Source: an optimization exercise on an open RTL-to-GDS flow (aim: a short achievable clock period and few clock cycles). Production flows keep margins and buffers that such runs may drop. Function was checked by simulation only, so behaviour that the tests miss may differ from the original. Not every run is shown, and edits may drop behaviour that the tests do not exercise. No activity file was given, so power comes from the tool's default toggle rates.

$ cat flow/design.v
module antares_top (
    input         clk,
    input         rst,
    output        halted,
    input  [31:0] iport_data_i,
    input         iport_ready,
    output [31:0] iport_address,
    output [3:0]  iport_wr,
    output        iport_enable,
    input  [31:0] dport_data_i,
    input         dport_ready,
    output [31:0] dport_address,
    output [31:0] dport_data_o,
    output [3:0]  dport_wr,
    output        dport_enable
);
    antares_core #(.ENABLE_HW_MULT(1), .ENABLE_HW_DIV(1), .ENABLE_HW_CLOZ(1)) core (
        .clk           (clk),
        .rst           (rst),
        .halted        (halted),
        .interrupts    (5'b0),
        .nmi           (1'b0),
        .iport_data_i  (iport_data_i),
        .iport_ready   (iport_ready),
        .iport_error   (1'b0),
        .iport_address (iport_address),
        .iport_wr      (iport_wr),
        .iport_enable  (iport_enable),
        .dport_data_i  (dport_data_i),
        .dport_ready   (dport_ready),
        .dport_error   (1'b0),
        .dport_address (dport_address),
        .dport_data_o  (dport_data_o),
        .dport_wr      (dport_wr),
        .dport_enable  (dport_enable)
    );
endmodule

module antares_add (
                    input [31:0]  a,
                    input [31:0]  b,
                    output [31:0] c
                    );
    assign c = a + b;
endmodule  
module antares_mux_2_1 #(parameter WIDTH = 32)
    (
     input [WIDTH-1:0]      in0,
     input [WIDTH-1:0]      in1,
     input                  select,
     output reg [WIDTH-1:0] out
    );
    always @( in0 or in1 or select) begin
        case (select)
            1'b0: out = in0;
            1'b1: out = in1;
        endcase  
    end  
endmodule  
module antares_mux_4_1 #(parameter WIDTH = 32)
    (
     input [1:0]            select,
     input [WIDTH-1:0]      in0,
     input [WIDTH-1:0]      in1,
     input [WIDTH-1:0]      in2,
     input [WIDTH-1:0]      in3,
     output reg [WIDTH-1:0] out
     );
    always @ (  in0 or in1 or in2 or in3 or select) begin
        case (select)
            2'b00: out = in0;
            2'b01: out = in1;
            2'b10: out = in2;
            2'b11: out = in3;
        endcase  
    end  
endmodule  
module antares_pc_register (
                            input             clk,
                            input             rst,
                            input [31:0]      if_new_pc,
                            input             if_stall,
                            output reg [31:0] if_pc
                            );
    always @ ( posedge clk ) begin
        if_pc <= (rst) ? 32'h0000_0010 : ((if_stall) ? if_pc : if_new_pc);
    end
endmodule  
module antares_ifid_register (
                              input             clk,              
                              input             rst,              
                              input [31:0]      if_instruction,   
                              input [31:0]      if_pc_add4,       
                              input [31:0]      if_exception_pc,  
                              input             if_is_bds,        
                              input             if_flush,         
                              input             if_stall,         
                              input             id_stall,         
                              output reg [31:0] id_instruction,   
                              output reg [31:0] id_pc_add4,       
                              output reg [31:0] id_exception_pc,  
                              output reg        id_is_bds,        
                              output reg        id_is_flushed     
                              );
    always @(posedge clk) begin
        id_instruction  <= (rst) ? 32'b0 : ((id_stall) ? id_instruction  : ((if_stall | if_flush) ? 32'b0 : if_instruction));
        id_pc_add4      <= (rst) ? 32'b0 : ((id_stall) ? id_pc_add4                                       : if_pc_add4);
        id_exception_pc <= (rst) ? 32'b0 : ((id_stall) ? id_exception_pc                                  : if_exception_pc);
        id_is_bds       <= (rst) ? 1'b0  : ((id_stall) ? id_is_bds                                        : if_is_bds);
        id_is_flushed   <= (rst) ? 1'b0  : ((id_stall) ? id_is_flushed                                    : if_flush);
    end
endmodule  
module antares_reg_file (
                         input         clk,
                         input [4:0]   gpr_ra_a,
                         input [4:0]   gpr_ra_b,
                         input [4:0]   gpr_wa,
                         input [31:0]  gpr_wd,
                         input         gpr_we,
                         output [31:0] gpr_rd_a,
                         output [31:0] gpr_rd_b
                         );
    reg [31:0]    registers [1:31];
    always @ ( posedge clk ) begin
        if(gpr_wa != 5'b0)
          registers[gpr_wa] <= (gpr_we) ? gpr_wd :  registers[gpr_wa];
    end
    assign gpr_rd_a = (gpr_ra_a == 5'b0) ? 32'b0 : registers[gpr_ra_a];
    assign gpr_rd_b = (gpr_ra_b == 5'b0) ? 32'b0 : registers[gpr_ra_b];
endmodule  
module antares_branch_unit (
                            input [5:0]       opcode,             
                            input [31:0]      id_pc_add4,         
                            input [31:0]      id_data_rs,         
                            input [31:0]      id_data_rt,         
                            input [25:0]      op_imm26,           
                            output reg [31:0] pc_branch_address,  
                            output reg        id_take_branch      
                            ) ;
    wire              beq;
    wire              bne;
    wire              bgez;
    wire              bgtz;
    wire              blez;
    wire              bltz;
    wire [31:0]       long_jump;
    wire [31:0]       short_jump;
    wire [5:0]        inst_function;
    wire [4:0]        op_rt;
    assign beq           = id_data_rs == id_data_rt;
    assign bne           = ~beq;
    assign bgez          = ~bltz;
    assign bgtz          = ~blez;
    assign blez          = bltz | ~(|id_data_rs);
    assign bltz          = id_data_rs[31];
    assign long_jump     = {id_pc_add4[31:28], op_imm26, 2'b00 };
    assign short_jump    = $signed(id_pc_add4) + $signed( { {14{op_imm26[15]}}, op_imm26[15:0], 2'b00 } );
    assign inst_function = op_imm26[5:0];
    assign op_rt         = op_imm26[20:16];
    always @(*) begin
        case (opcode)
            6'b00_0100         : begin pc_branch_address = short_jump; id_take_branch = beq;  end
            6'b00_0111        : begin pc_branch_address = short_jump; id_take_branch = bgtz; end
            6'b00_0110        : begin pc_branch_address = short_jump; id_take_branch = blez; end
            6'b00_0101         : begin pc_branch_address = short_jump; id_take_branch = bne;  end
            6'b00_0010           : begin pc_branch_address = long_jump;  id_take_branch = 1'b1; end
            6'b00_0011         : begin pc_branch_address = long_jump;  id_take_branch = 1'b1; end
            6'b00_0001 : begin
                case (op_rt)
                    5'b00001   : begin pc_branch_address = short_jump; id_take_branch = bgez; end
                    5'b10001 : begin pc_branch_address = short_jump; id_take_branch = bgez; end
                    5'b00000   : begin pc_branch_address = short_jump; id_take_branch = bltz; end
                    5'b10000 : begin pc_branch_address = short_jump; id_take_branch = bltz; end
                    default       : begin pc_branch_address = 32'bx;    id_take_branch = 1'b0; end
                endcase  
            end
            6'b00_0000      : begin
                case(inst_function)
                    6'b00_1001 : begin pc_branch_address = id_data_rs; id_take_branch = 1'b1; end
                    6'b00_1000   : begin pc_branch_address = id_data_rs; id_take_branch = 1'b1; end
                    default           : begin pc_branch_address = 32'bx; id_take_branch = 1'b0; end
                endcase  
            end
            default         : begin pc_branch_address = 32'bx; id_take_branch = 1'b0;    end
        endcase  
    end  
endmodule  
module antares_control_unit #(parameter ENABLE_HW_MULT = 1,  
                              parameter ENABLE_HW_DIV = 1,   
                              parameter ENABLE_HW_CLOZ = 1   
                              )(
                                input [5:0]  opcode,                   
                                input [5:0]  op_function,              
                                input [4:0]  op_rs,                    
                                input [4:0]  op_rt,                    
                                output [7:0] dp_hazard,
                                output       id_imm_sign_ext,          
                                output       id_movn,                  
                                output       id_movz,                  
                                output       id_llsc,                  
                                output       id_syscall,               
                                output       id_breakpoint,            
                                output       id_reserved,              
                                output       id_mfc0,                  
                                output       id_mtc0,                  
                                output       id_eret,                  
                                output       id_cp1_instruction,       
                                output       id_cp2_instruction,       
                                output       id_cp3_instruction,       
                                output       id_id_exception_source,   
                                output       id_ex_exception_source,   
                                output       id_mem_exception_source,  
                                output       id_trap,                  
                                output       id_trap_condition,        
                                output       id_gpr_we,                
                                output       id_mem_to_gpr_select,     
                                output [4:0] id_alu_operation,         
                                output [1:0] id_alu_port_a_select,     
                                output [1:0] id_alu_port_b_select,     
                                output [1:0] id_gpr_wa_select,         
                                output       id_jump,                  
                                output       id_branch,                
                                output       id_mem_write,             
                                output       id_mem_byte,              
                                output       id_mem_halfword,          
                                output       id_mem_data_sign_ext      
                                );
    reg     [31:0]  datapath;                
    wire    no_mult;
    wire    no_div;
    wire    no_clo_clz;
    assign id_imm_sign_ext     = (opcode != 6'b00_1100) & (opcode != 6'b00_1101) & (opcode != 6'b00_1110);
    assign id_movn             = (opcode == 6'b00_0000) & (op_function == 6'b00_1011);
    assign id_movz             = (opcode == 6'b00_0000) & (op_function == 6'b00_1010);
    assign id_llsc             = (opcode == 6'b11_0000) | (opcode == 6'b11_1000);
    assign id_syscall          = (opcode == 6'b00_0000) & (op_function == 6'b00_1100);
    assign id_breakpoint       = (opcode == 6'b00_0000) & (op_function == 6'b00_1101);
    assign id_mfc0             = (opcode == 6'b01_0000) & (op_rs == 5'b00000);
    assign id_mtc0             = (opcode == 6'b01_0000) & (op_rs == 5'b00100);
    assign id_eret             = (opcode == 6'b01_0000) & (op_rs == 5'b10000) & (op_function == 6'b01_1000);
    assign id_cp1_instruction  = (opcode == 6'b01_0001);
    assign id_cp2_instruction  = (opcode == 6'b01_0010);
    assign id_cp3_instruction  = (opcode == 6'b01_0011);
    assign id_reserved         = no_mult | no_div | no_clo_clz;
    generate
        if(ENABLE_HW_MULT) begin
            assign no_mult = 1'b0;
        end
        else begin
            assign no_mult = ((datapath[20:16] == 5'd23) | (datapath[20:16] == 5'd24) |
                              (datapath[20:16] == 5'd25) | (datapath[20:16] == 5'd26) |
                              (datapath[20:16] == 5'd5) | (datapath[20:16] == 5'd6));
        end
    endgenerate
    generate
        if(ENABLE_HW_DIV) begin
            assign no_div = 1'b0;
        end
        else begin
            assign no_div = ((datapath[20:16] == 5'd19) | (datapath[20:16] == 5'd20));
        end
    endgenerate
    generate
        if(ENABLE_HW_CLOZ) begin
            assign no_clo_clz = 1'b0;
        end
        else begin
            assign no_clo_clz = ((datapath[20:16] == 5'd21) | (datapath[20:16] == 5'd22));
        end
    endgenerate
    assign dp_hazard                = datapath[31:24];
    assign id_id_exception_source   = datapath[23];
    assign id_ex_exception_source   = datapath[22];
    assign id_mem_exception_source  = datapath[21];
    assign id_alu_operation         = datapath[20:16];
    assign id_trap                  = datapath[15];
    assign id_trap_condition        = datapath[14];
    assign id_gpr_we                = datapath[13];
    assign id_mem_to_gpr_select     = datapath[12];
    assign id_alu_port_a_select     = datapath[11:10];
    assign id_alu_port_b_select     = datapath[9:8];
    assign id_gpr_wa_select         = datapath[7:6];
    assign id_jump                  = datapath[5];
    assign id_branch                = datapath[4];
    assign id_mem_write             = datapath[3];
    assign id_mem_byte              = datapath[2];
    assign id_mem_halfword          = datapath[1];
    assign id_mem_data_sign_ext     = datapath[0];
    always @(*) begin
        case(opcode)
            6'b00_0000      :   begin
                                    case (op_function)
                                        6'b10_0000     : begin datapath = {8'b10101111, 3'b010  , 5'd1,   16'b00_10_000000_00_0000};     end
                                        6'b10_0001    : begin datapath = {8'b10101111, 3'b000, 5'd0,  16'b00_10_000000_00_0000};    end
                                        6'b10_0100     : begin datapath = {8'b10101111, 3'b000, 5'd4,   16'b00_10_000000_00_0000};     end
                                        6'b00_1101   : begin datapath = {8'b00000000    , 3'b100  , 5'd4,   16'b00_00_000000_00_0000};   end
                                        6'b01_1010     : begin datapath = {8'b10101111, 3'b000, 5'd19,   16'b00_00_000000_00_0000};     end
                                        6'b01_1011    : begin datapath = {8'b10101111, 3'b000, 5'd20,  16'b00_00_000000_00_0000};    end
                                        6'b00_1001    : begin datapath = {8'b11000000      , 3'b000, 5'd1,   16'b00_10_101010_01_0000};    end
                                        6'b00_1000      : begin datapath = {8'b11000000      , 3'b000, 5'd4,   16'b00_00_000000_01_0000};      end
                                        6'b01_0000    : begin datapath = {8'b00000000    , 3'b000, 5'd13,  16'b00_10_000000_00_0000};    end
                                        6'b01_0010    : begin datapath = {8'b00000000    , 3'b000, 5'd14,  16'b00_10_000000_00_0000};    end
                                        6'b00_1011    : begin datapath = {8'b10111100, 3'b000, 5'd27,     16'b00_00_000000_00_0000};    end
                                        6'b00_1010    : begin datapath = {8'b10111100, 3'b000, 5'd27,     16'b00_00_000000_00_0000};    end
                                        6'b01_0001    : begin datapath = {8'b10001100      , 3'b000, 5'd15,  16'b00_00_000000_00_0000};    end
                                        6'b01_0011    : begin datapath = {8'b10001100      , 3'b000, 5'd16,  16'b00_00_000000_00_0000};    end
                                        6'b01_1000    : begin datapath = {8'b10101111, 3'b000, 5'd5,  16'b00_00_000000_00_0000};    end
                                        6'b01_1001   : begin datapath = {8'b10101111, 3'b000, 5'd6,  16'b00_00_000000_00_0000};   end
                                        6'b10_0111     : begin datapath = {8'b10101111, 3'b000, 5'd7,   16'b00_10_000000_00_0000};     end
                                        6'b10_0101      : begin datapath = {8'b10101111, 3'b000, 5'd8,    16'b00_10_000000_00_0000};      end
                                        6'b00_0000     : begin datapath = {8'b00100011      , 3'b000, 5'd9,   16'b00_10_010000_00_0000};     end
                                        6'b00_0100    : begin datapath = {8'b10101111, 3'b000, 5'd9,   16'b00_10_000000_00_0000};    end
                                        6'b10_1010     : begin datapath = {8'b10101111, 3'b000, 5'd17,   16'b00_10_000000_00_0000};     end
                                        6'b10_1011    : begin datapath = {8'b10101111, 3'b000, 5'd18,  16'b00_10_000000_00_0000};    end
                                        6'b00_0011     : begin datapath = {8'b00100011      , 3'b000, 5'd10,   16'b00_10_010000_00_0000};     end
                                        6'b00_0111    : begin datapath = {8'b10101111, 3'b000, 5'd10,   16'b00_10_000000_00_0000};    end
                                        6'b00_0010     : begin datapath = {8'b00100011      , 3'b000, 5'd11,   16'b00_10_010000_00_0000};     end
                                        6'b00_0110    : begin datapath = {8'b10101111, 3'b000, 5'd11,   16'b00_10_000000_00_0000};    end
                                        6'b10_0010     : begin datapath = {8'b10101111, 3'b010  , 5'd2,   16'b00_10_000000_00_0000};     end
                                        6'b10_0011    : begin datapath = {8'b10101111, 3'b010  , 5'd3,  16'b00_10_000000_00_0000};    end
                                        6'b00_1100 : begin datapath = {8'b00000000    , 3'b100  , 5'd0,  16'b00_00_000000_00_0000}; end
                                        6'b11_0100     : begin datapath = {8'b10101111, 3'b001 , 5'd3,  16'b10_00_000000_00_0000};     end
                                        6'b11_0000     : begin datapath = {8'b10101111, 3'b001 , 5'd17,   16'b10_00_000000_00_0000};     end
                                        6'b11_0001    : begin datapath = {8'b10101111, 3'b001 , 5'd18,  16'b10_00_000000_00_0000};    end
                                        6'b11_0010     : begin datapath = {8'b10101111, 3'b001 , 5'd17,   16'b11_00_000000_00_0000};     end
                                        6'b11_0011    : begin datapath = {8'b10101111, 3'b001 , 5'd18,  16'b11_00_000000_00_0000};    end
                                        6'b11_0110     : begin datapath = {8'b10101111, 3'b001 , 5'd3,  16'b11_00_000000_00_0000};     end
                                        6'b10_0110     : begin datapath = {8'b10101111, 3'b000, 5'd12,   16'b00_10_000000_00_0000};     end
                                        default              : begin datapath = {8'b00000000    , 3'b000, 5'd4,   16'b00_00_000000_00_0000};    end
                                    endcase  
            end  
            6'b01_1100     :   begin
                                    case (op_function)
                                        6'b10_0001   : begin datapath = {8'b10001100      , 3'b000, 5'd21,   16'b00_10_000000_00_0000};   end
                                        6'b10_0000   : begin datapath = {8'b10001100      , 3'b000, 5'd22,   16'b00_10_000000_00_0000};   end
                                        6'b00_0000  : begin datapath = {8'b10101111, 3'b000, 5'd23,  16'b00_00_000000_00_0000};  end
                                        6'b00_0001 : begin datapath = {8'b10101111, 3'b000, 5'd24, 16'b00_00_000000_00_0000}; end
                                        6'b00_0100  : begin datapath = {8'b10101111, 3'b000, 5'd25,  16'b00_00_000000_00_0000};  end
                                        6'b00_0101 : begin datapath = {8'b10101111, 3'b000, 5'd26, 16'b00_00_000000_00_0000}; end
                                        default            : begin datapath = {8'b00000000    , 3'b000, 5'd4,   16'b00_00_000000_00_0000};  end
                                    endcase  
            end  
            6'b00_0001 :   begin
                                    case (op_rt)
                                        5'b00001   : begin datapath = {8'b11000000      , 3'b000, 5'd4,   16'b00_00_000000_01_0000};   end
                                        5'b10001 : begin datapath = {8'b11000000      , 3'b000, 5'd1,   16'b00_10_101010_01_0000}; end
                                        5'b00000   : begin datapath = {8'b11000000      , 3'b000, 5'd4,   16'b00_00_000000_01_0000};   end
                                        5'b10000 : begin datapath = {8'b11000000      , 3'b000, 5'd1,   16'b00_10_101010_01_0000}; end
                                        5'b01100   : begin datapath = {8'b10001100      , 3'b001 , 5'd3,  16'b10_00_000000_00_0000};   end
                                        5'b01000   : begin datapath = {8'b10001100      , 3'b001 , 5'd17,   16'b10_00_000000_00_0000};   end
                                        5'b01001  : begin datapath = {8'b10001100      , 3'b001 , 5'd18,  16'b10_00_000000_00_0000};  end
                                        5'b01010   : begin datapath = {8'b10001100      , 3'b001 , 5'd17,   16'b11_00_000000_00_0000};   end
                                        5'b01011  : begin datapath = {8'b10001100      , 3'b001 , 5'd18,  16'b11_00_000000_00_0000};  end
                                        5'b01110   : begin datapath = {8'b10001100      , 3'b001 , 5'd3,  16'b11_00_000000_00_0000};   end
                                        default       : begin datapath = {8'b00000000    , 3'b000, 5'd4,   16'b00_00_000000_00_0000};   end
                                    endcase  
            end  
            6'b01_0000    :   begin
                                    case (op_rs)
                                        5'b00000  : begin datapath = {8'b00000000    , 3'b100  , 5'd28,     16'b00_10_001101_00_0000}; end
                                        5'b00100  : begin datapath = {8'b00110000      , 3'b100  , 5'd4,   16'b00_00_000000_00_0000}; end
                                        5'b10000 : begin datapath = {8'b00000000    , 3'b100  , 5'd4,   16'b00_00_000000_00_0000}; end
                                        default     : begin datapath = {8'b00000000    , 3'b000, 5'd4,   16'b00_00_000000_00_0000}; end
                                    endcase  
            end
            6'b00_1000        :   begin datapath = {8'b10001100      , 3'b010  , 5'd1,   16'b00_10_000101_00_0000};  end
            6'b00_1001       :   begin datapath = {8'b10001100      , 3'b000, 5'd0,  16'b00_10_000101_00_0000}; end
            6'b00_1100        :   begin datapath = {8'b10001100      , 3'b000, 5'd4,   16'b00_10_000101_00_0000};  end
            6'b00_0100         :   begin datapath = {8'b11110000, 3'b000, 5'd4,   16'b00_00_000000_01_0000};   end
            6'b00_0111        :   begin datapath = {8'b11000000      , 3'b000, 5'd4,   16'b00_00_000000_01_0000};  end
            6'b00_0110        :   begin datapath = {8'b11000000      , 3'b000, 5'd4,   16'b00_00_000000_01_0000};  end
            6'b00_0101         :   begin datapath = {8'b11110000, 3'b000, 5'd4,   16'b00_00_000000_01_0000};   end
            6'b00_0010           :   begin datapath = {8'b00000000    , 3'b000, 5'd4,   16'b00_00_000000_10_0000};     end
            6'b00_0011         :   begin datapath = {8'b00000000    , 3'b000, 5'd1,   16'b00_10_101010_10_0000};   end
            6'b10_0000          :   begin datapath = {8'b10001100      , 3'b001 , 5'd0,  16'b00_11_000101_00_0101};    end
            6'b10_0100         :   begin datapath = {8'b10001100      , 3'b001 , 5'd0,  16'b00_11_000101_00_0100};   end
            6'b10_0001          :   begin datapath = {8'b10001100      , 3'b001 , 5'd0,  16'b00_11_000101_00_0011};    end
            6'b10_0101         :   begin datapath = {8'b10001100      , 3'b001 , 5'd0,  16'b00_11_000101_00_0010};   end
            6'b11_0000          :   begin datapath = {8'b10001100      , 3'b001 , 5'd0,  16'b00_11_000101_00_0000};    end
            6'b00_1111         :   begin datapath = {8'b00000000    , 3'b000, 5'd9,   16'b00_10_110101_00_0000};   end
            6'b10_0011          :   begin datapath = {8'b10001100      , 3'b001 , 5'd0,  16'b00_11_000101_00_0000};    end
            6'b00_1101         :   begin datapath = {8'b10001100      , 3'b000, 5'd8,    16'b00_10_000101_00_0000};   end
            6'b10_1000          :   begin datapath = {8'b10101110 , 3'b001 , 5'd0,  16'b00_00_000100_00_1100};    end
            6'b11_1000          :   begin datapath = {8'b10101110 , 3'b001 , 5'd0,  16'b00_11_000101_00_1000};    end
            6'b10_1001          :   begin datapath = {8'b10101110 , 3'b001 , 5'd0,  16'b00_00_000100_00_1010};    end
            6'b00_1010        :   begin datapath = {8'b10001100      , 3'b000, 5'd17,   16'b00_10_000101_00_0000};  end
            6'b00_1011       :   begin datapath = {8'b10001100      , 3'b000, 5'd18,  16'b00_10_000101_00_0000}; end
            6'b10_1011          :   begin datapath = {8'b10101110 , 3'b001 , 5'd0,  16'b00_00_000100_00_1000};    end
            6'b00_1110        :   begin datapath = {8'b10001100      , 3'b000, 5'd12,   16'b00_10_000101_00_0000};  end
            default         :   begin datapath = {8'b00000000    , 3'b000, 5'd4,   16'b00_00_000000_00_0000};  end
        endcase  
    end  
endmodule  
module antares_hazard_unit (
                            input [7:0]  DP_Hazards,          
                            input [4:0]  id_rs,                
                            input [4:0]  id_rt,                
                            input [4:0]  ex_rs,                
                            input [4:0]  ex_rt,                
                            input [4:0]  ex_gpr_wa,            
                            input [4:0]  mem_gpr_wa,           
                            input [4:0]  wb_gpr_wa,            
                            input        ex_gpr_we,            
                            input        mem_gpr_we,           
                            input        wb_gpr_we,            
                            input        mem_mem_write,       
                            input        mem_mem_read,        
                            input        ex_request_stall,     
                            input        dmem_request_stall,   
                            input        imem_request_stall,   
                            input        if_exception_stall,   
                            input        id_exception_stall,   
                            input        ex_exception_stall,   
                            input        mem_exception_stall, 
                            output [1:0] forward_id_rs,        
                            output [1:0] forward_id_rt,        
                            output [1:0] forward_ex_rs,        
                            output [1:0] forward_ex_rt,        
                            output       if_stall,             
                            output       id_stall,             
                            output       ex_stall,             
                            output       mem_stall,            
                            output       wb_stall              
                            );
    wire         ex_wa_nz;
    wire         mem_wa_nz;
    wire         wb_wa_nz;
    wire         WantRsID;
    wire         WantRtID;
    wire         WantRsEX;
    wire         WantRtEX;
    wire         NeedRsID;
    wire         NeedRtID;
    wire         NeedRsEX;
    wire         NeedRtEX;
    wire         id_ex_rs_match;
    wire         id_ex_rt_match;
    wire         id_mem_rs_match;
    wire         id_mem_rt_match;
    wire         id_wb_rs_match;
    wire         id_wb_rt_match;
    wire         ex_mem_rs_match;
    wire         ex_mem_rt_match;
    wire         ex_wb_rs_match;
    wire         ex_wb_rt_match;
    wire         stall_id_1;
    wire         stall_id_2;
    wire         stall_id_3;
    wire         stall_id_4;
    wire         stall_ex_1;
    wire         stall_ex_2;
    wire         forward_mem_id_rs;
    wire         forward_mem_id_rt;
    wire         forward_wb_id_rs;
    wire         forward_wb_id_rt;
    wire         forward_mem_ex_rs;
    wire         forward_mem_ex_rt;
    wire         forward_wb_ex_rs;
    wire         forward_wb_ex_rt;
    assign WantRsID = DP_Hazards[7];
    assign NeedRsID = DP_Hazards[6];
    assign WantRtID = DP_Hazards[5];
    assign NeedRtID = DP_Hazards[4];
    assign WantRsEX = DP_Hazards[3];
    assign NeedRsEX = DP_Hazards[2];
    assign WantRtEX = DP_Hazards[1];
    assign NeedRtEX = DP_Hazards[0];
    assign ex_wa_nz  = |(ex_gpr_wa);
    assign mem_wa_nz = |(mem_gpr_wa);
    assign wb_wa_nz  = |(wb_gpr_wa);
    assign id_ex_rs_match  = (ex_wa_nz)  & (id_rs == ex_gpr_wa)  & (WantRsID | NeedRsID) & ex_gpr_we;
    assign id_ex_rt_match  = (ex_wa_nz)  & (id_rt == ex_gpr_wa)  & (WantRtID | NeedRtID) & ex_gpr_we;
    assign id_mem_rs_match = (mem_wa_nz) & (id_rs == mem_gpr_wa) & (WantRsID | NeedRsID) & mem_gpr_we;
    assign id_mem_rt_match = (mem_wa_nz) & (id_rt == mem_gpr_wa) & (WantRtID | NeedRtID) & mem_gpr_we;
    assign id_wb_rs_match  = (wb_wa_nz)  & (id_rs == wb_gpr_wa)  & (WantRsID | NeedRsID) & wb_gpr_we;
    assign id_wb_rt_match  = (wb_wa_nz)  & (id_rt == wb_gpr_wa)  & (WantRtID | NeedRtID) & wb_gpr_we;
    assign ex_mem_rs_match = (mem_wa_nz) & (ex_rs == mem_gpr_wa) & (WantRsEX | NeedRsEX) & mem_gpr_we;
    assign ex_mem_rt_match = (mem_wa_nz) & (ex_rt == mem_gpr_wa) & (WantRtEX | NeedRtEX) & mem_gpr_we;
    assign ex_wb_rs_match  = (wb_wa_nz)  & (ex_rs == wb_gpr_wa)  & (WantRsEX | NeedRsEX) & wb_gpr_we;
    assign ex_wb_rt_match  = (wb_wa_nz)  & (ex_rt == wb_gpr_wa)  & (WantRtEX | NeedRtEX) & wb_gpr_we;
    assign stall_id_1 = id_ex_rs_match & NeedRsID;  
    assign stall_id_2 = id_ex_rt_match & NeedRtID;  
    assign stall_id_3 = id_mem_rs_match & NeedRsID & (mem_mem_read | mem_mem_write);  
    assign stall_id_4 = id_mem_rt_match & NeedRtID & (mem_mem_read | mem_mem_write);  
    assign stall_ex_1 = ex_mem_rs_match & NeedRsEX & (mem_mem_read | mem_mem_write);  
    assign stall_ex_2 = ex_mem_rt_match & NeedRtEX & (mem_mem_read | mem_mem_write);  
    assign forward_mem_id_rs = id_mem_rs_match & ~(mem_mem_read | mem_mem_write);  
    assign forward_mem_id_rt = id_mem_rt_match & ~(mem_mem_read | mem_mem_write);  
    assign forward_wb_id_rs  = id_wb_rs_match;
    assign forward_wb_id_rt  = id_wb_rt_match;
    assign forward_mem_ex_rs = ex_mem_rs_match & ~(mem_mem_read | mem_mem_write);
    assign forward_mem_ex_rt = ex_mem_rt_match & ~(mem_mem_read | mem_mem_write);
    assign forward_wb_ex_rs  = ex_wb_rs_match;
    assign forward_wb_ex_rt  = ex_wb_rt_match;
    assign wb_stall  = mem_stall;
    assign mem_stall = dmem_request_stall | mem_exception_stall | if_stall;  
    assign ex_stall  = stall_ex_1 | stall_ex_2 | ex_exception_stall | ex_request_stall | mem_stall;
    assign id_stall  = stall_id_1 | stall_id_2 | stall_id_3 | stall_id_4 | id_exception_stall | ex_stall;
    assign if_stall  = imem_request_stall | if_exception_stall;
    assign forward_id_rs = (forward_mem_id_rs) ? 2'b01 : ((forward_wb_id_rs) ? 2'b10 : 2'b00);
    assign forward_id_rt = (forward_mem_id_rt) ? 2'b01 : ((forward_wb_id_rt) ? 2'b10 : 2'b00);
    assign forward_ex_rs = (forward_mem_ex_rs) ? 2'b01 : ((forward_wb_ex_rs) ? 2'b10 : 2'b00);
    assign forward_ex_rt = (forward_mem_ex_rt) ? 2'b01 : ((forward_wb_ex_rt) ? 2'b10 : 2'b00);
endmodule  
module antares_idex_register (
                              input             clk,                      
                              input             rst,                      
                              input [4:0]       id_alu_operation,         
                              input [31:0]      id_data_rs,               
                              input [31:0]      id_data_rt,               
                              input             id_gpr_we,                
                              input             id_mem_to_gpr_select,     
                              input             id_mem_write,             
                              input [1:0]       id_alu_port_a_select,     
                              input [1:0]       id_alu_port_b_select,     
                              input [1:0]       id_gpr_wa_select,         
                              input             id_mem_byte,              
                              input             id_mem_halfword,          
                              input             id_mem_data_sign_ext,     
                              input [4:0]       id_rs,                    
                              input [4:0]       id_rt,                    
                              input [3:0]       id_dp_hazard,
                              input             id_imm_sign_ext,          
                              input [15:0]      id_sign_imm16,            
                              input [31:0]      id_cp0_data,             
                              input [31:0]      id_exception_pc,          
                              input             id_movn,
                              input             id_movz,
                              input             id_llsc,
                              input             id_kernel_mode,
                              input             id_is_bds,
                              input             id_trap,
                              input             id_trap_condition,
                              input             id_ex_exception_source,
                              input             id_mem_exception_source,
                              input             id_flush,                 
                              input             id_stall,                 
                              input             ex_stall,                 
                              output reg [4:0]  ex_alu_operation,         
                              output reg [31:0] ex_data_rs,              
                              output reg [31:0] ex_data_rt,              
                              output reg        ex_gpr_we,               
                              output reg        ex_mem_to_gpr_select,    
                              output reg        ex_mem_write,            
                              output reg [1:0]  ex_alu_port_a_select,    
                              output reg [1:0]  ex_alu_port_b_select,    
                              output reg [1:0]  ex_gpr_wa_select,        
                              output reg        ex_mem_byte,             
                              output reg        ex_mem_halfword,         
                              output reg        ex_mem_data_sign_ext,    
                              output reg [4:0]  ex_rs,                   
                              output reg [4:0]  ex_rt,                   
                              output reg [3:0]  ex_dp_hazard,
                              output reg [16:0] ex_sign_imm16,           
                              output reg [31:0] ex_cp0_data,
                              output reg [31:0] ex_exception_pc,
                              output reg        ex_movn,
                              output reg        ex_movz,
                              output reg        ex_llsc,
                              output reg        ex_kernel_mode,
                              output reg        ex_is_bds,
                              output reg        ex_trap,
                              output reg        ex_trap_condition,
                              output reg        ex_ex_exception_source,
                              output reg        ex_mem_exception_source
                              );
    wire [16:0] id_imm_extended = (id_imm_sign_ext) ? {id_sign_imm16[15], id_sign_imm16[15:0]} : {1'b0, id_sign_imm16};
    always @(posedge clk) begin
        ex_alu_operation        <= (rst) ? 5'b0  : ((ex_stall & ~id_flush) ? ex_alu_operation        : ((id_stall | id_flush) ? 5'b0 : id_alu_operation));
        ex_data_rs              <= (rst) ? 32'b0 : ((ex_stall & ~id_flush) ? ex_data_rs                                              : id_data_rs);
        ex_data_rt              <= (rst) ? 32'b0 : ((ex_stall & ~id_flush) ? ex_data_rt                                              : id_data_rt);
        ex_gpr_we               <= (rst) ? 1'b0  : ((ex_stall & ~id_flush) ? ex_gpr_we               : ((id_stall | id_flush) ? 1'b0 : id_gpr_we));
        ex_mem_to_gpr_select    <= (rst) ? 1'b0  : ((ex_stall & ~id_flush) ? ex_mem_to_gpr_select    : ((id_stall | id_flush) ? 1'b0 : id_mem_to_gpr_select));
        ex_mem_write            <= (rst) ? 1'b0  : ((ex_stall & ~id_flush) ? ex_mem_write            : ((id_stall | id_flush) ? 1'b0 : id_mem_write));
        ex_alu_port_a_select    <= (rst) ? 2'b0  : ((ex_stall & ~id_flush) ? ex_alu_port_a_select                                    : id_alu_port_a_select);
        ex_alu_port_b_select    <= (rst) ? 2'b0  : ((ex_stall & ~id_flush) ? ex_alu_port_b_select                                    : id_alu_port_b_select);
        ex_gpr_wa_select        <= (rst) ? 2'b0  : ((ex_stall & ~id_flush) ? ex_gpr_wa_select                                        : id_gpr_wa_select);
        ex_mem_byte             <= (rst) ? 1'b0  : ((ex_stall & ~id_flush) ? ex_mem_byte                                             : id_mem_byte);
        ex_mem_halfword         <= (rst) ? 1'b0  : ((ex_stall & ~id_flush) ? ex_mem_halfword                                         : id_mem_halfword);
        ex_mem_data_sign_ext    <= (rst) ? 1'b0  : ((ex_stall & ~id_flush) ? ex_mem_data_sign_ext                                    : id_mem_data_sign_ext);
        ex_rs                   <= (rst) ? 5'b0  : ((ex_stall & ~id_flush) ? ex_rs                                                   : id_rs);
        ex_rt                   <= (rst) ? 5'b0  : ((ex_stall & ~id_flush) ? ex_rt                                                   : id_rt);
        ex_dp_hazard            <= (rst) ? 4'b0  : ((ex_stall & ~id_flush) ? ex_dp_hazard            : ((id_stall | id_flush) ? 4'b0 : id_dp_hazard));
        ex_sign_imm16           <= (rst) ? 17'b0 : ((ex_stall & ~id_flush) ? ex_sign_imm16                                           : id_imm_extended);
        ex_cp0_data             <= (rst) ? 32'b0 : ((ex_stall & ~id_flush) ? ex_cp0_data                                             : id_cp0_data);
        ex_exception_pc         <= (rst) ? 32'b0 : ((ex_stall & ~id_flush) ? ex_exception_pc                                         : id_exception_pc);
        ex_movn                 <= (rst) ? 1'b0  : ((ex_stall & ~id_flush) ? ex_movn                 : ((id_stall | id_flush) ? 1'b0 : id_movn));
        ex_movz                 <= (rst) ? 1'b0  : ((ex_stall & ~id_flush) ? ex_movz                 : ((id_stall | id_flush) ? 1'b0 : id_movz));
        ex_llsc                 <= (rst) ? 1'b0  : ((ex_stall & ~id_flush) ? ex_llsc                                                 : id_llsc);
        ex_kernel_mode          <= (rst) ? 1'b0  : ((ex_stall & ~id_flush) ? ex_kernel_mode                                          : id_kernel_mode);
        ex_is_bds               <= (rst) ? 1'b0  : ((ex_stall & ~id_flush) ? ex_is_bds                                               : id_is_bds);
        ex_trap                 <= (rst) ? 1'b0  : ((ex_stall & ~id_flush) ? ex_trap                 : ((id_stall | id_flush) ? 1'b0 : id_trap));
        ex_trap_condition       <= (rst) ? 1'b0  : ((ex_stall & ~id_flush) ? ex_trap_condition                                       : id_trap_condition);
        ex_ex_exception_source  <= (rst) ? 1'b0  : ((ex_stall & ~id_flush) ? ex_ex_exception_source  : ((id_stall | id_flush) ? 1'b0 : id_ex_exception_source));
        ex_mem_exception_source <= (rst) ? 1'b0  : ((ex_stall & ~id_flush) ? ex_mem_exception_source : ((id_stall | id_flush) ? 1'b0 : id_mem_exception_source));
    end  
endmodule  
module antares_cloz (
                     input [31:0] A,
                     output reg [5:0] clo_result,
                     output reg [5:0] clz_result
                     );
    always @(*) begin
        casez (A)
            32'b0zzz_zzzz_zzzz_zzzz_zzzz_zzzz_zzzz_zzzz : clo_result  = 6'd0;
            32'b10zz_zzzz_zzzz_zzzz_zzzz_zzzz_zzzz_zzzz : clo_result  = 6'd1;
            32'b110z_zzzz_zzzz_zzzz_zzzz_zzzz_zzzz_zzzz : clo_result  = 6'd2;
            32'b1110_zzzz_zzzz_zzzz_zzzz_zzzz_zzzz_zzzz : clo_result  = 6'd3;
            32'b1111_0zzz_zzzz_zzzz_zzzz_zzzz_zzzz_zzzz : clo_result  = 6'd4;
            32'b1111_10zz_zzzz_zzzz_zzzz_zzzz_zzzz_zzzz : clo_result  = 6'd5;
            32'b1111_110z_zzzz_zzzz_zzzz_zzzz_zzzz_zzzz : clo_result  = 6'd6;
            32'b1111_1110_zzzz_zzzz_zzzz_zzzz_zzzz_zzzz : clo_result  = 6'd7;
            32'b1111_1111_0zzz_zzzz_zzzz_zzzz_zzzz_zzzz : clo_result  = 6'd8;
            32'b1111_1111_10zz_zzzz_zzzz_zzzz_zzzz_zzzz : clo_result  = 6'd9;
            32'b1111_1111_110z_zzzz_zzzz_zzzz_zzzz_zzzz : clo_result  = 6'd10;
            32'b1111_1111_1110_zzzz_zzzz_zzzz_zzzz_zzzz : clo_result  = 6'd11;
            32'b1111_1111_1111_0zzz_zzzz_zzzz_zzzz_zzzz : clo_result  = 6'd12;
            32'b1111_1111_1111_10zz_zzzz_zzzz_zzzz_zzzz : clo_result  = 6'd13;
            32'b1111_1111_1111_110z_zzzz_zzzz_zzzz_zzzz : clo_result  = 6'd14;
            32'b1111_1111_1111_1110_zzzz_zzzz_zzzz_zzzz : clo_result  = 6'd15;
            32'b1111_1111_1111_1111_0zzz_zzzz_zzzz_zzzz : clo_result  = 6'd16;
            32'b1111_1111_1111_1111_10zz_zzzz_zzzz_zzzz : clo_result  = 6'd17;
            32'b1111_1111_1111_1111_110z_zzzz_zzzz_zzzz : clo_result  = 6'd18;
            32'b1111_1111_1111_1111_1110_zzzz_zzzz_zzzz : clo_result  = 6'd19;
            32'b1111_1111_1111_1111_1111_0zzz_zzzz_zzzz : clo_result  = 6'd20;
            32'b1111_1111_1111_1111_1111_10zz_zzzz_zzzz : clo_result  = 6'd21;
            32'b1111_1111_1111_1111_1111_110z_zzzz_zzzz : clo_result  = 6'd22;
            32'b1111_1111_1111_1111_1111_1110_zzzz_zzzz : clo_result  = 6'd23;
            32'b1111_1111_1111_1111_1111_1111_0zzz_zzzz : clo_result  = 6'd24;
            32'b1111_1111_1111_1111_1111_1111_10zz_zzzz : clo_result  = 6'd25;
            32'b1111_1111_1111_1111_1111_1111_110z_zzzz : clo_result  = 6'd26;
            32'b1111_1111_1111_1111_1111_1111_1110_zzzz : clo_result  = 6'd27;
            32'b1111_1111_1111_1111_1111_1111_1111_0zzz : clo_result  = 6'd28;
            32'b1111_1111_1111_1111_1111_1111_1111_10zz : clo_result  = 6'd29;
            32'b1111_1111_1111_1111_1111_1111_1111_110z : clo_result  = 6'd30;
            32'b1111_1111_1111_1111_1111_1111_1111_1110 : clo_result  = 6'd31;
            32'b1111_1111_1111_1111_1111_1111_1111_1111 : clo_result  = 6'd32;
            default : clo_result                                      = 6'd0;
        endcase  
    end  
    always @(*) begin
        casez (A)
            32'b1zzz_zzzz_zzzz_zzzz_zzzz_zzzz_zzzz_zzzz : clz_result  = 6'd0;
            32'b01zz_zzzz_zzzz_zzzz_zzzz_zzzz_zzzz_zzzz : clz_result  = 6'd1;
            32'b001z_zzzz_zzzz_zzzz_zzzz_zzzz_zzzz_zzzz : clz_result  = 6'd2;
            32'b0001_zzzz_zzzz_zzzz_zzzz_zzzz_zzzz_zzzz : clz_result  = 6'd3;
            32'b0000_1zzz_zzzz_zzzz_zzzz_zzzz_zzzz_zzzz : clz_result  = 6'd4;
            32'b0000_01zz_zzzz_zzzz_zzzz_zzzz_zzzz_zzzz : clz_result  = 6'd5;
            32'b0000_001z_zzzz_zzzz_zzzz_zzzz_zzzz_zzzz : clz_result  = 6'd6;
            32'b0000_0001_zzzz_zzzz_zzzz_zzzz_zzzz_zzzz : clz_result  = 6'd7;
            32'b0000_0000_1zzz_zzzz_zzzz_zzzz_zzzz_zzzz : clz_result  = 6'd8;
            32'b0000_0000_01zz_zzzz_zzzz_zzzz_zzzz_zzzz : clz_result  = 6'd9;
            32'b0000_0000_001z_zzzz_zzzz_zzzz_zzzz_zzzz : clz_result  = 6'd10;
            32'b0000_0000_0001_zzzz_zzzz_zzzz_zzzz_zzzz : clz_result  = 6'd11;
            32'b0000_0000_0000_1zzz_zzzz_zzzz_zzzz_zzzz : clz_result  = 6'd12;
            32'b0000_0000_0000_01zz_zzzz_zzzz_zzzz_zzzz : clz_result  = 6'd13;
            32'b0000_0000_0000_001z_zzzz_zzzz_zzzz_zzzz : clz_result  = 6'd14;
            32'b0000_0000_0000_0001_zzzz_zzzz_zzzz_zzzz : clz_result  = 6'd15;
            32'b0000_0000_0000_0000_1zzz_zzzz_zzzz_zzzz : clz_result  = 6'd16;
            32'b0000_0000_0000_0000_01zz_zzzz_zzzz_zzzz : clz_result  = 6'd17;
            32'b0000_0000_0000_0000_001z_zzzz_zzzz_zzzz : clz_result  = 6'd18;
            32'b0000_0000_0000_0000_0001_zzzz_zzzz_zzzz : clz_result  = 6'd19;
            32'b0000_0000_0000_0000_0000_1zzz_zzzz_zzzz : clz_result  = 6'd20;
            32'b0000_0000_0000_0000_0000_01zz_zzzz_zzzz : clz_result  = 6'd21;
            32'b0000_0000_0000_0000_0000_001z_zzzz_zzzz : clz_result  = 6'd22;
            32'b0000_0000_0000_0000_0000_0001_zzzz_zzzz : clz_result  = 6'd23;
            32'b0000_0000_0000_0000_0000_0000_1zzz_zzzz : clz_result  = 6'd24;
            32'b0000_0000_0000_0000_0000_0000_01zz_zzzz : clz_result  = 6'd25;
            32'b0000_0000_0000_0000_0000_0000_001z_zzzz : clz_result  = 6'd26;
            32'b0000_0000_0000_0000_0000_0000_0001_zzzz : clz_result  = 6'd27;
            32'b0000_0000_0000_0000_0000_0000_0000_1zzz : clz_result  = 6'd28;
            32'b0000_0000_0000_0000_0000_0000_0000_01zz : clz_result  = 6'd29;
            32'b0000_0000_0000_0000_0000_0000_0000_001z : clz_result  = 6'd30;
            32'b0000_0000_0000_0000_0000_0000_0000_0001 : clz_result  = 6'd31;
            32'b0000_0000_0000_0000_0000_0000_0000_0000 : clz_result  = 6'd32;
            default : clz_result                                      = 6'd0;
        endcase  
    end  
endmodule  
module antares_shifter (
                        input [31:0]  shift_input_data,   
                        input [4:0]   shift_shamnt,       
                        input         shift_direction,    
                        input         shift_sign_extend,  
                        output [31:0] shift_result        
                        );
    reg [31:0]    input_inv;           
    reg [31:0]    result_shift_temp;   
    reg [31:0]    result_inv;          
    wire          sign;
    wire [31:0]   operand;
    assign sign         = (shift_sign_extend) ? shift_input_data[31] : 1'b0;
    assign operand      = (shift_direction) ? input_inv : shift_input_data;
    assign shift_result = (shift_direction) ? result_inv : result_shift_temp;
    integer       index0;
    integer       index1;
    always @ (*) begin
        for (index0 = 0; index0 < 32; index0 = index0 + 1) begin
            input_inv[31 - index0] = shift_input_data[index0];
        end
    end
    always @(*) begin
        for (index1 = 0; index1 < 32; index1 = index1 + 1)
          result_inv[31 - index1] = result_shift_temp[index1];
    end
    always @(*) begin
        case(shift_shamnt)
            5'd0    : result_shift_temp =               operand[31:0];
            5'd1    : result_shift_temp = { {1 {sign}}, operand[31:1] };
            5'd2    : result_shift_temp = { {2 {sign}}, operand[31:2] };
            5'd3    : result_shift_temp = { {3 {sign}}, operand[31:3] };
            5'd4    : result_shift_temp = { {4 {sign}}, operand[31:4] };
            5'd5    : result_shift_temp = { {5 {sign}}, operand[31:5] };
            5'd6    : result_shift_temp = { {6 {sign}}, operand[31:6] };
            5'd7    : result_shift_temp = { {7 {sign}}, operand[31:7] };
            5'd8    : result_shift_temp = { {8 {sign}}, operand[31:8] };
            5'd9    : result_shift_temp = { {9 {sign}}, operand[31:9] };
            5'd10   : result_shift_temp = { {10{sign}}, operand[31:10] };
            5'd11   : result_shift_temp = { {11{sign}}, operand[31:11] };
            5'd12   : result_shift_temp = { {12{sign}}, operand[31:12] };
            5'd13   : result_shift_temp = { {13{sign}}, operand[31:13] };
            5'd14   : result_shift_temp = { {14{sign}}, operand[31:14] };
            5'd15   : result_shift_temp = { {15{sign}}, operand[31:15] };
            5'd16   : result_shift_temp = { {16{sign}}, operand[31:16] };
            5'd17   : result_shift_temp = { {17{sign}}, operand[31:17] };
            5'd18   : result_shift_temp = { {18{sign}}, operand[31:18] };
            5'd19   : result_shift_temp = { {19{sign}}, operand[31:19] };
            5'd20   : result_shift_temp = { {20{sign}}, operand[31:20] };
            5'd21   : result_shift_temp = { {21{sign}}, operand[31:21] };
            5'd22   : result_shift_temp = { {22{sign}}, operand[31:22] };
            5'd23   : result_shift_temp = { {23{sign}}, operand[31:23] };
            5'd24   : result_shift_temp = { {24{sign}}, operand[31:24] };
            5'd25   : result_shift_temp = { {25{sign}}, operand[31:25] };
            5'd26   : result_shift_temp = { {26{sign}}, operand[31:26] };
            5'd27   : result_shift_temp = { {27{sign}}, operand[31:27] };
            5'd28   : result_shift_temp = { {28{sign}}, operand[31:28] };
            5'd29   : result_shift_temp = { {29{sign}}, operand[31:29] };
            5'd30   : result_shift_temp = { {30{sign}}, operand[31:30] };
            5'd31   : result_shift_temp = { {31{sign}}, operand[31:31] };
            default : result_shift_temp = 32'bx;
        endcase
    end
endmodule  
module antares_multiplier(
                          input         clk,             
                          input         rst,             
                          input [31:0]  mult_input_a,    
                          input [31:0]  mult_input_b,    
                          input         mult_signed_op,  
                          input         mult_enable_op,  
                          input         mult_stall,      
                          input         flush,           
                          output [63:0] mult_result,     
                          output        mult_active,     
                          output        mult_ready       
                          );
    reg [32:0]    A;
    reg [32:0]    B;
    reg [31:0]    result_ll_0;
    reg [31:0]    result_lh_0;
    reg [31:0]    result_hl_0;
    reg [31:0]    result_hh_0;  
    reg [31:0]    result_ll_1;
    reg [31:0]    result_hh_1;  
    reg [32:0]    result_mid_1;
    reg [63:0]    result_mult;
    reg           active0;      
    reg           active1;
    reg           active2;
    reg           active3;
    reg           sign_result0;
    reg           sign_result1;
    reg           sign_result2;
    reg           sign_result3;
    wire          sign_a;
    wire          sign_b;
    wire [47:0]   partial_sum;
    wire [32:0]   a_sign_ext;
    wire [32:0]   b_sign_ext;
    assign sign_a      = (mult_signed_op) ? mult_input_a[31] : 1'b0;
    assign sign_b      = (mult_signed_op) ? mult_input_b[31] : 1'b0;
    assign a_sign_ext  = {sign_a, mult_input_a};
    assign b_sign_ext  = {sign_b, mult_input_b};
    assign partial_sum = {15'b0, result_mid_1} + {result_hh_1[31:0], result_ll_1[31:16]};
    assign mult_result = (sign_result3) ? -result_mult : result_mult;                          
    assign mult_ready  = active3;
    assign mult_active = active0 | active1 | active2 | active3;                              
    always @(posedge clk) begin
        if (rst | flush) begin
            A <= 33'h0;
            B <= 33'h0;
            active0 <= 1'h0;
            active1 <= 1'h0;
            active2 <= 1'h0;
            active3 <= 1'h0;
            result_hh_0 <= 32'h0;
            result_hh_1 <= 32'h0;
            result_hl_0 <= 32'h0;
            result_lh_0 <= 32'h0;
            result_ll_0 <= 32'h0;
            result_ll_1 <= 32'h0;
            result_mid_1 <= 33'h0;
            result_mult <= 64'h0;
            sign_result0 <= 1'h0;
            sign_result1 <= 1'h0;
            sign_result2 <= 1'h0;
            sign_result3 <= 1'h0;
        end
        else if(~mult_stall) begin
            A            <= sign_a ? -a_sign_ext : a_sign_ext;
            B            <= sign_b ? -b_sign_ext : b_sign_ext;
            sign_result0 <= sign_a ^ sign_b;
            active0      <= mult_enable_op;
            result_ll_0  <= A[15:0]  *  B[15:0];        
            result_lh_0  <= A[15:0]  *  B[32:16];       
            result_hl_0  <= A[32:16] *  B[15:0];        
            result_hh_0  <= A[31:16] *  B[31:16];       
            sign_result1 <= sign_result0;
            active1      <= active0;
            result_ll_1  <= result_ll_0;
            result_hh_1  <= result_hh_0;
            result_mid_1 <= result_lh_0 + result_hl_0;       
            sign_result2 <= sign_result1;
            active2      <= active1;
            result_mult  <= {partial_sum, result_ll_1[15:0]};
            sign_result3 <= sign_result2;
            active3      <= active2;
        end
    end
endmodule
module antares_divider (
                        input         clk,
                        input         rst,
                        input         op_divs,
                        input         op_divu,
                        input [31:0]  dividend,
                        input [31:0]  divisor,
                        output [31:0] quotient,
                        output [31:0] remainder,
                        output        div_stall
                        );
    reg           active;           
    reg           neg_result;       
    reg           neg_remainder;    
    reg [4:0]     cycle;            
    reg [31:0]    result;           
    reg [31:0]    denominator;      
    reg [31:0]    residual;         
    wire [32:0]   partial_sub;         
    assign quotient    = !neg_result ? result : -result;
    assign remainder   = !neg_remainder ? residual : -residual;
    assign div_stall   = active;
    assign partial_sub = {residual[30:0], result[31]} - denominator;             
    always @(posedge clk) begin
        if (rst) begin
            active <= 1'h0;
            cycle <= 5'h0;
            denominator <= 32'h0;
            neg_result <= 1'h0;
            neg_remainder <= 1'h0;
            residual <= 32'h0;
            result <= 32'h0;
        end
        else begin
            if(op_divs) begin
                cycle         <= 5'd31;
                result        <= (dividend[31] == 1'b0) ? dividend : -dividend;
                denominator   <= (divisor[31] == 1'b0) ? divisor : -divisor;
                residual      <= 32'b0;
                neg_result    <= dividend[31] ^ divisor[31];
                neg_remainder <= dividend[31];
                active        <= 1'b1;
            end
            else if (op_divu) begin
                cycle         <= 5'd31;
                result        <= dividend;
                denominator   <= divisor;
                residual      <= 32'b0;
                neg_result    <= 1'b0;
                neg_remainder <= 1'h0;
                active        <= 1'b1;
            end
            else if (active) begin
                if(partial_sub[32] == 1'b0) begin
                    residual <= partial_sub[31:0];
                    result   <= {result[30:0], 1'b1};
                end
                else begin
                    residual <= {residual[30:0], result[31]};
                    result   <= {result[30:0], 1'b0};
                end
                if (cycle == 5'b0) begin
                    active <= 1'b0;
                end
                cycle <= cycle - 5'd1;
            end
        end
    end
endmodule  
module antares_alu #(parameter ENABLE_HW_MULT = 1,
                     parameter ENABLE_HW_DIV  = 1,
                     parameter ENABLE_HW_CLOZ = 1
                     )(
                       input             clk,
                       input             rst,
                       input [31:0]      ex_alu_port_a,
                       input [31:0]      ex_alu_port_b,
                       input [4:0]       ex_alu_operation,
                       input             ex_stall,
                       input             ex_flush,
                       output            ex_request_stall,
                       output reg [31:0] ex_alu_result,
                       output            ex_b_is_zero,
                       output reg        exc_overflow
                       );
    reg [63:0]         hilo;  
    reg                div_active;  
    reg                hilo_access;         
    wire [31:0]        A;                 
    wire [31:0]        B;                 
    wire signed [31:0] add_sub_result;    
    wire [63:0]        mult_result;       
    wire [31:0]        hi;                
    wire [31:0]        lo;                
    wire [31:0]        shift_result;      
    wire [31:0]        quotient;          
    wire [31:0]        remainder;         
    wire               op_divs;           
    wire               op_divu;           
    wire               div_stall;         
    wire [31:0]        dividend;
    wire [31:0]        divisor;
    wire               enable_ex;         
    wire               op_mults;          
    wire               op_multu;          
    wire               mult_active;       
    wire               mult_ready;        
    wire               mult_stall;
    wire [31:0]        mult_input_a;
    wire [31:0]        mult_input_b;
    wire               mult_signed_op;
    wire               mult_enable_op;
    wire               _op_divs;
    wire               _op_divu;
    wire               _op_mults;
    wire               _op_multu;
    wire [31:0]        shift_input_data;
    wire [4:0]         shift_shamnt;
    wire               shift_direction;
    wire               shift_sign_extend;
    wire [5:0]         clo_result;
    wire [5:0]         clz_result;
    assign A                  = ex_alu_port_a;                                                   
    assign B                  = ex_alu_port_b;                                                   
    assign ex_b_is_zero       = (B == 32'b0);
    assign add_sub_result     = ((ex_alu_operation == 5'd1) | (ex_alu_operation == 5'd0)) ? (A + B) : (A - B);
    assign hi                 = hilo[63:32];
    assign lo                 = hilo[31:0];
    assign enable_ex          = ~((ex_stall ^ ex_request_stall) | ex_flush);
    assign _op_divs           = (B != 32'd0) & (div_active == 1'b0) & (ex_alu_operation == 5'd19);
    assign _op_divu           = (B != 32'd0) & (div_active == 1'b0) & (ex_alu_operation == 5'd20);
    assign _op_mults          = (mult_active == 1'b0) & (ex_alu_operation == 5'd5);
    assign _op_multu          = (mult_active == 1'b0) & (ex_alu_operation == 5'd6);
    assign op_divs            =  _op_divs & enable_ex;
    assign op_divu            =  _op_divu & enable_ex;
    assign op_mults           =  _op_mults & enable_ex;
    assign op_multu           =  _op_multu & enable_ex;
    assign ex_request_stall   = (_op_divu | _op_divs | div_stall | _op_mults | _op_multu | (mult_active ^ mult_ready)) & hilo_access;
    assign mult_stall         = ex_stall ^ex_request_stall;
    assign mult_input_a       = ex_alu_port_a[31:0];
    assign mult_input_b       = ex_alu_port_b[31:0];
    assign mult_signed_op     = ex_alu_operation == 5'd5;
    assign mult_enable_op     = op_mults | op_multu;
    assign shift_input_data   = ex_alu_port_b;
    assign shift_shamnt       = ex_alu_port_a[4:0];
    assign shift_direction    = ex_alu_operation == 5'd9;
    assign shift_sign_extend  = ex_alu_operation == 5'd10;
    assign dividend           = ex_alu_port_a[31:0];
    assign divisor            = ex_alu_port_b[31:0];
    always @(*) begin
        case(ex_alu_operation)
            5'd1  : ex_alu_result = add_sub_result;
            5'd0 : ex_alu_result = add_sub_result;
            5'd2  : ex_alu_result = add_sub_result;
            5'd3 : ex_alu_result = add_sub_result;
            5'd4  : ex_alu_result = ex_alu_port_a & ex_alu_port_b;
            5'd21  : ex_alu_result = {26'b0, clo_result};
            5'd22  : ex_alu_result = {26'b0, clz_result};
            5'd7  : ex_alu_result = ~(ex_alu_port_a | ex_alu_port_b);
            5'd8   : ex_alu_result = ex_alu_port_a | ex_alu_port_b;
            5'd9  : ex_alu_result = shift_result;
            5'd10  : ex_alu_result = shift_result;
            5'd11  : ex_alu_result = shift_result;
            5'd12  : ex_alu_result = ex_alu_port_a ^ ex_alu_port_b;
            5'd13 : ex_alu_result = hi;
            5'd14 : ex_alu_result = lo;
            5'd17  : ex_alu_result = {31'b0, $signed(ex_alu_port_a) < $signed(ex_alu_port_b)};
            5'd18 : ex_alu_result = {31'b0, ex_alu_port_a < ex_alu_port_b};
            5'd27    : ex_alu_result = ex_alu_port_a;
            5'd28    : ex_alu_result = ex_alu_port_b;
            default      : ex_alu_result = 32'bx;
        endcase  
    end  
    always @(*) begin
        case (ex_alu_operation)
            5'd1 : exc_overflow = ((A[31] ~^ B[31]) & (A[31] ^ add_sub_result[31]));
            5'd2 : exc_overflow = ((A[31]  ^ B[31]) & (A[31] ^ add_sub_result[31]));
            default     : exc_overflow = 1'b0;
        endcase  
    end
    always @(posedge clk) begin
        if (rst) begin
            hilo <= 64'h0;
        end
        else if ((div_stall == 1'b0) & (div_active == 1'b1)) begin  
            hilo <= {remainder, quotient};
        end
        else if(mult_ready) begin
            case (ex_alu_operation)
                5'd5    : hilo <= mult_result;
                5'd6    : hilo <= mult_result;
                5'd23    : hilo <= hilo + mult_result;
                5'd24   : hilo <= hilo + mult_result;
                5'd25    : hilo <= hilo - mult_result;
                5'd26   : hilo <= hilo - mult_result;
                default         : hilo <= hilo;
            endcase  
        end  
        else if (enable_ex) begin
            case (ex_alu_operation)
                5'd15    : hilo <= {A, lo};
                5'd16    : hilo <= {hi, A};
                default         : hilo <= hilo;
            endcase  
        end
    end  
    always @(posedge clk) begin
        if (rst) begin
            div_active <= 1'h0;
        end
        else begin
            case(div_active)
                1'd0 : div_active <= (op_divs || op_divu) ? 1'b1 : 1'b0;
                1'd1 : div_active <= (~div_stall) ? 1'b0 : 1'b1;
            endcase  
        end  
    end  
    always @(*) begin
        case (ex_alu_operation)
            5'd19   : hilo_access = 1'b1;
            5'd20  : hilo_access = 1'b1;
            5'd5  : hilo_access = 1'b1;
            5'd6  : hilo_access = 1'b1;
            5'd23  : hilo_access = 1'b1;
            5'd24 : hilo_access = 1'b1;
            5'd25  : hilo_access = 1'b1;
            5'd26 : hilo_access = 1'b1;
            5'd15  : hilo_access = 1'b1;
            5'd16  : hilo_access = 1'b1;
            5'd13  : hilo_access = 1'b1;
            5'd14  : hilo_access = 1'b1;
            default       : hilo_access = 1'b0;
        endcase
    end
    antares_cloz cloz( 
                      .clo_result       (clo_result[5:0]),
                      .clz_result       (clz_result[5:0]),
                      .A                (A[31:0]));
    antares_shifter shifter( 
                            .shift_result       (shift_result[31:0]),
                            .shift_input_data   (shift_input_data[31:0]),
                            .shift_shamnt       (shift_shamnt[4:0]),
                            .shift_direction    (shift_direction),
                            .shift_sign_extend  (shift_sign_extend));
    antares_multiplier mult( 
                            .flush              (ex_flush),
                            .mult_result        (mult_result[63:0]),
                            .mult_active        (mult_active),
                            .mult_ready         (mult_ready),
                            .clk                (clk),
                            .rst                (rst),
                            .mult_input_a       (mult_input_a[31:0]),
                            .mult_input_b       (mult_input_b[31:0]),
                            .mult_signed_op     (mult_signed_op),
                            .mult_enable_op     (mult_enable_op),
                            .mult_stall         (mult_stall));
    antares_divider divider( 
                            .quotient           (quotient[31:0]),
                            .remainder          (remainder[31:0]),
                            .div_stall          (div_stall),
                            .clk                (clk),
                            .rst                (rst),
                            .op_divs            (op_divs),
                            .op_divu            (op_divu),
                            .dividend           (dividend[31:0]),
                            .divisor            (divisor[31:0]));
endmodule  
module antares_exmem_register (
                               input             clk,                       
                               input             rst,                       
                               input [31:0]      ex_alu_result,             
                               input [31:0]      ex_mem_store_data,         
                               input [4:0]       ex_gpr_wa,                 
                               input             ex_gpr_we,                 
                               input             ex_mem_to_gpr_select,      
                               input             ex_mem_write,              
                               input             ex_mem_byte,               
                               input             ex_mem_halfword,           
                               input             ex_mem_data_sign_ext,      
                               input [31:0]      ex_exception_pc,
                               input             ex_movn,
                               input             ex_movz,
                               input             ex_b_is_zero,
                               input             ex_llsc,
                               input             ex_kernel_mode,
                               input             ex_is_bds,
                               input             ex_trap,
                               input             ex_trap_condition,
                               input             ex_mem_exception_source,  
                               input             ex_flush,                  
                               input             ex_stall,                  
                               input             mem_stall,                 
                               output reg [31:0] mem_alu_result,            
                               output reg [31:0] mem_mem_store_data,       
                               output reg [4:0]  mem_gpr_wa,               
                               output reg        mem_gpr_we,               
                               output reg        mem_mem_to_gpr_select,    
                               output reg        mem_mem_write,            
                               output reg        mem_mem_byte,             
                               output reg        mem_mem_halfword,         
                               output reg        mem_mem_data_sign_ext,    
                               output reg [31:0] mem_exception_pc,
                               output reg        mem_llsc,
                               output reg        mem_kernel_mode,
                               output reg        mem_is_bds,
                               output reg        mem_trap,
                               output reg        mem_trap_condition,
                               output reg        mem_mem_exception_source
                               );
    wire    mov_reg_write = (ex_movn &  ~ex_b_is_zero) | (ex_movz &  ex_b_is_zero);
    always @(posedge clk) begin
        mem_alu_result           <= (rst) ? 32'b0 : ((mem_stall) ? mem_alu_result                                           : ex_alu_result);
        mem_mem_store_data       <= (rst) ? 32'b0 : ((mem_stall) ? mem_mem_store_data                                       : ex_mem_store_data);
        mem_gpr_wa               <= (rst) ? 5'b0  : ((mem_stall) ? mem_gpr_wa                                               : ex_gpr_wa);
        mem_gpr_we               <= (rst) ? 1'b0  : ((mem_stall) ? mem_gpr_we               : ((ex_stall | ex_flush) ? 1'b0 : ((ex_movz | ex_movn) ? mov_reg_write : ex_gpr_we)));
        mem_mem_to_gpr_select    <= (rst) ? 1'b0  : ((mem_stall) ? mem_mem_to_gpr_select    : ((ex_stall | ex_flush) ? 1'b0 : ex_mem_to_gpr_select));      
        mem_mem_write            <= (rst) ? 1'b0  : ((mem_stall) ? mem_mem_write            : ((ex_stall | ex_flush) ? 1'b0 : ex_mem_write));
        mem_mem_byte             <= (rst) ? 1'b0  : ((mem_stall) ? mem_mem_byte                                             : ex_mem_byte);
        mem_mem_halfword         <= (rst) ? 1'b0  : ((mem_stall) ? mem_mem_halfword                                         : ex_mem_halfword);
        mem_mem_data_sign_ext    <= (rst) ? 1'b0  : ((mem_stall) ? mem_mem_data_sign_ext                                    : ex_mem_data_sign_ext);
        mem_exception_pc         <= (rst) ? 32'b0 : ((mem_stall) ? mem_exception_pc                                         : ex_exception_pc);
        mem_llsc                 <= (rst) ? 1'b0  : ((mem_stall) ? mem_llsc                                                 : ex_llsc);
        mem_kernel_mode          <= (rst) ? 1'b0  : ((mem_stall) ? mem_kernel_mode                                          : ex_kernel_mode);
        mem_is_bds               <= (rst) ? 1'b0  : ((mem_stall) ? mem_is_bds                                               : ex_is_bds);
        mem_trap                 <= (rst) ? 1'b0  : ((mem_stall) ? mem_trap                 : ((ex_stall | ex_flush) ? 1'b0 : ex_trap));
        mem_trap_condition       <= (rst) ? 1'b0  : ((mem_stall) ? mem_trap_condition                                       : ex_trap_condition);
        mem_mem_exception_source <= (rst) ? 1'b0  : ((mem_stall) ? mem_mem_exception_source : ((ex_stall | ex_flush) ? 1'b0 : ex_mem_exception_source));
    end  
endmodule  
module antares_load_store_unit (
                                input             clk,                 
                                input             rst,                 
                                input [31:0]      imem_address,        
                                output reg [31:0] imem_data,           
                                input [31:0]      dmem_address,        
                                input [31:0]      dmem_data_i,         
                                input             dmem_halfword,       
                                input             dmem_byte,           
                                input             dmem_read,           
                                input             dmem_write,          
                                input             dmem_sign_extend,    
                                output reg [31:0] dmem_data_o,         
                                input [31:0]      iport_data_i,        
                                input             iport_ready,         
                                input             iport_error,         
                                output [31:0]     iport_address,       
                                output [3:0]      iport_wr,            
                                output            iport_enable,        
                                input [31:0]      dport_data_i,        
                                input             dport_ready,         
                                input             dport_error,         
                                output [31:0]     dport_address,       
                                output [31:0]     dport_data_o,        
                                output reg [3:0]  dport_wr,            
                                output            dport_enable,        
                                input             exception_ready,
                                input             mem_stall,           
                                input             mem_kernel_mode,     
                                input             mem_llsc,            
                                input             id_eret,             
                                output            exc_address_if,      
                                output            exc_address_l_mem,   
                                output            exc_address_s_mem,   
                                output            imem_request_stall,  
                                output            dmem_request_stall   
                                );
    wire              exc_invalid_word_iaddress;       
    wire              exc_invalid_space_iaddress;      
    wire              exc_invalid_word_maddress;       
    wire              exc_invalid_half_maddress;       
    wire              exc_invalid_space_maddress;      
    wire              dmem_operation;                  
    wire              data_word;                       
    wire              exc_invalid_maddress;
    wire              write_enable;
    wire              read_enable;
    reg [29:0]        llsc_address;
    reg               llsc_atomic;
    wire              llsc_mem_write_mask;
    assign exc_invalid_word_iaddress  = imem_address[1] | imem_address[0];
    assign exc_invalid_space_iaddress = 0;  
    assign exc_invalid_word_maddress  = (dmem_address[1] | dmem_address[0]) & data_word;
    assign exc_invalid_half_maddress  = dmem_address[0] & dmem_halfword;
    assign exc_invalid_space_maddress = ~mem_kernel_mode & (dmem_address < 32'h2000_0000);
    assign exc_invalid_maddress       = exc_invalid_space_maddress | exc_invalid_word_maddress | exc_invalid_half_maddress;
    assign exc_address_if             = exc_invalid_word_iaddress | exc_invalid_space_iaddress;
    assign exc_address_l_mem          = dmem_read  & exc_invalid_maddress;
    assign exc_address_s_mem          = dmem_write & exc_invalid_maddress;
    assign write_enable               = dmem_write & ~exc_invalid_maddress & ~llsc_mem_write_mask;
    assign read_enable                = dmem_read  & ~exc_invalid_maddress;
    assign dmem_operation             = (write_enable ^ read_enable) | mem_llsc;
    assign data_word                  = ~(dmem_halfword | dmem_byte);
    assign imem_request_stall         = iport_enable;
    assign dmem_request_stall         = dport_enable;
    assign iport_enable               = (~rst & ~iport_ready & ~exception_ready & ~iport_error);
    assign dport_enable               = ~dport_ready & ~dport_done & dmem_operation & ~dport_error;
    reg               dport_done;
    reg [31:0]        dport_data_hold;
    wire [31:0]       dport_rdata = (dport_done) ? dport_data_hold : dport_data_i;
    always @(posedge clk) begin
        if (rst | ~mem_stall) begin
            dport_done <= 1'b0;
        end
        else if (dport_ready) begin
            dport_done <= 1'b1;
        end
    end
    always @(posedge clk) begin
        if (dport_ready & ~dport_done) dport_data_hold <= dport_data_i;
    end
    always @(posedge clk) begin
        llsc_address <= (rst) ? 30'b0 : ( (dmem_read & mem_llsc) ? dmem_address[31:2] : llsc_address );
    end
    always @(posedge clk) begin
        if (rst) begin
            llsc_atomic <= 1'h0;
        end
        else if (dmem_read) begin
            llsc_atomic <= (mem_llsc) ? 1'b1 : llsc_atomic;
        end
        else if (id_eret | (~dmem_request_stall & dmem_write & (dmem_address[31:2] == llsc_address))) begin
            llsc_atomic <= 1'b0;
        end
        else begin
            llsc_atomic <= llsc_atomic;
        end
    end  
    assign llsc_mem_write_mask = (mem_llsc & dmem_write & (~llsc_atomic | (dmem_address[31:2] != llsc_address)));
    assign iport_address = imem_address[31:0];  
    assign dport_address = dmem_address[31:0];  
    assign iport_wr = 4'b0000;   
    always @(*) begin
        imem_data = iport_data_i;   
    end
    always @(*) begin
        if (dmem_byte) begin
            case (dmem_address[1:0])
                2'b00   : dmem_data_o = (dmem_sign_extend) ? { {24{dport_rdata[7]} },  dport_rdata[7:0] }   : {24'b0, dport_rdata[7:0]};
                2'b01   : dmem_data_o = (dmem_sign_extend) ? { {24{dport_rdata[15]} }, dport_rdata[15:8] }  : {24'b0, dport_rdata[15:8]};
                2'b10   : dmem_data_o = (dmem_sign_extend) ? { {24{dport_rdata[23]} }, dport_rdata[23:16] } : {24'b0, dport_rdata[23:16]};
                2'b11   : dmem_data_o = (dmem_sign_extend) ? { {24{dport_rdata[31]} }, dport_rdata[31:24] } : {24'b0, dport_rdata[31:24]};
                default : dmem_data_o = 32'hx;
            endcase  
        end
        else if (dmem_halfword) begin
            case (dmem_address[1])
                1'b0    : dmem_data_o = (dmem_sign_extend) ? { {16{dport_rdata[15]} }, dport_rdata[15:0] }   : {16'b0, dport_rdata[15:0]};
                1'b1    : dmem_data_o = (dmem_sign_extend) ? { {16{dport_rdata[31]} }, dport_rdata[31:16] }  : {16'b0, dport_rdata[31:16]};
                default : dmem_data_o = 32'hx;
            endcase  
        end
        else if (mem_llsc & dmem_write) begin
            dmem_data_o = (llsc_atomic & (dmem_address[31:2] == llsc_address)) ? 32'h0000_0001 : 32'h0000_0000;
        end
        else begin
            dmem_data_o = dport_rdata;
        end
    end  
    always @(*) begin
        dport_wr = 4'b0000;
        if (write_enable) begin
             dport_wr[3] = (dmem_byte & (dmem_address[1:0] == 2'b11)) | (dmem_halfword & dmem_address[1])  | data_word;
             dport_wr[2] = (dmem_byte & (dmem_address[1:0] == 2'b10)) | (dmem_halfword & dmem_address[1])  | data_word;
             dport_wr[1] = (dmem_byte & (dmem_address[1:0] == 2'b01)) | (dmem_halfword & ~dmem_address[1]) | data_word;
             dport_wr[0] = (dmem_byte & (dmem_address[1:0] == 2'b00)) | (dmem_halfword & ~dmem_address[1]) | data_word;
        end
    end
    assign dport_data_o[31:24] = (dmem_byte) ? dmem_data_i[7:0] : ((dmem_halfword) ? dmem_data_i[15:8] : dmem_data_i[31:24]);
    assign dport_data_o[23:16] = (dmem_byte | dmem_halfword) ? dmem_data_i[7:0] : dmem_data_i[23:16];
    assign dport_data_o[15:8]  = (dmem_byte) ? dmem_data_i[7:0]: dmem_data_i[15:8];
    assign dport_data_o[7:0]   = dmem_data_i[7:0];
endmodule  
module antares_memwb_register (
                               input             clk,                    
                               input             rst,                    
                               input [31:0]      mem_read_data,          
                               input [31:0]      mem_alu_data,           
                               input [4:0]       mem_gpr_wa,             
                               input             mem_mem_to_gpr_select,  
                               input             mem_gpr_we,             
                               input             mem_flush,
                               input             mem_stall,              
                               input             wb_stall,               
                               output reg [31:0] wb_read_data,           
                               output reg [31:0] wb_alu_data,            
                               output reg [4:0]  wb_gpr_wa,              
                               output reg        wb_mem_to_gpr_select,   
                               output reg        wb_gpr_we               
                               );
    always @(posedge clk) begin
        wb_read_data         <= (rst) ? 32'b0 : ((wb_stall) ? wb_read_data                                           : mem_read_data);
        wb_alu_data          <= (rst) ? 32'b0 : ((wb_stall) ? wb_alu_data                                            : mem_alu_data);
        wb_gpr_wa            <= (rst) ? 5'b0  : ((wb_stall) ? wb_gpr_wa                                              : mem_gpr_wa);
        wb_mem_to_gpr_select <= (rst) ? 1'b0  : ((wb_stall) ? wb_mem_to_gpr_select                                   : mem_mem_to_gpr_select);
        wb_gpr_we            <= (rst) ? 1'b0  : ((wb_stall) ? wb_gpr_we            : ((mem_stall | mem_flush) ? 1'b0 : mem_gpr_we));
    end
endmodule  
module antares_cpzero (
                       input             clk,
                       input             mfc0,                  
                       input             mtc0,                  
                       input             eret,                  
                       input             cp1_instruction,       
                       input             cp2_instruction,       
                       input             cp3_instruction,       
                       input [4:0]       register_address,      
                       input [2:0]       select,                
                       input [31:0]      data_input,            
                       input             if_stall,              
                       input             id_stall,              
                       output reg [31:0] cp0_data_output,       
                       output            id_kernel_mode,        
                       input [4:0]       interrupts,            
                       input             rst,                   
                       input             exc_nmi,               
                       input             exc_address_if,        
                       input             exc_address_l_mem,     
                       input             exc_address_s_mem,     
                       input             exc_ibus_error,        
                       input             exc_dbus_error,        
                       input             exc_overflow,          
                       input             exc_trap,              
                       input             exc_syscall,           
                       input             exc_breakpoint,        
                       input             exc_reserved,          
                       input [31:0]      id_exception_pc,       
                       input [31:0]      ex_exception_pc,       
                       input [31:0]      mem_exception_pc,      
                       input [31:0]      bad_address_if,        
                       input [31:0]      bad_address_mem,       
                       input             id_exception_source,   
                       input             ex_exception_source,   
                       input             mem_exception_source,  
                       input             id_is_flushed,         
                       input             if_is_bds,             
                       input             id_is_bds,             
                       input             ex_is_bds,             
                       input             mem_is_bds,            
                       output            halt,                  
                       output            if_exception_stall,    
                       output            id_exception_stall,    
                       output            ex_exception_stall,    
                       output            mem_exception_stall,   
                       output            if_flush,              
                       output            id_flush,              
                       output            ex_flush,              
                       output            mem_flush,             
                       output            exception_ready,
                       output            exception_pc_select,   
                       output reg [31:0] pc_exception           
                       );
    wire              exception_cp;             
    wire              interrupt_5;              
    wire              interrupt_enabled;        
    wire              exception_interrupt;      
    wire              cp0_enable_write;         
    wire              exception_no_interrupts;  
    reg [4:0]         cause_ExcCode_aux;        
    wire              if_exception;             
    wire              id_exception;             
    wire              ex_exception;             
    wire              mem_exception;            
    wire              if_exception_mask;        
    wire              id_exception_mask;        
    wire              ex_exception_mask;        
    wire              mem_exception_mask;       
    wire              if_exception_ready;       
    wire              id_exception_ready;       
    wire              ex_exception_ready;       
    wire              mem_exception_ready;      
    wire    [2:0]   Status_CU_321 = 3'b000;                  
    reg             Status_CU_0;                             
    wire            Status_RP     = 0;
    wire            Status_FR     = 0;
    wire            Status_RE     = 0;                       
    wire            Status_MX     = 0;
    wire            Status_PX     = 0;
    reg             Status_BEV;                              
    wire            Status_TS     = 0;
    wire            Status_SR     = 0;                       
    reg             Status_NMI;                              
    wire    [1:0]   Status_RES    = 0;                       
    reg             Status_HALT;                             
    reg     [7:0]   Status_IM;                               
    wire            Status_KX     = 0;                       
    wire            Status_SX     = 0;                       
    wire            Status_UX     = 0;                       
    reg     [1:0]   Status_KSU;                              
    reg             Status_ERL;                              
    reg             Status_EXL;                              
    reg             Status_IE;                               
    wire    [31:0]  Status;                                  
    reg             Cause_BD;                                
    reg     [1:0]   Cause_CE;                                
    reg             Cause_IV;                                
    wire            Cause_WP = 0;                            
    reg     [7:0]   Cause_IP;                                
    reg     [4:0]   Cause_ExcCode;                           
    wire    [31:0]  Cause;                                   
    wire    [7:0]   ID_Options = 8'b0000_0000;               
    wire    [7:0]   ID_CID     = 8'b0000_0000;               
    wire    [7:0]   ID_PID     = 8'b0000_0000;               
    wire    [7:0]   ID_Rev     = 8'b0000_0001;               
    wire    [31:0]  PRId;                                    
    wire            Config_M    = 1;                         
    wire    [14:0]  Config_Impl = 15'b000_0000_0000_0000;    
    wire            Config_BE   = 0;    
    wire    [1:0]   Config_AT   = 2'b00;                     
    wire    [2:0]   Config_AR   = 3'b000;                    
    wire    [2:0]   Config_MT   = 3'b000;                    
    wire            Config_VI   = 1'b0;                      
    wire    [2:0]   Config_K0   = 3'b000;                    
    wire    [31:0]  Config;                                  
    wire            Config1_M   = 0;                         
    wire    [5:0]   Config1_MMU = 6'b000000;                 
    wire    [2:0]   Config1_IS  = 3'b000;                    
    wire    [2:0]   Config1_IL  = 3'b000;                    
    wire    [2:0]   Config1_IA  = 3'b000;                    
    wire    [2:0]   Config1_DS  = 3'b000;                    
    wire    [2:0]   Config1_DL  = 3'b000;                    
    wire    [2:0]   Config1_DA  = 3'b000;                    
    wire            Config1_C2  = 0;                         
    wire            Config1_MD  = 0;                         
    wire            Config1_PC  = 0;                         
    wire            Config1_WR  = 0;                         
    wire            Config1_CA  = 0;                         
    wire            Config1_EP  = 0;                         
    wire            Config1_FP  = 0;                         
    wire    [31:0]  Config1;                                 
    reg     [31:0]  BadVAddr;                                
    reg     [31:0]  Count;                                   
    reg     [31:0]  Compare;                                 
    reg     [31:0]  EPC;                                     
    reg     [31:0]  ErrorEPC;                                
    assign  Status  = {Status_CU_321, Status_CU_0, Status_RP, Status_FR, Status_RE, Status_MX,            
                       Status_PX, Status_BEV, Status_TS, Status_SR, Status_NMI, Status_RES, Status_HALT,  
                       Status_IM,                                                                         
                       Status_KX, Status_SX, Status_UX, Status_KSU, Status_ERL, Status_EXL, Status_IE};   
    assign  Cause   = {Cause_BD, 1'b0, Cause_CE, 4'b0000,                                                 
                       Cause_IV, Cause_WP, 6'b000000,                                                     
                       Cause_IP,                                                                          
                       1'b0, Cause_ExcCode, 2'b0};                                                        
    assign  PRId    = {ID_Options,                                                                        
                       ID_CID,                                                                            
                       ID_PID,                                                                            
                       ID_Rev};                                                                           
    assign  Config  = {Config_M, Config_Impl,                                                             
                       Config_BE, Config_AT, Config_AR, Config_MT,                                        
                       3'b000, Config_VI, Config_K0};                                                     
    assign  Config1 = {Config1_M, Config1_MMU,
                       Config1_IS, Config1_IL, Config1_IA,
                       Config1_DS, Config1_DL, Config1_DA,
                       Config1_C2, Config1_MD, Config1_PC, Config1_WR, Config1_CA, Config1_EP, Config1_FP};
    assign exception_cp = cp1_instruction | cp2_instruction | cp3_instruction |                          
                          ( (mtc0 | mfc0 | eret) & ~(Status_CU_0 | id_kernel_mode) );                       
    assign exception_no_interrupts = exc_address_if | exc_ibus_error | exc_syscall | exc_breakpoint | exc_reserved |     
                                     exception_cp | exc_overflow | exc_address_l_mem | exc_address_s_mem |              
                                     exc_dbus_error | exc_trap;                                                         
    assign id_kernel_mode         = (Status_KSU != 2'b10) | Status_EXL | Status_ERL;                         
    assign interrupt_5         = (Count == Compare) & Status_IM[7];                                       
    assign interrupt_enabled   = exc_nmi | ( Status_IE & ( (Cause_IP[7:0] & Status_IM[7:0]) != 8'b0 ) );  
    assign exception_interrupt = interrupt_enabled & ~Status_EXL & ~Status_ERL & ~id_is_flushed;          
    assign cp0_enable_write    = mtc0 & ~id_stall & (Status_CU_0 | id_kernel_mode) &
                               (~mem_exception & ~ex_exception & ~id_exception & ~if_exception);          
    assign halt                = Status_HALT;
    assign mem_exception = exc_address_l_mem | exc_address_s_mem | exc_dbus_error | exc_trap;                 
    assign ex_exception  = exc_overflow;                                                                      
    assign id_exception  = exc_syscall | exc_breakpoint | exc_reserved | exception_cp | exception_interrupt;  
    assign if_exception  = exc_address_if | exc_ibus_error;                                                   
    assign mem_exception_mask = 0;
    assign ex_exception_mask  = mem_exception_source;
    assign id_exception_mask  = mem_exception_source | ex_exception_source;
    assign if_exception_mask  = mem_exception_source | ex_exception_source | id_exception_source | exception_interrupt;  
    assign mem_exception_stall = mem_exception & mem_exception_mask;
    assign ex_exception_stall  = ex_exception & ex_exception_mask & ~mem_exception;
    assign id_exception_stall  = (id_exception | eret | mtc0) & id_exception_mask & ~(mem_exception | ex_exception);
    assign if_exception_stall  = if_exception & if_exception_mask & ~(mem_exception | ex_exception | id_exception);
    assign mem_exception_ready = mem_exception & ~mem_exception_mask;
    assign ex_exception_ready  = ex_exception & ~ex_exception_mask;
    assign id_exception_ready  = id_exception & ~id_exception_mask;
    assign if_exception_ready  = if_exception & ~if_exception_mask;
    assign mem_flush = mem_exception;
    assign ex_flush  = mem_exception | ex_exception;
    assign id_flush  = mem_exception | ex_exception | id_exception;
    assign if_flush  = mem_exception | ex_exception | id_exception | if_exception | (eret & ~id_stall);        
    always @(*) begin
        if(mfc0 & (Status_CU_0 | id_kernel_mode)) begin
            case (register_address)
                5'd8   : cp0_data_output = BadVAddr;
                5'd9   : cp0_data_output = Count;
                5'd11  : cp0_data_output = Compare;
                5'd12  : cp0_data_output = Status;
                5'd13  : cp0_data_output = Cause;
                5'd14  : cp0_data_output = EPC;
                5'd15  : cp0_data_output = PRId;
                5'd16  : cp0_data_output = (select == 3'b000) ? Config : Config1;
                5'd30  : cp0_data_output = ErrorEPC;
                default: cp0_data_output = 32'h0000_0000;
            endcase
        end
        else begin
            cp0_data_output = 32'h0000_0000;
        end
    end
    always @(posedge clk) begin
        if (rst) begin
            Status_BEV <= 1'b1;
            Status_NMI <= 1'b0;
            Status_ERL <= 1'b1;
            ErrorEPC   <= 32'b0;
        end
        else if (id_exception_ready & exc_nmi) begin
            Status_BEV <= 1'b1;
            Status_NMI <= 1'b1;
            Status_ERL <= 1'b1;
            ErrorEPC   <= id_exception_pc;
        end
        else begin
            Status_BEV <= (cp0_enable_write & (register_address == 5'd12) & (select == 3'b000)) ? data_input[22] : Status_BEV;
            Status_NMI <= (cp0_enable_write & (register_address == 5'd12) & (select == 3'b000)) ? data_input[19] : Status_NMI;
            Status_ERL <= (cp0_enable_write & (register_address == 5'd12) & (select == 3'b000)) ? data_input[2]  : ((Status_ERL & eret & ~id_stall) ? 1'b0 : Status_ERL);
            ErrorEPC   <= (cp0_enable_write & (register_address == 5'd30) & (select == 3'b000)) ? data_input     : ErrorEPC;
        end
    end
    always @(posedge clk) begin
        if (rst) begin
            Count         <= 32'b0;
            Compare       <= 32'b0;
            Status_HALT   <= 1'b0;
            Status_CU_0   <= 1'b0;
            Status_IM     <= 8'b0;
            Status_KSU    <= 2'b0;
            Status_IE     <= 1'b0;
            Cause_IV      <= 1'b0;
            Cause_IP      <= 8'b0;
        end
        else begin
            Count         <= (cp0_enable_write & (register_address == 5'd9 ) & (select == 3'b000)) ? data_input       : Count + 1'b1;
            Compare       <= (cp0_enable_write & (register_address == 5'd11) & (select == 3'b000)) ? data_input       : Compare;
            Status_HALT   <= (cp0_enable_write & (register_address == 5'd12) & (select == 3'b000)) ? data_input[16]   : Status_HALT;
            Status_CU_0   <= (cp0_enable_write & (register_address == 5'd12) & (select == 3'b000)) ? data_input[28]   : Status_CU_0;
            Status_IM     <= (cp0_enable_write & (register_address == 5'd12) & (select == 3'b000)) ? data_input[15:8] : Status_IM;
            Status_KSU    <= (cp0_enable_write & (register_address == 5'd12) & (select == 3'b000)) ? data_input[4:3]  : Status_KSU;
            Status_IE     <= (cp0_enable_write & (register_address == 5'd12) & (select == 3'b000)) ? data_input[0]    : Status_IE;
            Cause_IV      <= (cp0_enable_write & (register_address == 5'd13) & (select == 3'b000)) ? data_input[23]   : Cause_IV;
            Cause_IP[7]   <= (cp0_enable_write & (register_address == 5'd11) & (select == 3'b000)) ? 1'b0 : ((Cause_IP[7] == 0) ? interrupt_5 : Cause_IP[7]);     
            Cause_IP[6:2] <= interrupts[4:0];
            Cause_IP[1:0] <= (cp0_enable_write & (register_address == 5'd13) & (select == 3'b000)) ? data_input[9:8] : Cause_IP[1:0];
        end
    end
    always @(posedge clk) begin
        if (rst) begin
            Cause_BD      <= 1'b0;
            Cause_CE      <= 2'b00;
            Cause_ExcCode <= 5'b0;
            Status_EXL    <= 1'b0;
            EPC           <= 32'h0;
            BadVAddr      <= 32'h0;
        end
        else begin
            if (mem_exception_ready) begin
                Cause_BD      <= (Status_EXL) ? Cause_BD : mem_is_bds;
                Cause_CE      <= (cp3_instruction) ? 2'b11 : ((cp2_instruction) ? 2'b10 : ((cp1_instruction) ? 2'b01 : 2'b00));
                Cause_ExcCode <= cause_ExcCode_aux;
                Status_EXL    <= 1'b1;
                EPC           <= (Status_EXL) ? EPC : mem_exception_pc;
                BadVAddr      <= bad_address_mem;
            end
            else if (ex_exception_ready) begin
                Cause_BD      <= (Status_EXL) ? Cause_BD : ex_is_bds;
                Cause_CE      <= (cp3_instruction) ? 2'b11 : ((cp2_instruction) ? 2'b10 : ((cp1_instruction) ? 2'b01 : 2'b00));
                Cause_ExcCode <= cause_ExcCode_aux;
                Status_EXL    <= 1'b1;
                EPC           <= (Status_EXL) ? EPC : ex_exception_pc;
                BadVAddr      <= BadVAddr;
            end
            else if (id_exception_ready) begin
                Cause_BD      <= (Status_EXL) ? Cause_BD : id_is_bds;
                Cause_CE      <= (cp3_instruction) ? 2'b11 : ((cp2_instruction) ? 2'b10 : ((cp1_instruction) ? 2'b01 : 2'b00));
                Cause_ExcCode <= cause_ExcCode_aux;
                Status_EXL    <= 1'b1;
                EPC           <= (Status_EXL) ? EPC : id_exception_pc;
                BadVAddr      <= BadVAddr;
            end
            else if (if_exception_ready) begin
                Cause_BD      <= (Status_EXL) ? Cause_BD : if_is_bds;
                Cause_CE      <= (cp3_instruction) ? 2'b11 : ((cp2_instruction) ? 2'b10 : ((cp1_instruction) ? 2'b01 : 2'b00));
                Cause_ExcCode <= cause_ExcCode_aux;
                Status_EXL    <= 1'b1;
                EPC           <= (Status_EXL) ? EPC : bad_address_if;
                BadVAddr      <= bad_address_if;
            end
            else begin
                Cause_BD      <= 1'b0;
                Cause_CE      <= Cause_CE;
                Cause_ExcCode <= Cause_ExcCode;
                Status_EXL    <= (cp0_enable_write & (register_address == 5'd12) & (select == 3'b000)) ? data_input[1] : ((Status_EXL & eret & ~id_stall) ? 1'b0 : Status_EXL);
                EPC           <= (cp0_enable_write & (register_address == 5'd14) & (select == 3'b000)) ? data_input : EPC;
                BadVAddr      <= BadVAddr;
            end
        end
    end
    always @(*) begin
        if (rst) begin
            pc_exception = 32'h0000_0010;
        end
        if (eret & ~id_stall) begin
            pc_exception = (Status_ERL) ? ErrorEPC : EPC;
        end
        else if (exception_no_interrupts) begin
            pc_exception = (Status_BEV) ? (32'h0000_0000 + 32'h0000_0000) : (32'h0000_0000 + 32'h0000_0000);
        end
        else if (exc_nmi) begin
            pc_exception = 32'h0000_0010;
        end
        else if (exception_interrupt & Cause_IV) begin
            pc_exception = (Status_BEV) ? (32'h0000_0000 + 32'h0000_0008) : (32'h0000_0000 + 32'h0000_0008);
        end
        else begin
            pc_exception = (Status_BEV) ? (32'h0000_0000 + 32'h0000_0000) : (32'h0000_0000 + 32'h0000_0000);
        end
    end
    assign exception_ready     = if_exception_ready | id_exception_ready | ex_exception_ready | mem_exception_ready;
    assign exception_pc_select = rst | (eret & ~id_stall) | exception_ready;
    always @(*) begin
        if      (exc_address_l_mem)   cause_ExcCode_aux = 5'h4;      
        else if (exc_address_s_mem)   cause_ExcCode_aux = 5'h5;      
        else if (exc_dbus_error)      cause_ExcCode_aux = 5'h7;      
        else if (exc_trap)            cause_ExcCode_aux = 5'hd;      
        else if (exc_overflow)        cause_ExcCode_aux = 5'hc;      
        else if (exc_syscall)         cause_ExcCode_aux = 5'h8;      
        else if (exc_breakpoint)      cause_ExcCode_aux = 5'h9;      
        else if (exc_reserved)        cause_ExcCode_aux = 5'ha;      
        else if (exception_cp)        cause_ExcCode_aux = 5'hb;      
        else if (exc_address_if)      cause_ExcCode_aux = 5'h4;      
        else if (exc_ibus_error)      cause_ExcCode_aux = 5'h6;      
        else if (exception_interrupt) cause_ExcCode_aux = 5'h0;      
        else                          cause_ExcCode_aux = 5'bxxxx;   
    end
endmodule  
module antares_core #(parameter ENABLE_HW_MULT = 1,
                      parameter ENABLE_HW_DIV = 1,
                      parameter ENABLE_HW_CLOZ = 1
                      )(
                        input         clk,
                        input         rst,
                        output        halted,  
                        input [4:0]   interrupts,  
                        input         nmi,  
                        input [31:0]  iport_data_i,  
                        input         iport_ready,  
                        input         iport_error,  
                        output [31:0] iport_address,  
                        output [3:0]  iport_wr,  
                        output        iport_enable,  
                        input [31:0]  dport_data_i,  
                        input         dport_ready,  
                        input         dport_error,  
                        output [31:0] dport_address,  
                        output [31:0] dport_data_o,  
                        output [3:0]  dport_wr,  
                        output        dport_enable    
                        );
    wire [31:0]         cp0_data_output;         
    wire                dmem_request_stall;      
    wire [7:0]          dp_hazard;               
    wire [4:0]          ex_alu_operation;        
    wire [1:0]          ex_alu_port_a_select;    
    wire [1:0]          ex_alu_port_b_select;    
    wire [31:0]         ex_data_rs;              
    wire [31:0]         ex_data_rt;              
    wire [3:0]          ex_dp_hazard;            
    wire                ex_flush;                
    wire [1:0]          ex_gpr_wa_select;        
    wire                ex_gpr_we;               
    wire                ex_mem_byte;             
    wire                ex_mem_data_sign_ext;    
    wire                ex_mem_halfword;         
    wire                ex_mem_to_gpr_select;    
    wire                ex_mem_write;            
    wire [4:0]          ex_rs;                   
    wire [4:0]          ex_rt;                   
    wire [16:0]         ex_sign_imm16;           
    wire                ex_stall;                
    wire                exc_address_if;          
    wire                exc_address_l_mem;       
    wire                exc_address_s_mem;       
    wire                exc_syscall;             
    wire [1:0]          forward_ex_rs;           
    wire [1:0]          forward_ex_rt;           
    wire [1:0]          forward_id_rs;           
    wire [1:0]          forward_id_rt;           
    wire [4:0]          id_alu_operation;        
    wire [1:0]          id_alu_port_a_select;    
    wire [1:0]          id_alu_port_b_select;    
    wire                id_branch;               
    wire                id_flush;                
    wire [1:0]          id_gpr_wa_select;        
    wire                id_gpr_we;               
    wire [31:0]         id_instruction;          
    wire                id_jump;                 
    wire                id_mem_byte;             
    wire                id_mem_data_sign_ext;    
    wire                id_mem_halfword;         
    wire                id_mem_to_gpr_select;    
    wire                id_mem_write;            
    wire [31:0]         id_pc_add4;              
    wire                id_stall;                
    wire                id_take_branch;          
    wire                if_flush;                
    wire [31:0]         if_new_pc;               
    wire [31:0]         if_pc;                   
    wire [31:0]         if_pc_add4;              
    wire                if_stall;                
    wire                imem_request_stall;      
    wire [31:0]         mem_alu_result;          
    wire                mem_flush;               
    wire [4:0]          mem_gpr_wa;              
    wire                mem_gpr_we;              
    wire                mem_mem_byte;            
    wire                mem_mem_data_sign_ext;   
    wire                mem_mem_halfword;        
    wire [31:0]         mem_mem_store_data;      
    wire                mem_mem_to_gpr_select;   
    wire                mem_mem_write;           
    wire                mem_stall;               
    wire [31:0]         pc_branch_address;       
    wire [31:0]         wb_alu_data;             
    wire [4:0]          wb_gpr_wa;               
    wire                wb_gpr_we;               
    wire                wb_mem_to_gpr_select;    
    wire [31:0]         wb_read_data;            
    wire                wb_stall;                
    wire [5:0]          opcode;
    wire [4:0]          op_rs;
    wire [4:0]          op_rt;
    wire [4:0]          op_rd;
    wire [5:0]          op_function;
    wire [15:0]         op_imm16;
    wire [25:0]         op_imm26;
    wire [2:0]          op_cp0_select;
    wire    [31:0]  if_instruction;
    wire    [31:0]  id_gpr_rs;
    wire    [31:0]  id_gpr_rt;
    wire    [31:0]  wb_gpr_wd;
    wire    [31:0]  id_forward_rs;
    wire    [31:0]  id_forward_rt;
    wire    [31:0]  ex_forward_rs;
    wire    [31:0]  ex_forward_rt;
    wire    [31:0]  ex_alu_result;
    wire            ex_request_stall;
    wire    [31:0]  ex_alu_port_a;
    wire    [31:0]  ex_alu_port_b;
    wire    [4:0]   ex_gpr_wa;
    wire    [31:0]  mem_read_data;
    wire            halt_0;
    reg             halt_1;
    reg             halt_2;
    reg             halt_3;
    wire            id_mfc0;
    wire            id_mtc0;
    wire            id_eret;
    wire            id_cp1_instruction;
    wire            id_cp2_instruction;
    wire            id_cp3_instruction;
    wire            exc_overflow;
    wire            exc_trap;
    wire            exc_breakpoint;
    wire            exc_reserved;
    wire    [31:0]  id_exception_pc;
    wire    [31:0]  ex_exception_pc;
    wire    [31:0]  mem_exception_pc;
    wire            id_exception_source;
    wire            ex_exception_source;
    wire            mem_exception_source;
    wire            id_is_flushed;
    wire            if_is_bds;
    wire            id_is_bds;
    wire            ex_is_bds;
    wire            mem_is_bds;
    wire            id_kernel_mode;
    wire            ex_kernel_mode;
    wire            mem_kernel_mode;
    wire            if_exception_stall;
    wire            id_exception_stall;
    wire            ex_exception_stall;
    wire            mem_exception_stall;
    wire            exception_pc_select;
    wire    [31:0]  pc_exception;
    wire    [31:0]  pc_pre_exc_selection;
    wire            id_llsc;
    wire            ex_llsc;
    wire            mem_llsc;
    wire            id_movn;
    wire            id_movz;
    wire            ex_movn;
    wire            ex_movz;
    wire            ex_b_is_zero;
    wire            id_trap;
    wire            ex_trap;
    wire            id_trap_condition;
    wire            ex_trap_condition;
    wire            mem_trap;
    wire            mem_trap_condition;
    wire            id_id_exception_source;
    wire            id_ex_exception_source;
    wire            id_mem_exception_source;
    wire            ex_ex_exception_source;
    wire            ex_mem_exception_source;
    wire            mem_mem_exception_source;
    wire            id_imm_sign_ext;
    wire    [31:0]  ex_cp0_data;
    wire            exception_ready;
    wire            pc_source_select;
    wire            if_stall_pc_register;
    wire            ifid_stall;
    wire [7:0]      haz_dp_hazards;
    assign opcode                = id_instruction[31:26];
    assign op_rs                 = id_instruction[25:21];
    assign op_rt                 = id_instruction[20:16];
    assign op_rd                 = id_instruction[15:11];
    assign op_function           = id_instruction[5:0];
    assign op_imm16              = id_instruction[15:0];
    assign op_imm26              = id_instruction[25:0];
    assign op_cp0_select         = id_instruction[2:0];
    assign id_exception_source   = id_id_exception_source | id_ex_exception_source | id_mem_exception_source;
    assign ex_exception_source   = ex_ex_exception_source | ex_mem_exception_source;
    assign mem_exception_source  = mem_mem_exception_source;
    assign if_is_bds             = id_take_branch;
    assign exc_trap              = mem_trap & (mem_trap_condition ^ (mem_alu_result == 32'b0));
    assign pc_source_select      = (id_take_branch & id_branch) | id_jump;
    assign if_stall_pc_register  = (if_stall | id_stall | halt_0) & ~exception_ready;
    assign ifid_stall            = id_stall & ~exception_ready;
    assign haz_dp_hazards = {dp_hazard[7:4], ex_dp_hazard};
    always @(posedge clk) begin
        if (rst) begin
            halt_1 <= 1'b0;
            halt_2 <= 1'b0;
            halt_3 <= 1'b0;
        end
        else begin
            halt_1 <= halt_0;
            halt_2 <= halt_1;
            halt_3 <= halt_2;
        end
    end  
    assign halted  = halt_3;
    antares_mux_2_1 pc_source( 
                              .out    (pc_pre_exc_selection[31:0]),
                              .in0    (if_pc_add4[31:0]),
                              .in1    (pc_branch_address[31:0]),
                              .select (pc_source_select)
                               );
    antares_mux_2_1 pc_source_exception ( 
                                         .out    (if_new_pc[31:0]),
                                         .in0    (pc_pre_exc_selection[31:0]),
                                         .in1    (pc_exception[31:0]),
                                         .select (exception_pc_select)
                                          );
    antares_pc_register pc_register ( 
                                     .if_stall          (if_stall_pc_register),
                                     .if_pc             (if_pc[31:0]),
                                     .clk               (clk),
                                     .rst               (rst),
                                     .if_new_pc         (if_new_pc[31:0]));
    antares_add pc_add4 ( 
                         .c (if_pc_add4[31:0]),
                         .a (if_pc[31:0]),
                         .b (32'd4)
                          );
    antares_ifid_register IFID_register ( 
                                         .if_exception_pc       (if_pc[31:0]),
                                         .id_instruction        (id_instruction[31:0]),
                                         .id_pc_add4            (id_pc_add4[31:0]),
                                         .id_exception_pc       (id_exception_pc[31:0]),
                                         .id_is_bds             (id_is_bds),
                                         .id_is_flushed         (id_is_flushed),
                                         .clk                   (clk),
                                         .rst                   (rst),
                                         .if_instruction        (if_instruction[31:0]),
                                         .if_pc_add4            (if_pc_add4[31:0]),
                                         .if_is_bds             (if_is_bds),
                                         .if_flush              (if_flush),
                                         .if_stall              (if_stall),
                                         .id_stall              (ifid_stall));
    antares_reg_file GPR ( 
                          .gpr_rd_a   (id_gpr_rs[31:0]),
                          .gpr_rd_b   (id_gpr_rt[31:0]),
                          .clk        (clk),
                          .gpr_ra_a   (op_rs[4:0]),
                          .gpr_ra_b   (op_rt[4:0]),
                          .gpr_wa     (wb_gpr_wa[4:0]),
                          .gpr_wd     (wb_gpr_wd[31:0]),
                          .gpr_we     (wb_gpr_we)
                           );
    antares_branch_unit branch_unit0 ( 
                                      .id_data_rs       (id_forward_rs[31:0]),
                                      .id_data_rt       (id_forward_rt[31:0]),
                                      .pc_branch_address(pc_branch_address[31:0]),
                                      .id_take_branch   (id_take_branch),
                                      .opcode           (opcode[5:0]),
                                      .id_pc_add4       (id_pc_add4[31:0]),
                                      .op_imm26         (op_imm26[25:0]));
    antares_control_unit #( 
                           .ENABLE_HW_MULT      (ENABLE_HW_MULT),
                           .ENABLE_HW_DIV       (ENABLE_HW_DIV),
                           .ENABLE_HW_CLOZ      (ENABLE_HW_CLOZ))
                         control_unit0 ( 
                                        .id_syscall              (exc_syscall),
                                        .id_breakpoint           (exc_breakpoint),
                                        .id_reserved             (exc_reserved),
                                        .dp_hazard               (dp_hazard[7:0]),
                                        .id_imm_sign_ext         (id_imm_sign_ext),
                                        .id_movn                 (id_movn),
                                        .id_movz                 (id_movz),
                                        .id_llsc                 (id_llsc),
                                        .id_mfc0                 (id_mfc0),
                                        .id_mtc0                 (id_mtc0),
                                        .id_eret                 (id_eret),
                                        .id_cp1_instruction      (id_cp1_instruction),
                                        .id_cp2_instruction      (id_cp2_instruction),
                                        .id_cp3_instruction      (id_cp3_instruction),
                                        .id_id_exception_source  (id_id_exception_source),
                                        .id_ex_exception_source  (id_ex_exception_source),
                                        .id_mem_exception_source (id_mem_exception_source),
                                        .id_trap                 (id_trap),
                                        .id_trap_condition       (id_trap_condition),
                                        .id_gpr_we               (id_gpr_we),
                                        .id_mem_to_gpr_select    (id_mem_to_gpr_select),
                                        .id_alu_operation        (id_alu_operation[4:0]),
                                        .id_alu_port_a_select    (id_alu_port_a_select[1:0]),
                                        .id_alu_port_b_select    (id_alu_port_b_select[1:0]),
                                        .id_gpr_wa_select        (id_gpr_wa_select[1:0]),
                                        .id_jump                 (id_jump),
                                        .id_branch               (id_branch),
                                        .id_mem_write            (id_mem_write),
                                        .id_mem_byte             (id_mem_byte),
                                        .id_mem_halfword         (id_mem_halfword),
                                        .id_mem_data_sign_ext    (id_mem_data_sign_ext),
                                        .opcode                  (opcode[5:0]),
                                        .op_function             (op_function[5:0]),
                                        .op_rs                   (op_rs[4:0]),
                                        .op_rt                   (op_rt[4:0]));
    antares_mux_4_1 ForwardRsID ( 
                                   .out    (id_forward_rs[31:0]),
                                   .in0    (id_gpr_rs[31:0]),
                                   .in1    (mem_alu_result[31:0]),
                                   .in2    (wb_gpr_wd[31:0]),
                                   .in3    (32'bx),
                                   .select (forward_id_rs[1:0])
                                    );
    antares_mux_4_1 ForwardRtID ( 
                                   .out    (id_forward_rt[31:0]),
                                   .in0    (id_gpr_rt[31:0]),
                                   .in1    (mem_alu_result[31:0]),
                                   .in2    (wb_gpr_wd[31:0]),
                                   .in3    (32'bx),
                                   .select (forward_id_rt[1:0])
                                    );
    antares_idex_register IDEX_register ( 
                                         .id_data_rs              (id_forward_rs[31:0]),
                                         .id_data_rt              (id_forward_rt[31:0]),
                                         .id_sign_imm16           (op_imm16[15:0]),
                                         .id_cp0_data             (cp0_data_output[31:0]),
                                         .id_rs                   (op_rs[4:0]),
                                         .id_rt                   (op_rt[4:0]),
                                         .id_dp_hazard            (dp_hazard[3:0]),
                                         .ex_alu_operation        (ex_alu_operation[4:0]),
                                         .ex_data_rs              (ex_data_rs[31:0]),
                                         .ex_data_rt              (ex_data_rt[31:0]),
                                         .ex_gpr_we               (ex_gpr_we),
                                         .ex_mem_to_gpr_select    (ex_mem_to_gpr_select),
                                         .ex_mem_write            (ex_mem_write),
                                         .ex_alu_port_a_select    (ex_alu_port_a_select[1:0]),
                                         .ex_alu_port_b_select    (ex_alu_port_b_select[1:0]),
                                         .ex_gpr_wa_select        (ex_gpr_wa_select[1:0]),
                                         .ex_mem_byte             (ex_mem_byte),
                                         .ex_mem_halfword         (ex_mem_halfword),
                                         .ex_mem_data_sign_ext    (ex_mem_data_sign_ext),
                                         .ex_rs                   (ex_rs[4:0]),
                                         .ex_rt                   (ex_rt[4:0]),
                                         .ex_dp_hazard            (ex_dp_hazard[3:0]),
                                         .ex_sign_imm16           (ex_sign_imm16[16:0]),
                                         .ex_cp0_data             (ex_cp0_data[31:0]),
                                         .ex_exception_pc         (ex_exception_pc[31:0]),
                                         .ex_movn                 (ex_movn),
                                         .ex_movz                 (ex_movz),
                                         .ex_llsc                 (ex_llsc),
                                         .ex_kernel_mode          (ex_kernel_mode),
                                         .ex_is_bds               (ex_is_bds),
                                         .ex_trap                 (ex_trap),
                                         .ex_trap_condition       (ex_trap_condition),
                                         .ex_ex_exception_source  (ex_ex_exception_source),
                                         .ex_mem_exception_source (ex_mem_exception_source),
                                         .clk                     (clk),
                                         .rst                     (rst),
                                         .id_alu_operation        (id_alu_operation[4:0]),
                                         .id_gpr_we               (id_gpr_we),
                                         .id_mem_to_gpr_select    (id_mem_to_gpr_select),
                                         .id_mem_write            (id_mem_write),
                                         .id_alu_port_a_select    (id_alu_port_a_select[1:0]),
                                         .id_alu_port_b_select    (id_alu_port_b_select[1:0]),
                                         .id_gpr_wa_select        (id_gpr_wa_select[1:0]),
                                         .id_mem_byte             (id_mem_byte),
                                         .id_mem_halfword         (id_mem_halfword),
                                         .id_mem_data_sign_ext    (id_mem_data_sign_ext),
                                         .id_imm_sign_ext         (id_imm_sign_ext),
                                         .id_exception_pc         (id_exception_pc[31:0]),
                                         .id_movn                 (id_movn),
                                         .id_movz                 (id_movz),
                                         .id_llsc                 (id_llsc),
                                         .id_kernel_mode          (id_kernel_mode),
                                         .id_is_bds               (id_is_bds),
                                         .id_trap                 (id_trap),
                                         .id_trap_condition       (id_trap_condition),
                                         .id_ex_exception_source  (id_ex_exception_source),
                                         .id_mem_exception_source (id_mem_exception_source),
                                         .id_flush                (id_flush),
                                         .id_stall                (id_stall),
                                         .ex_stall                (ex_stall));
    antares_alu #( 
                  .ENABLE_HW_MULT       (ENABLE_HW_MULT),
                  .ENABLE_HW_DIV        (ENABLE_HW_DIV),
                  .ENABLE_HW_CLOZ       (ENABLE_HW_CLOZ))
                execution_unit ( 
                                .ex_request_stall (ex_request_stall),
                                .ex_alu_result    (ex_alu_result[31:0]),
                                .ex_b_is_zero     (ex_b_is_zero),
                                .exc_overflow     (exc_overflow),
                                .clk              (clk),
                                .rst              (rst),
                                .ex_alu_port_a    (ex_alu_port_a[31:0]),
                                .ex_alu_port_b    (ex_alu_port_b[31:0]),
                                .ex_alu_operation (ex_alu_operation[4:0]),
                                .ex_stall         (ex_stall),
                                .ex_flush         (ex_flush));
    antares_mux_4_1 forward_rs_ex ( 
                                   .out    (ex_forward_rs[31:0]),
                                   .in0    (ex_data_rs[31:0]),
                                   .in1    (mem_alu_result[31:0]),
                                   .in2    (wb_gpr_wd[31:0]),
                                   .in3    (32'bx),
                                   .select (forward_ex_rs[1:0])
                                    );
    antares_mux_4_1 forward_rt_ex ( 
                                   .out    (ex_forward_rt[31:0]),
                                   .in0    (ex_data_rt[31:0]),
                                   .in1    (mem_alu_result[31:0]),
                                   .in2    (wb_gpr_wd[31:0]),
                                   .in3    (32'bx),
                                   .select (forward_ex_rt[1:0])
                                    );
    antares_mux_4_1 ALUPortA ( 
                              .out    (ex_alu_port_a[31:0]),
                              .in0    (ex_forward_rs[31:0]),
                              .in1    ({27'b0, ex_sign_imm16[10:6]}),  
                              .in2    (32'd8),  
                              .in3    (32'd16),
                              .select (ex_alu_port_a_select[1:0])
                               );
    antares_mux_4_1 ALUPortB ( 
                              .out    (ex_alu_port_b[31:0]),
                              .in0    (ex_forward_rt[31:0]),
                              .in1    ({{15{ex_sign_imm16[16]}}, ex_sign_imm16[16:0]}),
                              .in2    (ex_exception_pc[31:0]),
                              .in3    (ex_cp0_data[31:0]),
                              .select (ex_alu_port_b_select[1:0])
                               );
    antares_mux_4_1 #(.WIDTH(5))
        mux_reg_wa( 
                   .out    (ex_gpr_wa[4:0]),
                   .in0    (ex_sign_imm16[15:11]),  
                   .in1    (ex_rt[4:0]),
                   .in2    (5'b11111),  
                   .in3    (5'b00000),  
                   .select (ex_gpr_wa_select[1:0])
                    );
    antares_exmem_register EXMEM_register ( 
                                           .ex_mem_store_data        (ex_forward_rt[31:0]),
                                           .mem_alu_result           (mem_alu_result[31:0]),
                                           .mem_mem_store_data       (mem_mem_store_data[31:0]),
                                           .mem_gpr_wa               (mem_gpr_wa[4:0]),
                                           .mem_gpr_we               (mem_gpr_we),
                                           .mem_mem_to_gpr_select    (mem_mem_to_gpr_select),
                                           .mem_mem_write            (mem_mem_write),
                                           .mem_mem_byte             (mem_mem_byte),
                                           .mem_mem_halfword         (mem_mem_halfword),
                                           .mem_mem_data_sign_ext    (mem_mem_data_sign_ext),
                                           .mem_exception_pc         (mem_exception_pc[31:0]),
                                           .mem_llsc                 (mem_llsc),
                                           .mem_kernel_mode          (mem_kernel_mode),
                                           .mem_is_bds               (mem_is_bds),
                                           .mem_trap                 (mem_trap),
                                           .mem_trap_condition       (mem_trap_condition),
                                           .mem_mem_exception_source (mem_mem_exception_source),
                                           .clk                      (clk),
                                           .rst                      (rst),
                                           .ex_alu_result            (ex_alu_result[31:0]),
                                           .ex_gpr_wa                (ex_gpr_wa[4:0]),
                                           .ex_gpr_we                (ex_gpr_we),
                                           .ex_mem_to_gpr_select     (ex_mem_to_gpr_select),
                                           .ex_mem_write             (ex_mem_write),
                                           .ex_mem_byte              (ex_mem_byte),
                                           .ex_mem_halfword          (ex_mem_halfword),
                                           .ex_mem_data_sign_ext     (ex_mem_data_sign_ext),
                                           .ex_exception_pc          (ex_exception_pc[31:0]),
                                           .ex_movn                  (ex_movn),
                                           .ex_movz                  (ex_movz),
                                           .ex_b_is_zero             (ex_b_is_zero),
                                           .ex_llsc                  (ex_llsc),
                                           .ex_kernel_mode           (ex_kernel_mode),
                                           .ex_is_bds                (ex_is_bds),
                                           .ex_trap                  (ex_trap),
                                           .ex_trap_condition        (ex_trap_condition),
                                           .ex_mem_exception_source  (ex_mem_exception_source),
                                           .ex_flush                 (ex_flush),
                                           .ex_stall                 (ex_stall),
                                           .mem_stall                (mem_stall));
    antares_memwb_register MEMWB_register ( 
                                           .mem_alu_data          (mem_alu_result[31:0]),
                                           .wb_read_data          (wb_read_data[31:0]),
                                           .wb_alu_data           (wb_alu_data[31:0]),
                                           .wb_gpr_wa             (wb_gpr_wa[4:0]),
                                           .wb_mem_to_gpr_select  (wb_mem_to_gpr_select),
                                           .wb_gpr_we             (wb_gpr_we),
                                           .clk                   (clk),
                                           .rst                   (rst),
                                           .mem_read_data         (mem_read_data[31:0]),
                                           .mem_gpr_wa            (mem_gpr_wa[4:0]),
                                           .mem_mem_to_gpr_select (mem_mem_to_gpr_select),
                                           .mem_gpr_we            (mem_gpr_we),
                                           .mem_flush             (mem_flush),
                                           .mem_stall             (mem_stall),
                                           .wb_stall              (wb_stall));
    antares_mux_2_1 mux_mem_ex_result ( 
                                       .out    (wb_gpr_wd[31:0]),
                                       .in0    (wb_alu_data[31:0]),
                                       .in1    (wb_read_data[31:0]),
                                       .select (wb_mem_to_gpr_select)
                                        );
    antares_hazard_unit hazard_unit0 ( 
                                      .id_rs               (op_rs[4:0]),
                                      .id_rt               (op_rt[4:0]),
                                      .mem_mem_read        (mem_mem_to_gpr_select),
                                      .DP_Hazards          (haz_dp_hazards[7:0]),
                                      .forward_id_rs       (forward_id_rs[1:0]),
                                      .forward_id_rt       (forward_id_rt[1:0]),
                                      .forward_ex_rs       (forward_ex_rs[1:0]),
                                      .forward_ex_rt       (forward_ex_rt[1:0]),
                                      .if_stall            (if_stall),
                                      .id_stall            (id_stall),
                                      .ex_stall            (ex_stall),
                                      .mem_stall           (mem_stall),
                                      .wb_stall            (wb_stall),
                                      .ex_rs               (ex_rs[4:0]),
                                      .ex_rt               (ex_rt[4:0]),
                                      .ex_gpr_wa           (ex_gpr_wa[4:0]),
                                      .mem_gpr_wa          (mem_gpr_wa[4:0]),
                                      .wb_gpr_wa           (wb_gpr_wa[4:0]),
                                      .ex_gpr_we           (ex_gpr_we),
                                      .mem_gpr_we          (mem_gpr_we),
                                      .wb_gpr_we           (wb_gpr_we),
                                      .mem_mem_write       (mem_mem_write),
                                      .ex_request_stall    (ex_request_stall),
                                      .dmem_request_stall  (dmem_request_stall),
                                      .imem_request_stall  (imem_request_stall),
                                      .if_exception_stall  (if_exception_stall),
                                      .id_exception_stall  (id_exception_stall),
                                      .ex_exception_stall  (ex_exception_stall),
                                      .mem_exception_stall (mem_exception_stall));
    antares_load_store_unit load_store_unit0 ( 
                                              .imem_data          (if_instruction[31:0]),
                                              .dmem_data_o        (mem_read_data[31:0]),
                                              .imem_address       (if_pc[31:0]),
                                              .dmem_address       (mem_alu_result[31:0]),
                                              .dmem_data_i        (mem_mem_store_data[31:0]),
                                              .dmem_halfword      (mem_mem_halfword),
                                              .dmem_byte          (mem_mem_byte),
                                              .dmem_read          (mem_mem_to_gpr_select),
                                              .dmem_write         (mem_mem_write),
                                              .dmem_sign_extend   (mem_mem_data_sign_ext),
                                              .iport_address      (iport_address[31:0]),
                                              .iport_wr           (iport_wr[3:0]),
                                              .iport_enable       (iport_enable),
                                              .dport_address      (dport_address[31:0]),
                                              .dport_data_o       (dport_data_o[31:0]),
                                              .dport_wr           (dport_wr[3:0]),
                                              .dport_enable       (dport_enable),
                                              .exc_address_if     (exc_address_if),
                                              .exc_address_l_mem  (exc_address_l_mem),
                                              .exc_address_s_mem  (exc_address_s_mem),
                                              .imem_request_stall (imem_request_stall),
                                              .dmem_request_stall (dmem_request_stall),
                                              .mem_stall          (mem_stall),
                                              .clk                (clk),
                                              .rst                (rst),
                                              .iport_data_i       (iport_data_i[31:0]),
                                              .iport_ready        (iport_ready),
                                              .iport_error        (iport_error),
                                              .dport_data_i       (dport_data_i[31:0]),
                                              .dport_ready        (dport_ready),
                                              .dport_error        (dport_error),
                                              .exception_ready    (exception_ready),
                                              .mem_kernel_mode    (mem_kernel_mode),
                                              .mem_llsc           (mem_llsc),
                                              .id_eret            (id_eret));
    antares_cpzero cpzero0 ( 
                            .halt                 (halt_0),
                            .mfc0                 (id_mfc0),
                            .mtc0                 (id_mtc0),
                            .eret                 (id_eret),
                            .cp1_instruction      (id_cp1_instruction),
                            .cp2_instruction      (id_cp2_instruction),
                            .cp3_instruction      (id_cp3_instruction),
                            .register_address     (op_rd[4:0]),
                            .select               (op_cp0_select[2:0]),
                            .data_input           (id_forward_rt[31:0]),
                            .exc_nmi              (nmi),
                            .exc_ibus_error       (iport_error),
                            .exc_dbus_error       (dport_error),
                            .bad_address_if       (if_pc[31:0]),
                            .bad_address_mem      (mem_alu_result[31:0]),
                            .cp0_data_output      (cp0_data_output[31:0]),
                            .id_kernel_mode       (id_kernel_mode),
                            .if_exception_stall   (if_exception_stall),
                            .id_exception_stall   (id_exception_stall),
                            .ex_exception_stall   (ex_exception_stall),
                            .mem_exception_stall  (mem_exception_stall),
                            .if_flush             (if_flush),
                            .id_flush             (id_flush),
                            .ex_flush             (ex_flush),
                            .mem_flush            (mem_flush),
                            .exception_ready      (exception_ready),
                            .exception_pc_select  (exception_pc_select),
                            .pc_exception         (pc_exception[31:0]),
                            .clk                  (clk),
                            .if_stall             (if_stall),
                            .id_stall             (id_stall),
                            .interrupts           (interrupts[4:0]),
                            .rst                  (rst),
                            .exc_address_if       (exc_address_if),
                            .exc_address_l_mem    (exc_address_l_mem),
                            .exc_address_s_mem    (exc_address_s_mem),
                            .exc_overflow         (exc_overflow),
                            .exc_trap             (exc_trap),
                            .exc_syscall          (exc_syscall),
                            .exc_breakpoint       (exc_breakpoint),
                            .exc_reserved         (exc_reserved),
                            .id_exception_pc      (id_exception_pc[31:0]),
                            .ex_exception_pc      (ex_exception_pc[31:0]),
                            .mem_exception_pc     (mem_exception_pc[31:0]),
                            .id_exception_source  (id_exception_source),
                            .ex_exception_source  (ex_exception_source),
                            .mem_exception_source (mem_exception_source),
                            .id_is_flushed        (id_is_flushed),
                            .if_is_bds            (if_is_bds),
                            .id_is_bds            (id_is_bds),
                            .ex_is_bds            (ex_is_bds),
                            .mem_is_bds           (mem_is_bds));
endmodule  
$ cat flow/run.sh
#!/bin/bash
# synth_recipe.tcl (not shown) runs the flow's synth.tcl, then flattens the netlist and writes it again
# the make line also repeats each setting of config.mk as NAME=value (left out here)
make -C /OpenROAD-flow-scripts/flow DESIGN_CONFIG=/design/flow/config.mk WORK_HOME=/design/flow/orfs CLKGATE_MAP_FILE= SYNTH_SCRIPT=/design/flow/synth_recipe.tcl finish
$ cat flow/config.mk
export PLATFORM = sky130hd
export DESIGN_NAME = antares_top
export DESIGN_NICKNAME = antares_top
export VERILOG_FILES = /design/flow/design.v
export SDC_FILE = /design/flow/constraint.sdc
export NUM_CORES = 4
export LEC_CHECK = 0
export CAP_MARGIN = 20
export CORE_MARGIN = 2
export CORE_UTILIZATION = 40
export SLEW_MARGIN = 20
$ cat flow/constraint.sdc
create_clock -name core_clock -period 13.0 [get_ports {clk}]
set_input_delay 2.6000 -clock core_clock [delete_from_list [all_inputs] [get_ports {clk}]]
set_output_delay 2.6000 -clock core_clock [all_outputs]
set_load 0.01 [all_outputs]
==> run_1/zoom.png <==
Window x 314 to 339, y 314 to 339 µm. Cells in gray, sequential cells in the stronger gray; small squares are vias.
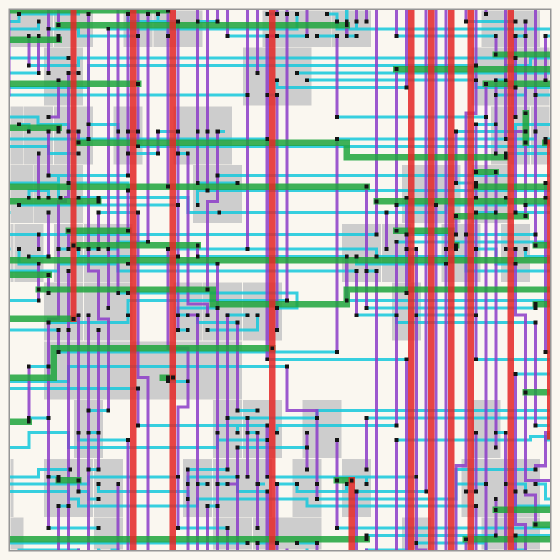
Key: red = met4; purple = met2; green = met3; cyan = met1
52 logic cells have their middle in the window. Sequential cells in the window: 0. Most frequent: nand2_1 (13), a21oi_1 (7).

==> run_1/final_all.png <==
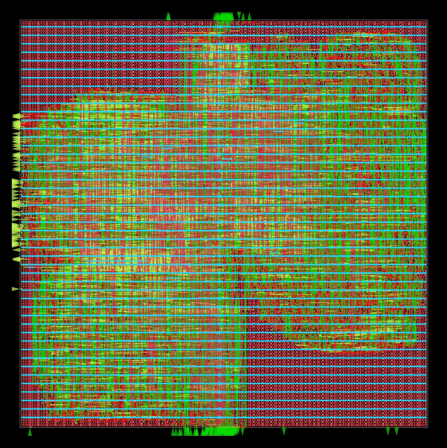
fin cells: 23546
# IOs: 175
die area: 426000 µm²
chip height: 653 µm
die width: 653 µm

==> run_1/wire_density.png <==
33 x 33 tiles, from white (low) to dark blue (high), scaled to the fullest tile. Values are wire area over tile area, all layers added.
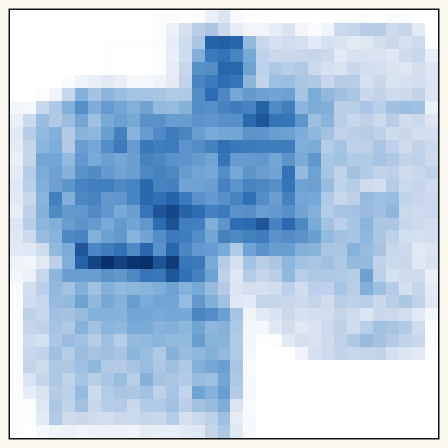
25% of the tiles are over half the peak. 17% of the tiles are nearly empty. The mean over all tiles is 0.30. The densest ninth of the die: center. The fullest tile reaches 0.92. The emptiest ninth of the die: south-east.
Tot GR Track Use: 0.327
routed length per instance: 30.4 µm
wirelength, routed: 716000 µm
Via Count: 147932

==> results.sh, run 1 <==
export IMPL_critical_path_top_delay_family="compound AO/OA/AOI/OAI gates"
export IMPL_dp_cells=23026
export IMPL_cp_end_kind="output pin"
export IMPL_synth_edff_count=1024
export IMPL_path_buf_inv=3
export IMPL_post_dp_cell_area_um2=177000
export IMPL_hold_depth=2
export IMPL_highest_layer="met5"
export IMPL_final_nets=19387
export IMPL_final_clkbuf_count=371
export IMPL_overflow=0
export IMPL_post_cts_resized=0
export IMPL_multi_input_comb_cells=13214
export IMPL_synth_warnings=19
export IMPL_synth_seq_area_share=0.336
export IMPL_power_leakage_nw=69.1
export IMPL_synth_top_cell_by_area="edfxtp_1"
export IMPL_fmax_ghz=0.0826
export IMPL_start_util=0.401
export IMPL_cap_violations=0
export IMPL_clk_pin_slew_ns=0.06
export IMPL_maxPowerGroup="combinational cells"
export IMPL_regMostFlops="core.GPR.registers"
export IMPL_status="finished clean"
export IMPL_path_cells="or3_1 -> o31ai_4 -> nor3_4 -> buf_4 -> mux2i_1 -> o21ai_0 -> mux4_2 -> inv_1 -> ha_1 -> a211oi_1 -> o21ai_0 -> a311oi_1 -> o221ai_1 -> a21oi_1 -> a22o_1 -> o41ai_1 -> mux2i_1 -> o311a_1 -> or2_2 -> nand2_1 -> nor3_1 -> clkdlybuf4s50_1"
export IMPL_cts_sinks=2313
export IMPL_ir_drop_mv=0.266
export IMPL_coreArea_um2=420000
export IMPL_seq_area_um2=56600
export IMPL_syn_inst=18137
export IMPL_p_int_mw=22.8
export IMPL_rsz0062_at_grt="no"
export IMPL_fin_area_um2=186000
export IMPL_p_per_area_nw_per_um2=258
export IMPL_use_met1=0.411
export IMPL_drcViolationCount=0
export IMPL_finalCritPeriodShare=0.931
export IMPL_powerSeq_mw=9.89
export IMPL_path_max_fanout=36
export IMPL_gp_congestion=1.05
export IMPL_r2r_slack_ns=1.71
export IMPL_critPathArrivalTime_ns=9.51
export IMPL_p_switching_mw=25.3
export IMPL_synth_commonest_cells="nand2_1, nor2_1, a21oi_1, dfxtp_1, inv_1"
export IMPL_fin_crit_ns=12.11
export IMPL_n_antenna_cell=26
export IMPL_powerComb_mw=30.3
export IMPL_finalSetupTns_ns=0
export IMPL_num_rows=238
export IMPL_cts_max_path_buffers=4
export IMPL_root_buffer="clkbuf_16"
export IMPL_synth_simple_area_share=0.155
export IMPL_dominant_cells="multi-input combinational cells"
export IMPL_slowest_delay_ns=0.74
export IMPL_synth_cell_types=107
export IMPL_dr_wl_met2_um=309000
export IMPL_ant_nets=0
export IMPL_grt_pass1_vias=140991
export IMPL_htree_levels=5
export IMPL_combPwrFrac=0.630
export IMPL_r2r_end="core.execution_unit.divider.denominator[8]"
export IMPL_multi_input_area_um2=103000
export IMPL_nNonClkBuffers=746
export IMPL_final_cell_mix="nand2_1, nor2_1, a21oi_1"
export IMPL_drt_iter0_markers=19655
export IMPL_min_to="core.execution_unit.mult.result_mult[9]"
export IMPL_nFillCells=40227
export IMPL_crit_start="core.MEMWB_register.wb_gpr_wa[4]"
export IMPL_cts_setup_buffers=0
export IMPL_final_nonclk_buf_share=0.0335
export IMPL_seq_cell_count=2313
export IMPL_grtUsageMet2=0.496
export IMPL_grt_max_degree=192
export IMPL_wl_met1_um=269000
export IMPL_relSlewSlack=0.0639
export IMPL_grt_pass1_wl_um=1020000
Testbench counts for the RTL of run 1, summed over its fixed seeds: cycles 175,616.
--- run 2 (diff from run 1) ---
--- a/flow/design.v
+++ b/flow/design.v
@@ -86,6 +86,136 @@
         if_pc <= (rst) ? 32'h0000_0010 : ((if_stall) ? if_pc : if_new_pc);
     end
 endmodule  
+module antares_fetch_unit #(parameter DEPTH = 4)
+    (
+     input             clk,
+     input             rst,
+     input             pop,             
+     input             redirect,        
+     input [31:0]      target,
+     input             halt,            
+     input             dport_free,      
+     input [31:0]      iport_data_i,
+     input [31:0]      dport_data_i,
+     output            iport_enable,
+     output [31:0]     iport_address,
+     output            dfetch_enable,
+     output [31:0]     dfetch_address,
+     output            if_avail,        
+     output [31:0]     if_instruction,
+     output [31:0]     if_pc
+     );
+    reg [DEPTH-1:0]    valid;
+    reg [DEPTH-1:0]    pend_i;
+    reg [DEPTH-1:0]    pend_d;
+    reg [31:0]         instr [0:DEPTH-1];
+    reg [29:0]         pc    [0:DEPTH-1];
+    reg [2:0]          cnt;              
+    reg [29:0]         fpc;              
+    reg [29:0]         fpc4;             
+    reg                i_busy;           
+    wire               room1   = (cnt < DEPTH);
+    wire               room2   = (cnt < DEPTH - 1);
+    wire               issue_i = ~i_busy & ~halt & room1;
+    wire               issue_d = dport_free & ~halt & (issue_i ? room2 : room1);
+    assign iport_enable   = issue_i;
+    assign iport_address  = {fpc, 2'b00};
+    assign dfetch_enable  = issue_d;
+    assign dfetch_address = {(issue_i ? fpc4 : fpc), 2'b00};
+    assign if_avail       = valid[0] | pend_i[0] | pend_d[0];
+    assign if_instruction = pend_i[0] ? iport_data_i : (pend_d[0] ? dport_data_i : instr[0]);
+    assign if_pc          = {pc[0], 2'b00};
+    reg [DEPTH-1:0]    n_valid, n_pend_i, n_pend_d;
+    reg [31:0]         n_instr [0:DEPTH-1];
+    reg [29:0]         n_pc    [0:DEPTH-1];
+    reg [DEPTH-1:0]    f_valid;
+    reg [31:0]         f_instr [0:DEPTH-1];
+    reg [2:0]          n_cnt;
+    integer            i;
+    always @(*) begin
+        for (i = 0; i < DEPTH; i = i + 1) begin
+            f_valid[i] = valid[i] | pend_i[i] | pend_d[i];
+            f_instr[i] = pend_i[i] ? iport_data_i : (pend_d[i] ? dport_data_i : instr[i]);
+        end
+        for (i = 0; i < DEPTH; i = i + 1) begin
+            if (pop) begin
+                if (i < DEPTH - 1) begin
+                    n_valid[i] = f_valid[i+1];
+                    n_instr[i] = f_instr[i+1];
+                    n_pc[i]    = pc[i+1];
+                end
+                else begin
+                    n_valid[i] = 1'b0;
+                    n_instr[i] = f_instr[i];
+                    n_pc[i]    = pc[i];
+                end
+            end
+            else begin
+                n_valid[i] = f_valid[i];
+                n_instr[i] = f_instr[i];
+                n_pc[i]    = pc[i];
+            end
+            n_pend_i[i] = 1'b0;
+            n_pend_d[i] = 1'b0;
+        end
+        n_cnt = cnt - {2'b0, pop};
+        if (redirect | halt) begin
+            n_valid = {DEPTH{1'b0}};
+            n_cnt   = 3'd0;
+        end
+        else begin
+            if (issue_i) begin
+                for (i = 0; i < DEPTH; i = i + 1) begin
+                    if (i == n_cnt) begin
+                        n_pend_i[i] = 1'b1;
+                        n_valid[i]  = 1'b0;
+                        n_pc[i]     = fpc;
+                    end
+                end
+                n_cnt = n_cnt + 3'd1;
+            end
+            if (issue_d) begin
+                for (i = 0; i < DEPTH; i = i + 1) begin
+                    if (i == n_cnt) begin
+                        n_pend_d[i] = 1'b1;
+                        n_valid[i]  = 1'b0;
+                        n_pc[i]     = issue_i ? fpc4 : fpc;
+                    end
+                end
+                n_cnt = n_cnt + 3'd1;
+            end
+        end
+    end
+    wire [1:0]  nissue  = {1'b0, issue_i} + {1'b0, issue_d};
+    wire [29:0] fpc_seq = (nissue == 2'd2) ? fpc + 30'd2 : ((nissue == 2'd1) ? fpc4 : fpc);
+    wire [29:0] fpc_n   = redirect ? target[31:2] : fpc_seq;
+    always @(posedge clk) begin
+        if (rst) begin
+            valid  <= {DEPTH{1'b0}};
+            pend_i <= {DEPTH{1'b0}};
+            pend_d <= {DEPTH{1'b0}};
+            cnt    <= 3'd0;
+            fpc    <= 30'h4;             
+            fpc4   <= 30'h5;
+            i_busy <= 1'b0;
+        end
+        else begin
+            valid  <= n_valid;
+            pend_i <= n_pend_i;
+            pend_d <= n_pend_d;
+            cnt    <= n_cnt;
+            fpc    <= fpc_n;
+            fpc4   <= fpc_n + 30'd1;
+            i_busy <= issue_i;
+        end
+    end
+    always @(posedge clk) begin
+        for (i = 0; i < DEPTH; i = i + 1) begin
+            instr[i] <= n_instr[i];
+            pc[i]    <= n_pc[i];
+        end
+    end
+endmodule  
 module antares_ifid_register (
                               input             clk,              
                               input             rst,              
@@ -420,7 +550,9 @@
                             output       id_stall,             
                             output       ex_stall,             
                             output       mem_stall,            
-                            output       wb_stall              
+                            output       wb_stall,             
+                            input        id_exc_hold,          
+                            output       ex_stall_other        
                             );
     wire         ex_wa_nz;
     wire         mem_wa_nz;
@@ -494,6 +626,7 @@
     assign forward_wb_ex_rt  = ex_wb_rt_match;
     assign wb_stall  = mem_stall;
     assign mem_stall = dmem_request_stall | mem_exception_stall | if_stall;  
+    assign ex_stall_other = stall_ex_1 | stall_ex_2 | ex_exception_stall | dmem_request_stall | mem_exception_stall | id_exc_hold;
     assign ex_stall  = stall_ex_1 | stall_ex_2 | ex_exception_stall | ex_request_stall | mem_stall;
     assign id_stall  = stall_id_1 | stall_id_2 | stall_id_3 | stall_id_4 | id_exception_stall | ex_stall;
     assign if_stall  = imem_request_stall | if_exception_stall;
@@ -535,7 +668,10 @@
                               input             id_mem_exception_source,
                               input             id_flush,                 
                               input             id_stall,                 
-                              input             ex_stall,                 
+                              input             ex_stall,
+                              input             ex_refresh,       
+                              input [31:0]      ex_forward_rs,
+                              input [31:0]      ex_forward_rt,                 
                               output reg [4:0]  ex_alu_operation,         
                               output reg [31:0] ex_data_rs,              
                               output reg [31:0] ex_data_rt,              
@@ -567,8 +703,8 @@
     wire [16:0] id_imm_extended = (id_imm_sign_ext) ? {id_sign_imm16[15], id_sign_imm16[15:0]} : {1'b0, id_sign_imm16};
     always @(posedge clk) begin
         ex_alu_operation        <= (rst) ? 5'b0  : ((ex_stall & ~id_flush) ? ex_alu_operation        : ((id_stall | id_flush) ? 5'b0 : id_alu_operation));
-        ex_data_rs              <= (rst) ? 32'b0 : ((ex_stall & ~id_flush) ? ex_data_rs                                              : id_data_rs);
-        ex_data_rt              <= (rst) ? 32'b0 : ((ex_stall & ~id_flush) ? ex_data_rt                                              : id_data_rt);
+        ex_data_rs              <= (rst) ? 32'b0 : ((ex_stall & ~id_flush) ? (ex_refresh ? ex_forward_rs : ex_data_rs)               : id_data_rs);
+        ex_data_rt              <= (rst) ? 32'b0 : ((ex_stall & ~id_flush) ? (ex_refresh ? ex_forward_rt : ex_data_rt)               : id_data_rt);
         ex_gpr_we               <= (rst) ? 1'b0  : ((ex_stall & ~id_flush) ? ex_gpr_we               : ((id_stall | id_flush) ? 1'b0 : id_gpr_we));
         ex_mem_to_gpr_select    <= (rst) ? 1'b0  : ((ex_stall & ~id_flush) ? ex_mem_to_gpr_select    : ((id_stall | id_flush) ? 1'b0 : id_mem_to_gpr_select));
         ex_mem_write            <= (rst) ? 1'b0  : ((ex_stall & ~id_flush) ? ex_mem_write            : ((id_stall | id_flush) ? 1'b0 : id_mem_write));
@@ -828,7 +964,8 @@
         end
     end
 endmodule
-module antares_divider (
+module antares_divider #(parameter STEPS = 2)    
+    (
                         input         clk,
                         input         rst,
                         input         op_divs,
@@ -846,11 +983,28 @@
     reg [31:0]    result;           
     reg [31:0]    denominator;      
     reg [31:0]    residual;         
-    wire [32:0]   partial_sub;         
     assign quotient    = !neg_result ? result : -result;
     assign remainder   = !neg_remainder ? residual : -residual;
     assign div_stall   = active;
-    assign partial_sub = {residual[30:0], result[31]} - denominator;             
+    reg [31:0]    s_res [0:STEPS];
+    reg [31:0]    s_quo [0:STEPS];
+    reg [32:0]    s_sub;
+    integer       k;
+    always @(*) begin
+        s_res[0] = residual;
+        s_quo[0] = result;
+        for (k = 0; k < STEPS; k = k + 1) begin
+            s_sub = {s_res[k][30:0], s_quo[k][31]} - denominator;
+            if (s_sub[32] == 1'b0) begin
+                s_res[k+1] = s_sub[31:0];
+                s_quo[k+1] = {s_quo[k][30:0], 1'b1};
+            end
+            else begin
+                s_res[k+1] = {s_res[k][30:0], s_quo[k][31]};
+                s_quo[k+1] = {s_quo[k][30:0], 1'b0};
+            end
+        end
+    end
     always @(posedge clk) begin
         if (rst) begin
             active <= 1'h0;
@@ -863,7 +1017,7 @@
         end
         else begin
             if(op_divs) begin
-                cycle         <= 5'd31;
+                cycle         <= 32 / STEPS - 1;
                 result        <= (dividend[31] == 1'b0) ? dividend : -dividend;
                 denominator   <= (divisor[31] == 1'b0) ? divisor : -divisor;
                 residual      <= 32'b0;
@@ -872,7 +1026,7 @@
                 active        <= 1'b1;
             end
             else if (op_divu) begin
-                cycle         <= 5'd31;
+                cycle         <= 32 / STEPS - 1;
                 result        <= dividend;
                 denominator   <= divisor;
                 residual      <= 32'b0;
@@ -881,14 +1035,8 @@
                 active        <= 1'b1;
             end
             else if (active) begin
-                if(partial_sub[32] == 1'b0) begin
-                    residual <= partial_sub[31:0];
-                    result   <= {result[30:0], 1'b1};
-                end
-                else begin
-                    residual <= {residual[30:0], result[31]};
-                    result   <= {result[30:0], 1'b0};
-                end
+                residual <= s_res[STEPS];
+                result   <= s_quo[STEPS];
                 if (cycle == 5'b0) begin
                     active <= 1'b0;
                 end
@@ -908,7 +1056,10 @@
                        input [4:0]       ex_alu_operation,
                        input             ex_stall,
                        input             ex_flush,
+                       input             ex_load,         
+                       input             id_exception,    
                        output            ex_request_stall,
+                       output            ex_hilo_wait,    
                        output reg [31:0] ex_alu_result,
                        output            ex_b_is_zero,
                        output reg        exc_overflow
@@ -956,27 +1107,71 @@
     assign add_sub_result     = ((ex_alu_operation == 5'd1) | (ex_alu_operation == 5'd0)) ? (A + B) : (A - B);
     assign hi                 = hilo[63:32];
     assign lo                 = hilo[31:0];
-    assign enable_ex          = ~((ex_stall ^ ex_request_stall) | ex_flush);
-    assign _op_divs           = (B != 32'd0) & (div_active == 1'b0) & (ex_alu_operation == 5'd19);
-    assign _op_divu           = (B != 32'd0) & (div_active == 1'b0) & (ex_alu_operation == 5'd20);
-    assign _op_mults          = (mult_active == 1'b0) & (ex_alu_operation == 5'd5);
-    assign _op_multu          = (mult_active == 1'b0) & (ex_alu_operation == 5'd6);
-    assign op_divs            =  _op_divs & enable_ex;
-    assign op_divu            =  _op_divu & enable_ex;
+    assign enable_ex          = ~(ex_stall | ex_flush);
+    reg                md_cap;
+    reg [31:0]         md_a;
+    reg [31:0]         md_b;
+    wire               is_mult  = (ex_alu_operation == 5'd5) | (ex_alu_operation == 5'd6);
+    wire               is_div   = (ex_alu_operation == 5'd19)  | (ex_alu_operation == 5'd20);
+    wire               cand_ok  = is_mult | (B != 32'd0);
+    wire [31:0]        md_op_a  = md_cap ? md_a : A;
+    wire [31:0]        md_op_b  = md_cap ? md_b : B;
+    wire               md_have  = md_cap | cand_ok;
+    always @(posedge clk) begin
+        if (rst | ex_load) begin
+            md_cap <= 1'b0;
+        end
+        else if ((is_mult | is_div) & ~md_cap & cand_ok) begin
+            md_cap <= 1'b1;
+            md_a   <= A;
+            md_b   <= B;
+        end
+    end
+    wire               units_busy = div_active | mult_active;
+    reg                kpend;
+    reg                kpend_s;
+    reg [31:0]         kpend_a;
+    reg [31:0]         kpend_b;
+    wire               hilo_busy  = units_busy | kpend;
+    wire               md_kill    = id_exception & ~ex_flush & (is_mult | (is_div & md_have));
+    wire               kill_div   = md_kill & is_div;
+    wire               kpend_go   = kpend & ~units_busy;
+    always @(posedge clk) begin
+        if (rst) begin
+            kpend <= 1'b0;
+        end
+        else if (kpend_go) begin
+            kpend <= 1'b0;
+        end
+        else if (kill_div & hilo_busy) begin
+            kpend   <= 1'b1;
+            kpend_s <= (ex_alu_operation == 5'd19);
+            kpend_a <= md_op_a;
+            kpend_b <= md_op_b;
+        end
+    end
+    assign _op_divs           = md_have & (ex_alu_operation == 5'd19);
+    assign _op_divu           = md_have & (ex_alu_operation == 5'd20);
+    assign _op_mults          = (ex_alu_operation == 5'd5);
+    assign _op_multu          = (ex_alu_operation == 5'd6);
+    wire               ex_div_go  = (enable_ex | kill_div) & ~hilo_busy;
+    assign op_divs            = (kpend_go & kpend_s)  | (_op_divs & ex_div_go);
+    assign op_divu            = (kpend_go & ~kpend_s) | (_op_divu & ex_div_go);
     assign op_mults           =  _op_mults & enable_ex;
     assign op_multu           =  _op_multu & enable_ex;
-    assign ex_request_stall   = (_op_divu | _op_divs | div_stall | _op_mults | _op_multu | (mult_active ^ mult_ready)) & hilo_access;
-    assign mult_stall         = ex_stall ^ex_request_stall;
-    assign mult_input_a       = ex_alu_port_a[31:0];
-    assign mult_input_b       = ex_alu_port_b[31:0];
+    assign ex_request_stall   = (hilo_busy & hilo_access) | md_kill;
+    assign ex_hilo_wait       = hilo_busy & hilo_access & ~md_kill;
+    assign mult_stall         = 1'b0;
+    assign mult_input_a       = md_op_a;
+    assign mult_input_b       = md_op_b;
     assign mult_signed_op     = ex_alu_operation == 5'd5;
     assign mult_enable_op     = op_mults | op_multu;
     assign shift_input_data   = ex_alu_port_b;
     assign shift_shamnt       = ex_alu_port_a[4:0];
     assign shift_direction    = ex_alu_operation == 5'd9;
     assign shift_sign_extend  = ex_alu_operation == 5'd10;
-    assign dividend           = ex_alu_port_a[31:0];
-    assign divisor            = ex_alu_port_b[31:0];
+    assign dividend           = kpend ? kpend_a : md_op_a;
+    assign divisor            = kpend ? kpend_b : md_op_b;
     always @(*) begin
         case(ex_alu_operation)
             5'd1  : ex_alu_result = add_sub_result;
@@ -1016,15 +1211,7 @@
             hilo <= {remainder, quotient};
         end
         else if(mult_ready) begin
-            case (ex_alu_operation)
-                5'd5    : hilo <= mult_result;
-                5'd6    : hilo <= mult_result;
-                5'd23    : hilo <= hilo + mult_result;
-                5'd24   : hilo <= hilo + mult_result;
-                5'd25    : hilo <= hilo - mult_result;
-                5'd26   : hilo <= hilo - mult_result;
-                default         : hilo <= hilo;
-            endcase  
+            hilo <= mult_result;
         end  
         else if (enable_ex) begin
             case (ex_alu_operation)
@@ -1073,7 +1260,7 @@
                             .shift_direction    (shift_direction),
                             .shift_sign_extend  (shift_sign_extend));
     antares_multiplier mult( 
-                            .flush              (ex_flush),
+                            .flush              (1'b0),
                             .mult_result        (mult_result[63:0]),
                             .mult_active        (mult_active),
                             .mult_ready         (mult_ready),
@@ -1160,8 +1347,10 @@
 module antares_load_store_unit (
                                 input             clk,                 
                                 input             rst,                 
-                                input [31:0]      imem_address,        
-                                output reg [31:0] imem_data,           
+                                input             dfetch_enable,       
+                                input [31:0]      dfetch_address,      
+                                input             ex_mem_op,           
+                                output            dport_free,          
                                 input [31:0]      dmem_address,        
                                 input [31:0]      dmem_data_i,         
                                 input             dmem_halfword,       
@@ -1170,12 +1359,6 @@
                                 input             dmem_write,          
                                 input             dmem_sign_extend,    
                                 output reg [31:0] dmem_data_o,         
-                                input [31:0]      iport_data_i,        
-                                input             iport_ready,         
-                                input             iport_error,         
-                                output [31:0]     iport_address,       
-                                output [3:0]      iport_wr,            
-                                output            iport_enable,        
                                 input [31:0]      dport_data_i,        
                                 input             dport_ready,         
                                 input             dport_error,         
@@ -1191,7 +1374,6 @@
                                 output            exc_address_if,      
                                 output            exc_address_l_mem,   
                                 output            exc_address_s_mem,   
-                                output            imem_request_stall,  
                                 output            dmem_request_stall   
                                 );
     wire              exc_invalid_word_iaddress;       
@@ -1207,7 +1389,7 @@
     reg [29:0]        llsc_address;
     reg               llsc_atomic;
     wire              llsc_mem_write_mask;
-    assign exc_invalid_word_iaddress  = imem_address[1] | imem_address[0];
+    assign exc_invalid_word_iaddress  = 1'b0;
     assign exc_invalid_space_iaddress = 0;  
     assign exc_invalid_word_maddress  = (dmem_address[1] | dmem_address[0]) & data_word;
     assign exc_invalid_half_maddress  = dmem_address[0] & dmem_halfword;
@@ -1220,32 +1402,46 @@
     assign read_enable                = dmem_read  & ~exc_invalid_maddress;
     assign dmem_operation             = (write_enable ^ read_enable) | mem_llsc;
     assign data_word                  = ~(dmem_halfword | dmem_byte);
-    assign imem_request_stall         = iport_enable;
-    assign dmem_request_stall         = dport_enable;
-    assign iport_enable               = (~rst & ~iport_ready & ~exception_ready & ~iport_error);
-    assign dport_enable               = ~dport_ready & ~dport_done & dmem_operation & ~dport_error;
-    reg               dport_done;
+    reg               d_busy;        
+    reg               dport_done;    
+    reg               mem_issued;    
+    wire              mem_need    = dmem_operation & ~mem_issued & ~dport_done;
+    wire              mem_issue   = mem_need & ~d_busy;
+    wire              mem_wait    = mem_need & d_busy;
+    assign dmem_request_stall         = mem_need;
+    assign dport_free                 = ~d_busy & ~mem_need & ~ex_mem_op;
+    assign dport_enable               = mem_issue | dfetch_enable;
+    always @(posedge clk) begin
+        if (rst) begin
+            d_busy     <= 1'b0;
+            mem_issued <= 1'b0;
+        end
+        else begin
+            d_busy     <= dport_enable;
+            mem_issued <= mem_issue;
+        end
+    end
     reg [31:0]        dport_data_hold;
     wire [31:0]       dport_rdata = (dport_done) ? dport_data_hold : dport_data_i;
     always @(posedge clk) begin
         if (rst | ~mem_stall) begin
             dport_done <= 1'b0;
         end
-        else if (dport_ready) begin
+        else if (mem_issued) begin
             dport_done <= 1'b1;
         end
     end
     always @(posedge clk) begin
-        if (dport_ready & ~dport_done) dport_data_hold <= dport_data_i;
+        if (mem_issued & ~dport_done) dport_data_hold <= dport_data_i;
     end
     always @(posedge clk) begin
-        llsc_address <= (rst) ? 30'b0 : ( (dmem_read & mem_llsc) ? dmem_address[31:2] : llsc_address );
+        llsc_address <= (rst) ? 30'b0 : ( (dmem_read & mem_llsc & ~mem_wait) ? dmem_address[31:2] : llsc_address );
     end
     always @(posedge clk) begin
         if (rst) begin
             llsc_atomic <= 1'h0;
         end
-        else if (dmem_read) begin
+        else if (dmem_read & ~mem_wait) begin      
             llsc_atomic <= (mem_llsc) ? 1'b1 : llsc_atomic;
         end
         else if (id_eret | (~dmem_request_stall & dmem_write & (dmem_address[31:2] == llsc_address))) begin
@@ -1256,12 +1452,7 @@
         end
     end  
     assign llsc_mem_write_mask = (mem_llsc & dmem_write & (~llsc_atomic | (dmem_address[31:2] != llsc_address)));
-    assign iport_address = imem_address[31:0];  
-    assign dport_address = dmem_address[31:0];  
-    assign iport_wr = 4'b0000;   
-    always @(*) begin
-        imem_data = iport_data_i;   
-    end
+    assign dport_address = mem_issue ? dmem_address[31:0] : dfetch_address;
     always @(*) begin
         if (dmem_byte) begin
             case (dmem_address[1:0])
@@ -1288,7 +1479,7 @@
     end  
     always @(*) begin
         dport_wr = 4'b0000;
-        if (write_enable) begin
+        if (write_enable & mem_issue) begin
              dport_wr[3] = (dmem_byte & (dmem_address[1:0] == 2'b11)) | (dmem_halfword & dmem_address[1])  | data_word;
              dport_wr[2] = (dmem_byte & (dmem_address[1:0] == 2'b10)) | (dmem_halfword & dmem_address[1])  | data_word;
              dport_wr[1] = (dmem_byte & (dmem_address[1:0] == 2'b01)) | (dmem_halfword & ~dmem_address[1]) | data_word;
@@ -1360,6 +1551,7 @@
                        input [31:0]      bad_address_mem,       
                        input             id_exception_source,   
                        input             ex_exception_source,   
+                       input             ex_hilo_wait,          
                        input             mem_exception_source,  
                        input             id_is_flushed,         
                        input             if_is_bds,             
@@ -1376,6 +1568,8 @@
                        output            ex_flush,              
                        output            mem_flush,             
                        output            exception_ready,
+                       output            id_exception_raw,      
+                       output            id_exception_held,     
                        output            exception_pc_select,   
                        output reg [31:0] pc_exception           
                        );
@@ -1499,7 +1693,7 @@
     assign if_exception  = exc_address_if | exc_ibus_error;                                                   
     assign mem_exception_mask = 0;
     assign ex_exception_mask  = mem_exception_source;
-    assign id_exception_mask  = mem_exception_source | ex_exception_source;
+    assign id_exception_mask  = mem_exception_source | ex_exception_source | ex_hilo_wait;
     assign if_exception_mask  = mem_exception_source | ex_exception_source | id_exception_source | exception_interrupt;  
     assign mem_exception_stall = mem_exception & mem_exception_mask;
     assign ex_exception_stall  = ex_exception & ex_exception_mask & ~mem_exception;
@@ -1650,6 +1844,8 @@
             pc_exception = (Status_BEV) ? (32'h0000_0000 + 32'h0000_0000) : (32'h0000_0000 + 32'h0000_0000);
         end
     end
+    assign id_exception_raw    = id_exception;
+    assign id_exception_held   = id_exception & (mem_exception_source | ex_exception_source);
     assign exception_ready     = if_exception_ready | id_exception_ready | ex_exception_ready | mem_exception_ready;
     assign exception_pc_select = rst | (eret & ~id_stall) | exception_ready;
     always @(*) begin
@@ -1784,9 +1980,6 @@
     wire    [4:0]   ex_gpr_wa;
     wire    [31:0]  mem_read_data;
     wire            halt_0;
-    reg             halt_1;
-    reg             halt_2;
-    reg             halt_3;
     wire            id_mfc0;
     wire            id_mtc0;
     wire            id_eret;
@@ -1859,45 +2052,48 @@
     assign if_is_bds             = id_take_branch;
     assign exc_trap              = mem_trap & (mem_trap_condition ^ (mem_alu_result == 32'b0));
     assign pc_source_select      = (id_take_branch & id_branch) | id_jump;
-    assign if_stall_pc_register  = (if_stall | id_stall | halt_0) & ~exception_ready;
     assign ifid_stall            = id_stall & ~exception_ready;
     assign haz_dp_hazards = {dp_hazard[7:4], ex_dp_hazard};
+    assign halted  = halt_0;
+    wire        if_avail;
+    wire        dfetch_enable;
+    wire [31:0] dfetch_address;
+    wire        dport_free;
+    wire        fetch_redirect = exception_pc_select | (pc_source_select & ~id_stall & ~halt_0);
+    wire [31:0] fetch_target   = exception_pc_select ? pc_exception : pc_branch_address;
+    wire        fetch_pop      = if_avail & ~id_stall;
+    wire        ex_mem_op      = ex_mem_to_gpr_select | ex_mem_write | ex_llsc;
+    antares_fetch_unit fetch_unit (
+                                   .clk              (clk),
+                                   .rst              (rst),
+                                   .pop              (fetch_pop),
+                                   .redirect         (fetch_redirect),
+                                   .target           (fetch_target[31:0]),
+                                   .halt             (halt_0),
+                                   .dport_free       (dport_free),
+                                   .iport_data_i     (iport_data_i[31:0]),
+                                   .dport_data_i     (dport_data_i[31:0]),
+                                   .iport_enable     (iport_enable),
+                                   .iport_address    (iport_address[31:0]),
+                                   .dfetch_enable    (dfetch_enable),
+                                   .dfetch_address   (dfetch_address[31:0]),
+                                   .if_avail         (if_avail),
+                                   .if_instruction   (if_instruction[31:0]),
+                                   .if_pc            (if_pc[31:0]));
+    assign iport_wr           = 4'b0000;
+    assign if_pc_add4         = if_pc + 32'd4;
+    wire        id_exception_raw;
+    wire        ex_hilo_wait;
+    wire        ex_stall_other;
+    wire        ex_hilo_protect = ex_hilo_wait & ~ex_stall_other;
+    wire        idex_flush      = id_flush & ~ex_hilo_protect;
+    wire        id_exception_held;
+    reg         id_first;
     always @(posedge clk) begin
-        if (rst) begin
-            halt_1 <= 1'b0;
-            halt_2 <= 1'b0;
-            halt_3 <= 1'b0;
-        end
-        else begin
-            halt_1 <= halt_0;
-            halt_2 <= halt_1;
-            halt_3 <= halt_2;
-        end
-    end  
-    assign halted  = halt_3;
-    antares_mux_2_1 pc_source( 
-                              .out    (pc_pre_exc_selection[31:0]),
-                              .in0    (if_pc_add4[31:0]),
-                              .in1    (pc_branch_address[31:0]),
-                              .select (pc_source_select)
-                               );
-    antares_mux_2_1 pc_source_exception ( 
-                                         .out    (if_new_pc[31:0]),
-                                         .in0    (pc_pre_exc_selection[31:0]),
-                                         .in1    (pc_exception[31:0]),
-                                         .select (exception_pc_select)
-                                          );
-    antares_pc_register pc_register ( 
-                                     .if_stall          (if_stall_pc_register),
-                                     .if_pc             (if_pc[31:0]),
-                                     .clk               (clk),
-                                     .rst               (rst),
-                                     .if_new_pc         (if_new_pc[31:0]));
-    antares_add pc_add4 ( 
-                         .c (if_pc_add4[31:0]),
-                         .a (if_pc[31:0]),
-                         .b (32'd4)
-                          );
+        id_first <= rst ? 1'b0 : ~(id_stall & ~exception_ready);
+    end
+    wire        id_exc_hold = id_first & id_exception_held;
+    assign imem_request_stall = (~if_avail | id_exc_hold) & ~exception_ready;
     antares_ifid_register IFID_register ( 
                                          .if_exception_pc       (if_pc[31:0]),
                                          .id_instruction        (id_instruction[31:0]),
@@ -2045,15 +2241,19 @@
                                          .id_trap_condition       (id_trap_condition),
                                          .id_ex_exception_source  (id_ex_exception_source),
                                          .id_mem_exception_source (id_mem_exception_source),
-                                         .id_flush                (id_flush),
+                                         .id_flush                (idex_flush),
                                          .id_stall                (id_stall),
-                                         .ex_stall                (ex_stall));
+                                         .ex_stall                (ex_stall),
+                                         .ex_refresh              (ex_request_stall),
+                                         .ex_forward_rs           (ex_forward_rs[31:0]),
+                                         .ex_forward_rt           (ex_forward_rt[31:0]));
     antares_alu #( 
                   .ENABLE_HW_MULT       (ENABLE_HW_MULT),
                   .ENABLE_HW_DIV        (ENABLE_HW_DIV),
                   .ENABLE_HW_CLOZ       (ENABLE_HW_CLOZ))
                 execution_unit ( 
                                 .ex_request_stall (ex_request_stall),
+                                .ex_hilo_wait     (ex_hilo_wait),
                                 .ex_alu_result    (ex_alu_result[31:0]),
                                 .ex_b_is_zero     (ex_b_is_zero),
                                 .exc_overflow     (exc_overflow),
@@ -2063,7 +2263,9 @@
                                 .ex_alu_port_b    (ex_alu_port_b[31:0]),
                                 .ex_alu_operation (ex_alu_operation[4:0]),
                                 .ex_stall         (ex_stall),
-                                .ex_flush         (ex_flush));
+                                .ex_flush         (ex_flush),
+                                .ex_load          (~(ex_stall & ~idex_flush)),
+                                .id_exception     (id_exception_raw));
     antares_mux_4_1 forward_rs_ex ( 
                                    .out    (ex_forward_rs[31:0]),
                                    .in0    (ex_data_rs[31:0]),
@@ -2182,6 +2384,8 @@
                                       .ex_stall            (ex_stall),
                                       .mem_stall           (mem_stall),
                                       .wb_stall            (wb_stall),
+                                      .ex_stall_other      (ex_stall_other),
+                                      .id_exc_hold         (id_exc_hold),
                                       .ex_rs               (ex_rs[4:0]),
                                       .ex_rt               (ex_rt[4:0]),
                                       .ex_gpr_wa           (ex_gpr_wa[4:0]),
@@ -2199,9 +2403,11 @@
                                       .ex_exception_stall  (ex_exception_stall),
                                       .mem_exception_stall (mem_exception_stall));
     antares_load_store_unit load_store_unit0 ( 
-                                              .imem_data          (if_instruction[31:0]),
                                               .dmem_data_o        (mem_read_data[31:0]),
-                                              .imem_address       (if_pc[31:0]),
+                                              .dfetch_enable      (dfetch_enable),
+                                              .dfetch_address     (dfetch_address[31:0]),
+                                              .ex_mem_op          (ex_mem_op),
+                                              .dport_free         (dport_free),
                                               .dmem_address       (mem_alu_result[31:0]),
                                               .dmem_data_i        (mem_mem_store_data[31:0]),
                                               .dmem_halfword      (mem_mem_halfword),
@@ -2209,9 +2415,6 @@
                                               .dmem_read          (mem_mem_to_gpr_select),
                                               .dmem_write         (mem_mem_write),
                                               .dmem_sign_extend   (mem_mem_data_sign_ext),
-                                              .iport_address      (iport_address[31:0]),
-                                              .iport_wr           (iport_wr[3:0]),
-                                              .iport_enable       (iport_enable),
                                               .dport_address      (dport_address[31:0]),
                                               .dport_data_o       (dport_data_o[31:0]),
                                               .dport_wr           (dport_wr[3:0]),
@@ -2219,14 +2422,10 @@
                                               .exc_address_if     (exc_address_if),
                                               .exc_address_l_mem  (exc_address_l_mem),
                                               .exc_address_s_mem  (exc_address_s_mem),
-                                              .imem_request_stall (imem_request_stall),
                                               .dmem_request_stall (dmem_request_stall),
                                               .mem_stall          (mem_stall),
                                               .clk                (clk),
                                               .rst                (rst),
-                                              .iport_data_i       (iport_data_i[31:0]),
-                                              .iport_ready        (iport_ready),
-                                              .iport_error        (iport_error),
                                               .dport_data_i       (dport_data_i[31:0]),
                                               .dport_ready        (dport_ready),
                                               .dport_error        (dport_error),
@@ -2261,6 +2460,8 @@
                             .ex_flush             (ex_flush),
                             .mem_flush            (mem_flush),
                             .exception_ready      (exception_ready),
+                            .id_exception_raw     (id_exception_raw),
+                            .id_exception_held    (id_exception_held),
                             .exception_pc_select  (exception_pc_select),
                             .pc_exception         (pc_exception[31:0]),
                             .clk                  (clk),
@@ -2281,6 +2482,7 @@
                             .mem_exception_pc     (mem_exception_pc[31:0]),
                             .id_exception_source  (id_exception_source),
                             .ex_exception_source  (ex_exception_source),
+                            .ex_hilo_wait         (ex_hilo_protect),
                             .mem_exception_source (mem_exception_source),
                             .id_is_flushed        (id_is_flushed),
                             .if_is_bds            (if_is_bds),
==> run_2/zoom.png <==
Window x 328 to 353, y 328 to 353 µm. Cells in gray, sequential cells in the stronger gray; small squares are vias.
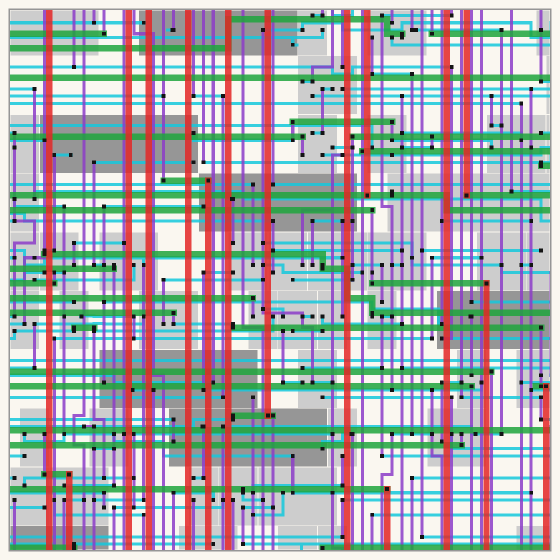
Key: green = met3; purple = met2; red = met4; cyan = met1
Netlist names of flops here include core.IDEX_register.ex_data_rs (5), core.EXMEM_register.mem_alu_result (1). 42 logic cells have their middle in the window. Sequential cells in the window: 6. Most frequent: nor2_1 (7), dfxtp_1 (6).

==> run_2/registers.png <==
Other sequential cells in the stronger gray, the rest of the logic in the fainter gray.
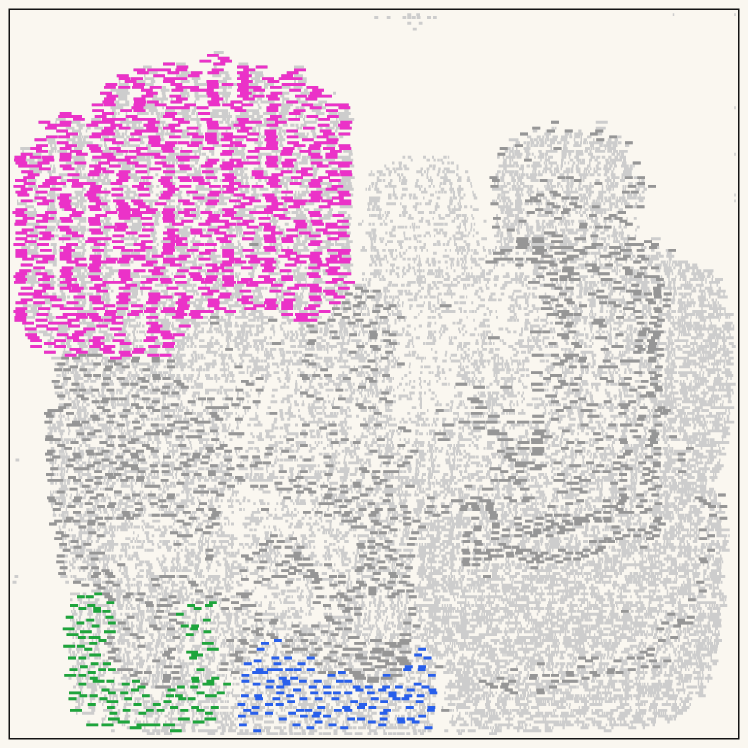
Key: blue = core.fetch_unit.instr [placed flops 128, where south]; green = core.fetch_unit.pc [placed flops 120, where south-west]; magenta = core.GPR.registers [placed flops 992]
Another 1489 sequential cells are not colored.
sequential cell area share: 0.328
seq pwr: 10.9 mW
register area: 66500 µm²
final core occ: 0.444

==> results.sh, run 2 <==
export IMPL_synth_cell_types=116
export IMPL_post_dp_cell_area_um2=192000
export IMPL_dp_cells=25000
export IMPL_ir_drop_mv=0.182
export IMPL_cap_violations=0
export IMPL_final_nets=20898
export IMPL_wl_um=756000
export IMPL_final_cell_mix="nand2_1, nor2_1, dfxtp_1"
export IMPL_status="finished clean"
export IMPL_drt_iter0_markers=19859
export IMPL_r2r_slack_ns=1.64
export IMPL_seq_cell_count=2729
export IMPL_hold_depth=1
export IMPL_wl_per_cell_um=29.5
export IMPL_critPathArrivalTime_ns=12.09
export IMPL_grt_max_degree=228
export IMPL_clk_pin_slew_ns=0.06
export IMPL_dr_wl_met2_um=330000
export IMPL_ant_nets=0
export IMPL_finalCritPeriodShare=0.874
export IMPL_finalNonFillerCells=25601
export IMPL_slowest_delay_ns=0.81
export IMPL_power_leakage_nw=75.2
export IMPL_p_per_area_nw_per_um2=189
export IMPL_gp_congestion=1.04
export IMPL_nNonClkBuffers=803
export IMPL_cts_sinks=2729
export IMPL_path_buf_inv=6
export IMPL_dominant_cells="multi-input combinational cells"
export IMPL_synth_simple_area_share=0.154
export IMPL_pin_count=175
export IMPL_multi_input_area_um2=107000
export IMPL_track_usage=0.317
export IMPL_synth_commonest_cells="nand2_1, nor2_1, dfxtp_1, inv_1, edfxtp_1"
export IMPL_post_cts_resized=0
export IMPL_drcViolationCount=0
export IMPL_powerComb_mw=18.5
export IMPL_finalSetupTns_ns=0
export IMPL_p_switching_mw=17.8
export IMPL_combPwrFrac=0.481
export IMPL_synth_top_cell_by_area="edfxtp_1"
export IMPL_relSlewSlack=0.128
export IMPL_synth_warnings=26
export IMPL_final_clkbuf_count=433
Testbench counts for the RTL of run 2, summed over its fixed seeds: cycles 101,841.
==> run_2/final_all.png <==
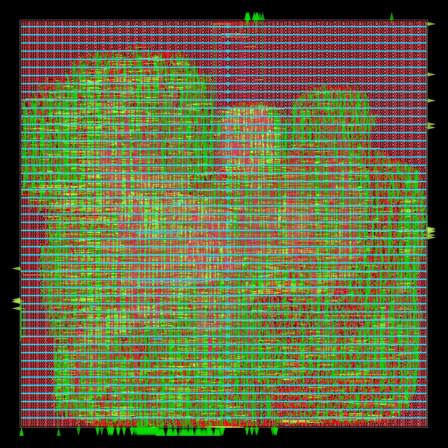
fin area: 203000 µm²
die area: 463000 µm²
standard-cell rows: 248
die width: 680 µm

==> run_2/density.png <==
34 x 34 tiles, from white (low) to dark blue (high), 0 to 100% covered.
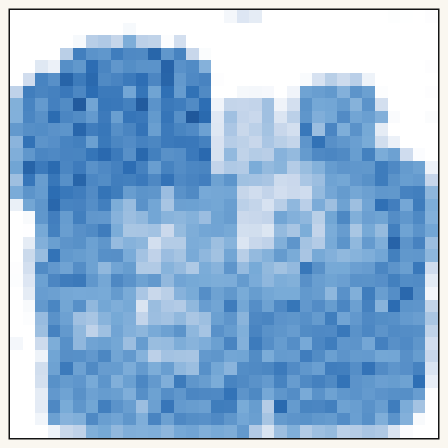
The fullest tile reaches 84%. The emptiest ninth of the die: north-east. The mean over all tiles is 42%. 18% of the tiles are nearly empty. 2.3% of the tiles are over 75% full.
Initial Utilization: 0.401
core box area: 456000 µm²

==> run 3: too many edits to list; what changed since run 2 <==
flow/design.v: 2492 -> 2795 lines; modules unchanged: 14
  antares_fastadd: new, 36 lines
  antares_fetch_unit: edited, 130 -> 186 lines
  antares_hazard_unit: edited, 114 -> 117 lines
  antares_idex_register: edited, 96 -> 102 lines
  antares_divider: edited, 81 -> 115 lines
  antares_alu: edited, 237 -> 245 lines
  antares_load_store_unit: edited, 147 -> 235 lines
  antares_cpzero: edited, 348 -> 350 lines
  antares_core: edited, 626 -> 696 lines
==> module antares_divider as of run 3 <==
module antares_divider #(parameter STEPS = 2)    
    (
                        input         clk,
                        input         rst,
                        input         op_divs,
                        input         op_divu,
                        input [31:0]  dividend,
                        input [31:0]  divisor,
                        output [31:0] quotient,
                        output [31:0] remainder,
                        output        div_stall
                        );
    reg           active;           
    reg           prep;             
    reg           prep2;            
    reg [5:0]     k_r;
    reg           q_zero_r;
    reg           neg_result;       
    reg           neg_remainder;    
    reg [5:0]     count;            
    reg [31:0]    result;           
    reg [31:0]    denominator;      
    reg [31:0]    residual;         
    assign quotient    = !neg_result ? result : -result;
    assign remainder   = !neg_remainder ? residual : -residual;
    assign div_stall   = active;
    function [5:0] clz32;
        input [31:0] v;
        integer j;
        begin
            clz32 = 6'd32;
            for (j = 0; j < 32; j = j + 1)
                if (v[j]) clz32 = 6'd31 - j[5:0];
        end
    endfunction
    wire [5:0]    na     = clz32(result);
    wire [5:0]    nd     = clz32(denominator);
    wire          q_zero = (nd < na);
    wire [5:0]    k      = nd - na + 6'd1;                  
    wire [63:0]   k_ext  = {32'b0, result} << (6'd32 - k_r);   
    wire [32:0]   d0, d1;
    wire [31:0]   r1, q1, r2, q2;
    wire          u0, u1;
    antares_fastadd #(.W(33)) sub0 (.a({1'b0, residual[30:0], result[31]}), .b({1'b1, ~denominator}),
                                     .cin(1'b1), .sum(d0), .cout(), .c_msb(u0));
    assign r1 = (count == 6'd0) ? residual : (d0[32] ? {residual[30:0], result[31]} : d0[31:0]);
    assign q1 = (count == 6'd0) ? result   : {result[30:0], ~d0[32]};
    antares_fastadd #(.W(33)) sub1 (.a({1'b0, r1[30:0], q1[31]}), .b({1'b1, ~denominator}),
                                     .cin(1'b1), .sum(d1), .cout(), .c_msb(u1));
    assign r2 = (count <= 6'd1) ? r1 : (d1[32] ? {r1[30:0], q1[31]} : d1[31:0]);
    assign q2 = (count <= 6'd1) ? q1 : {q1[30:0], ~d1[32]};
    always @(posedge clk) begin
        if (rst) begin
            active <= 1'h0;
            prep <= 1'h0;
            prep2 <= 1'h0;
            count <= 6'h0;
            denominator <= 32'h0;
            neg_result <= 1'h0;
            neg_remainder <= 1'h0;
            residual <= 32'h0;
            result <= 32'h0;
        end
        else begin
            if(op_divs) begin
                result        <= (dividend[31] == 1'b0) ? dividend : -dividend;
                denominator   <= (divisor[31] == 1'b0) ? divisor : -divisor;
                residual      <= 32'b0;
                neg_result    <= dividend[31] ^ divisor[31];
                neg_remainder <= dividend[31];
                active        <= 1'b1;
                prep          <= 1'b1;
            end
            else if (op_divu) begin
                result        <= dividend;
                denominator   <= divisor;
                residual      <= 32'b0;
                neg_result    <= 1'b0;
                neg_remainder <= 1'h0;
                active        <= 1'b1;
                prep          <= 1'b1;
            end
            else if (active & prep) begin
                prep     <= 1'b0;
                prep2    <= 1'b1;
                k_r      <= k;
                q_zero_r <= q_zero;
            end
            else if (active & prep2) begin
                prep2 <= 1'b0;
                if (q_zero_r) begin
                    residual <= result;
                    result   <= 32'b0;
                    active   <= 1'b0;
                end
                else begin
                    residual <= k_ext[63:32];
                    result   <= k_ext[31:0];
                    count    <= k_r;
                end
            end
            else if (active) begin
                residual <= r2;
                result   <= q2;
                if (count <= STEPS) begin
                    active <= 1'b0;
                    count  <= 6'd0;
                end
                else begin
                    count <= count - STEPS;
                end
            end
        end
    end
endmodule  
==> module antares_fastadd as of run 3 <==
module antares_fastadd #(parameter W = 32)
    (
     input [W-1:0]  a,
     input [W-1:0]  b,
     input          cin,
     output [W-1:0] sum,
     output         cout,
     output         c_msb           
     );
    localparam L = (W > 32) ? 6 : ((W > 16) ? 5 : ((W > 8) ? 4 : ((W > 4) ? 3 : 2)));
    wire [W-1:0] p0 = a ^ b;
    wire [W-1:0] g0 = a & b;
    wire [W-1:0] gl [0:L];
    wire [W-1:0] pl [0:L];
    assign gl[0] = {g0[W-1:1], g0[0] | (p0[0] & cin)};
    assign pl[0] = p0;
    genvar l, i;
    generate
        for (l = 0; l < L; l = l + 1) begin : level
            for (i = 0; i < W; i = i + 1) begin : bitn
                if (i >= (1 << l)) begin : comb
                    assign gl[l+1][i] = gl[l][i] | (pl[l][i] & gl[l][i - (1 << l)]);
                    assign pl[l+1][i] = pl[l][i] & pl[l][i - (1 << l)];
                end
                else begin : pass
                    assign gl[l+1][i] = gl[l][i];
                    assign pl[l+1][i] = pl[l][i];
                end
            end
        end
    endgenerate
    wire [W:0]   c = {gl[L], cin};
    assign sum   = p0 ^ c[W-1:0];
    assign cout  = c[W];
    assign c_msb = c[W-1];
endmodule  
==> module antares_fetch_unit as of run 3 <==
module antares_fetch_unit #(parameter DEPTH = 4)
    (
     input             clk,
     input             rst,
     input             pop,             
     input             redirect,        
     input             br_redirect,     
     input [31:0]      target,
     input             id_load,         
     input             spec_req,        
     input [31:0]      spec_target,
     input             halt,            
     input             iport_ok,        
     input             dport_ok,        
     input [31:0]      iport_data_i,
     input [31:0]      dport_data_i,
     output            iport_enable,
     output [31:0]     iport_address,
     output            dfetch_enable,
     output [31:0]     dfetch_address,
     output            if_avail,        
     output [31:0]     if_instruction,
     output [31:0]     if_pc
     );
    reg [DEPTH-1:0]    valid;
    reg [DEPTH-1:0]    pend_i;
    reg [DEPTH-1:0]    pend_d;
    reg [31:0]         instr [0:DEPTH-1];
    reg [29:0]         pc    [0:DEPTH-1];
    reg [2:0]          cnt;              
    reg [29:0]         fpc;              
    reg  [29:0]        fpc4;             
    reg                fpc4_ok;
    reg                tq_done;          
    reg                tq_v;             
    reg                tq_pi;            
    reg                tq_pd;            
    reg [31:0]         tq_data;
    reg [29:0]         tq_pc;
    reg                head_tq;
    wire [31:0]        tq_word    = tq_pi ? iport_data_i : (tq_pd ? dport_data_i : tq_data);
    wire               spec_issue = spec_req & ~tq_done & ~head_tq & ~halt & (iport_ok | dport_ok);
    wire               spec_on_i  = iport_ok;
    wire               avail_i    = iport_ok & ~(spec_issue & spec_on_i);
    wire               avail_d    = dport_ok & ~(spec_issue & ~spec_on_i);
    wire               use_tq     = br_redirect & (tq_done | spec_issue);
    wire               q_pop   = pop & ~head_tq;
    wire               room1   = (cnt < DEPTH);
    wire               room2   = (cnt < DEPTH - 1);
    wire               issue_i = avail_i & ~halt & room1;
    wire               issue_d = avail_d & ~halt & (issue_i ? (room2 & fpc4_ok) : room1);
    assign iport_enable   = issue_i | (spec_issue & spec_on_i);
    assign iport_address  = (spec_issue & spec_on_i) ? spec_target : {fpc, 2'b00};
    assign dfetch_enable  = issue_d | (spec_issue & ~spec_on_i);
    assign dfetch_address = (spec_issue & ~spec_on_i) ? spec_target : {(issue_i ? fpc4 : fpc), 2'b00};
    wire               q_avail = valid[0] | pend_i[0] | pend_d[0];
    wire [31:0]        q_instr = pend_i[0] ? iport_data_i : (pend_d[0] ? dport_data_i : instr[0]);
    assign if_avail       = head_tq ? (tq_v | tq_pi | tq_pd) : q_avail;
    assign if_instruction = head_tq ? tq_word : q_instr;
    assign if_pc          = {(head_tq ? tq_pc : pc[0]), 2'b00};
    reg [DEPTH-1:0]    n_valid, n_pend_i, n_pend_d;
    reg [31:0]         n_instr [0:DEPTH-1];
    reg [29:0]         n_pc    [0:DEPTH-1];
    reg [DEPTH-1:0]    f_valid;
    reg [31:0]         f_instr [0:DEPTH-1];
    reg [2:0]          base;
    reg [2:0]          n_cnt;
    integer            i;
    always @(*) begin
        for (i = 0; i < DEPTH; i = i + 1) begin
            f_valid[i] = valid[i] | pend_i[i] | pend_d[i];
            f_instr[i] = pend_i[i] ? iport_data_i : (pend_d[i] ? dport_data_i : instr[i]);
        end
        for (i = 0; i < DEPTH; i = i + 1) begin
            if (q_pop & (i < DEPTH - 1)) begin
                n_valid[i] = f_valid[i+1];
                n_instr[i] = f_instr[i+1];
                n_pc[i]    = pc[i+1];
            end
            else begin
                n_valid[i] = f_valid[i] & ~q_pop;
                n_instr[i] = f_instr[i];
                n_pc[i]    = pc[i];
            end
            n_pend_i[i] = 1'b0;
            n_pend_d[i] = 1'b0;
        end
        base  = cnt - {2'b0, q_pop};
        n_cnt = base + {2'b0, issue_i} + {2'b0, issue_d};
        for (i = 0; i < DEPTH; i = i + 1) begin
            if (issue_i & (i == base)) begin
                n_pend_i[i] = 1'b1;
                n_valid[i]  = 1'b0;
                n_pc[i]     = fpc;
            end
            if (issue_d & (i == base + {2'b0, issue_i})) begin
                n_pend_d[i] = 1'b1;
                n_valid[i]  = 1'b0;
                n_pc[i]     = issue_i ? fpc4 : fpc;
            end
        end
    end
    wire [1:0]  nissue  = {1'b0, issue_i} + {1'b0, issue_d};
    wire [29:0] fpc_p1  = fpc + 30'd1;
    wire [29:0] fpc_p2  = fpc + 30'd2;
    wire [29:0] fpc_p3  = fpc + 30'd3;
    wire [29:0] fpc_seq = (nissue == 2'd2) ? fpc_p2 : ((nissue == 2'd1) ? fpc_p1 : fpc);
    wire [29:0] fpc4_seq = (nissue == 2'd2) ? fpc_p3 : ((nissue == 2'd1) ? fpc_p2 : fpc_p1);
    wire [29:0] tq_next = (spec_issue ? spec_target[31:2] : tq_pc) + 30'd1;
    wire [29:0] fpc_n   = use_tq ? tq_next : (redirect ? target[31:2] : fpc_seq);
    wire        flush   = redirect | halt;
    always @(posedge clk) begin
        if (rst) begin
            valid   <= {DEPTH{1'b0}};
            pend_i  <= {DEPTH{1'b0}};
            pend_d  <= {DEPTH{1'b0}};
            cnt     <= 3'd0;
            fpc     <= 30'h4;             
            fpc4    <= 30'h5;
            fpc4_ok <= 1'b1;
            tq_done <= 1'b0;
            tq_v    <= 1'b0;
            tq_pi   <= 1'b0;
            tq_pd   <= 1'b0;
            head_tq <= 1'b0;
        end
        else begin
            valid   <= flush ? {DEPTH{1'b0}} : n_valid;
            pend_i  <= flush ? {DEPTH{1'b0}} : n_pend_i;
            pend_d  <= flush ? {DEPTH{1'b0}} : n_pend_d;
            cnt     <= flush ? 3'd0 : n_cnt;
            fpc     <= fpc_n;
            fpc4    <= fpc4_seq;
            fpc4_ok <= ~(use_tq | redirect);
            if (use_tq & ~halt) begin
                head_tq <= 1'b1;
                tq_done <= 1'b0;
                tq_v    <= tq_v | tq_pi | tq_pd;
                tq_pi   <= spec_issue & spec_on_i;
                tq_pd   <= spec_issue & ~spec_on_i;
                if (spec_issue) begin
                    tq_v  <= 1'b0;
                    tq_pc <= spec_target[31:2];
                end
            end
            else if (flush) begin
                head_tq <= 1'b0;
                tq_done <= 1'b0;
                tq_v    <= 1'b0;
                tq_pi   <= 1'b0;
                tq_pd   <= 1'b0;
            end
            else if (head_tq) begin
                tq_pi <= 1'b0;
                tq_pd <= 1'b0;
                if (tq_pi | tq_pd) tq_v <= 1'b1;
                if (pop) begin
                    head_tq <= 1'b0;
                    tq_v    <= 1'b0;
                end
            end
            else if (id_load) begin
                tq_done <= 1'b0;
                tq_v    <= 1'b0;
                tq_pi   <= 1'b0;
                tq_pd   <= 1'b0;
            end
            else begin
                tq_pi <= spec_issue & spec_on_i;
                tq_pd <= spec_issue & ~spec_on_i;
                if (spec_issue) begin
                    tq_done <= 1'b1;
                    tq_pc   <= spec_target[31:2];
                end
                if (tq_pi | tq_pd) tq_v <= 1'b1;
            end
        end
        if (tq_pi | tq_pd) tq_data <= tq_pi ? iport_data_i : dport_data_i;
    end
    always @(posedge clk) begin
        for (i = 0; i < DEPTH; i = i + 1) begin
            instr[i] <= n_instr[i];
            pc[i]    <= n_pc[i];
        end
    end
endmodule  
==> module antares_hazard_unit as of run 3 <==
module antares_hazard_unit (
                            input [7:0]  DP_Hazards,          
                            input [4:0]  id_rs,                
                            input [4:0]  id_rt,                
                            input [4:0]  ex_rs,                
                            input [4:0]  ex_rt,                
                            input [4:0]  ex_gpr_wa,            
                            input [4:0]  mem_gpr_wa,           
                            input [4:0]  wb_gpr_wa,            
                            input        ex_gpr_we,            
                            input        mem_gpr_we,           
                            input        wb_gpr_we,            
                            input        mem_mem_write,       
                            input        mem_mem_read,        
                            input        ex_request_stall,     
                            input        dmem_request_stall,   
                            input        imem_request_stall,   
                            input        if_exception_stall,   
                            input        id_exception_stall,   
                            input        ex_exception_stall,   
                            input        mem_exception_stall, 
                            output [1:0] forward_id_rs,        
                            output [1:0] forward_id_rt,        
                            output [1:0] forward_ex_rs,        
                            output [1:0] forward_ex_rt,        
                            output       if_stall,             
                            output       id_stall,             
                            output       ex_stall,             
                            output       mem_stall,            
                            output       wb_stall,             
                            input        id_exc_hold,
                            input [3:0]  ex_match_r,           
                            output       ex_stall_other,       
                            output       id_rs_inflight        
                            );
    wire         ex_wa_nz;
    wire         mem_wa_nz;
    wire         wb_wa_nz;
    wire         WantRsID;
    wire         WantRtID;
    wire         WantRsEX;
    wire         WantRtEX;
    wire         NeedRsID;
    wire         NeedRtID;
    wire         NeedRsEX;
    wire         NeedRtEX;
    wire         id_ex_rs_match;
    wire         id_ex_rt_match;
    wire         id_mem_rs_match;
    wire         id_mem_rt_match;
    wire         id_wb_rs_match;
    wire         id_wb_rt_match;
    wire         ex_mem_rs_match;
    wire         ex_mem_rt_match;
    wire         ex_wb_rs_match;
    wire         ex_wb_rt_match;
    wire         stall_id_1;
    wire         stall_id_2;
    wire         stall_id_3;
    wire         stall_id_4;
    wire         stall_ex_1;
    wire         stall_ex_2;
    wire         forward_mem_id_rs;
    wire         forward_mem_id_rt;
    wire         forward_wb_id_rs;
    wire         forward_wb_id_rt;
    wire         forward_mem_ex_rs;
    wire         forward_mem_ex_rt;
    wire         forward_wb_ex_rs;
    wire         forward_wb_ex_rt;
    assign WantRsID = DP_Hazards[7];
    assign NeedRsID = DP_Hazards[6];
    assign WantRtID = DP_Hazards[5];
    assign NeedRtID = DP_Hazards[4];
    assign WantRsEX = DP_Hazards[3];
    assign NeedRsEX = DP_Hazards[2];
    assign WantRtEX = DP_Hazards[1];
    assign NeedRtEX = DP_Hazards[0];
    assign ex_wa_nz  = |(ex_gpr_wa);
    assign mem_wa_nz = |(mem_gpr_wa);
    assign wb_wa_nz  = |(wb_gpr_wa);
    assign id_ex_rs_match  = (ex_wa_nz)  & (id_rs == ex_gpr_wa)  & (WantRsID | NeedRsID) & ex_gpr_we;
    assign id_ex_rt_match  = (ex_wa_nz)  & (id_rt == ex_gpr_wa)  & (WantRtID | NeedRtID) & ex_gpr_we;
    assign id_mem_rs_match = (mem_wa_nz) & (id_rs == mem_gpr_wa) & (WantRsID | NeedRsID) & mem_gpr_we;
    assign id_mem_rt_match = (mem_wa_nz) & (id_rt == mem_gpr_wa) & (WantRtID | NeedRtID) & mem_gpr_we;
    assign id_wb_rs_match  = (wb_wa_nz)  & (id_rs == wb_gpr_wa)  & (WantRsID | NeedRsID) & wb_gpr_we;
    assign id_wb_rt_match  = (wb_wa_nz)  & (id_rt == wb_gpr_wa)  & (WantRtID | NeedRtID) & wb_gpr_we;
    assign ex_mem_rs_match = ex_match_r[3];
    assign ex_mem_rt_match = ex_match_r[2];
    assign ex_wb_rs_match  = ex_match_r[1];
    assign ex_wb_rt_match  = ex_match_r[0];
    assign stall_id_1 = id_ex_rs_match & NeedRsID;  
    assign stall_id_2 = id_ex_rt_match & NeedRtID;  
    assign stall_id_3 = id_mem_rs_match & NeedRsID & (mem_mem_read | mem_mem_write);  
    assign stall_id_4 = id_mem_rt_match & NeedRtID & (mem_mem_read | mem_mem_write);  
    assign stall_ex_1 = ex_mem_rs_match & NeedRsEX & (mem_mem_read | mem_mem_write);  
    assign stall_ex_2 = ex_mem_rt_match & NeedRtEX & (mem_mem_read | mem_mem_write);  
    assign forward_mem_id_rs = id_mem_rs_match & ~(mem_mem_read | mem_mem_write);  
    assign forward_mem_id_rt = id_mem_rt_match & ~(mem_mem_read | mem_mem_write);  
    assign forward_wb_id_rs  = id_wb_rs_match;
    assign forward_wb_id_rt  = id_wb_rt_match;
    assign forward_mem_ex_rs = ex_mem_rs_match & ~(mem_mem_read | mem_mem_write);
    assign forward_mem_ex_rt = ex_mem_rt_match & ~(mem_mem_read | mem_mem_write);
    assign forward_wb_ex_rs  = ex_wb_rs_match;
    assign forward_wb_ex_rt  = ex_wb_rt_match;
    assign wb_stall  = mem_stall;
    assign mem_stall = dmem_request_stall | mem_exception_stall | if_stall;  
    assign id_rs_inflight = id_ex_rs_match | (id_mem_rs_match & (mem_mem_read | mem_mem_write));
    assign ex_stall_other = stall_ex_1 | stall_ex_2 | ex_exception_stall | dmem_request_stall | mem_exception_stall | id_exc_hold;
    assign ex_stall  = stall_ex_1 | stall_ex_2 | ex_request_stall | mem_stall;
    assign id_stall  = stall_id_1 | stall_id_2 | stall_id_3 | stall_id_4 | id_exception_stall | ex_exception_stall | ex_stall;
    assign if_stall  = imem_request_stall | if_exception_stall;
    assign forward_id_rs = (forward_mem_id_rs) ? 2'b01 : ((forward_wb_id_rs) ? 2'b10 : 2'b00);
    assign forward_id_rt = (forward_mem_id_rt) ? 2'b01 : ((forward_wb_id_rt) ? 2'b10 : 2'b00);
    assign forward_ex_rs = (forward_mem_ex_rs) ? 2'b01 : ((forward_wb_ex_rs) ? 2'b10 : 2'b00);
    assign forward_ex_rt = (forward_mem_ex_rt) ? 2'b01 : ((forward_wb_ex_rt) ? 2'b10 : 2'b00);
endmodule  
==> flow/flow/run.sh (new file) <==
#!/bin/bash
set -euo pipefail
export SETUP_SLACK_MARGIN=7
bash standard.sh > standard.log 2>&1
==> flow/standard.sh (new file) <==
#!/bin/bash
# synth_recipe.tcl (not shown) runs the flow's synth.tcl, then flattens the netlist and writes it again
# the make line also repeats each setting of config.mk as NAME=value (left out here)
make -C /OpenROAD-flow-scripts/flow DESIGN_CONFIG=/design/flow/config.mk WORK_HOME=/design/flow/orfs CLKGATE_MAP_FILE= SYNTH_SCRIPT=/design/flow/synth_recipe.tcl "${@:-finish}"
--- a/flow/config.mk
+++ b/flow/config.mk
@@ -10,2 +10,3 @@
 export CORE_UTILIZATION = 40
 export SLEW_MARGIN = 20
+export TNS_END_PERCENT = 100
removed: flow/run.sh
==> run_3/registers.png <==
Other sequential cells in the stronger gray, the rest of the logic in the fainter gray.
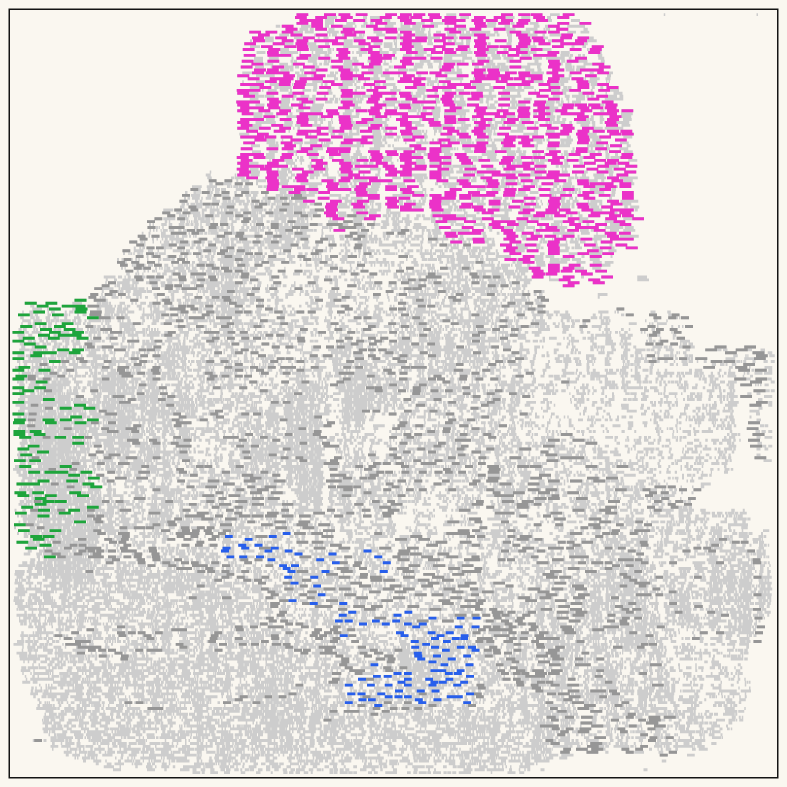
Key: magenta = core.GPR.registers [placed flops 992]; blue = core.fetch_unit.instr [placed flops 128, where south]; green = core.fetch_unit.pc [placed flops 120, where west]
Another 1701 sequential cells are not colored.
register area: 73600 µm²
sequential cell area share: 0.286
final core occ: 0.510
seq pwr: 12.8 mW

==> run_3/wire_density.png <==
36 x 36 tiles, from white (low) to dark blue (high), scaled to the fullest tile. Values are wire area over tile area, all layers added.
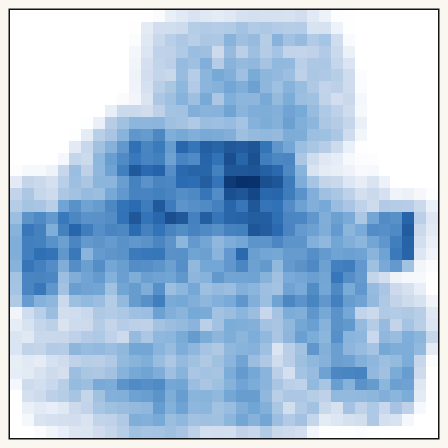
The densest ninth of the die: center. 28% of the tiles are over half the peak. The mean over all tiles is 0.36. The emptiest ninth of the die: north-west.
Via Count: 193235
routed length per instance: 33.8 µm
Tot GR Track Use: 0.364
wirelength, routed: 1000000 µm

==> results.sh, run 3 <==
export IMPL_status="finished clean"
export IMPL_power_leakage_nw=97.5
export IMPL_drt_iter0_markers=30972
export IMPL_nNonClkBuffers=2170
export IMPL_fmax_ghz=0.129
export IMPL_critPathArrivalTime_ns=5.18
export IMPL_p_switching_mw=30.0
export IMPL_crit_start="core.IFID_register.id_instruction[18]"
export IMPL_grt_pass1_vias=175413
export IMPL_highest_layer="met5"
export IMPL_use_met1=0.478
export IMPL_p_int_mw=30.8
export IMPL_coreArea_um2=505000
export IMPL_drcViolationCount=0
export IMPL_final_nets=24344
export IMPL_synth_cell_types=119
export IMPL_dp_cells=27676
export IMPL_r2r_end="core.fetch_unit.pc[0][21]"
export IMPL_clock_latency_ns=1.06
export IMPL_nFillCells=44958
export IMPL_post_cts_resized=2452
export IMPL_htree_levels=5
export IMPL_combPwrFrac=0.621
export IMPL_path_max_fanout=5
export IMPL_finalSetupTns_ns=0
export IMPL_finalNonFillerCells=29736
export IMPL_cts_max_path_buffers=4
export IMPL_synth_commonest_cells="nand2_1, nor2_1, a21oi_1, dfxtp_1, edfxtp_1"
export IMPL_regMostFlops="core.GPR.registers"
export IMPL_grt_max_degree=174
export IMPL_hold_depth=1
export IMPL_post_dp_cell_area_um2=213000
export IMPL_hp_start="core.execution_unit.mult.result_ll_1[4]"
export IMPL_cap_violations=0
export IMPL_overflow=0
export IMPL_critical_path_top_delay_family="simple AND/OR/NAND/NOR gates"
export IMPL_path_cells="or3_4 -> or4_4 -> nand2b_4 -> a21oi_4 -> or4_4 -> and3_4 -> buf_16 -> buf_12 -> mux2i_4 -> a211oi_4 -> a21oi_2 -> nand2_1 -> o21ai_2 -> a21oi_4 -> buf_6"
export IMPL_finalCritPeriodShare=0.598
export IMPL_n_antenna_cell=56
export IMPL_dominant_cells="multi-input combinational cells"
export IMPL_syn_inst=21726
export IMPL_synth_warnings=26
export IMPL_synth_seq_area_share=0.362
export IMPL_pin_count=175
export IMPL_slowest_delay_ns=0.53
export IMPL_multi_input_comb_cells=15914
export IMPL_cp_start_kind="flip-flop"
export IMPL_grt_pass1_wl_um=1340000
export IMPL_final_clkbuf_count=451
export IMPL_finalHoldViolCount=0
export IMPL_relSlewSlack=0.0752
export IMPL_cp_end_kind="output pin"
export IMPL_num_rows=261
export IMPL_start_util=0.401
export IMPL_ant_nets=0
export IMPL_gp_congestion=1.03
export IMPL_synth_edff_count=1444
export IMPL_cts_setup_buffers=715
export IMPL_clk_pin_slew_ns=0.06
export IMPL_p_per_area_nw_per_um2=236
export IMPL_die_area_um2=512000
export IMPL_min_to="core.execution_unit.mult.result_mult[4]"
export IMPL_final_cell_mix="nand2_1, nor2_1, edfxtp_1"
export IMPL_maxPowerGroup="combinational cells"
export IMPL_seq_cell_count=2941
export IMPL_r2r_slack_ns=5.30
export IMPL_root_buffer="clkbuf_16"
export IMPL_rsz0062_at_grt="yes"
export IMPL_synth_simple_area_share=0.150
export IMPL_busiest_layer="met2"
export IMPL_fin_crit_ns=7.78
export IMPL_powerComb_mw=37.7
export IMPL_cts_sinks=2941
export IMPL_wl_met1_um=369000
Testbench counts for the RTL of run 3, summed over its fixed seeds: cycles 90,950.
==> run_3/final_all.png <==
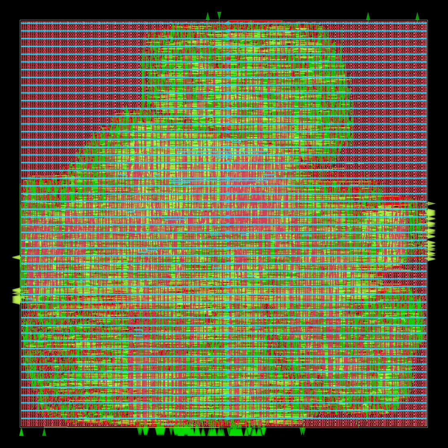
die width: 716 µm
fin area: 257000 µm²

==> run_3/zoom.png <==
Window x 345 to 370, y 345 to 370 µm. Cells in gray, sequential cells in the stronger gray; small squares are vias.
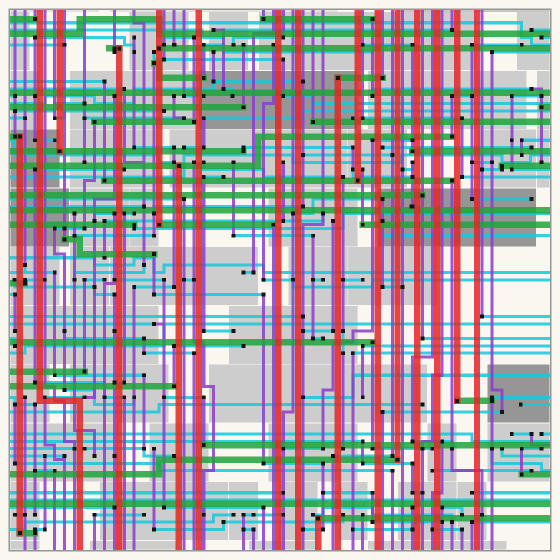
Key: green = met3; purple = met2; cyan = met1; red = met4
Sequential cells in the window: 2. 38 logic cells have their middle in the window. Most frequent: nor2_1 (4), nand2_1 (4). Netlist names of flops here include core.IDEX_register.ex_data_rs (1), core.IDEX_register.ex_sign_imm16 (1).

--- run 4 (diff from run 3) ---
--- a/flow/design.v
+++ b/flow/design.v
@@ -1555,8 +1555,7 @@
     assign exc_address_s_mem          = dmem_write & exc_invalid_maddress;
     assign write_enable               = dmem_write & ~exc_invalid_maddress & ~llsc_mem_write_mask;
     assign read_enable                = dmem_read  & ~exc_invalid_maddress & ~mem_early;
-    assign dmem_operation             = (mem_llsc & ~dmem_write & ~mem_early) |
-                                        (~exc_invalid_maddress & (dmem_write | (dmem_read & ~mem_early)));
+    assign dmem_operation             = (write_enable ^ read_enable) | mem_llsc;
     assign data_word                  = ~(dmem_halfword | dmem_byte);
     reg               d_busy;        
     reg               e_act;         
@@ -1581,10 +1580,10 @@
     wire              mem_issue_i = mem_need & mem_plain_load & ~mem_issue_d & ~i_busy & ~sb_valid;
     wire              mem_issue   = mem_issue_d | mem_issue_i;
     reg               mem_on_i;
-    wire              plain_store = dmem_write;
+    wire              mem_wait    = mem_need & ~mem_issue;
+    wire              plain_store = dmem_write & ~mem_llsc;
     wire              store_buf   = mem_need & plain_store & ~mem_issue_d & (~sb_valid | sb_drain);
     wire              store_go    = (mem_issue_d & plain_store) | store_buf;
-    wire              mem_wait    = mem_need & ~mem_issue & ~store_go;
     assign store_pending              = sb_valid;
     wire              mem_store_pending = dmem_write & ~mem_issued & ~dport_done;
     wire              d_avail     = ~d_busy & ~mem_need & ~sb_valid;
@@ -1659,8 +1658,8 @@
         if (rst) begin
             llsc_atomic <= 1'h0;
         end
-        else if (dmem_read) begin                 
-            llsc_atomic <= (mem_llsc & ~mem_wait) ? 1'b1 : llsc_atomic;
+        else if (dmem_read & ~mem_wait) begin      
+            llsc_atomic <= (mem_llsc) ? 1'b1 : llsc_atomic;
         end
         else if (id_eret | (~dmem_request_stall & dmem_write & (dmem_address[31:2] == llsc_address))) begin
             llsc_atomic <= 1'b0;
@@ -1689,7 +1688,7 @@
             endcase  
         end
         else if (mem_llsc & dmem_write) begin
-            dmem_data_o = 32'h0000_0001;
+            dmem_data_o = (llsc_atomic & (dmem_address[31:2] == llsc_address)) ? 32'h0000_0001 : 32'h0000_0000;
         end
         else begin
             dmem_data_o = dport_rdata;
@@ -2321,7 +2320,7 @@
     wire [31:0] ex_ld_addr;
     wire        ex_ld_ok;
     wire [31:0] id_ld_addr = id_forward_rs + {{16{op_imm16[15]}}, op_imm16};
-    wire        id_ld_ok   = id_mem_to_gpr_select & ~id_mem_write & ~id_rs_inflight;
+    wire        id_ld_ok   = id_mem_to_gpr_select & ~id_mem_write & ~id_llsc & ~id_rs_inflight;
     antares_fetch_unit fetch_unit (
                                    .clk              (clk),
                                    .rst              (rst),
@@ -2650,14 +2649,19 @@
                                            .wb_gpr_we             (wb_gpr_we),
                                            .clk                   (clk),
                                            .rst                   (rst),
-                                           .mem_read_data         (mem_mem_to_gpr_select ? mem_read_data[31:0] : mem_alu_result[31:0]),
+                                           .mem_read_data         (mem_read_data[31:0]),
                                            .mem_gpr_wa            (mem_gpr_wa[4:0]),
                                            .mem_mem_to_gpr_select (mem_mem_to_gpr_select),
                                            .mem_gpr_we            (mem_gpr_we),
                                            .mem_flush             (mem_flush),
                                            .mem_stall             (mem_stall),
                                            .wb_stall              (wb_stall));
-    assign wb_gpr_wd = wb_read_data;
+    antares_mux_2_1 mux_mem_ex_result ( 
+                                       .out    (wb_gpr_wd[31:0]),
+                                       .in0    (wb_alu_data[31:0]),
+                                       .in1    (wb_read_data[31:0]),
+                                       .select (wb_mem_to_gpr_select)
+                                        );
     antares_hazard_unit hazard_unit0 ( 
                                       .id_rs               (op_rs[4:0]),
                                       .id_rt               (op_rt[4:0]),
@@ -2704,7 +2708,7 @@
                                               .iport_data_i       (iport_data_i[31:0]),
                                               .ex_mem_op          (ex_mem_op),
                                               .id_mem_op          (id_mem_op),
-                                              .ex_plain_load      (ex_mem_to_gpr_select & ~ex_mem_write & ex_ld_ok),
+                                              .ex_plain_load      (ex_mem_to_gpr_select & ~ex_mem_write & ~ex_llsc & ex_ld_ok),
                                               .ex_address         (ex_ld_addr[31:0]),
                                               .ex_to_mem          (~ex_stall & ~ex_flush),
                                               .ex_load            (~(ex_stall & ~idex_flush)),
==> flow/run.sh (new file) <==
#!/bin/bash
# synth_recipe.tcl (not shown) runs the flow's synth.tcl, then flattens the netlist and writes it again
# the make line also repeats each setting of config.mk as NAME=value (left out here)
make -C /OpenROAD-flow-scripts/flow DESIGN_CONFIG=/design/flow/config.mk WORK_HOME=/design/flow/orfs CLKGATE_MAP_FILE= SYNTH_SCRIPT=/design/flow/synth_recipe.tcl finish
--- a/flow/config.mk
+++ b/flow/config.mk
@@ -8,5 +8,6 @@
 export CAP_MARGIN = 20
 export CORE_MARGIN = 2
 export CORE_UTILIZATION = 40
+export SETUP_SLACK_MARGIN = 5
 export SLEW_MARGIN = 20
 export TNS_END_PERCENT = 100
removed: flow/flow/run.sh
removed: flow/standard.sh
==> run_4/wire_density.png <==
36 x 36 tiles, from white (low) to dark blue (high), scaled to the fullest tile. Values are wire area over tile area, all layers added.
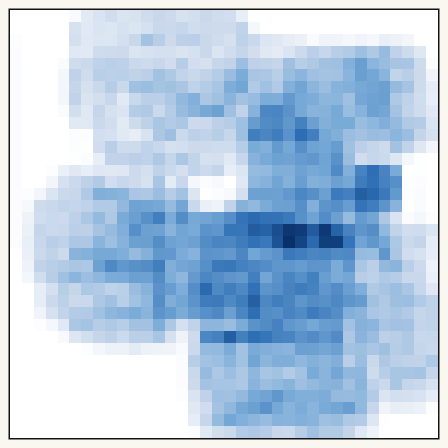
The mean over all tiles is 0.29. The densest ninth of the die: center. 21% of the tiles are nearly empty. 22% of the tiles are over half the peak.
Via Count: 179736
Tot GR Track Use: 0.313
routed length per instance: 29.4 µm
wirelength, routed: 839000 µm

==> run_4/density.png <==
36 x 36 tiles, from white (low) to dark blue (high), 0 to 100% covered.
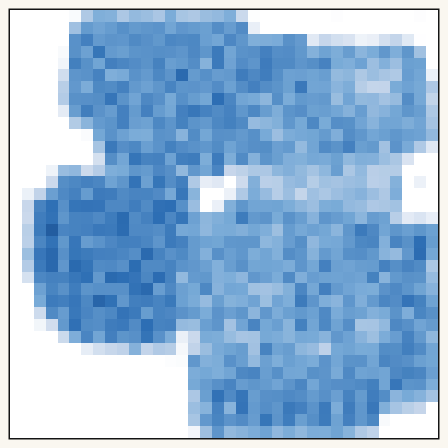
The emptiest ninth of the die: south-west. 1.2% of the tiles are over 75% full. The mean over all tiles is 42%.
Initial Utilization: 0.402
core box area: 506000 µm²

==> results.sh, run 4 <==
export IMPL_grt_max_degree=165
export IMPL_critPathArrivalTime_ns=8.72
export IMPL_grt_pass1_vias=165339
export IMPL_use_met1=0.431
export IMPL_multi_input_comb_cells=16036
export IMPL_slowest_delay_ns=0.98
export IMPL_post_dp_cell_area_um2=213000
export IMPL_cts_sinks=2974
export IMPL_die_w_um=717
export IMPL_syn_inst=21959
export IMPL_synth_top_cell_by_area="edfxtp_1"
export IMPL_dominant_cells="multi-input combinational cells"
export IMPL_r2r_slack_ns=4.96
export IMPL_critical_path_top_delay_family="compound AO/OA/AOI/OAI gates"
export IMPL_synth_commonest_cells="nand2_1, nor2_1, dfxtp_1, edfxtp_1, a21oi_1"
export IMPL_cp_end_kind="flip-flop"
export IMPL_nFillCells=48500
export IMPL_synth_warnings=27
export IMPL_powerComb_mw=26.7
export IMPL_multi_input_area_um2=120000
export IMPL_dr_wl_met2_um=336000
export IMPL_clk_pin_slew_ns=0.06
export IMPL_drt_iter0_markers=25992
export IMPL_post_cts_resized=153
export IMPL_n_antenna_cell=36
export IMPL_highest_layer="met5"
export IMPL_fmax_ghz=0.124
export IMPL_synth_edff_count=1444
export IMPL_seq_area_um2=74100
export IMPL_hp_start="core.execution_unit.mult.result_ll_0[14]"
export IMPL_status="finished clean"
export IMPL_synth_cell_types=105
export IMPL_wl_met1_um=338000
export IMPL_power_leakage_nw=85.1
export IMPL_dp_cells=27835
export IMPL_powerSeq_mw=12.7
export IMPL_hold_depth=1
export IMPL_cp_start_kind="flip-flop"
export IMPL_synth_simple_area_share=0.154
export IMPL_grtUsageMet2=0.438
export IMPL_r2r_end="core.execution_unit.md_b[9]"
export IMPL_nNonClkBuffers=862
export IMPL_regMostFlops="core.GPR.registers"
export IMPL_path_max_fanout=42
export IMPL_num_rows=261
export IMPL_path_buf_inv=6
export IMPL_busiest_layer="met2"
export IMPL_gp_congestion=1.03
export IMPL_root_buffer="clkbuf_16"
export IMPL_overflow=0
export IMPL_seq_cell_count=2974
export IMPL_finalCritPeriodShare=0.619
export IMPL_path_cells="buf_12 -> mux2i_2 -> a21oi_1 -> o32ai_2 -> buf_4 -> xor2_1 -> ha_1 -> nor3_1 -> nor2_1 -> o2111ai_1 -> a21boi_2 -> a211oi_4 -> buf_4 -> o31ai_4 -> a211oi_2 -> or2_2 -> o32ai_2 -> buf_4 -> nand2_8 -> nor4_4 -> buf_4 -> buf_4"
export IMPL_ir_drop_mv=0.287
export IMPL_final_cell_mix="nand2_1, nor2_1, dfxtp_1"
export IMPL_p_int_mw=25.1
export IMPL_seq_share=0.327
export IMPL_fin_crit_ns=8.04
export IMPL_finalSetupTns_ns=0
export IMPL_p_switching_mw=24.2
export IMPL_synth_seq_area_share=0.364
Testbench counts for the RTL of run 4, summed over its fixed seeds: cycles 91,406.
==> run_4/final_all.png <==
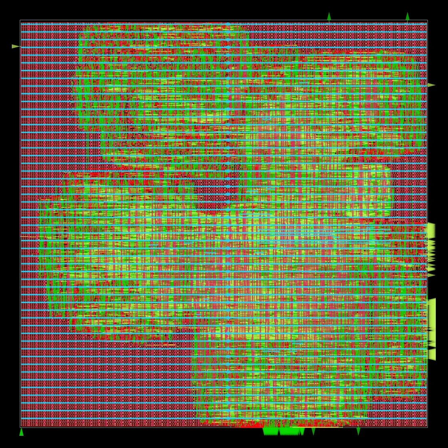
final core occ: 0.448
die area: 515000 µm²
fin cells: 28577
fin area: 227000 µm²
chip height: 717 µm

==> run_4/zoom.png <==
Window x 346 to 371, y 346 to 371 µm. Cells in gray, sequential cells in the stronger gray; small squares are vias.
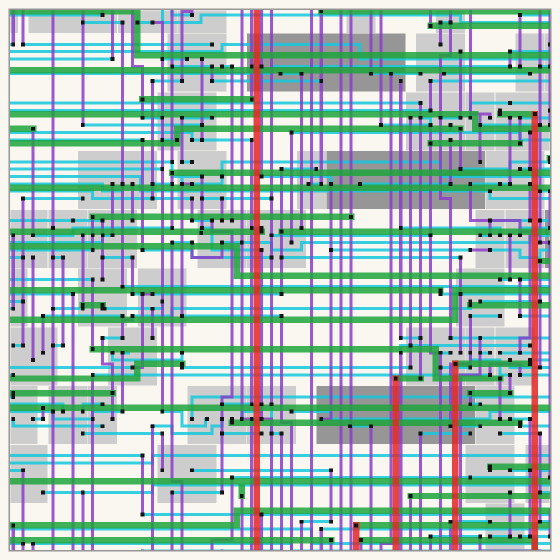
Key: purple = met2; cyan = met1; green = met3; red = met4
Sequential cells in the window: 3. Netlist names of flops here include core.IDEX_register.ex_data_rs (3). 39 logic cells have their middle in the window. Most frequent: a211oi_1 (6), and2_1 (4).

[port drivers added, routing unchanged]
The flow's constraints put no driver on any port. The routed layouts listed below were extracted and timed again, unchanged, in two steps. Step 1 sets driving cells, clkbuf_16 on the clock port and buf_2 on the other inputs (assumed; they add their load-dependent delay and slew). Step 2 also shifts input and output timing later by t, the mid clock arrival at the registers, as if the neighbouring blocks saw the same clock. Three values: ideal, step 1, step 2; two values: the first two.
| run | t, ns | slack for setup (ns) | clock arrival spread, ns | worst register clock-pin slew, ns | worst slew at a driven data input, ns |
|---|---|---|---|---|---|
| run 1 | 1.077 | 0.892 / 0.758 / 1.713 | 0.120 / 0.120 | 0.07 / 0.07 | 0.05 |
| run 2 | 1.091 | 1.639 / 1.639 / 1.639 | 0.102 / 0.102 | 0.07 / 0.07 | 0.10 |
| run 3 | 1.140 | 5.221 / 5.098 / 5.300 | 0.080 / 0.080 | 0.07 / 0.07 | 0.22 |
| run 4 | 1.117 | 4.958 / 4.917 / 4.431 | 0.145 / 0.145 | 0.07 / 0.07 | 0.09 |
After both steps every run listed still meets setup and hold. For run 4, which loses most, drivers alone change the setup slack by -0.041 ns; drivers and shift together by -0.527 ns.
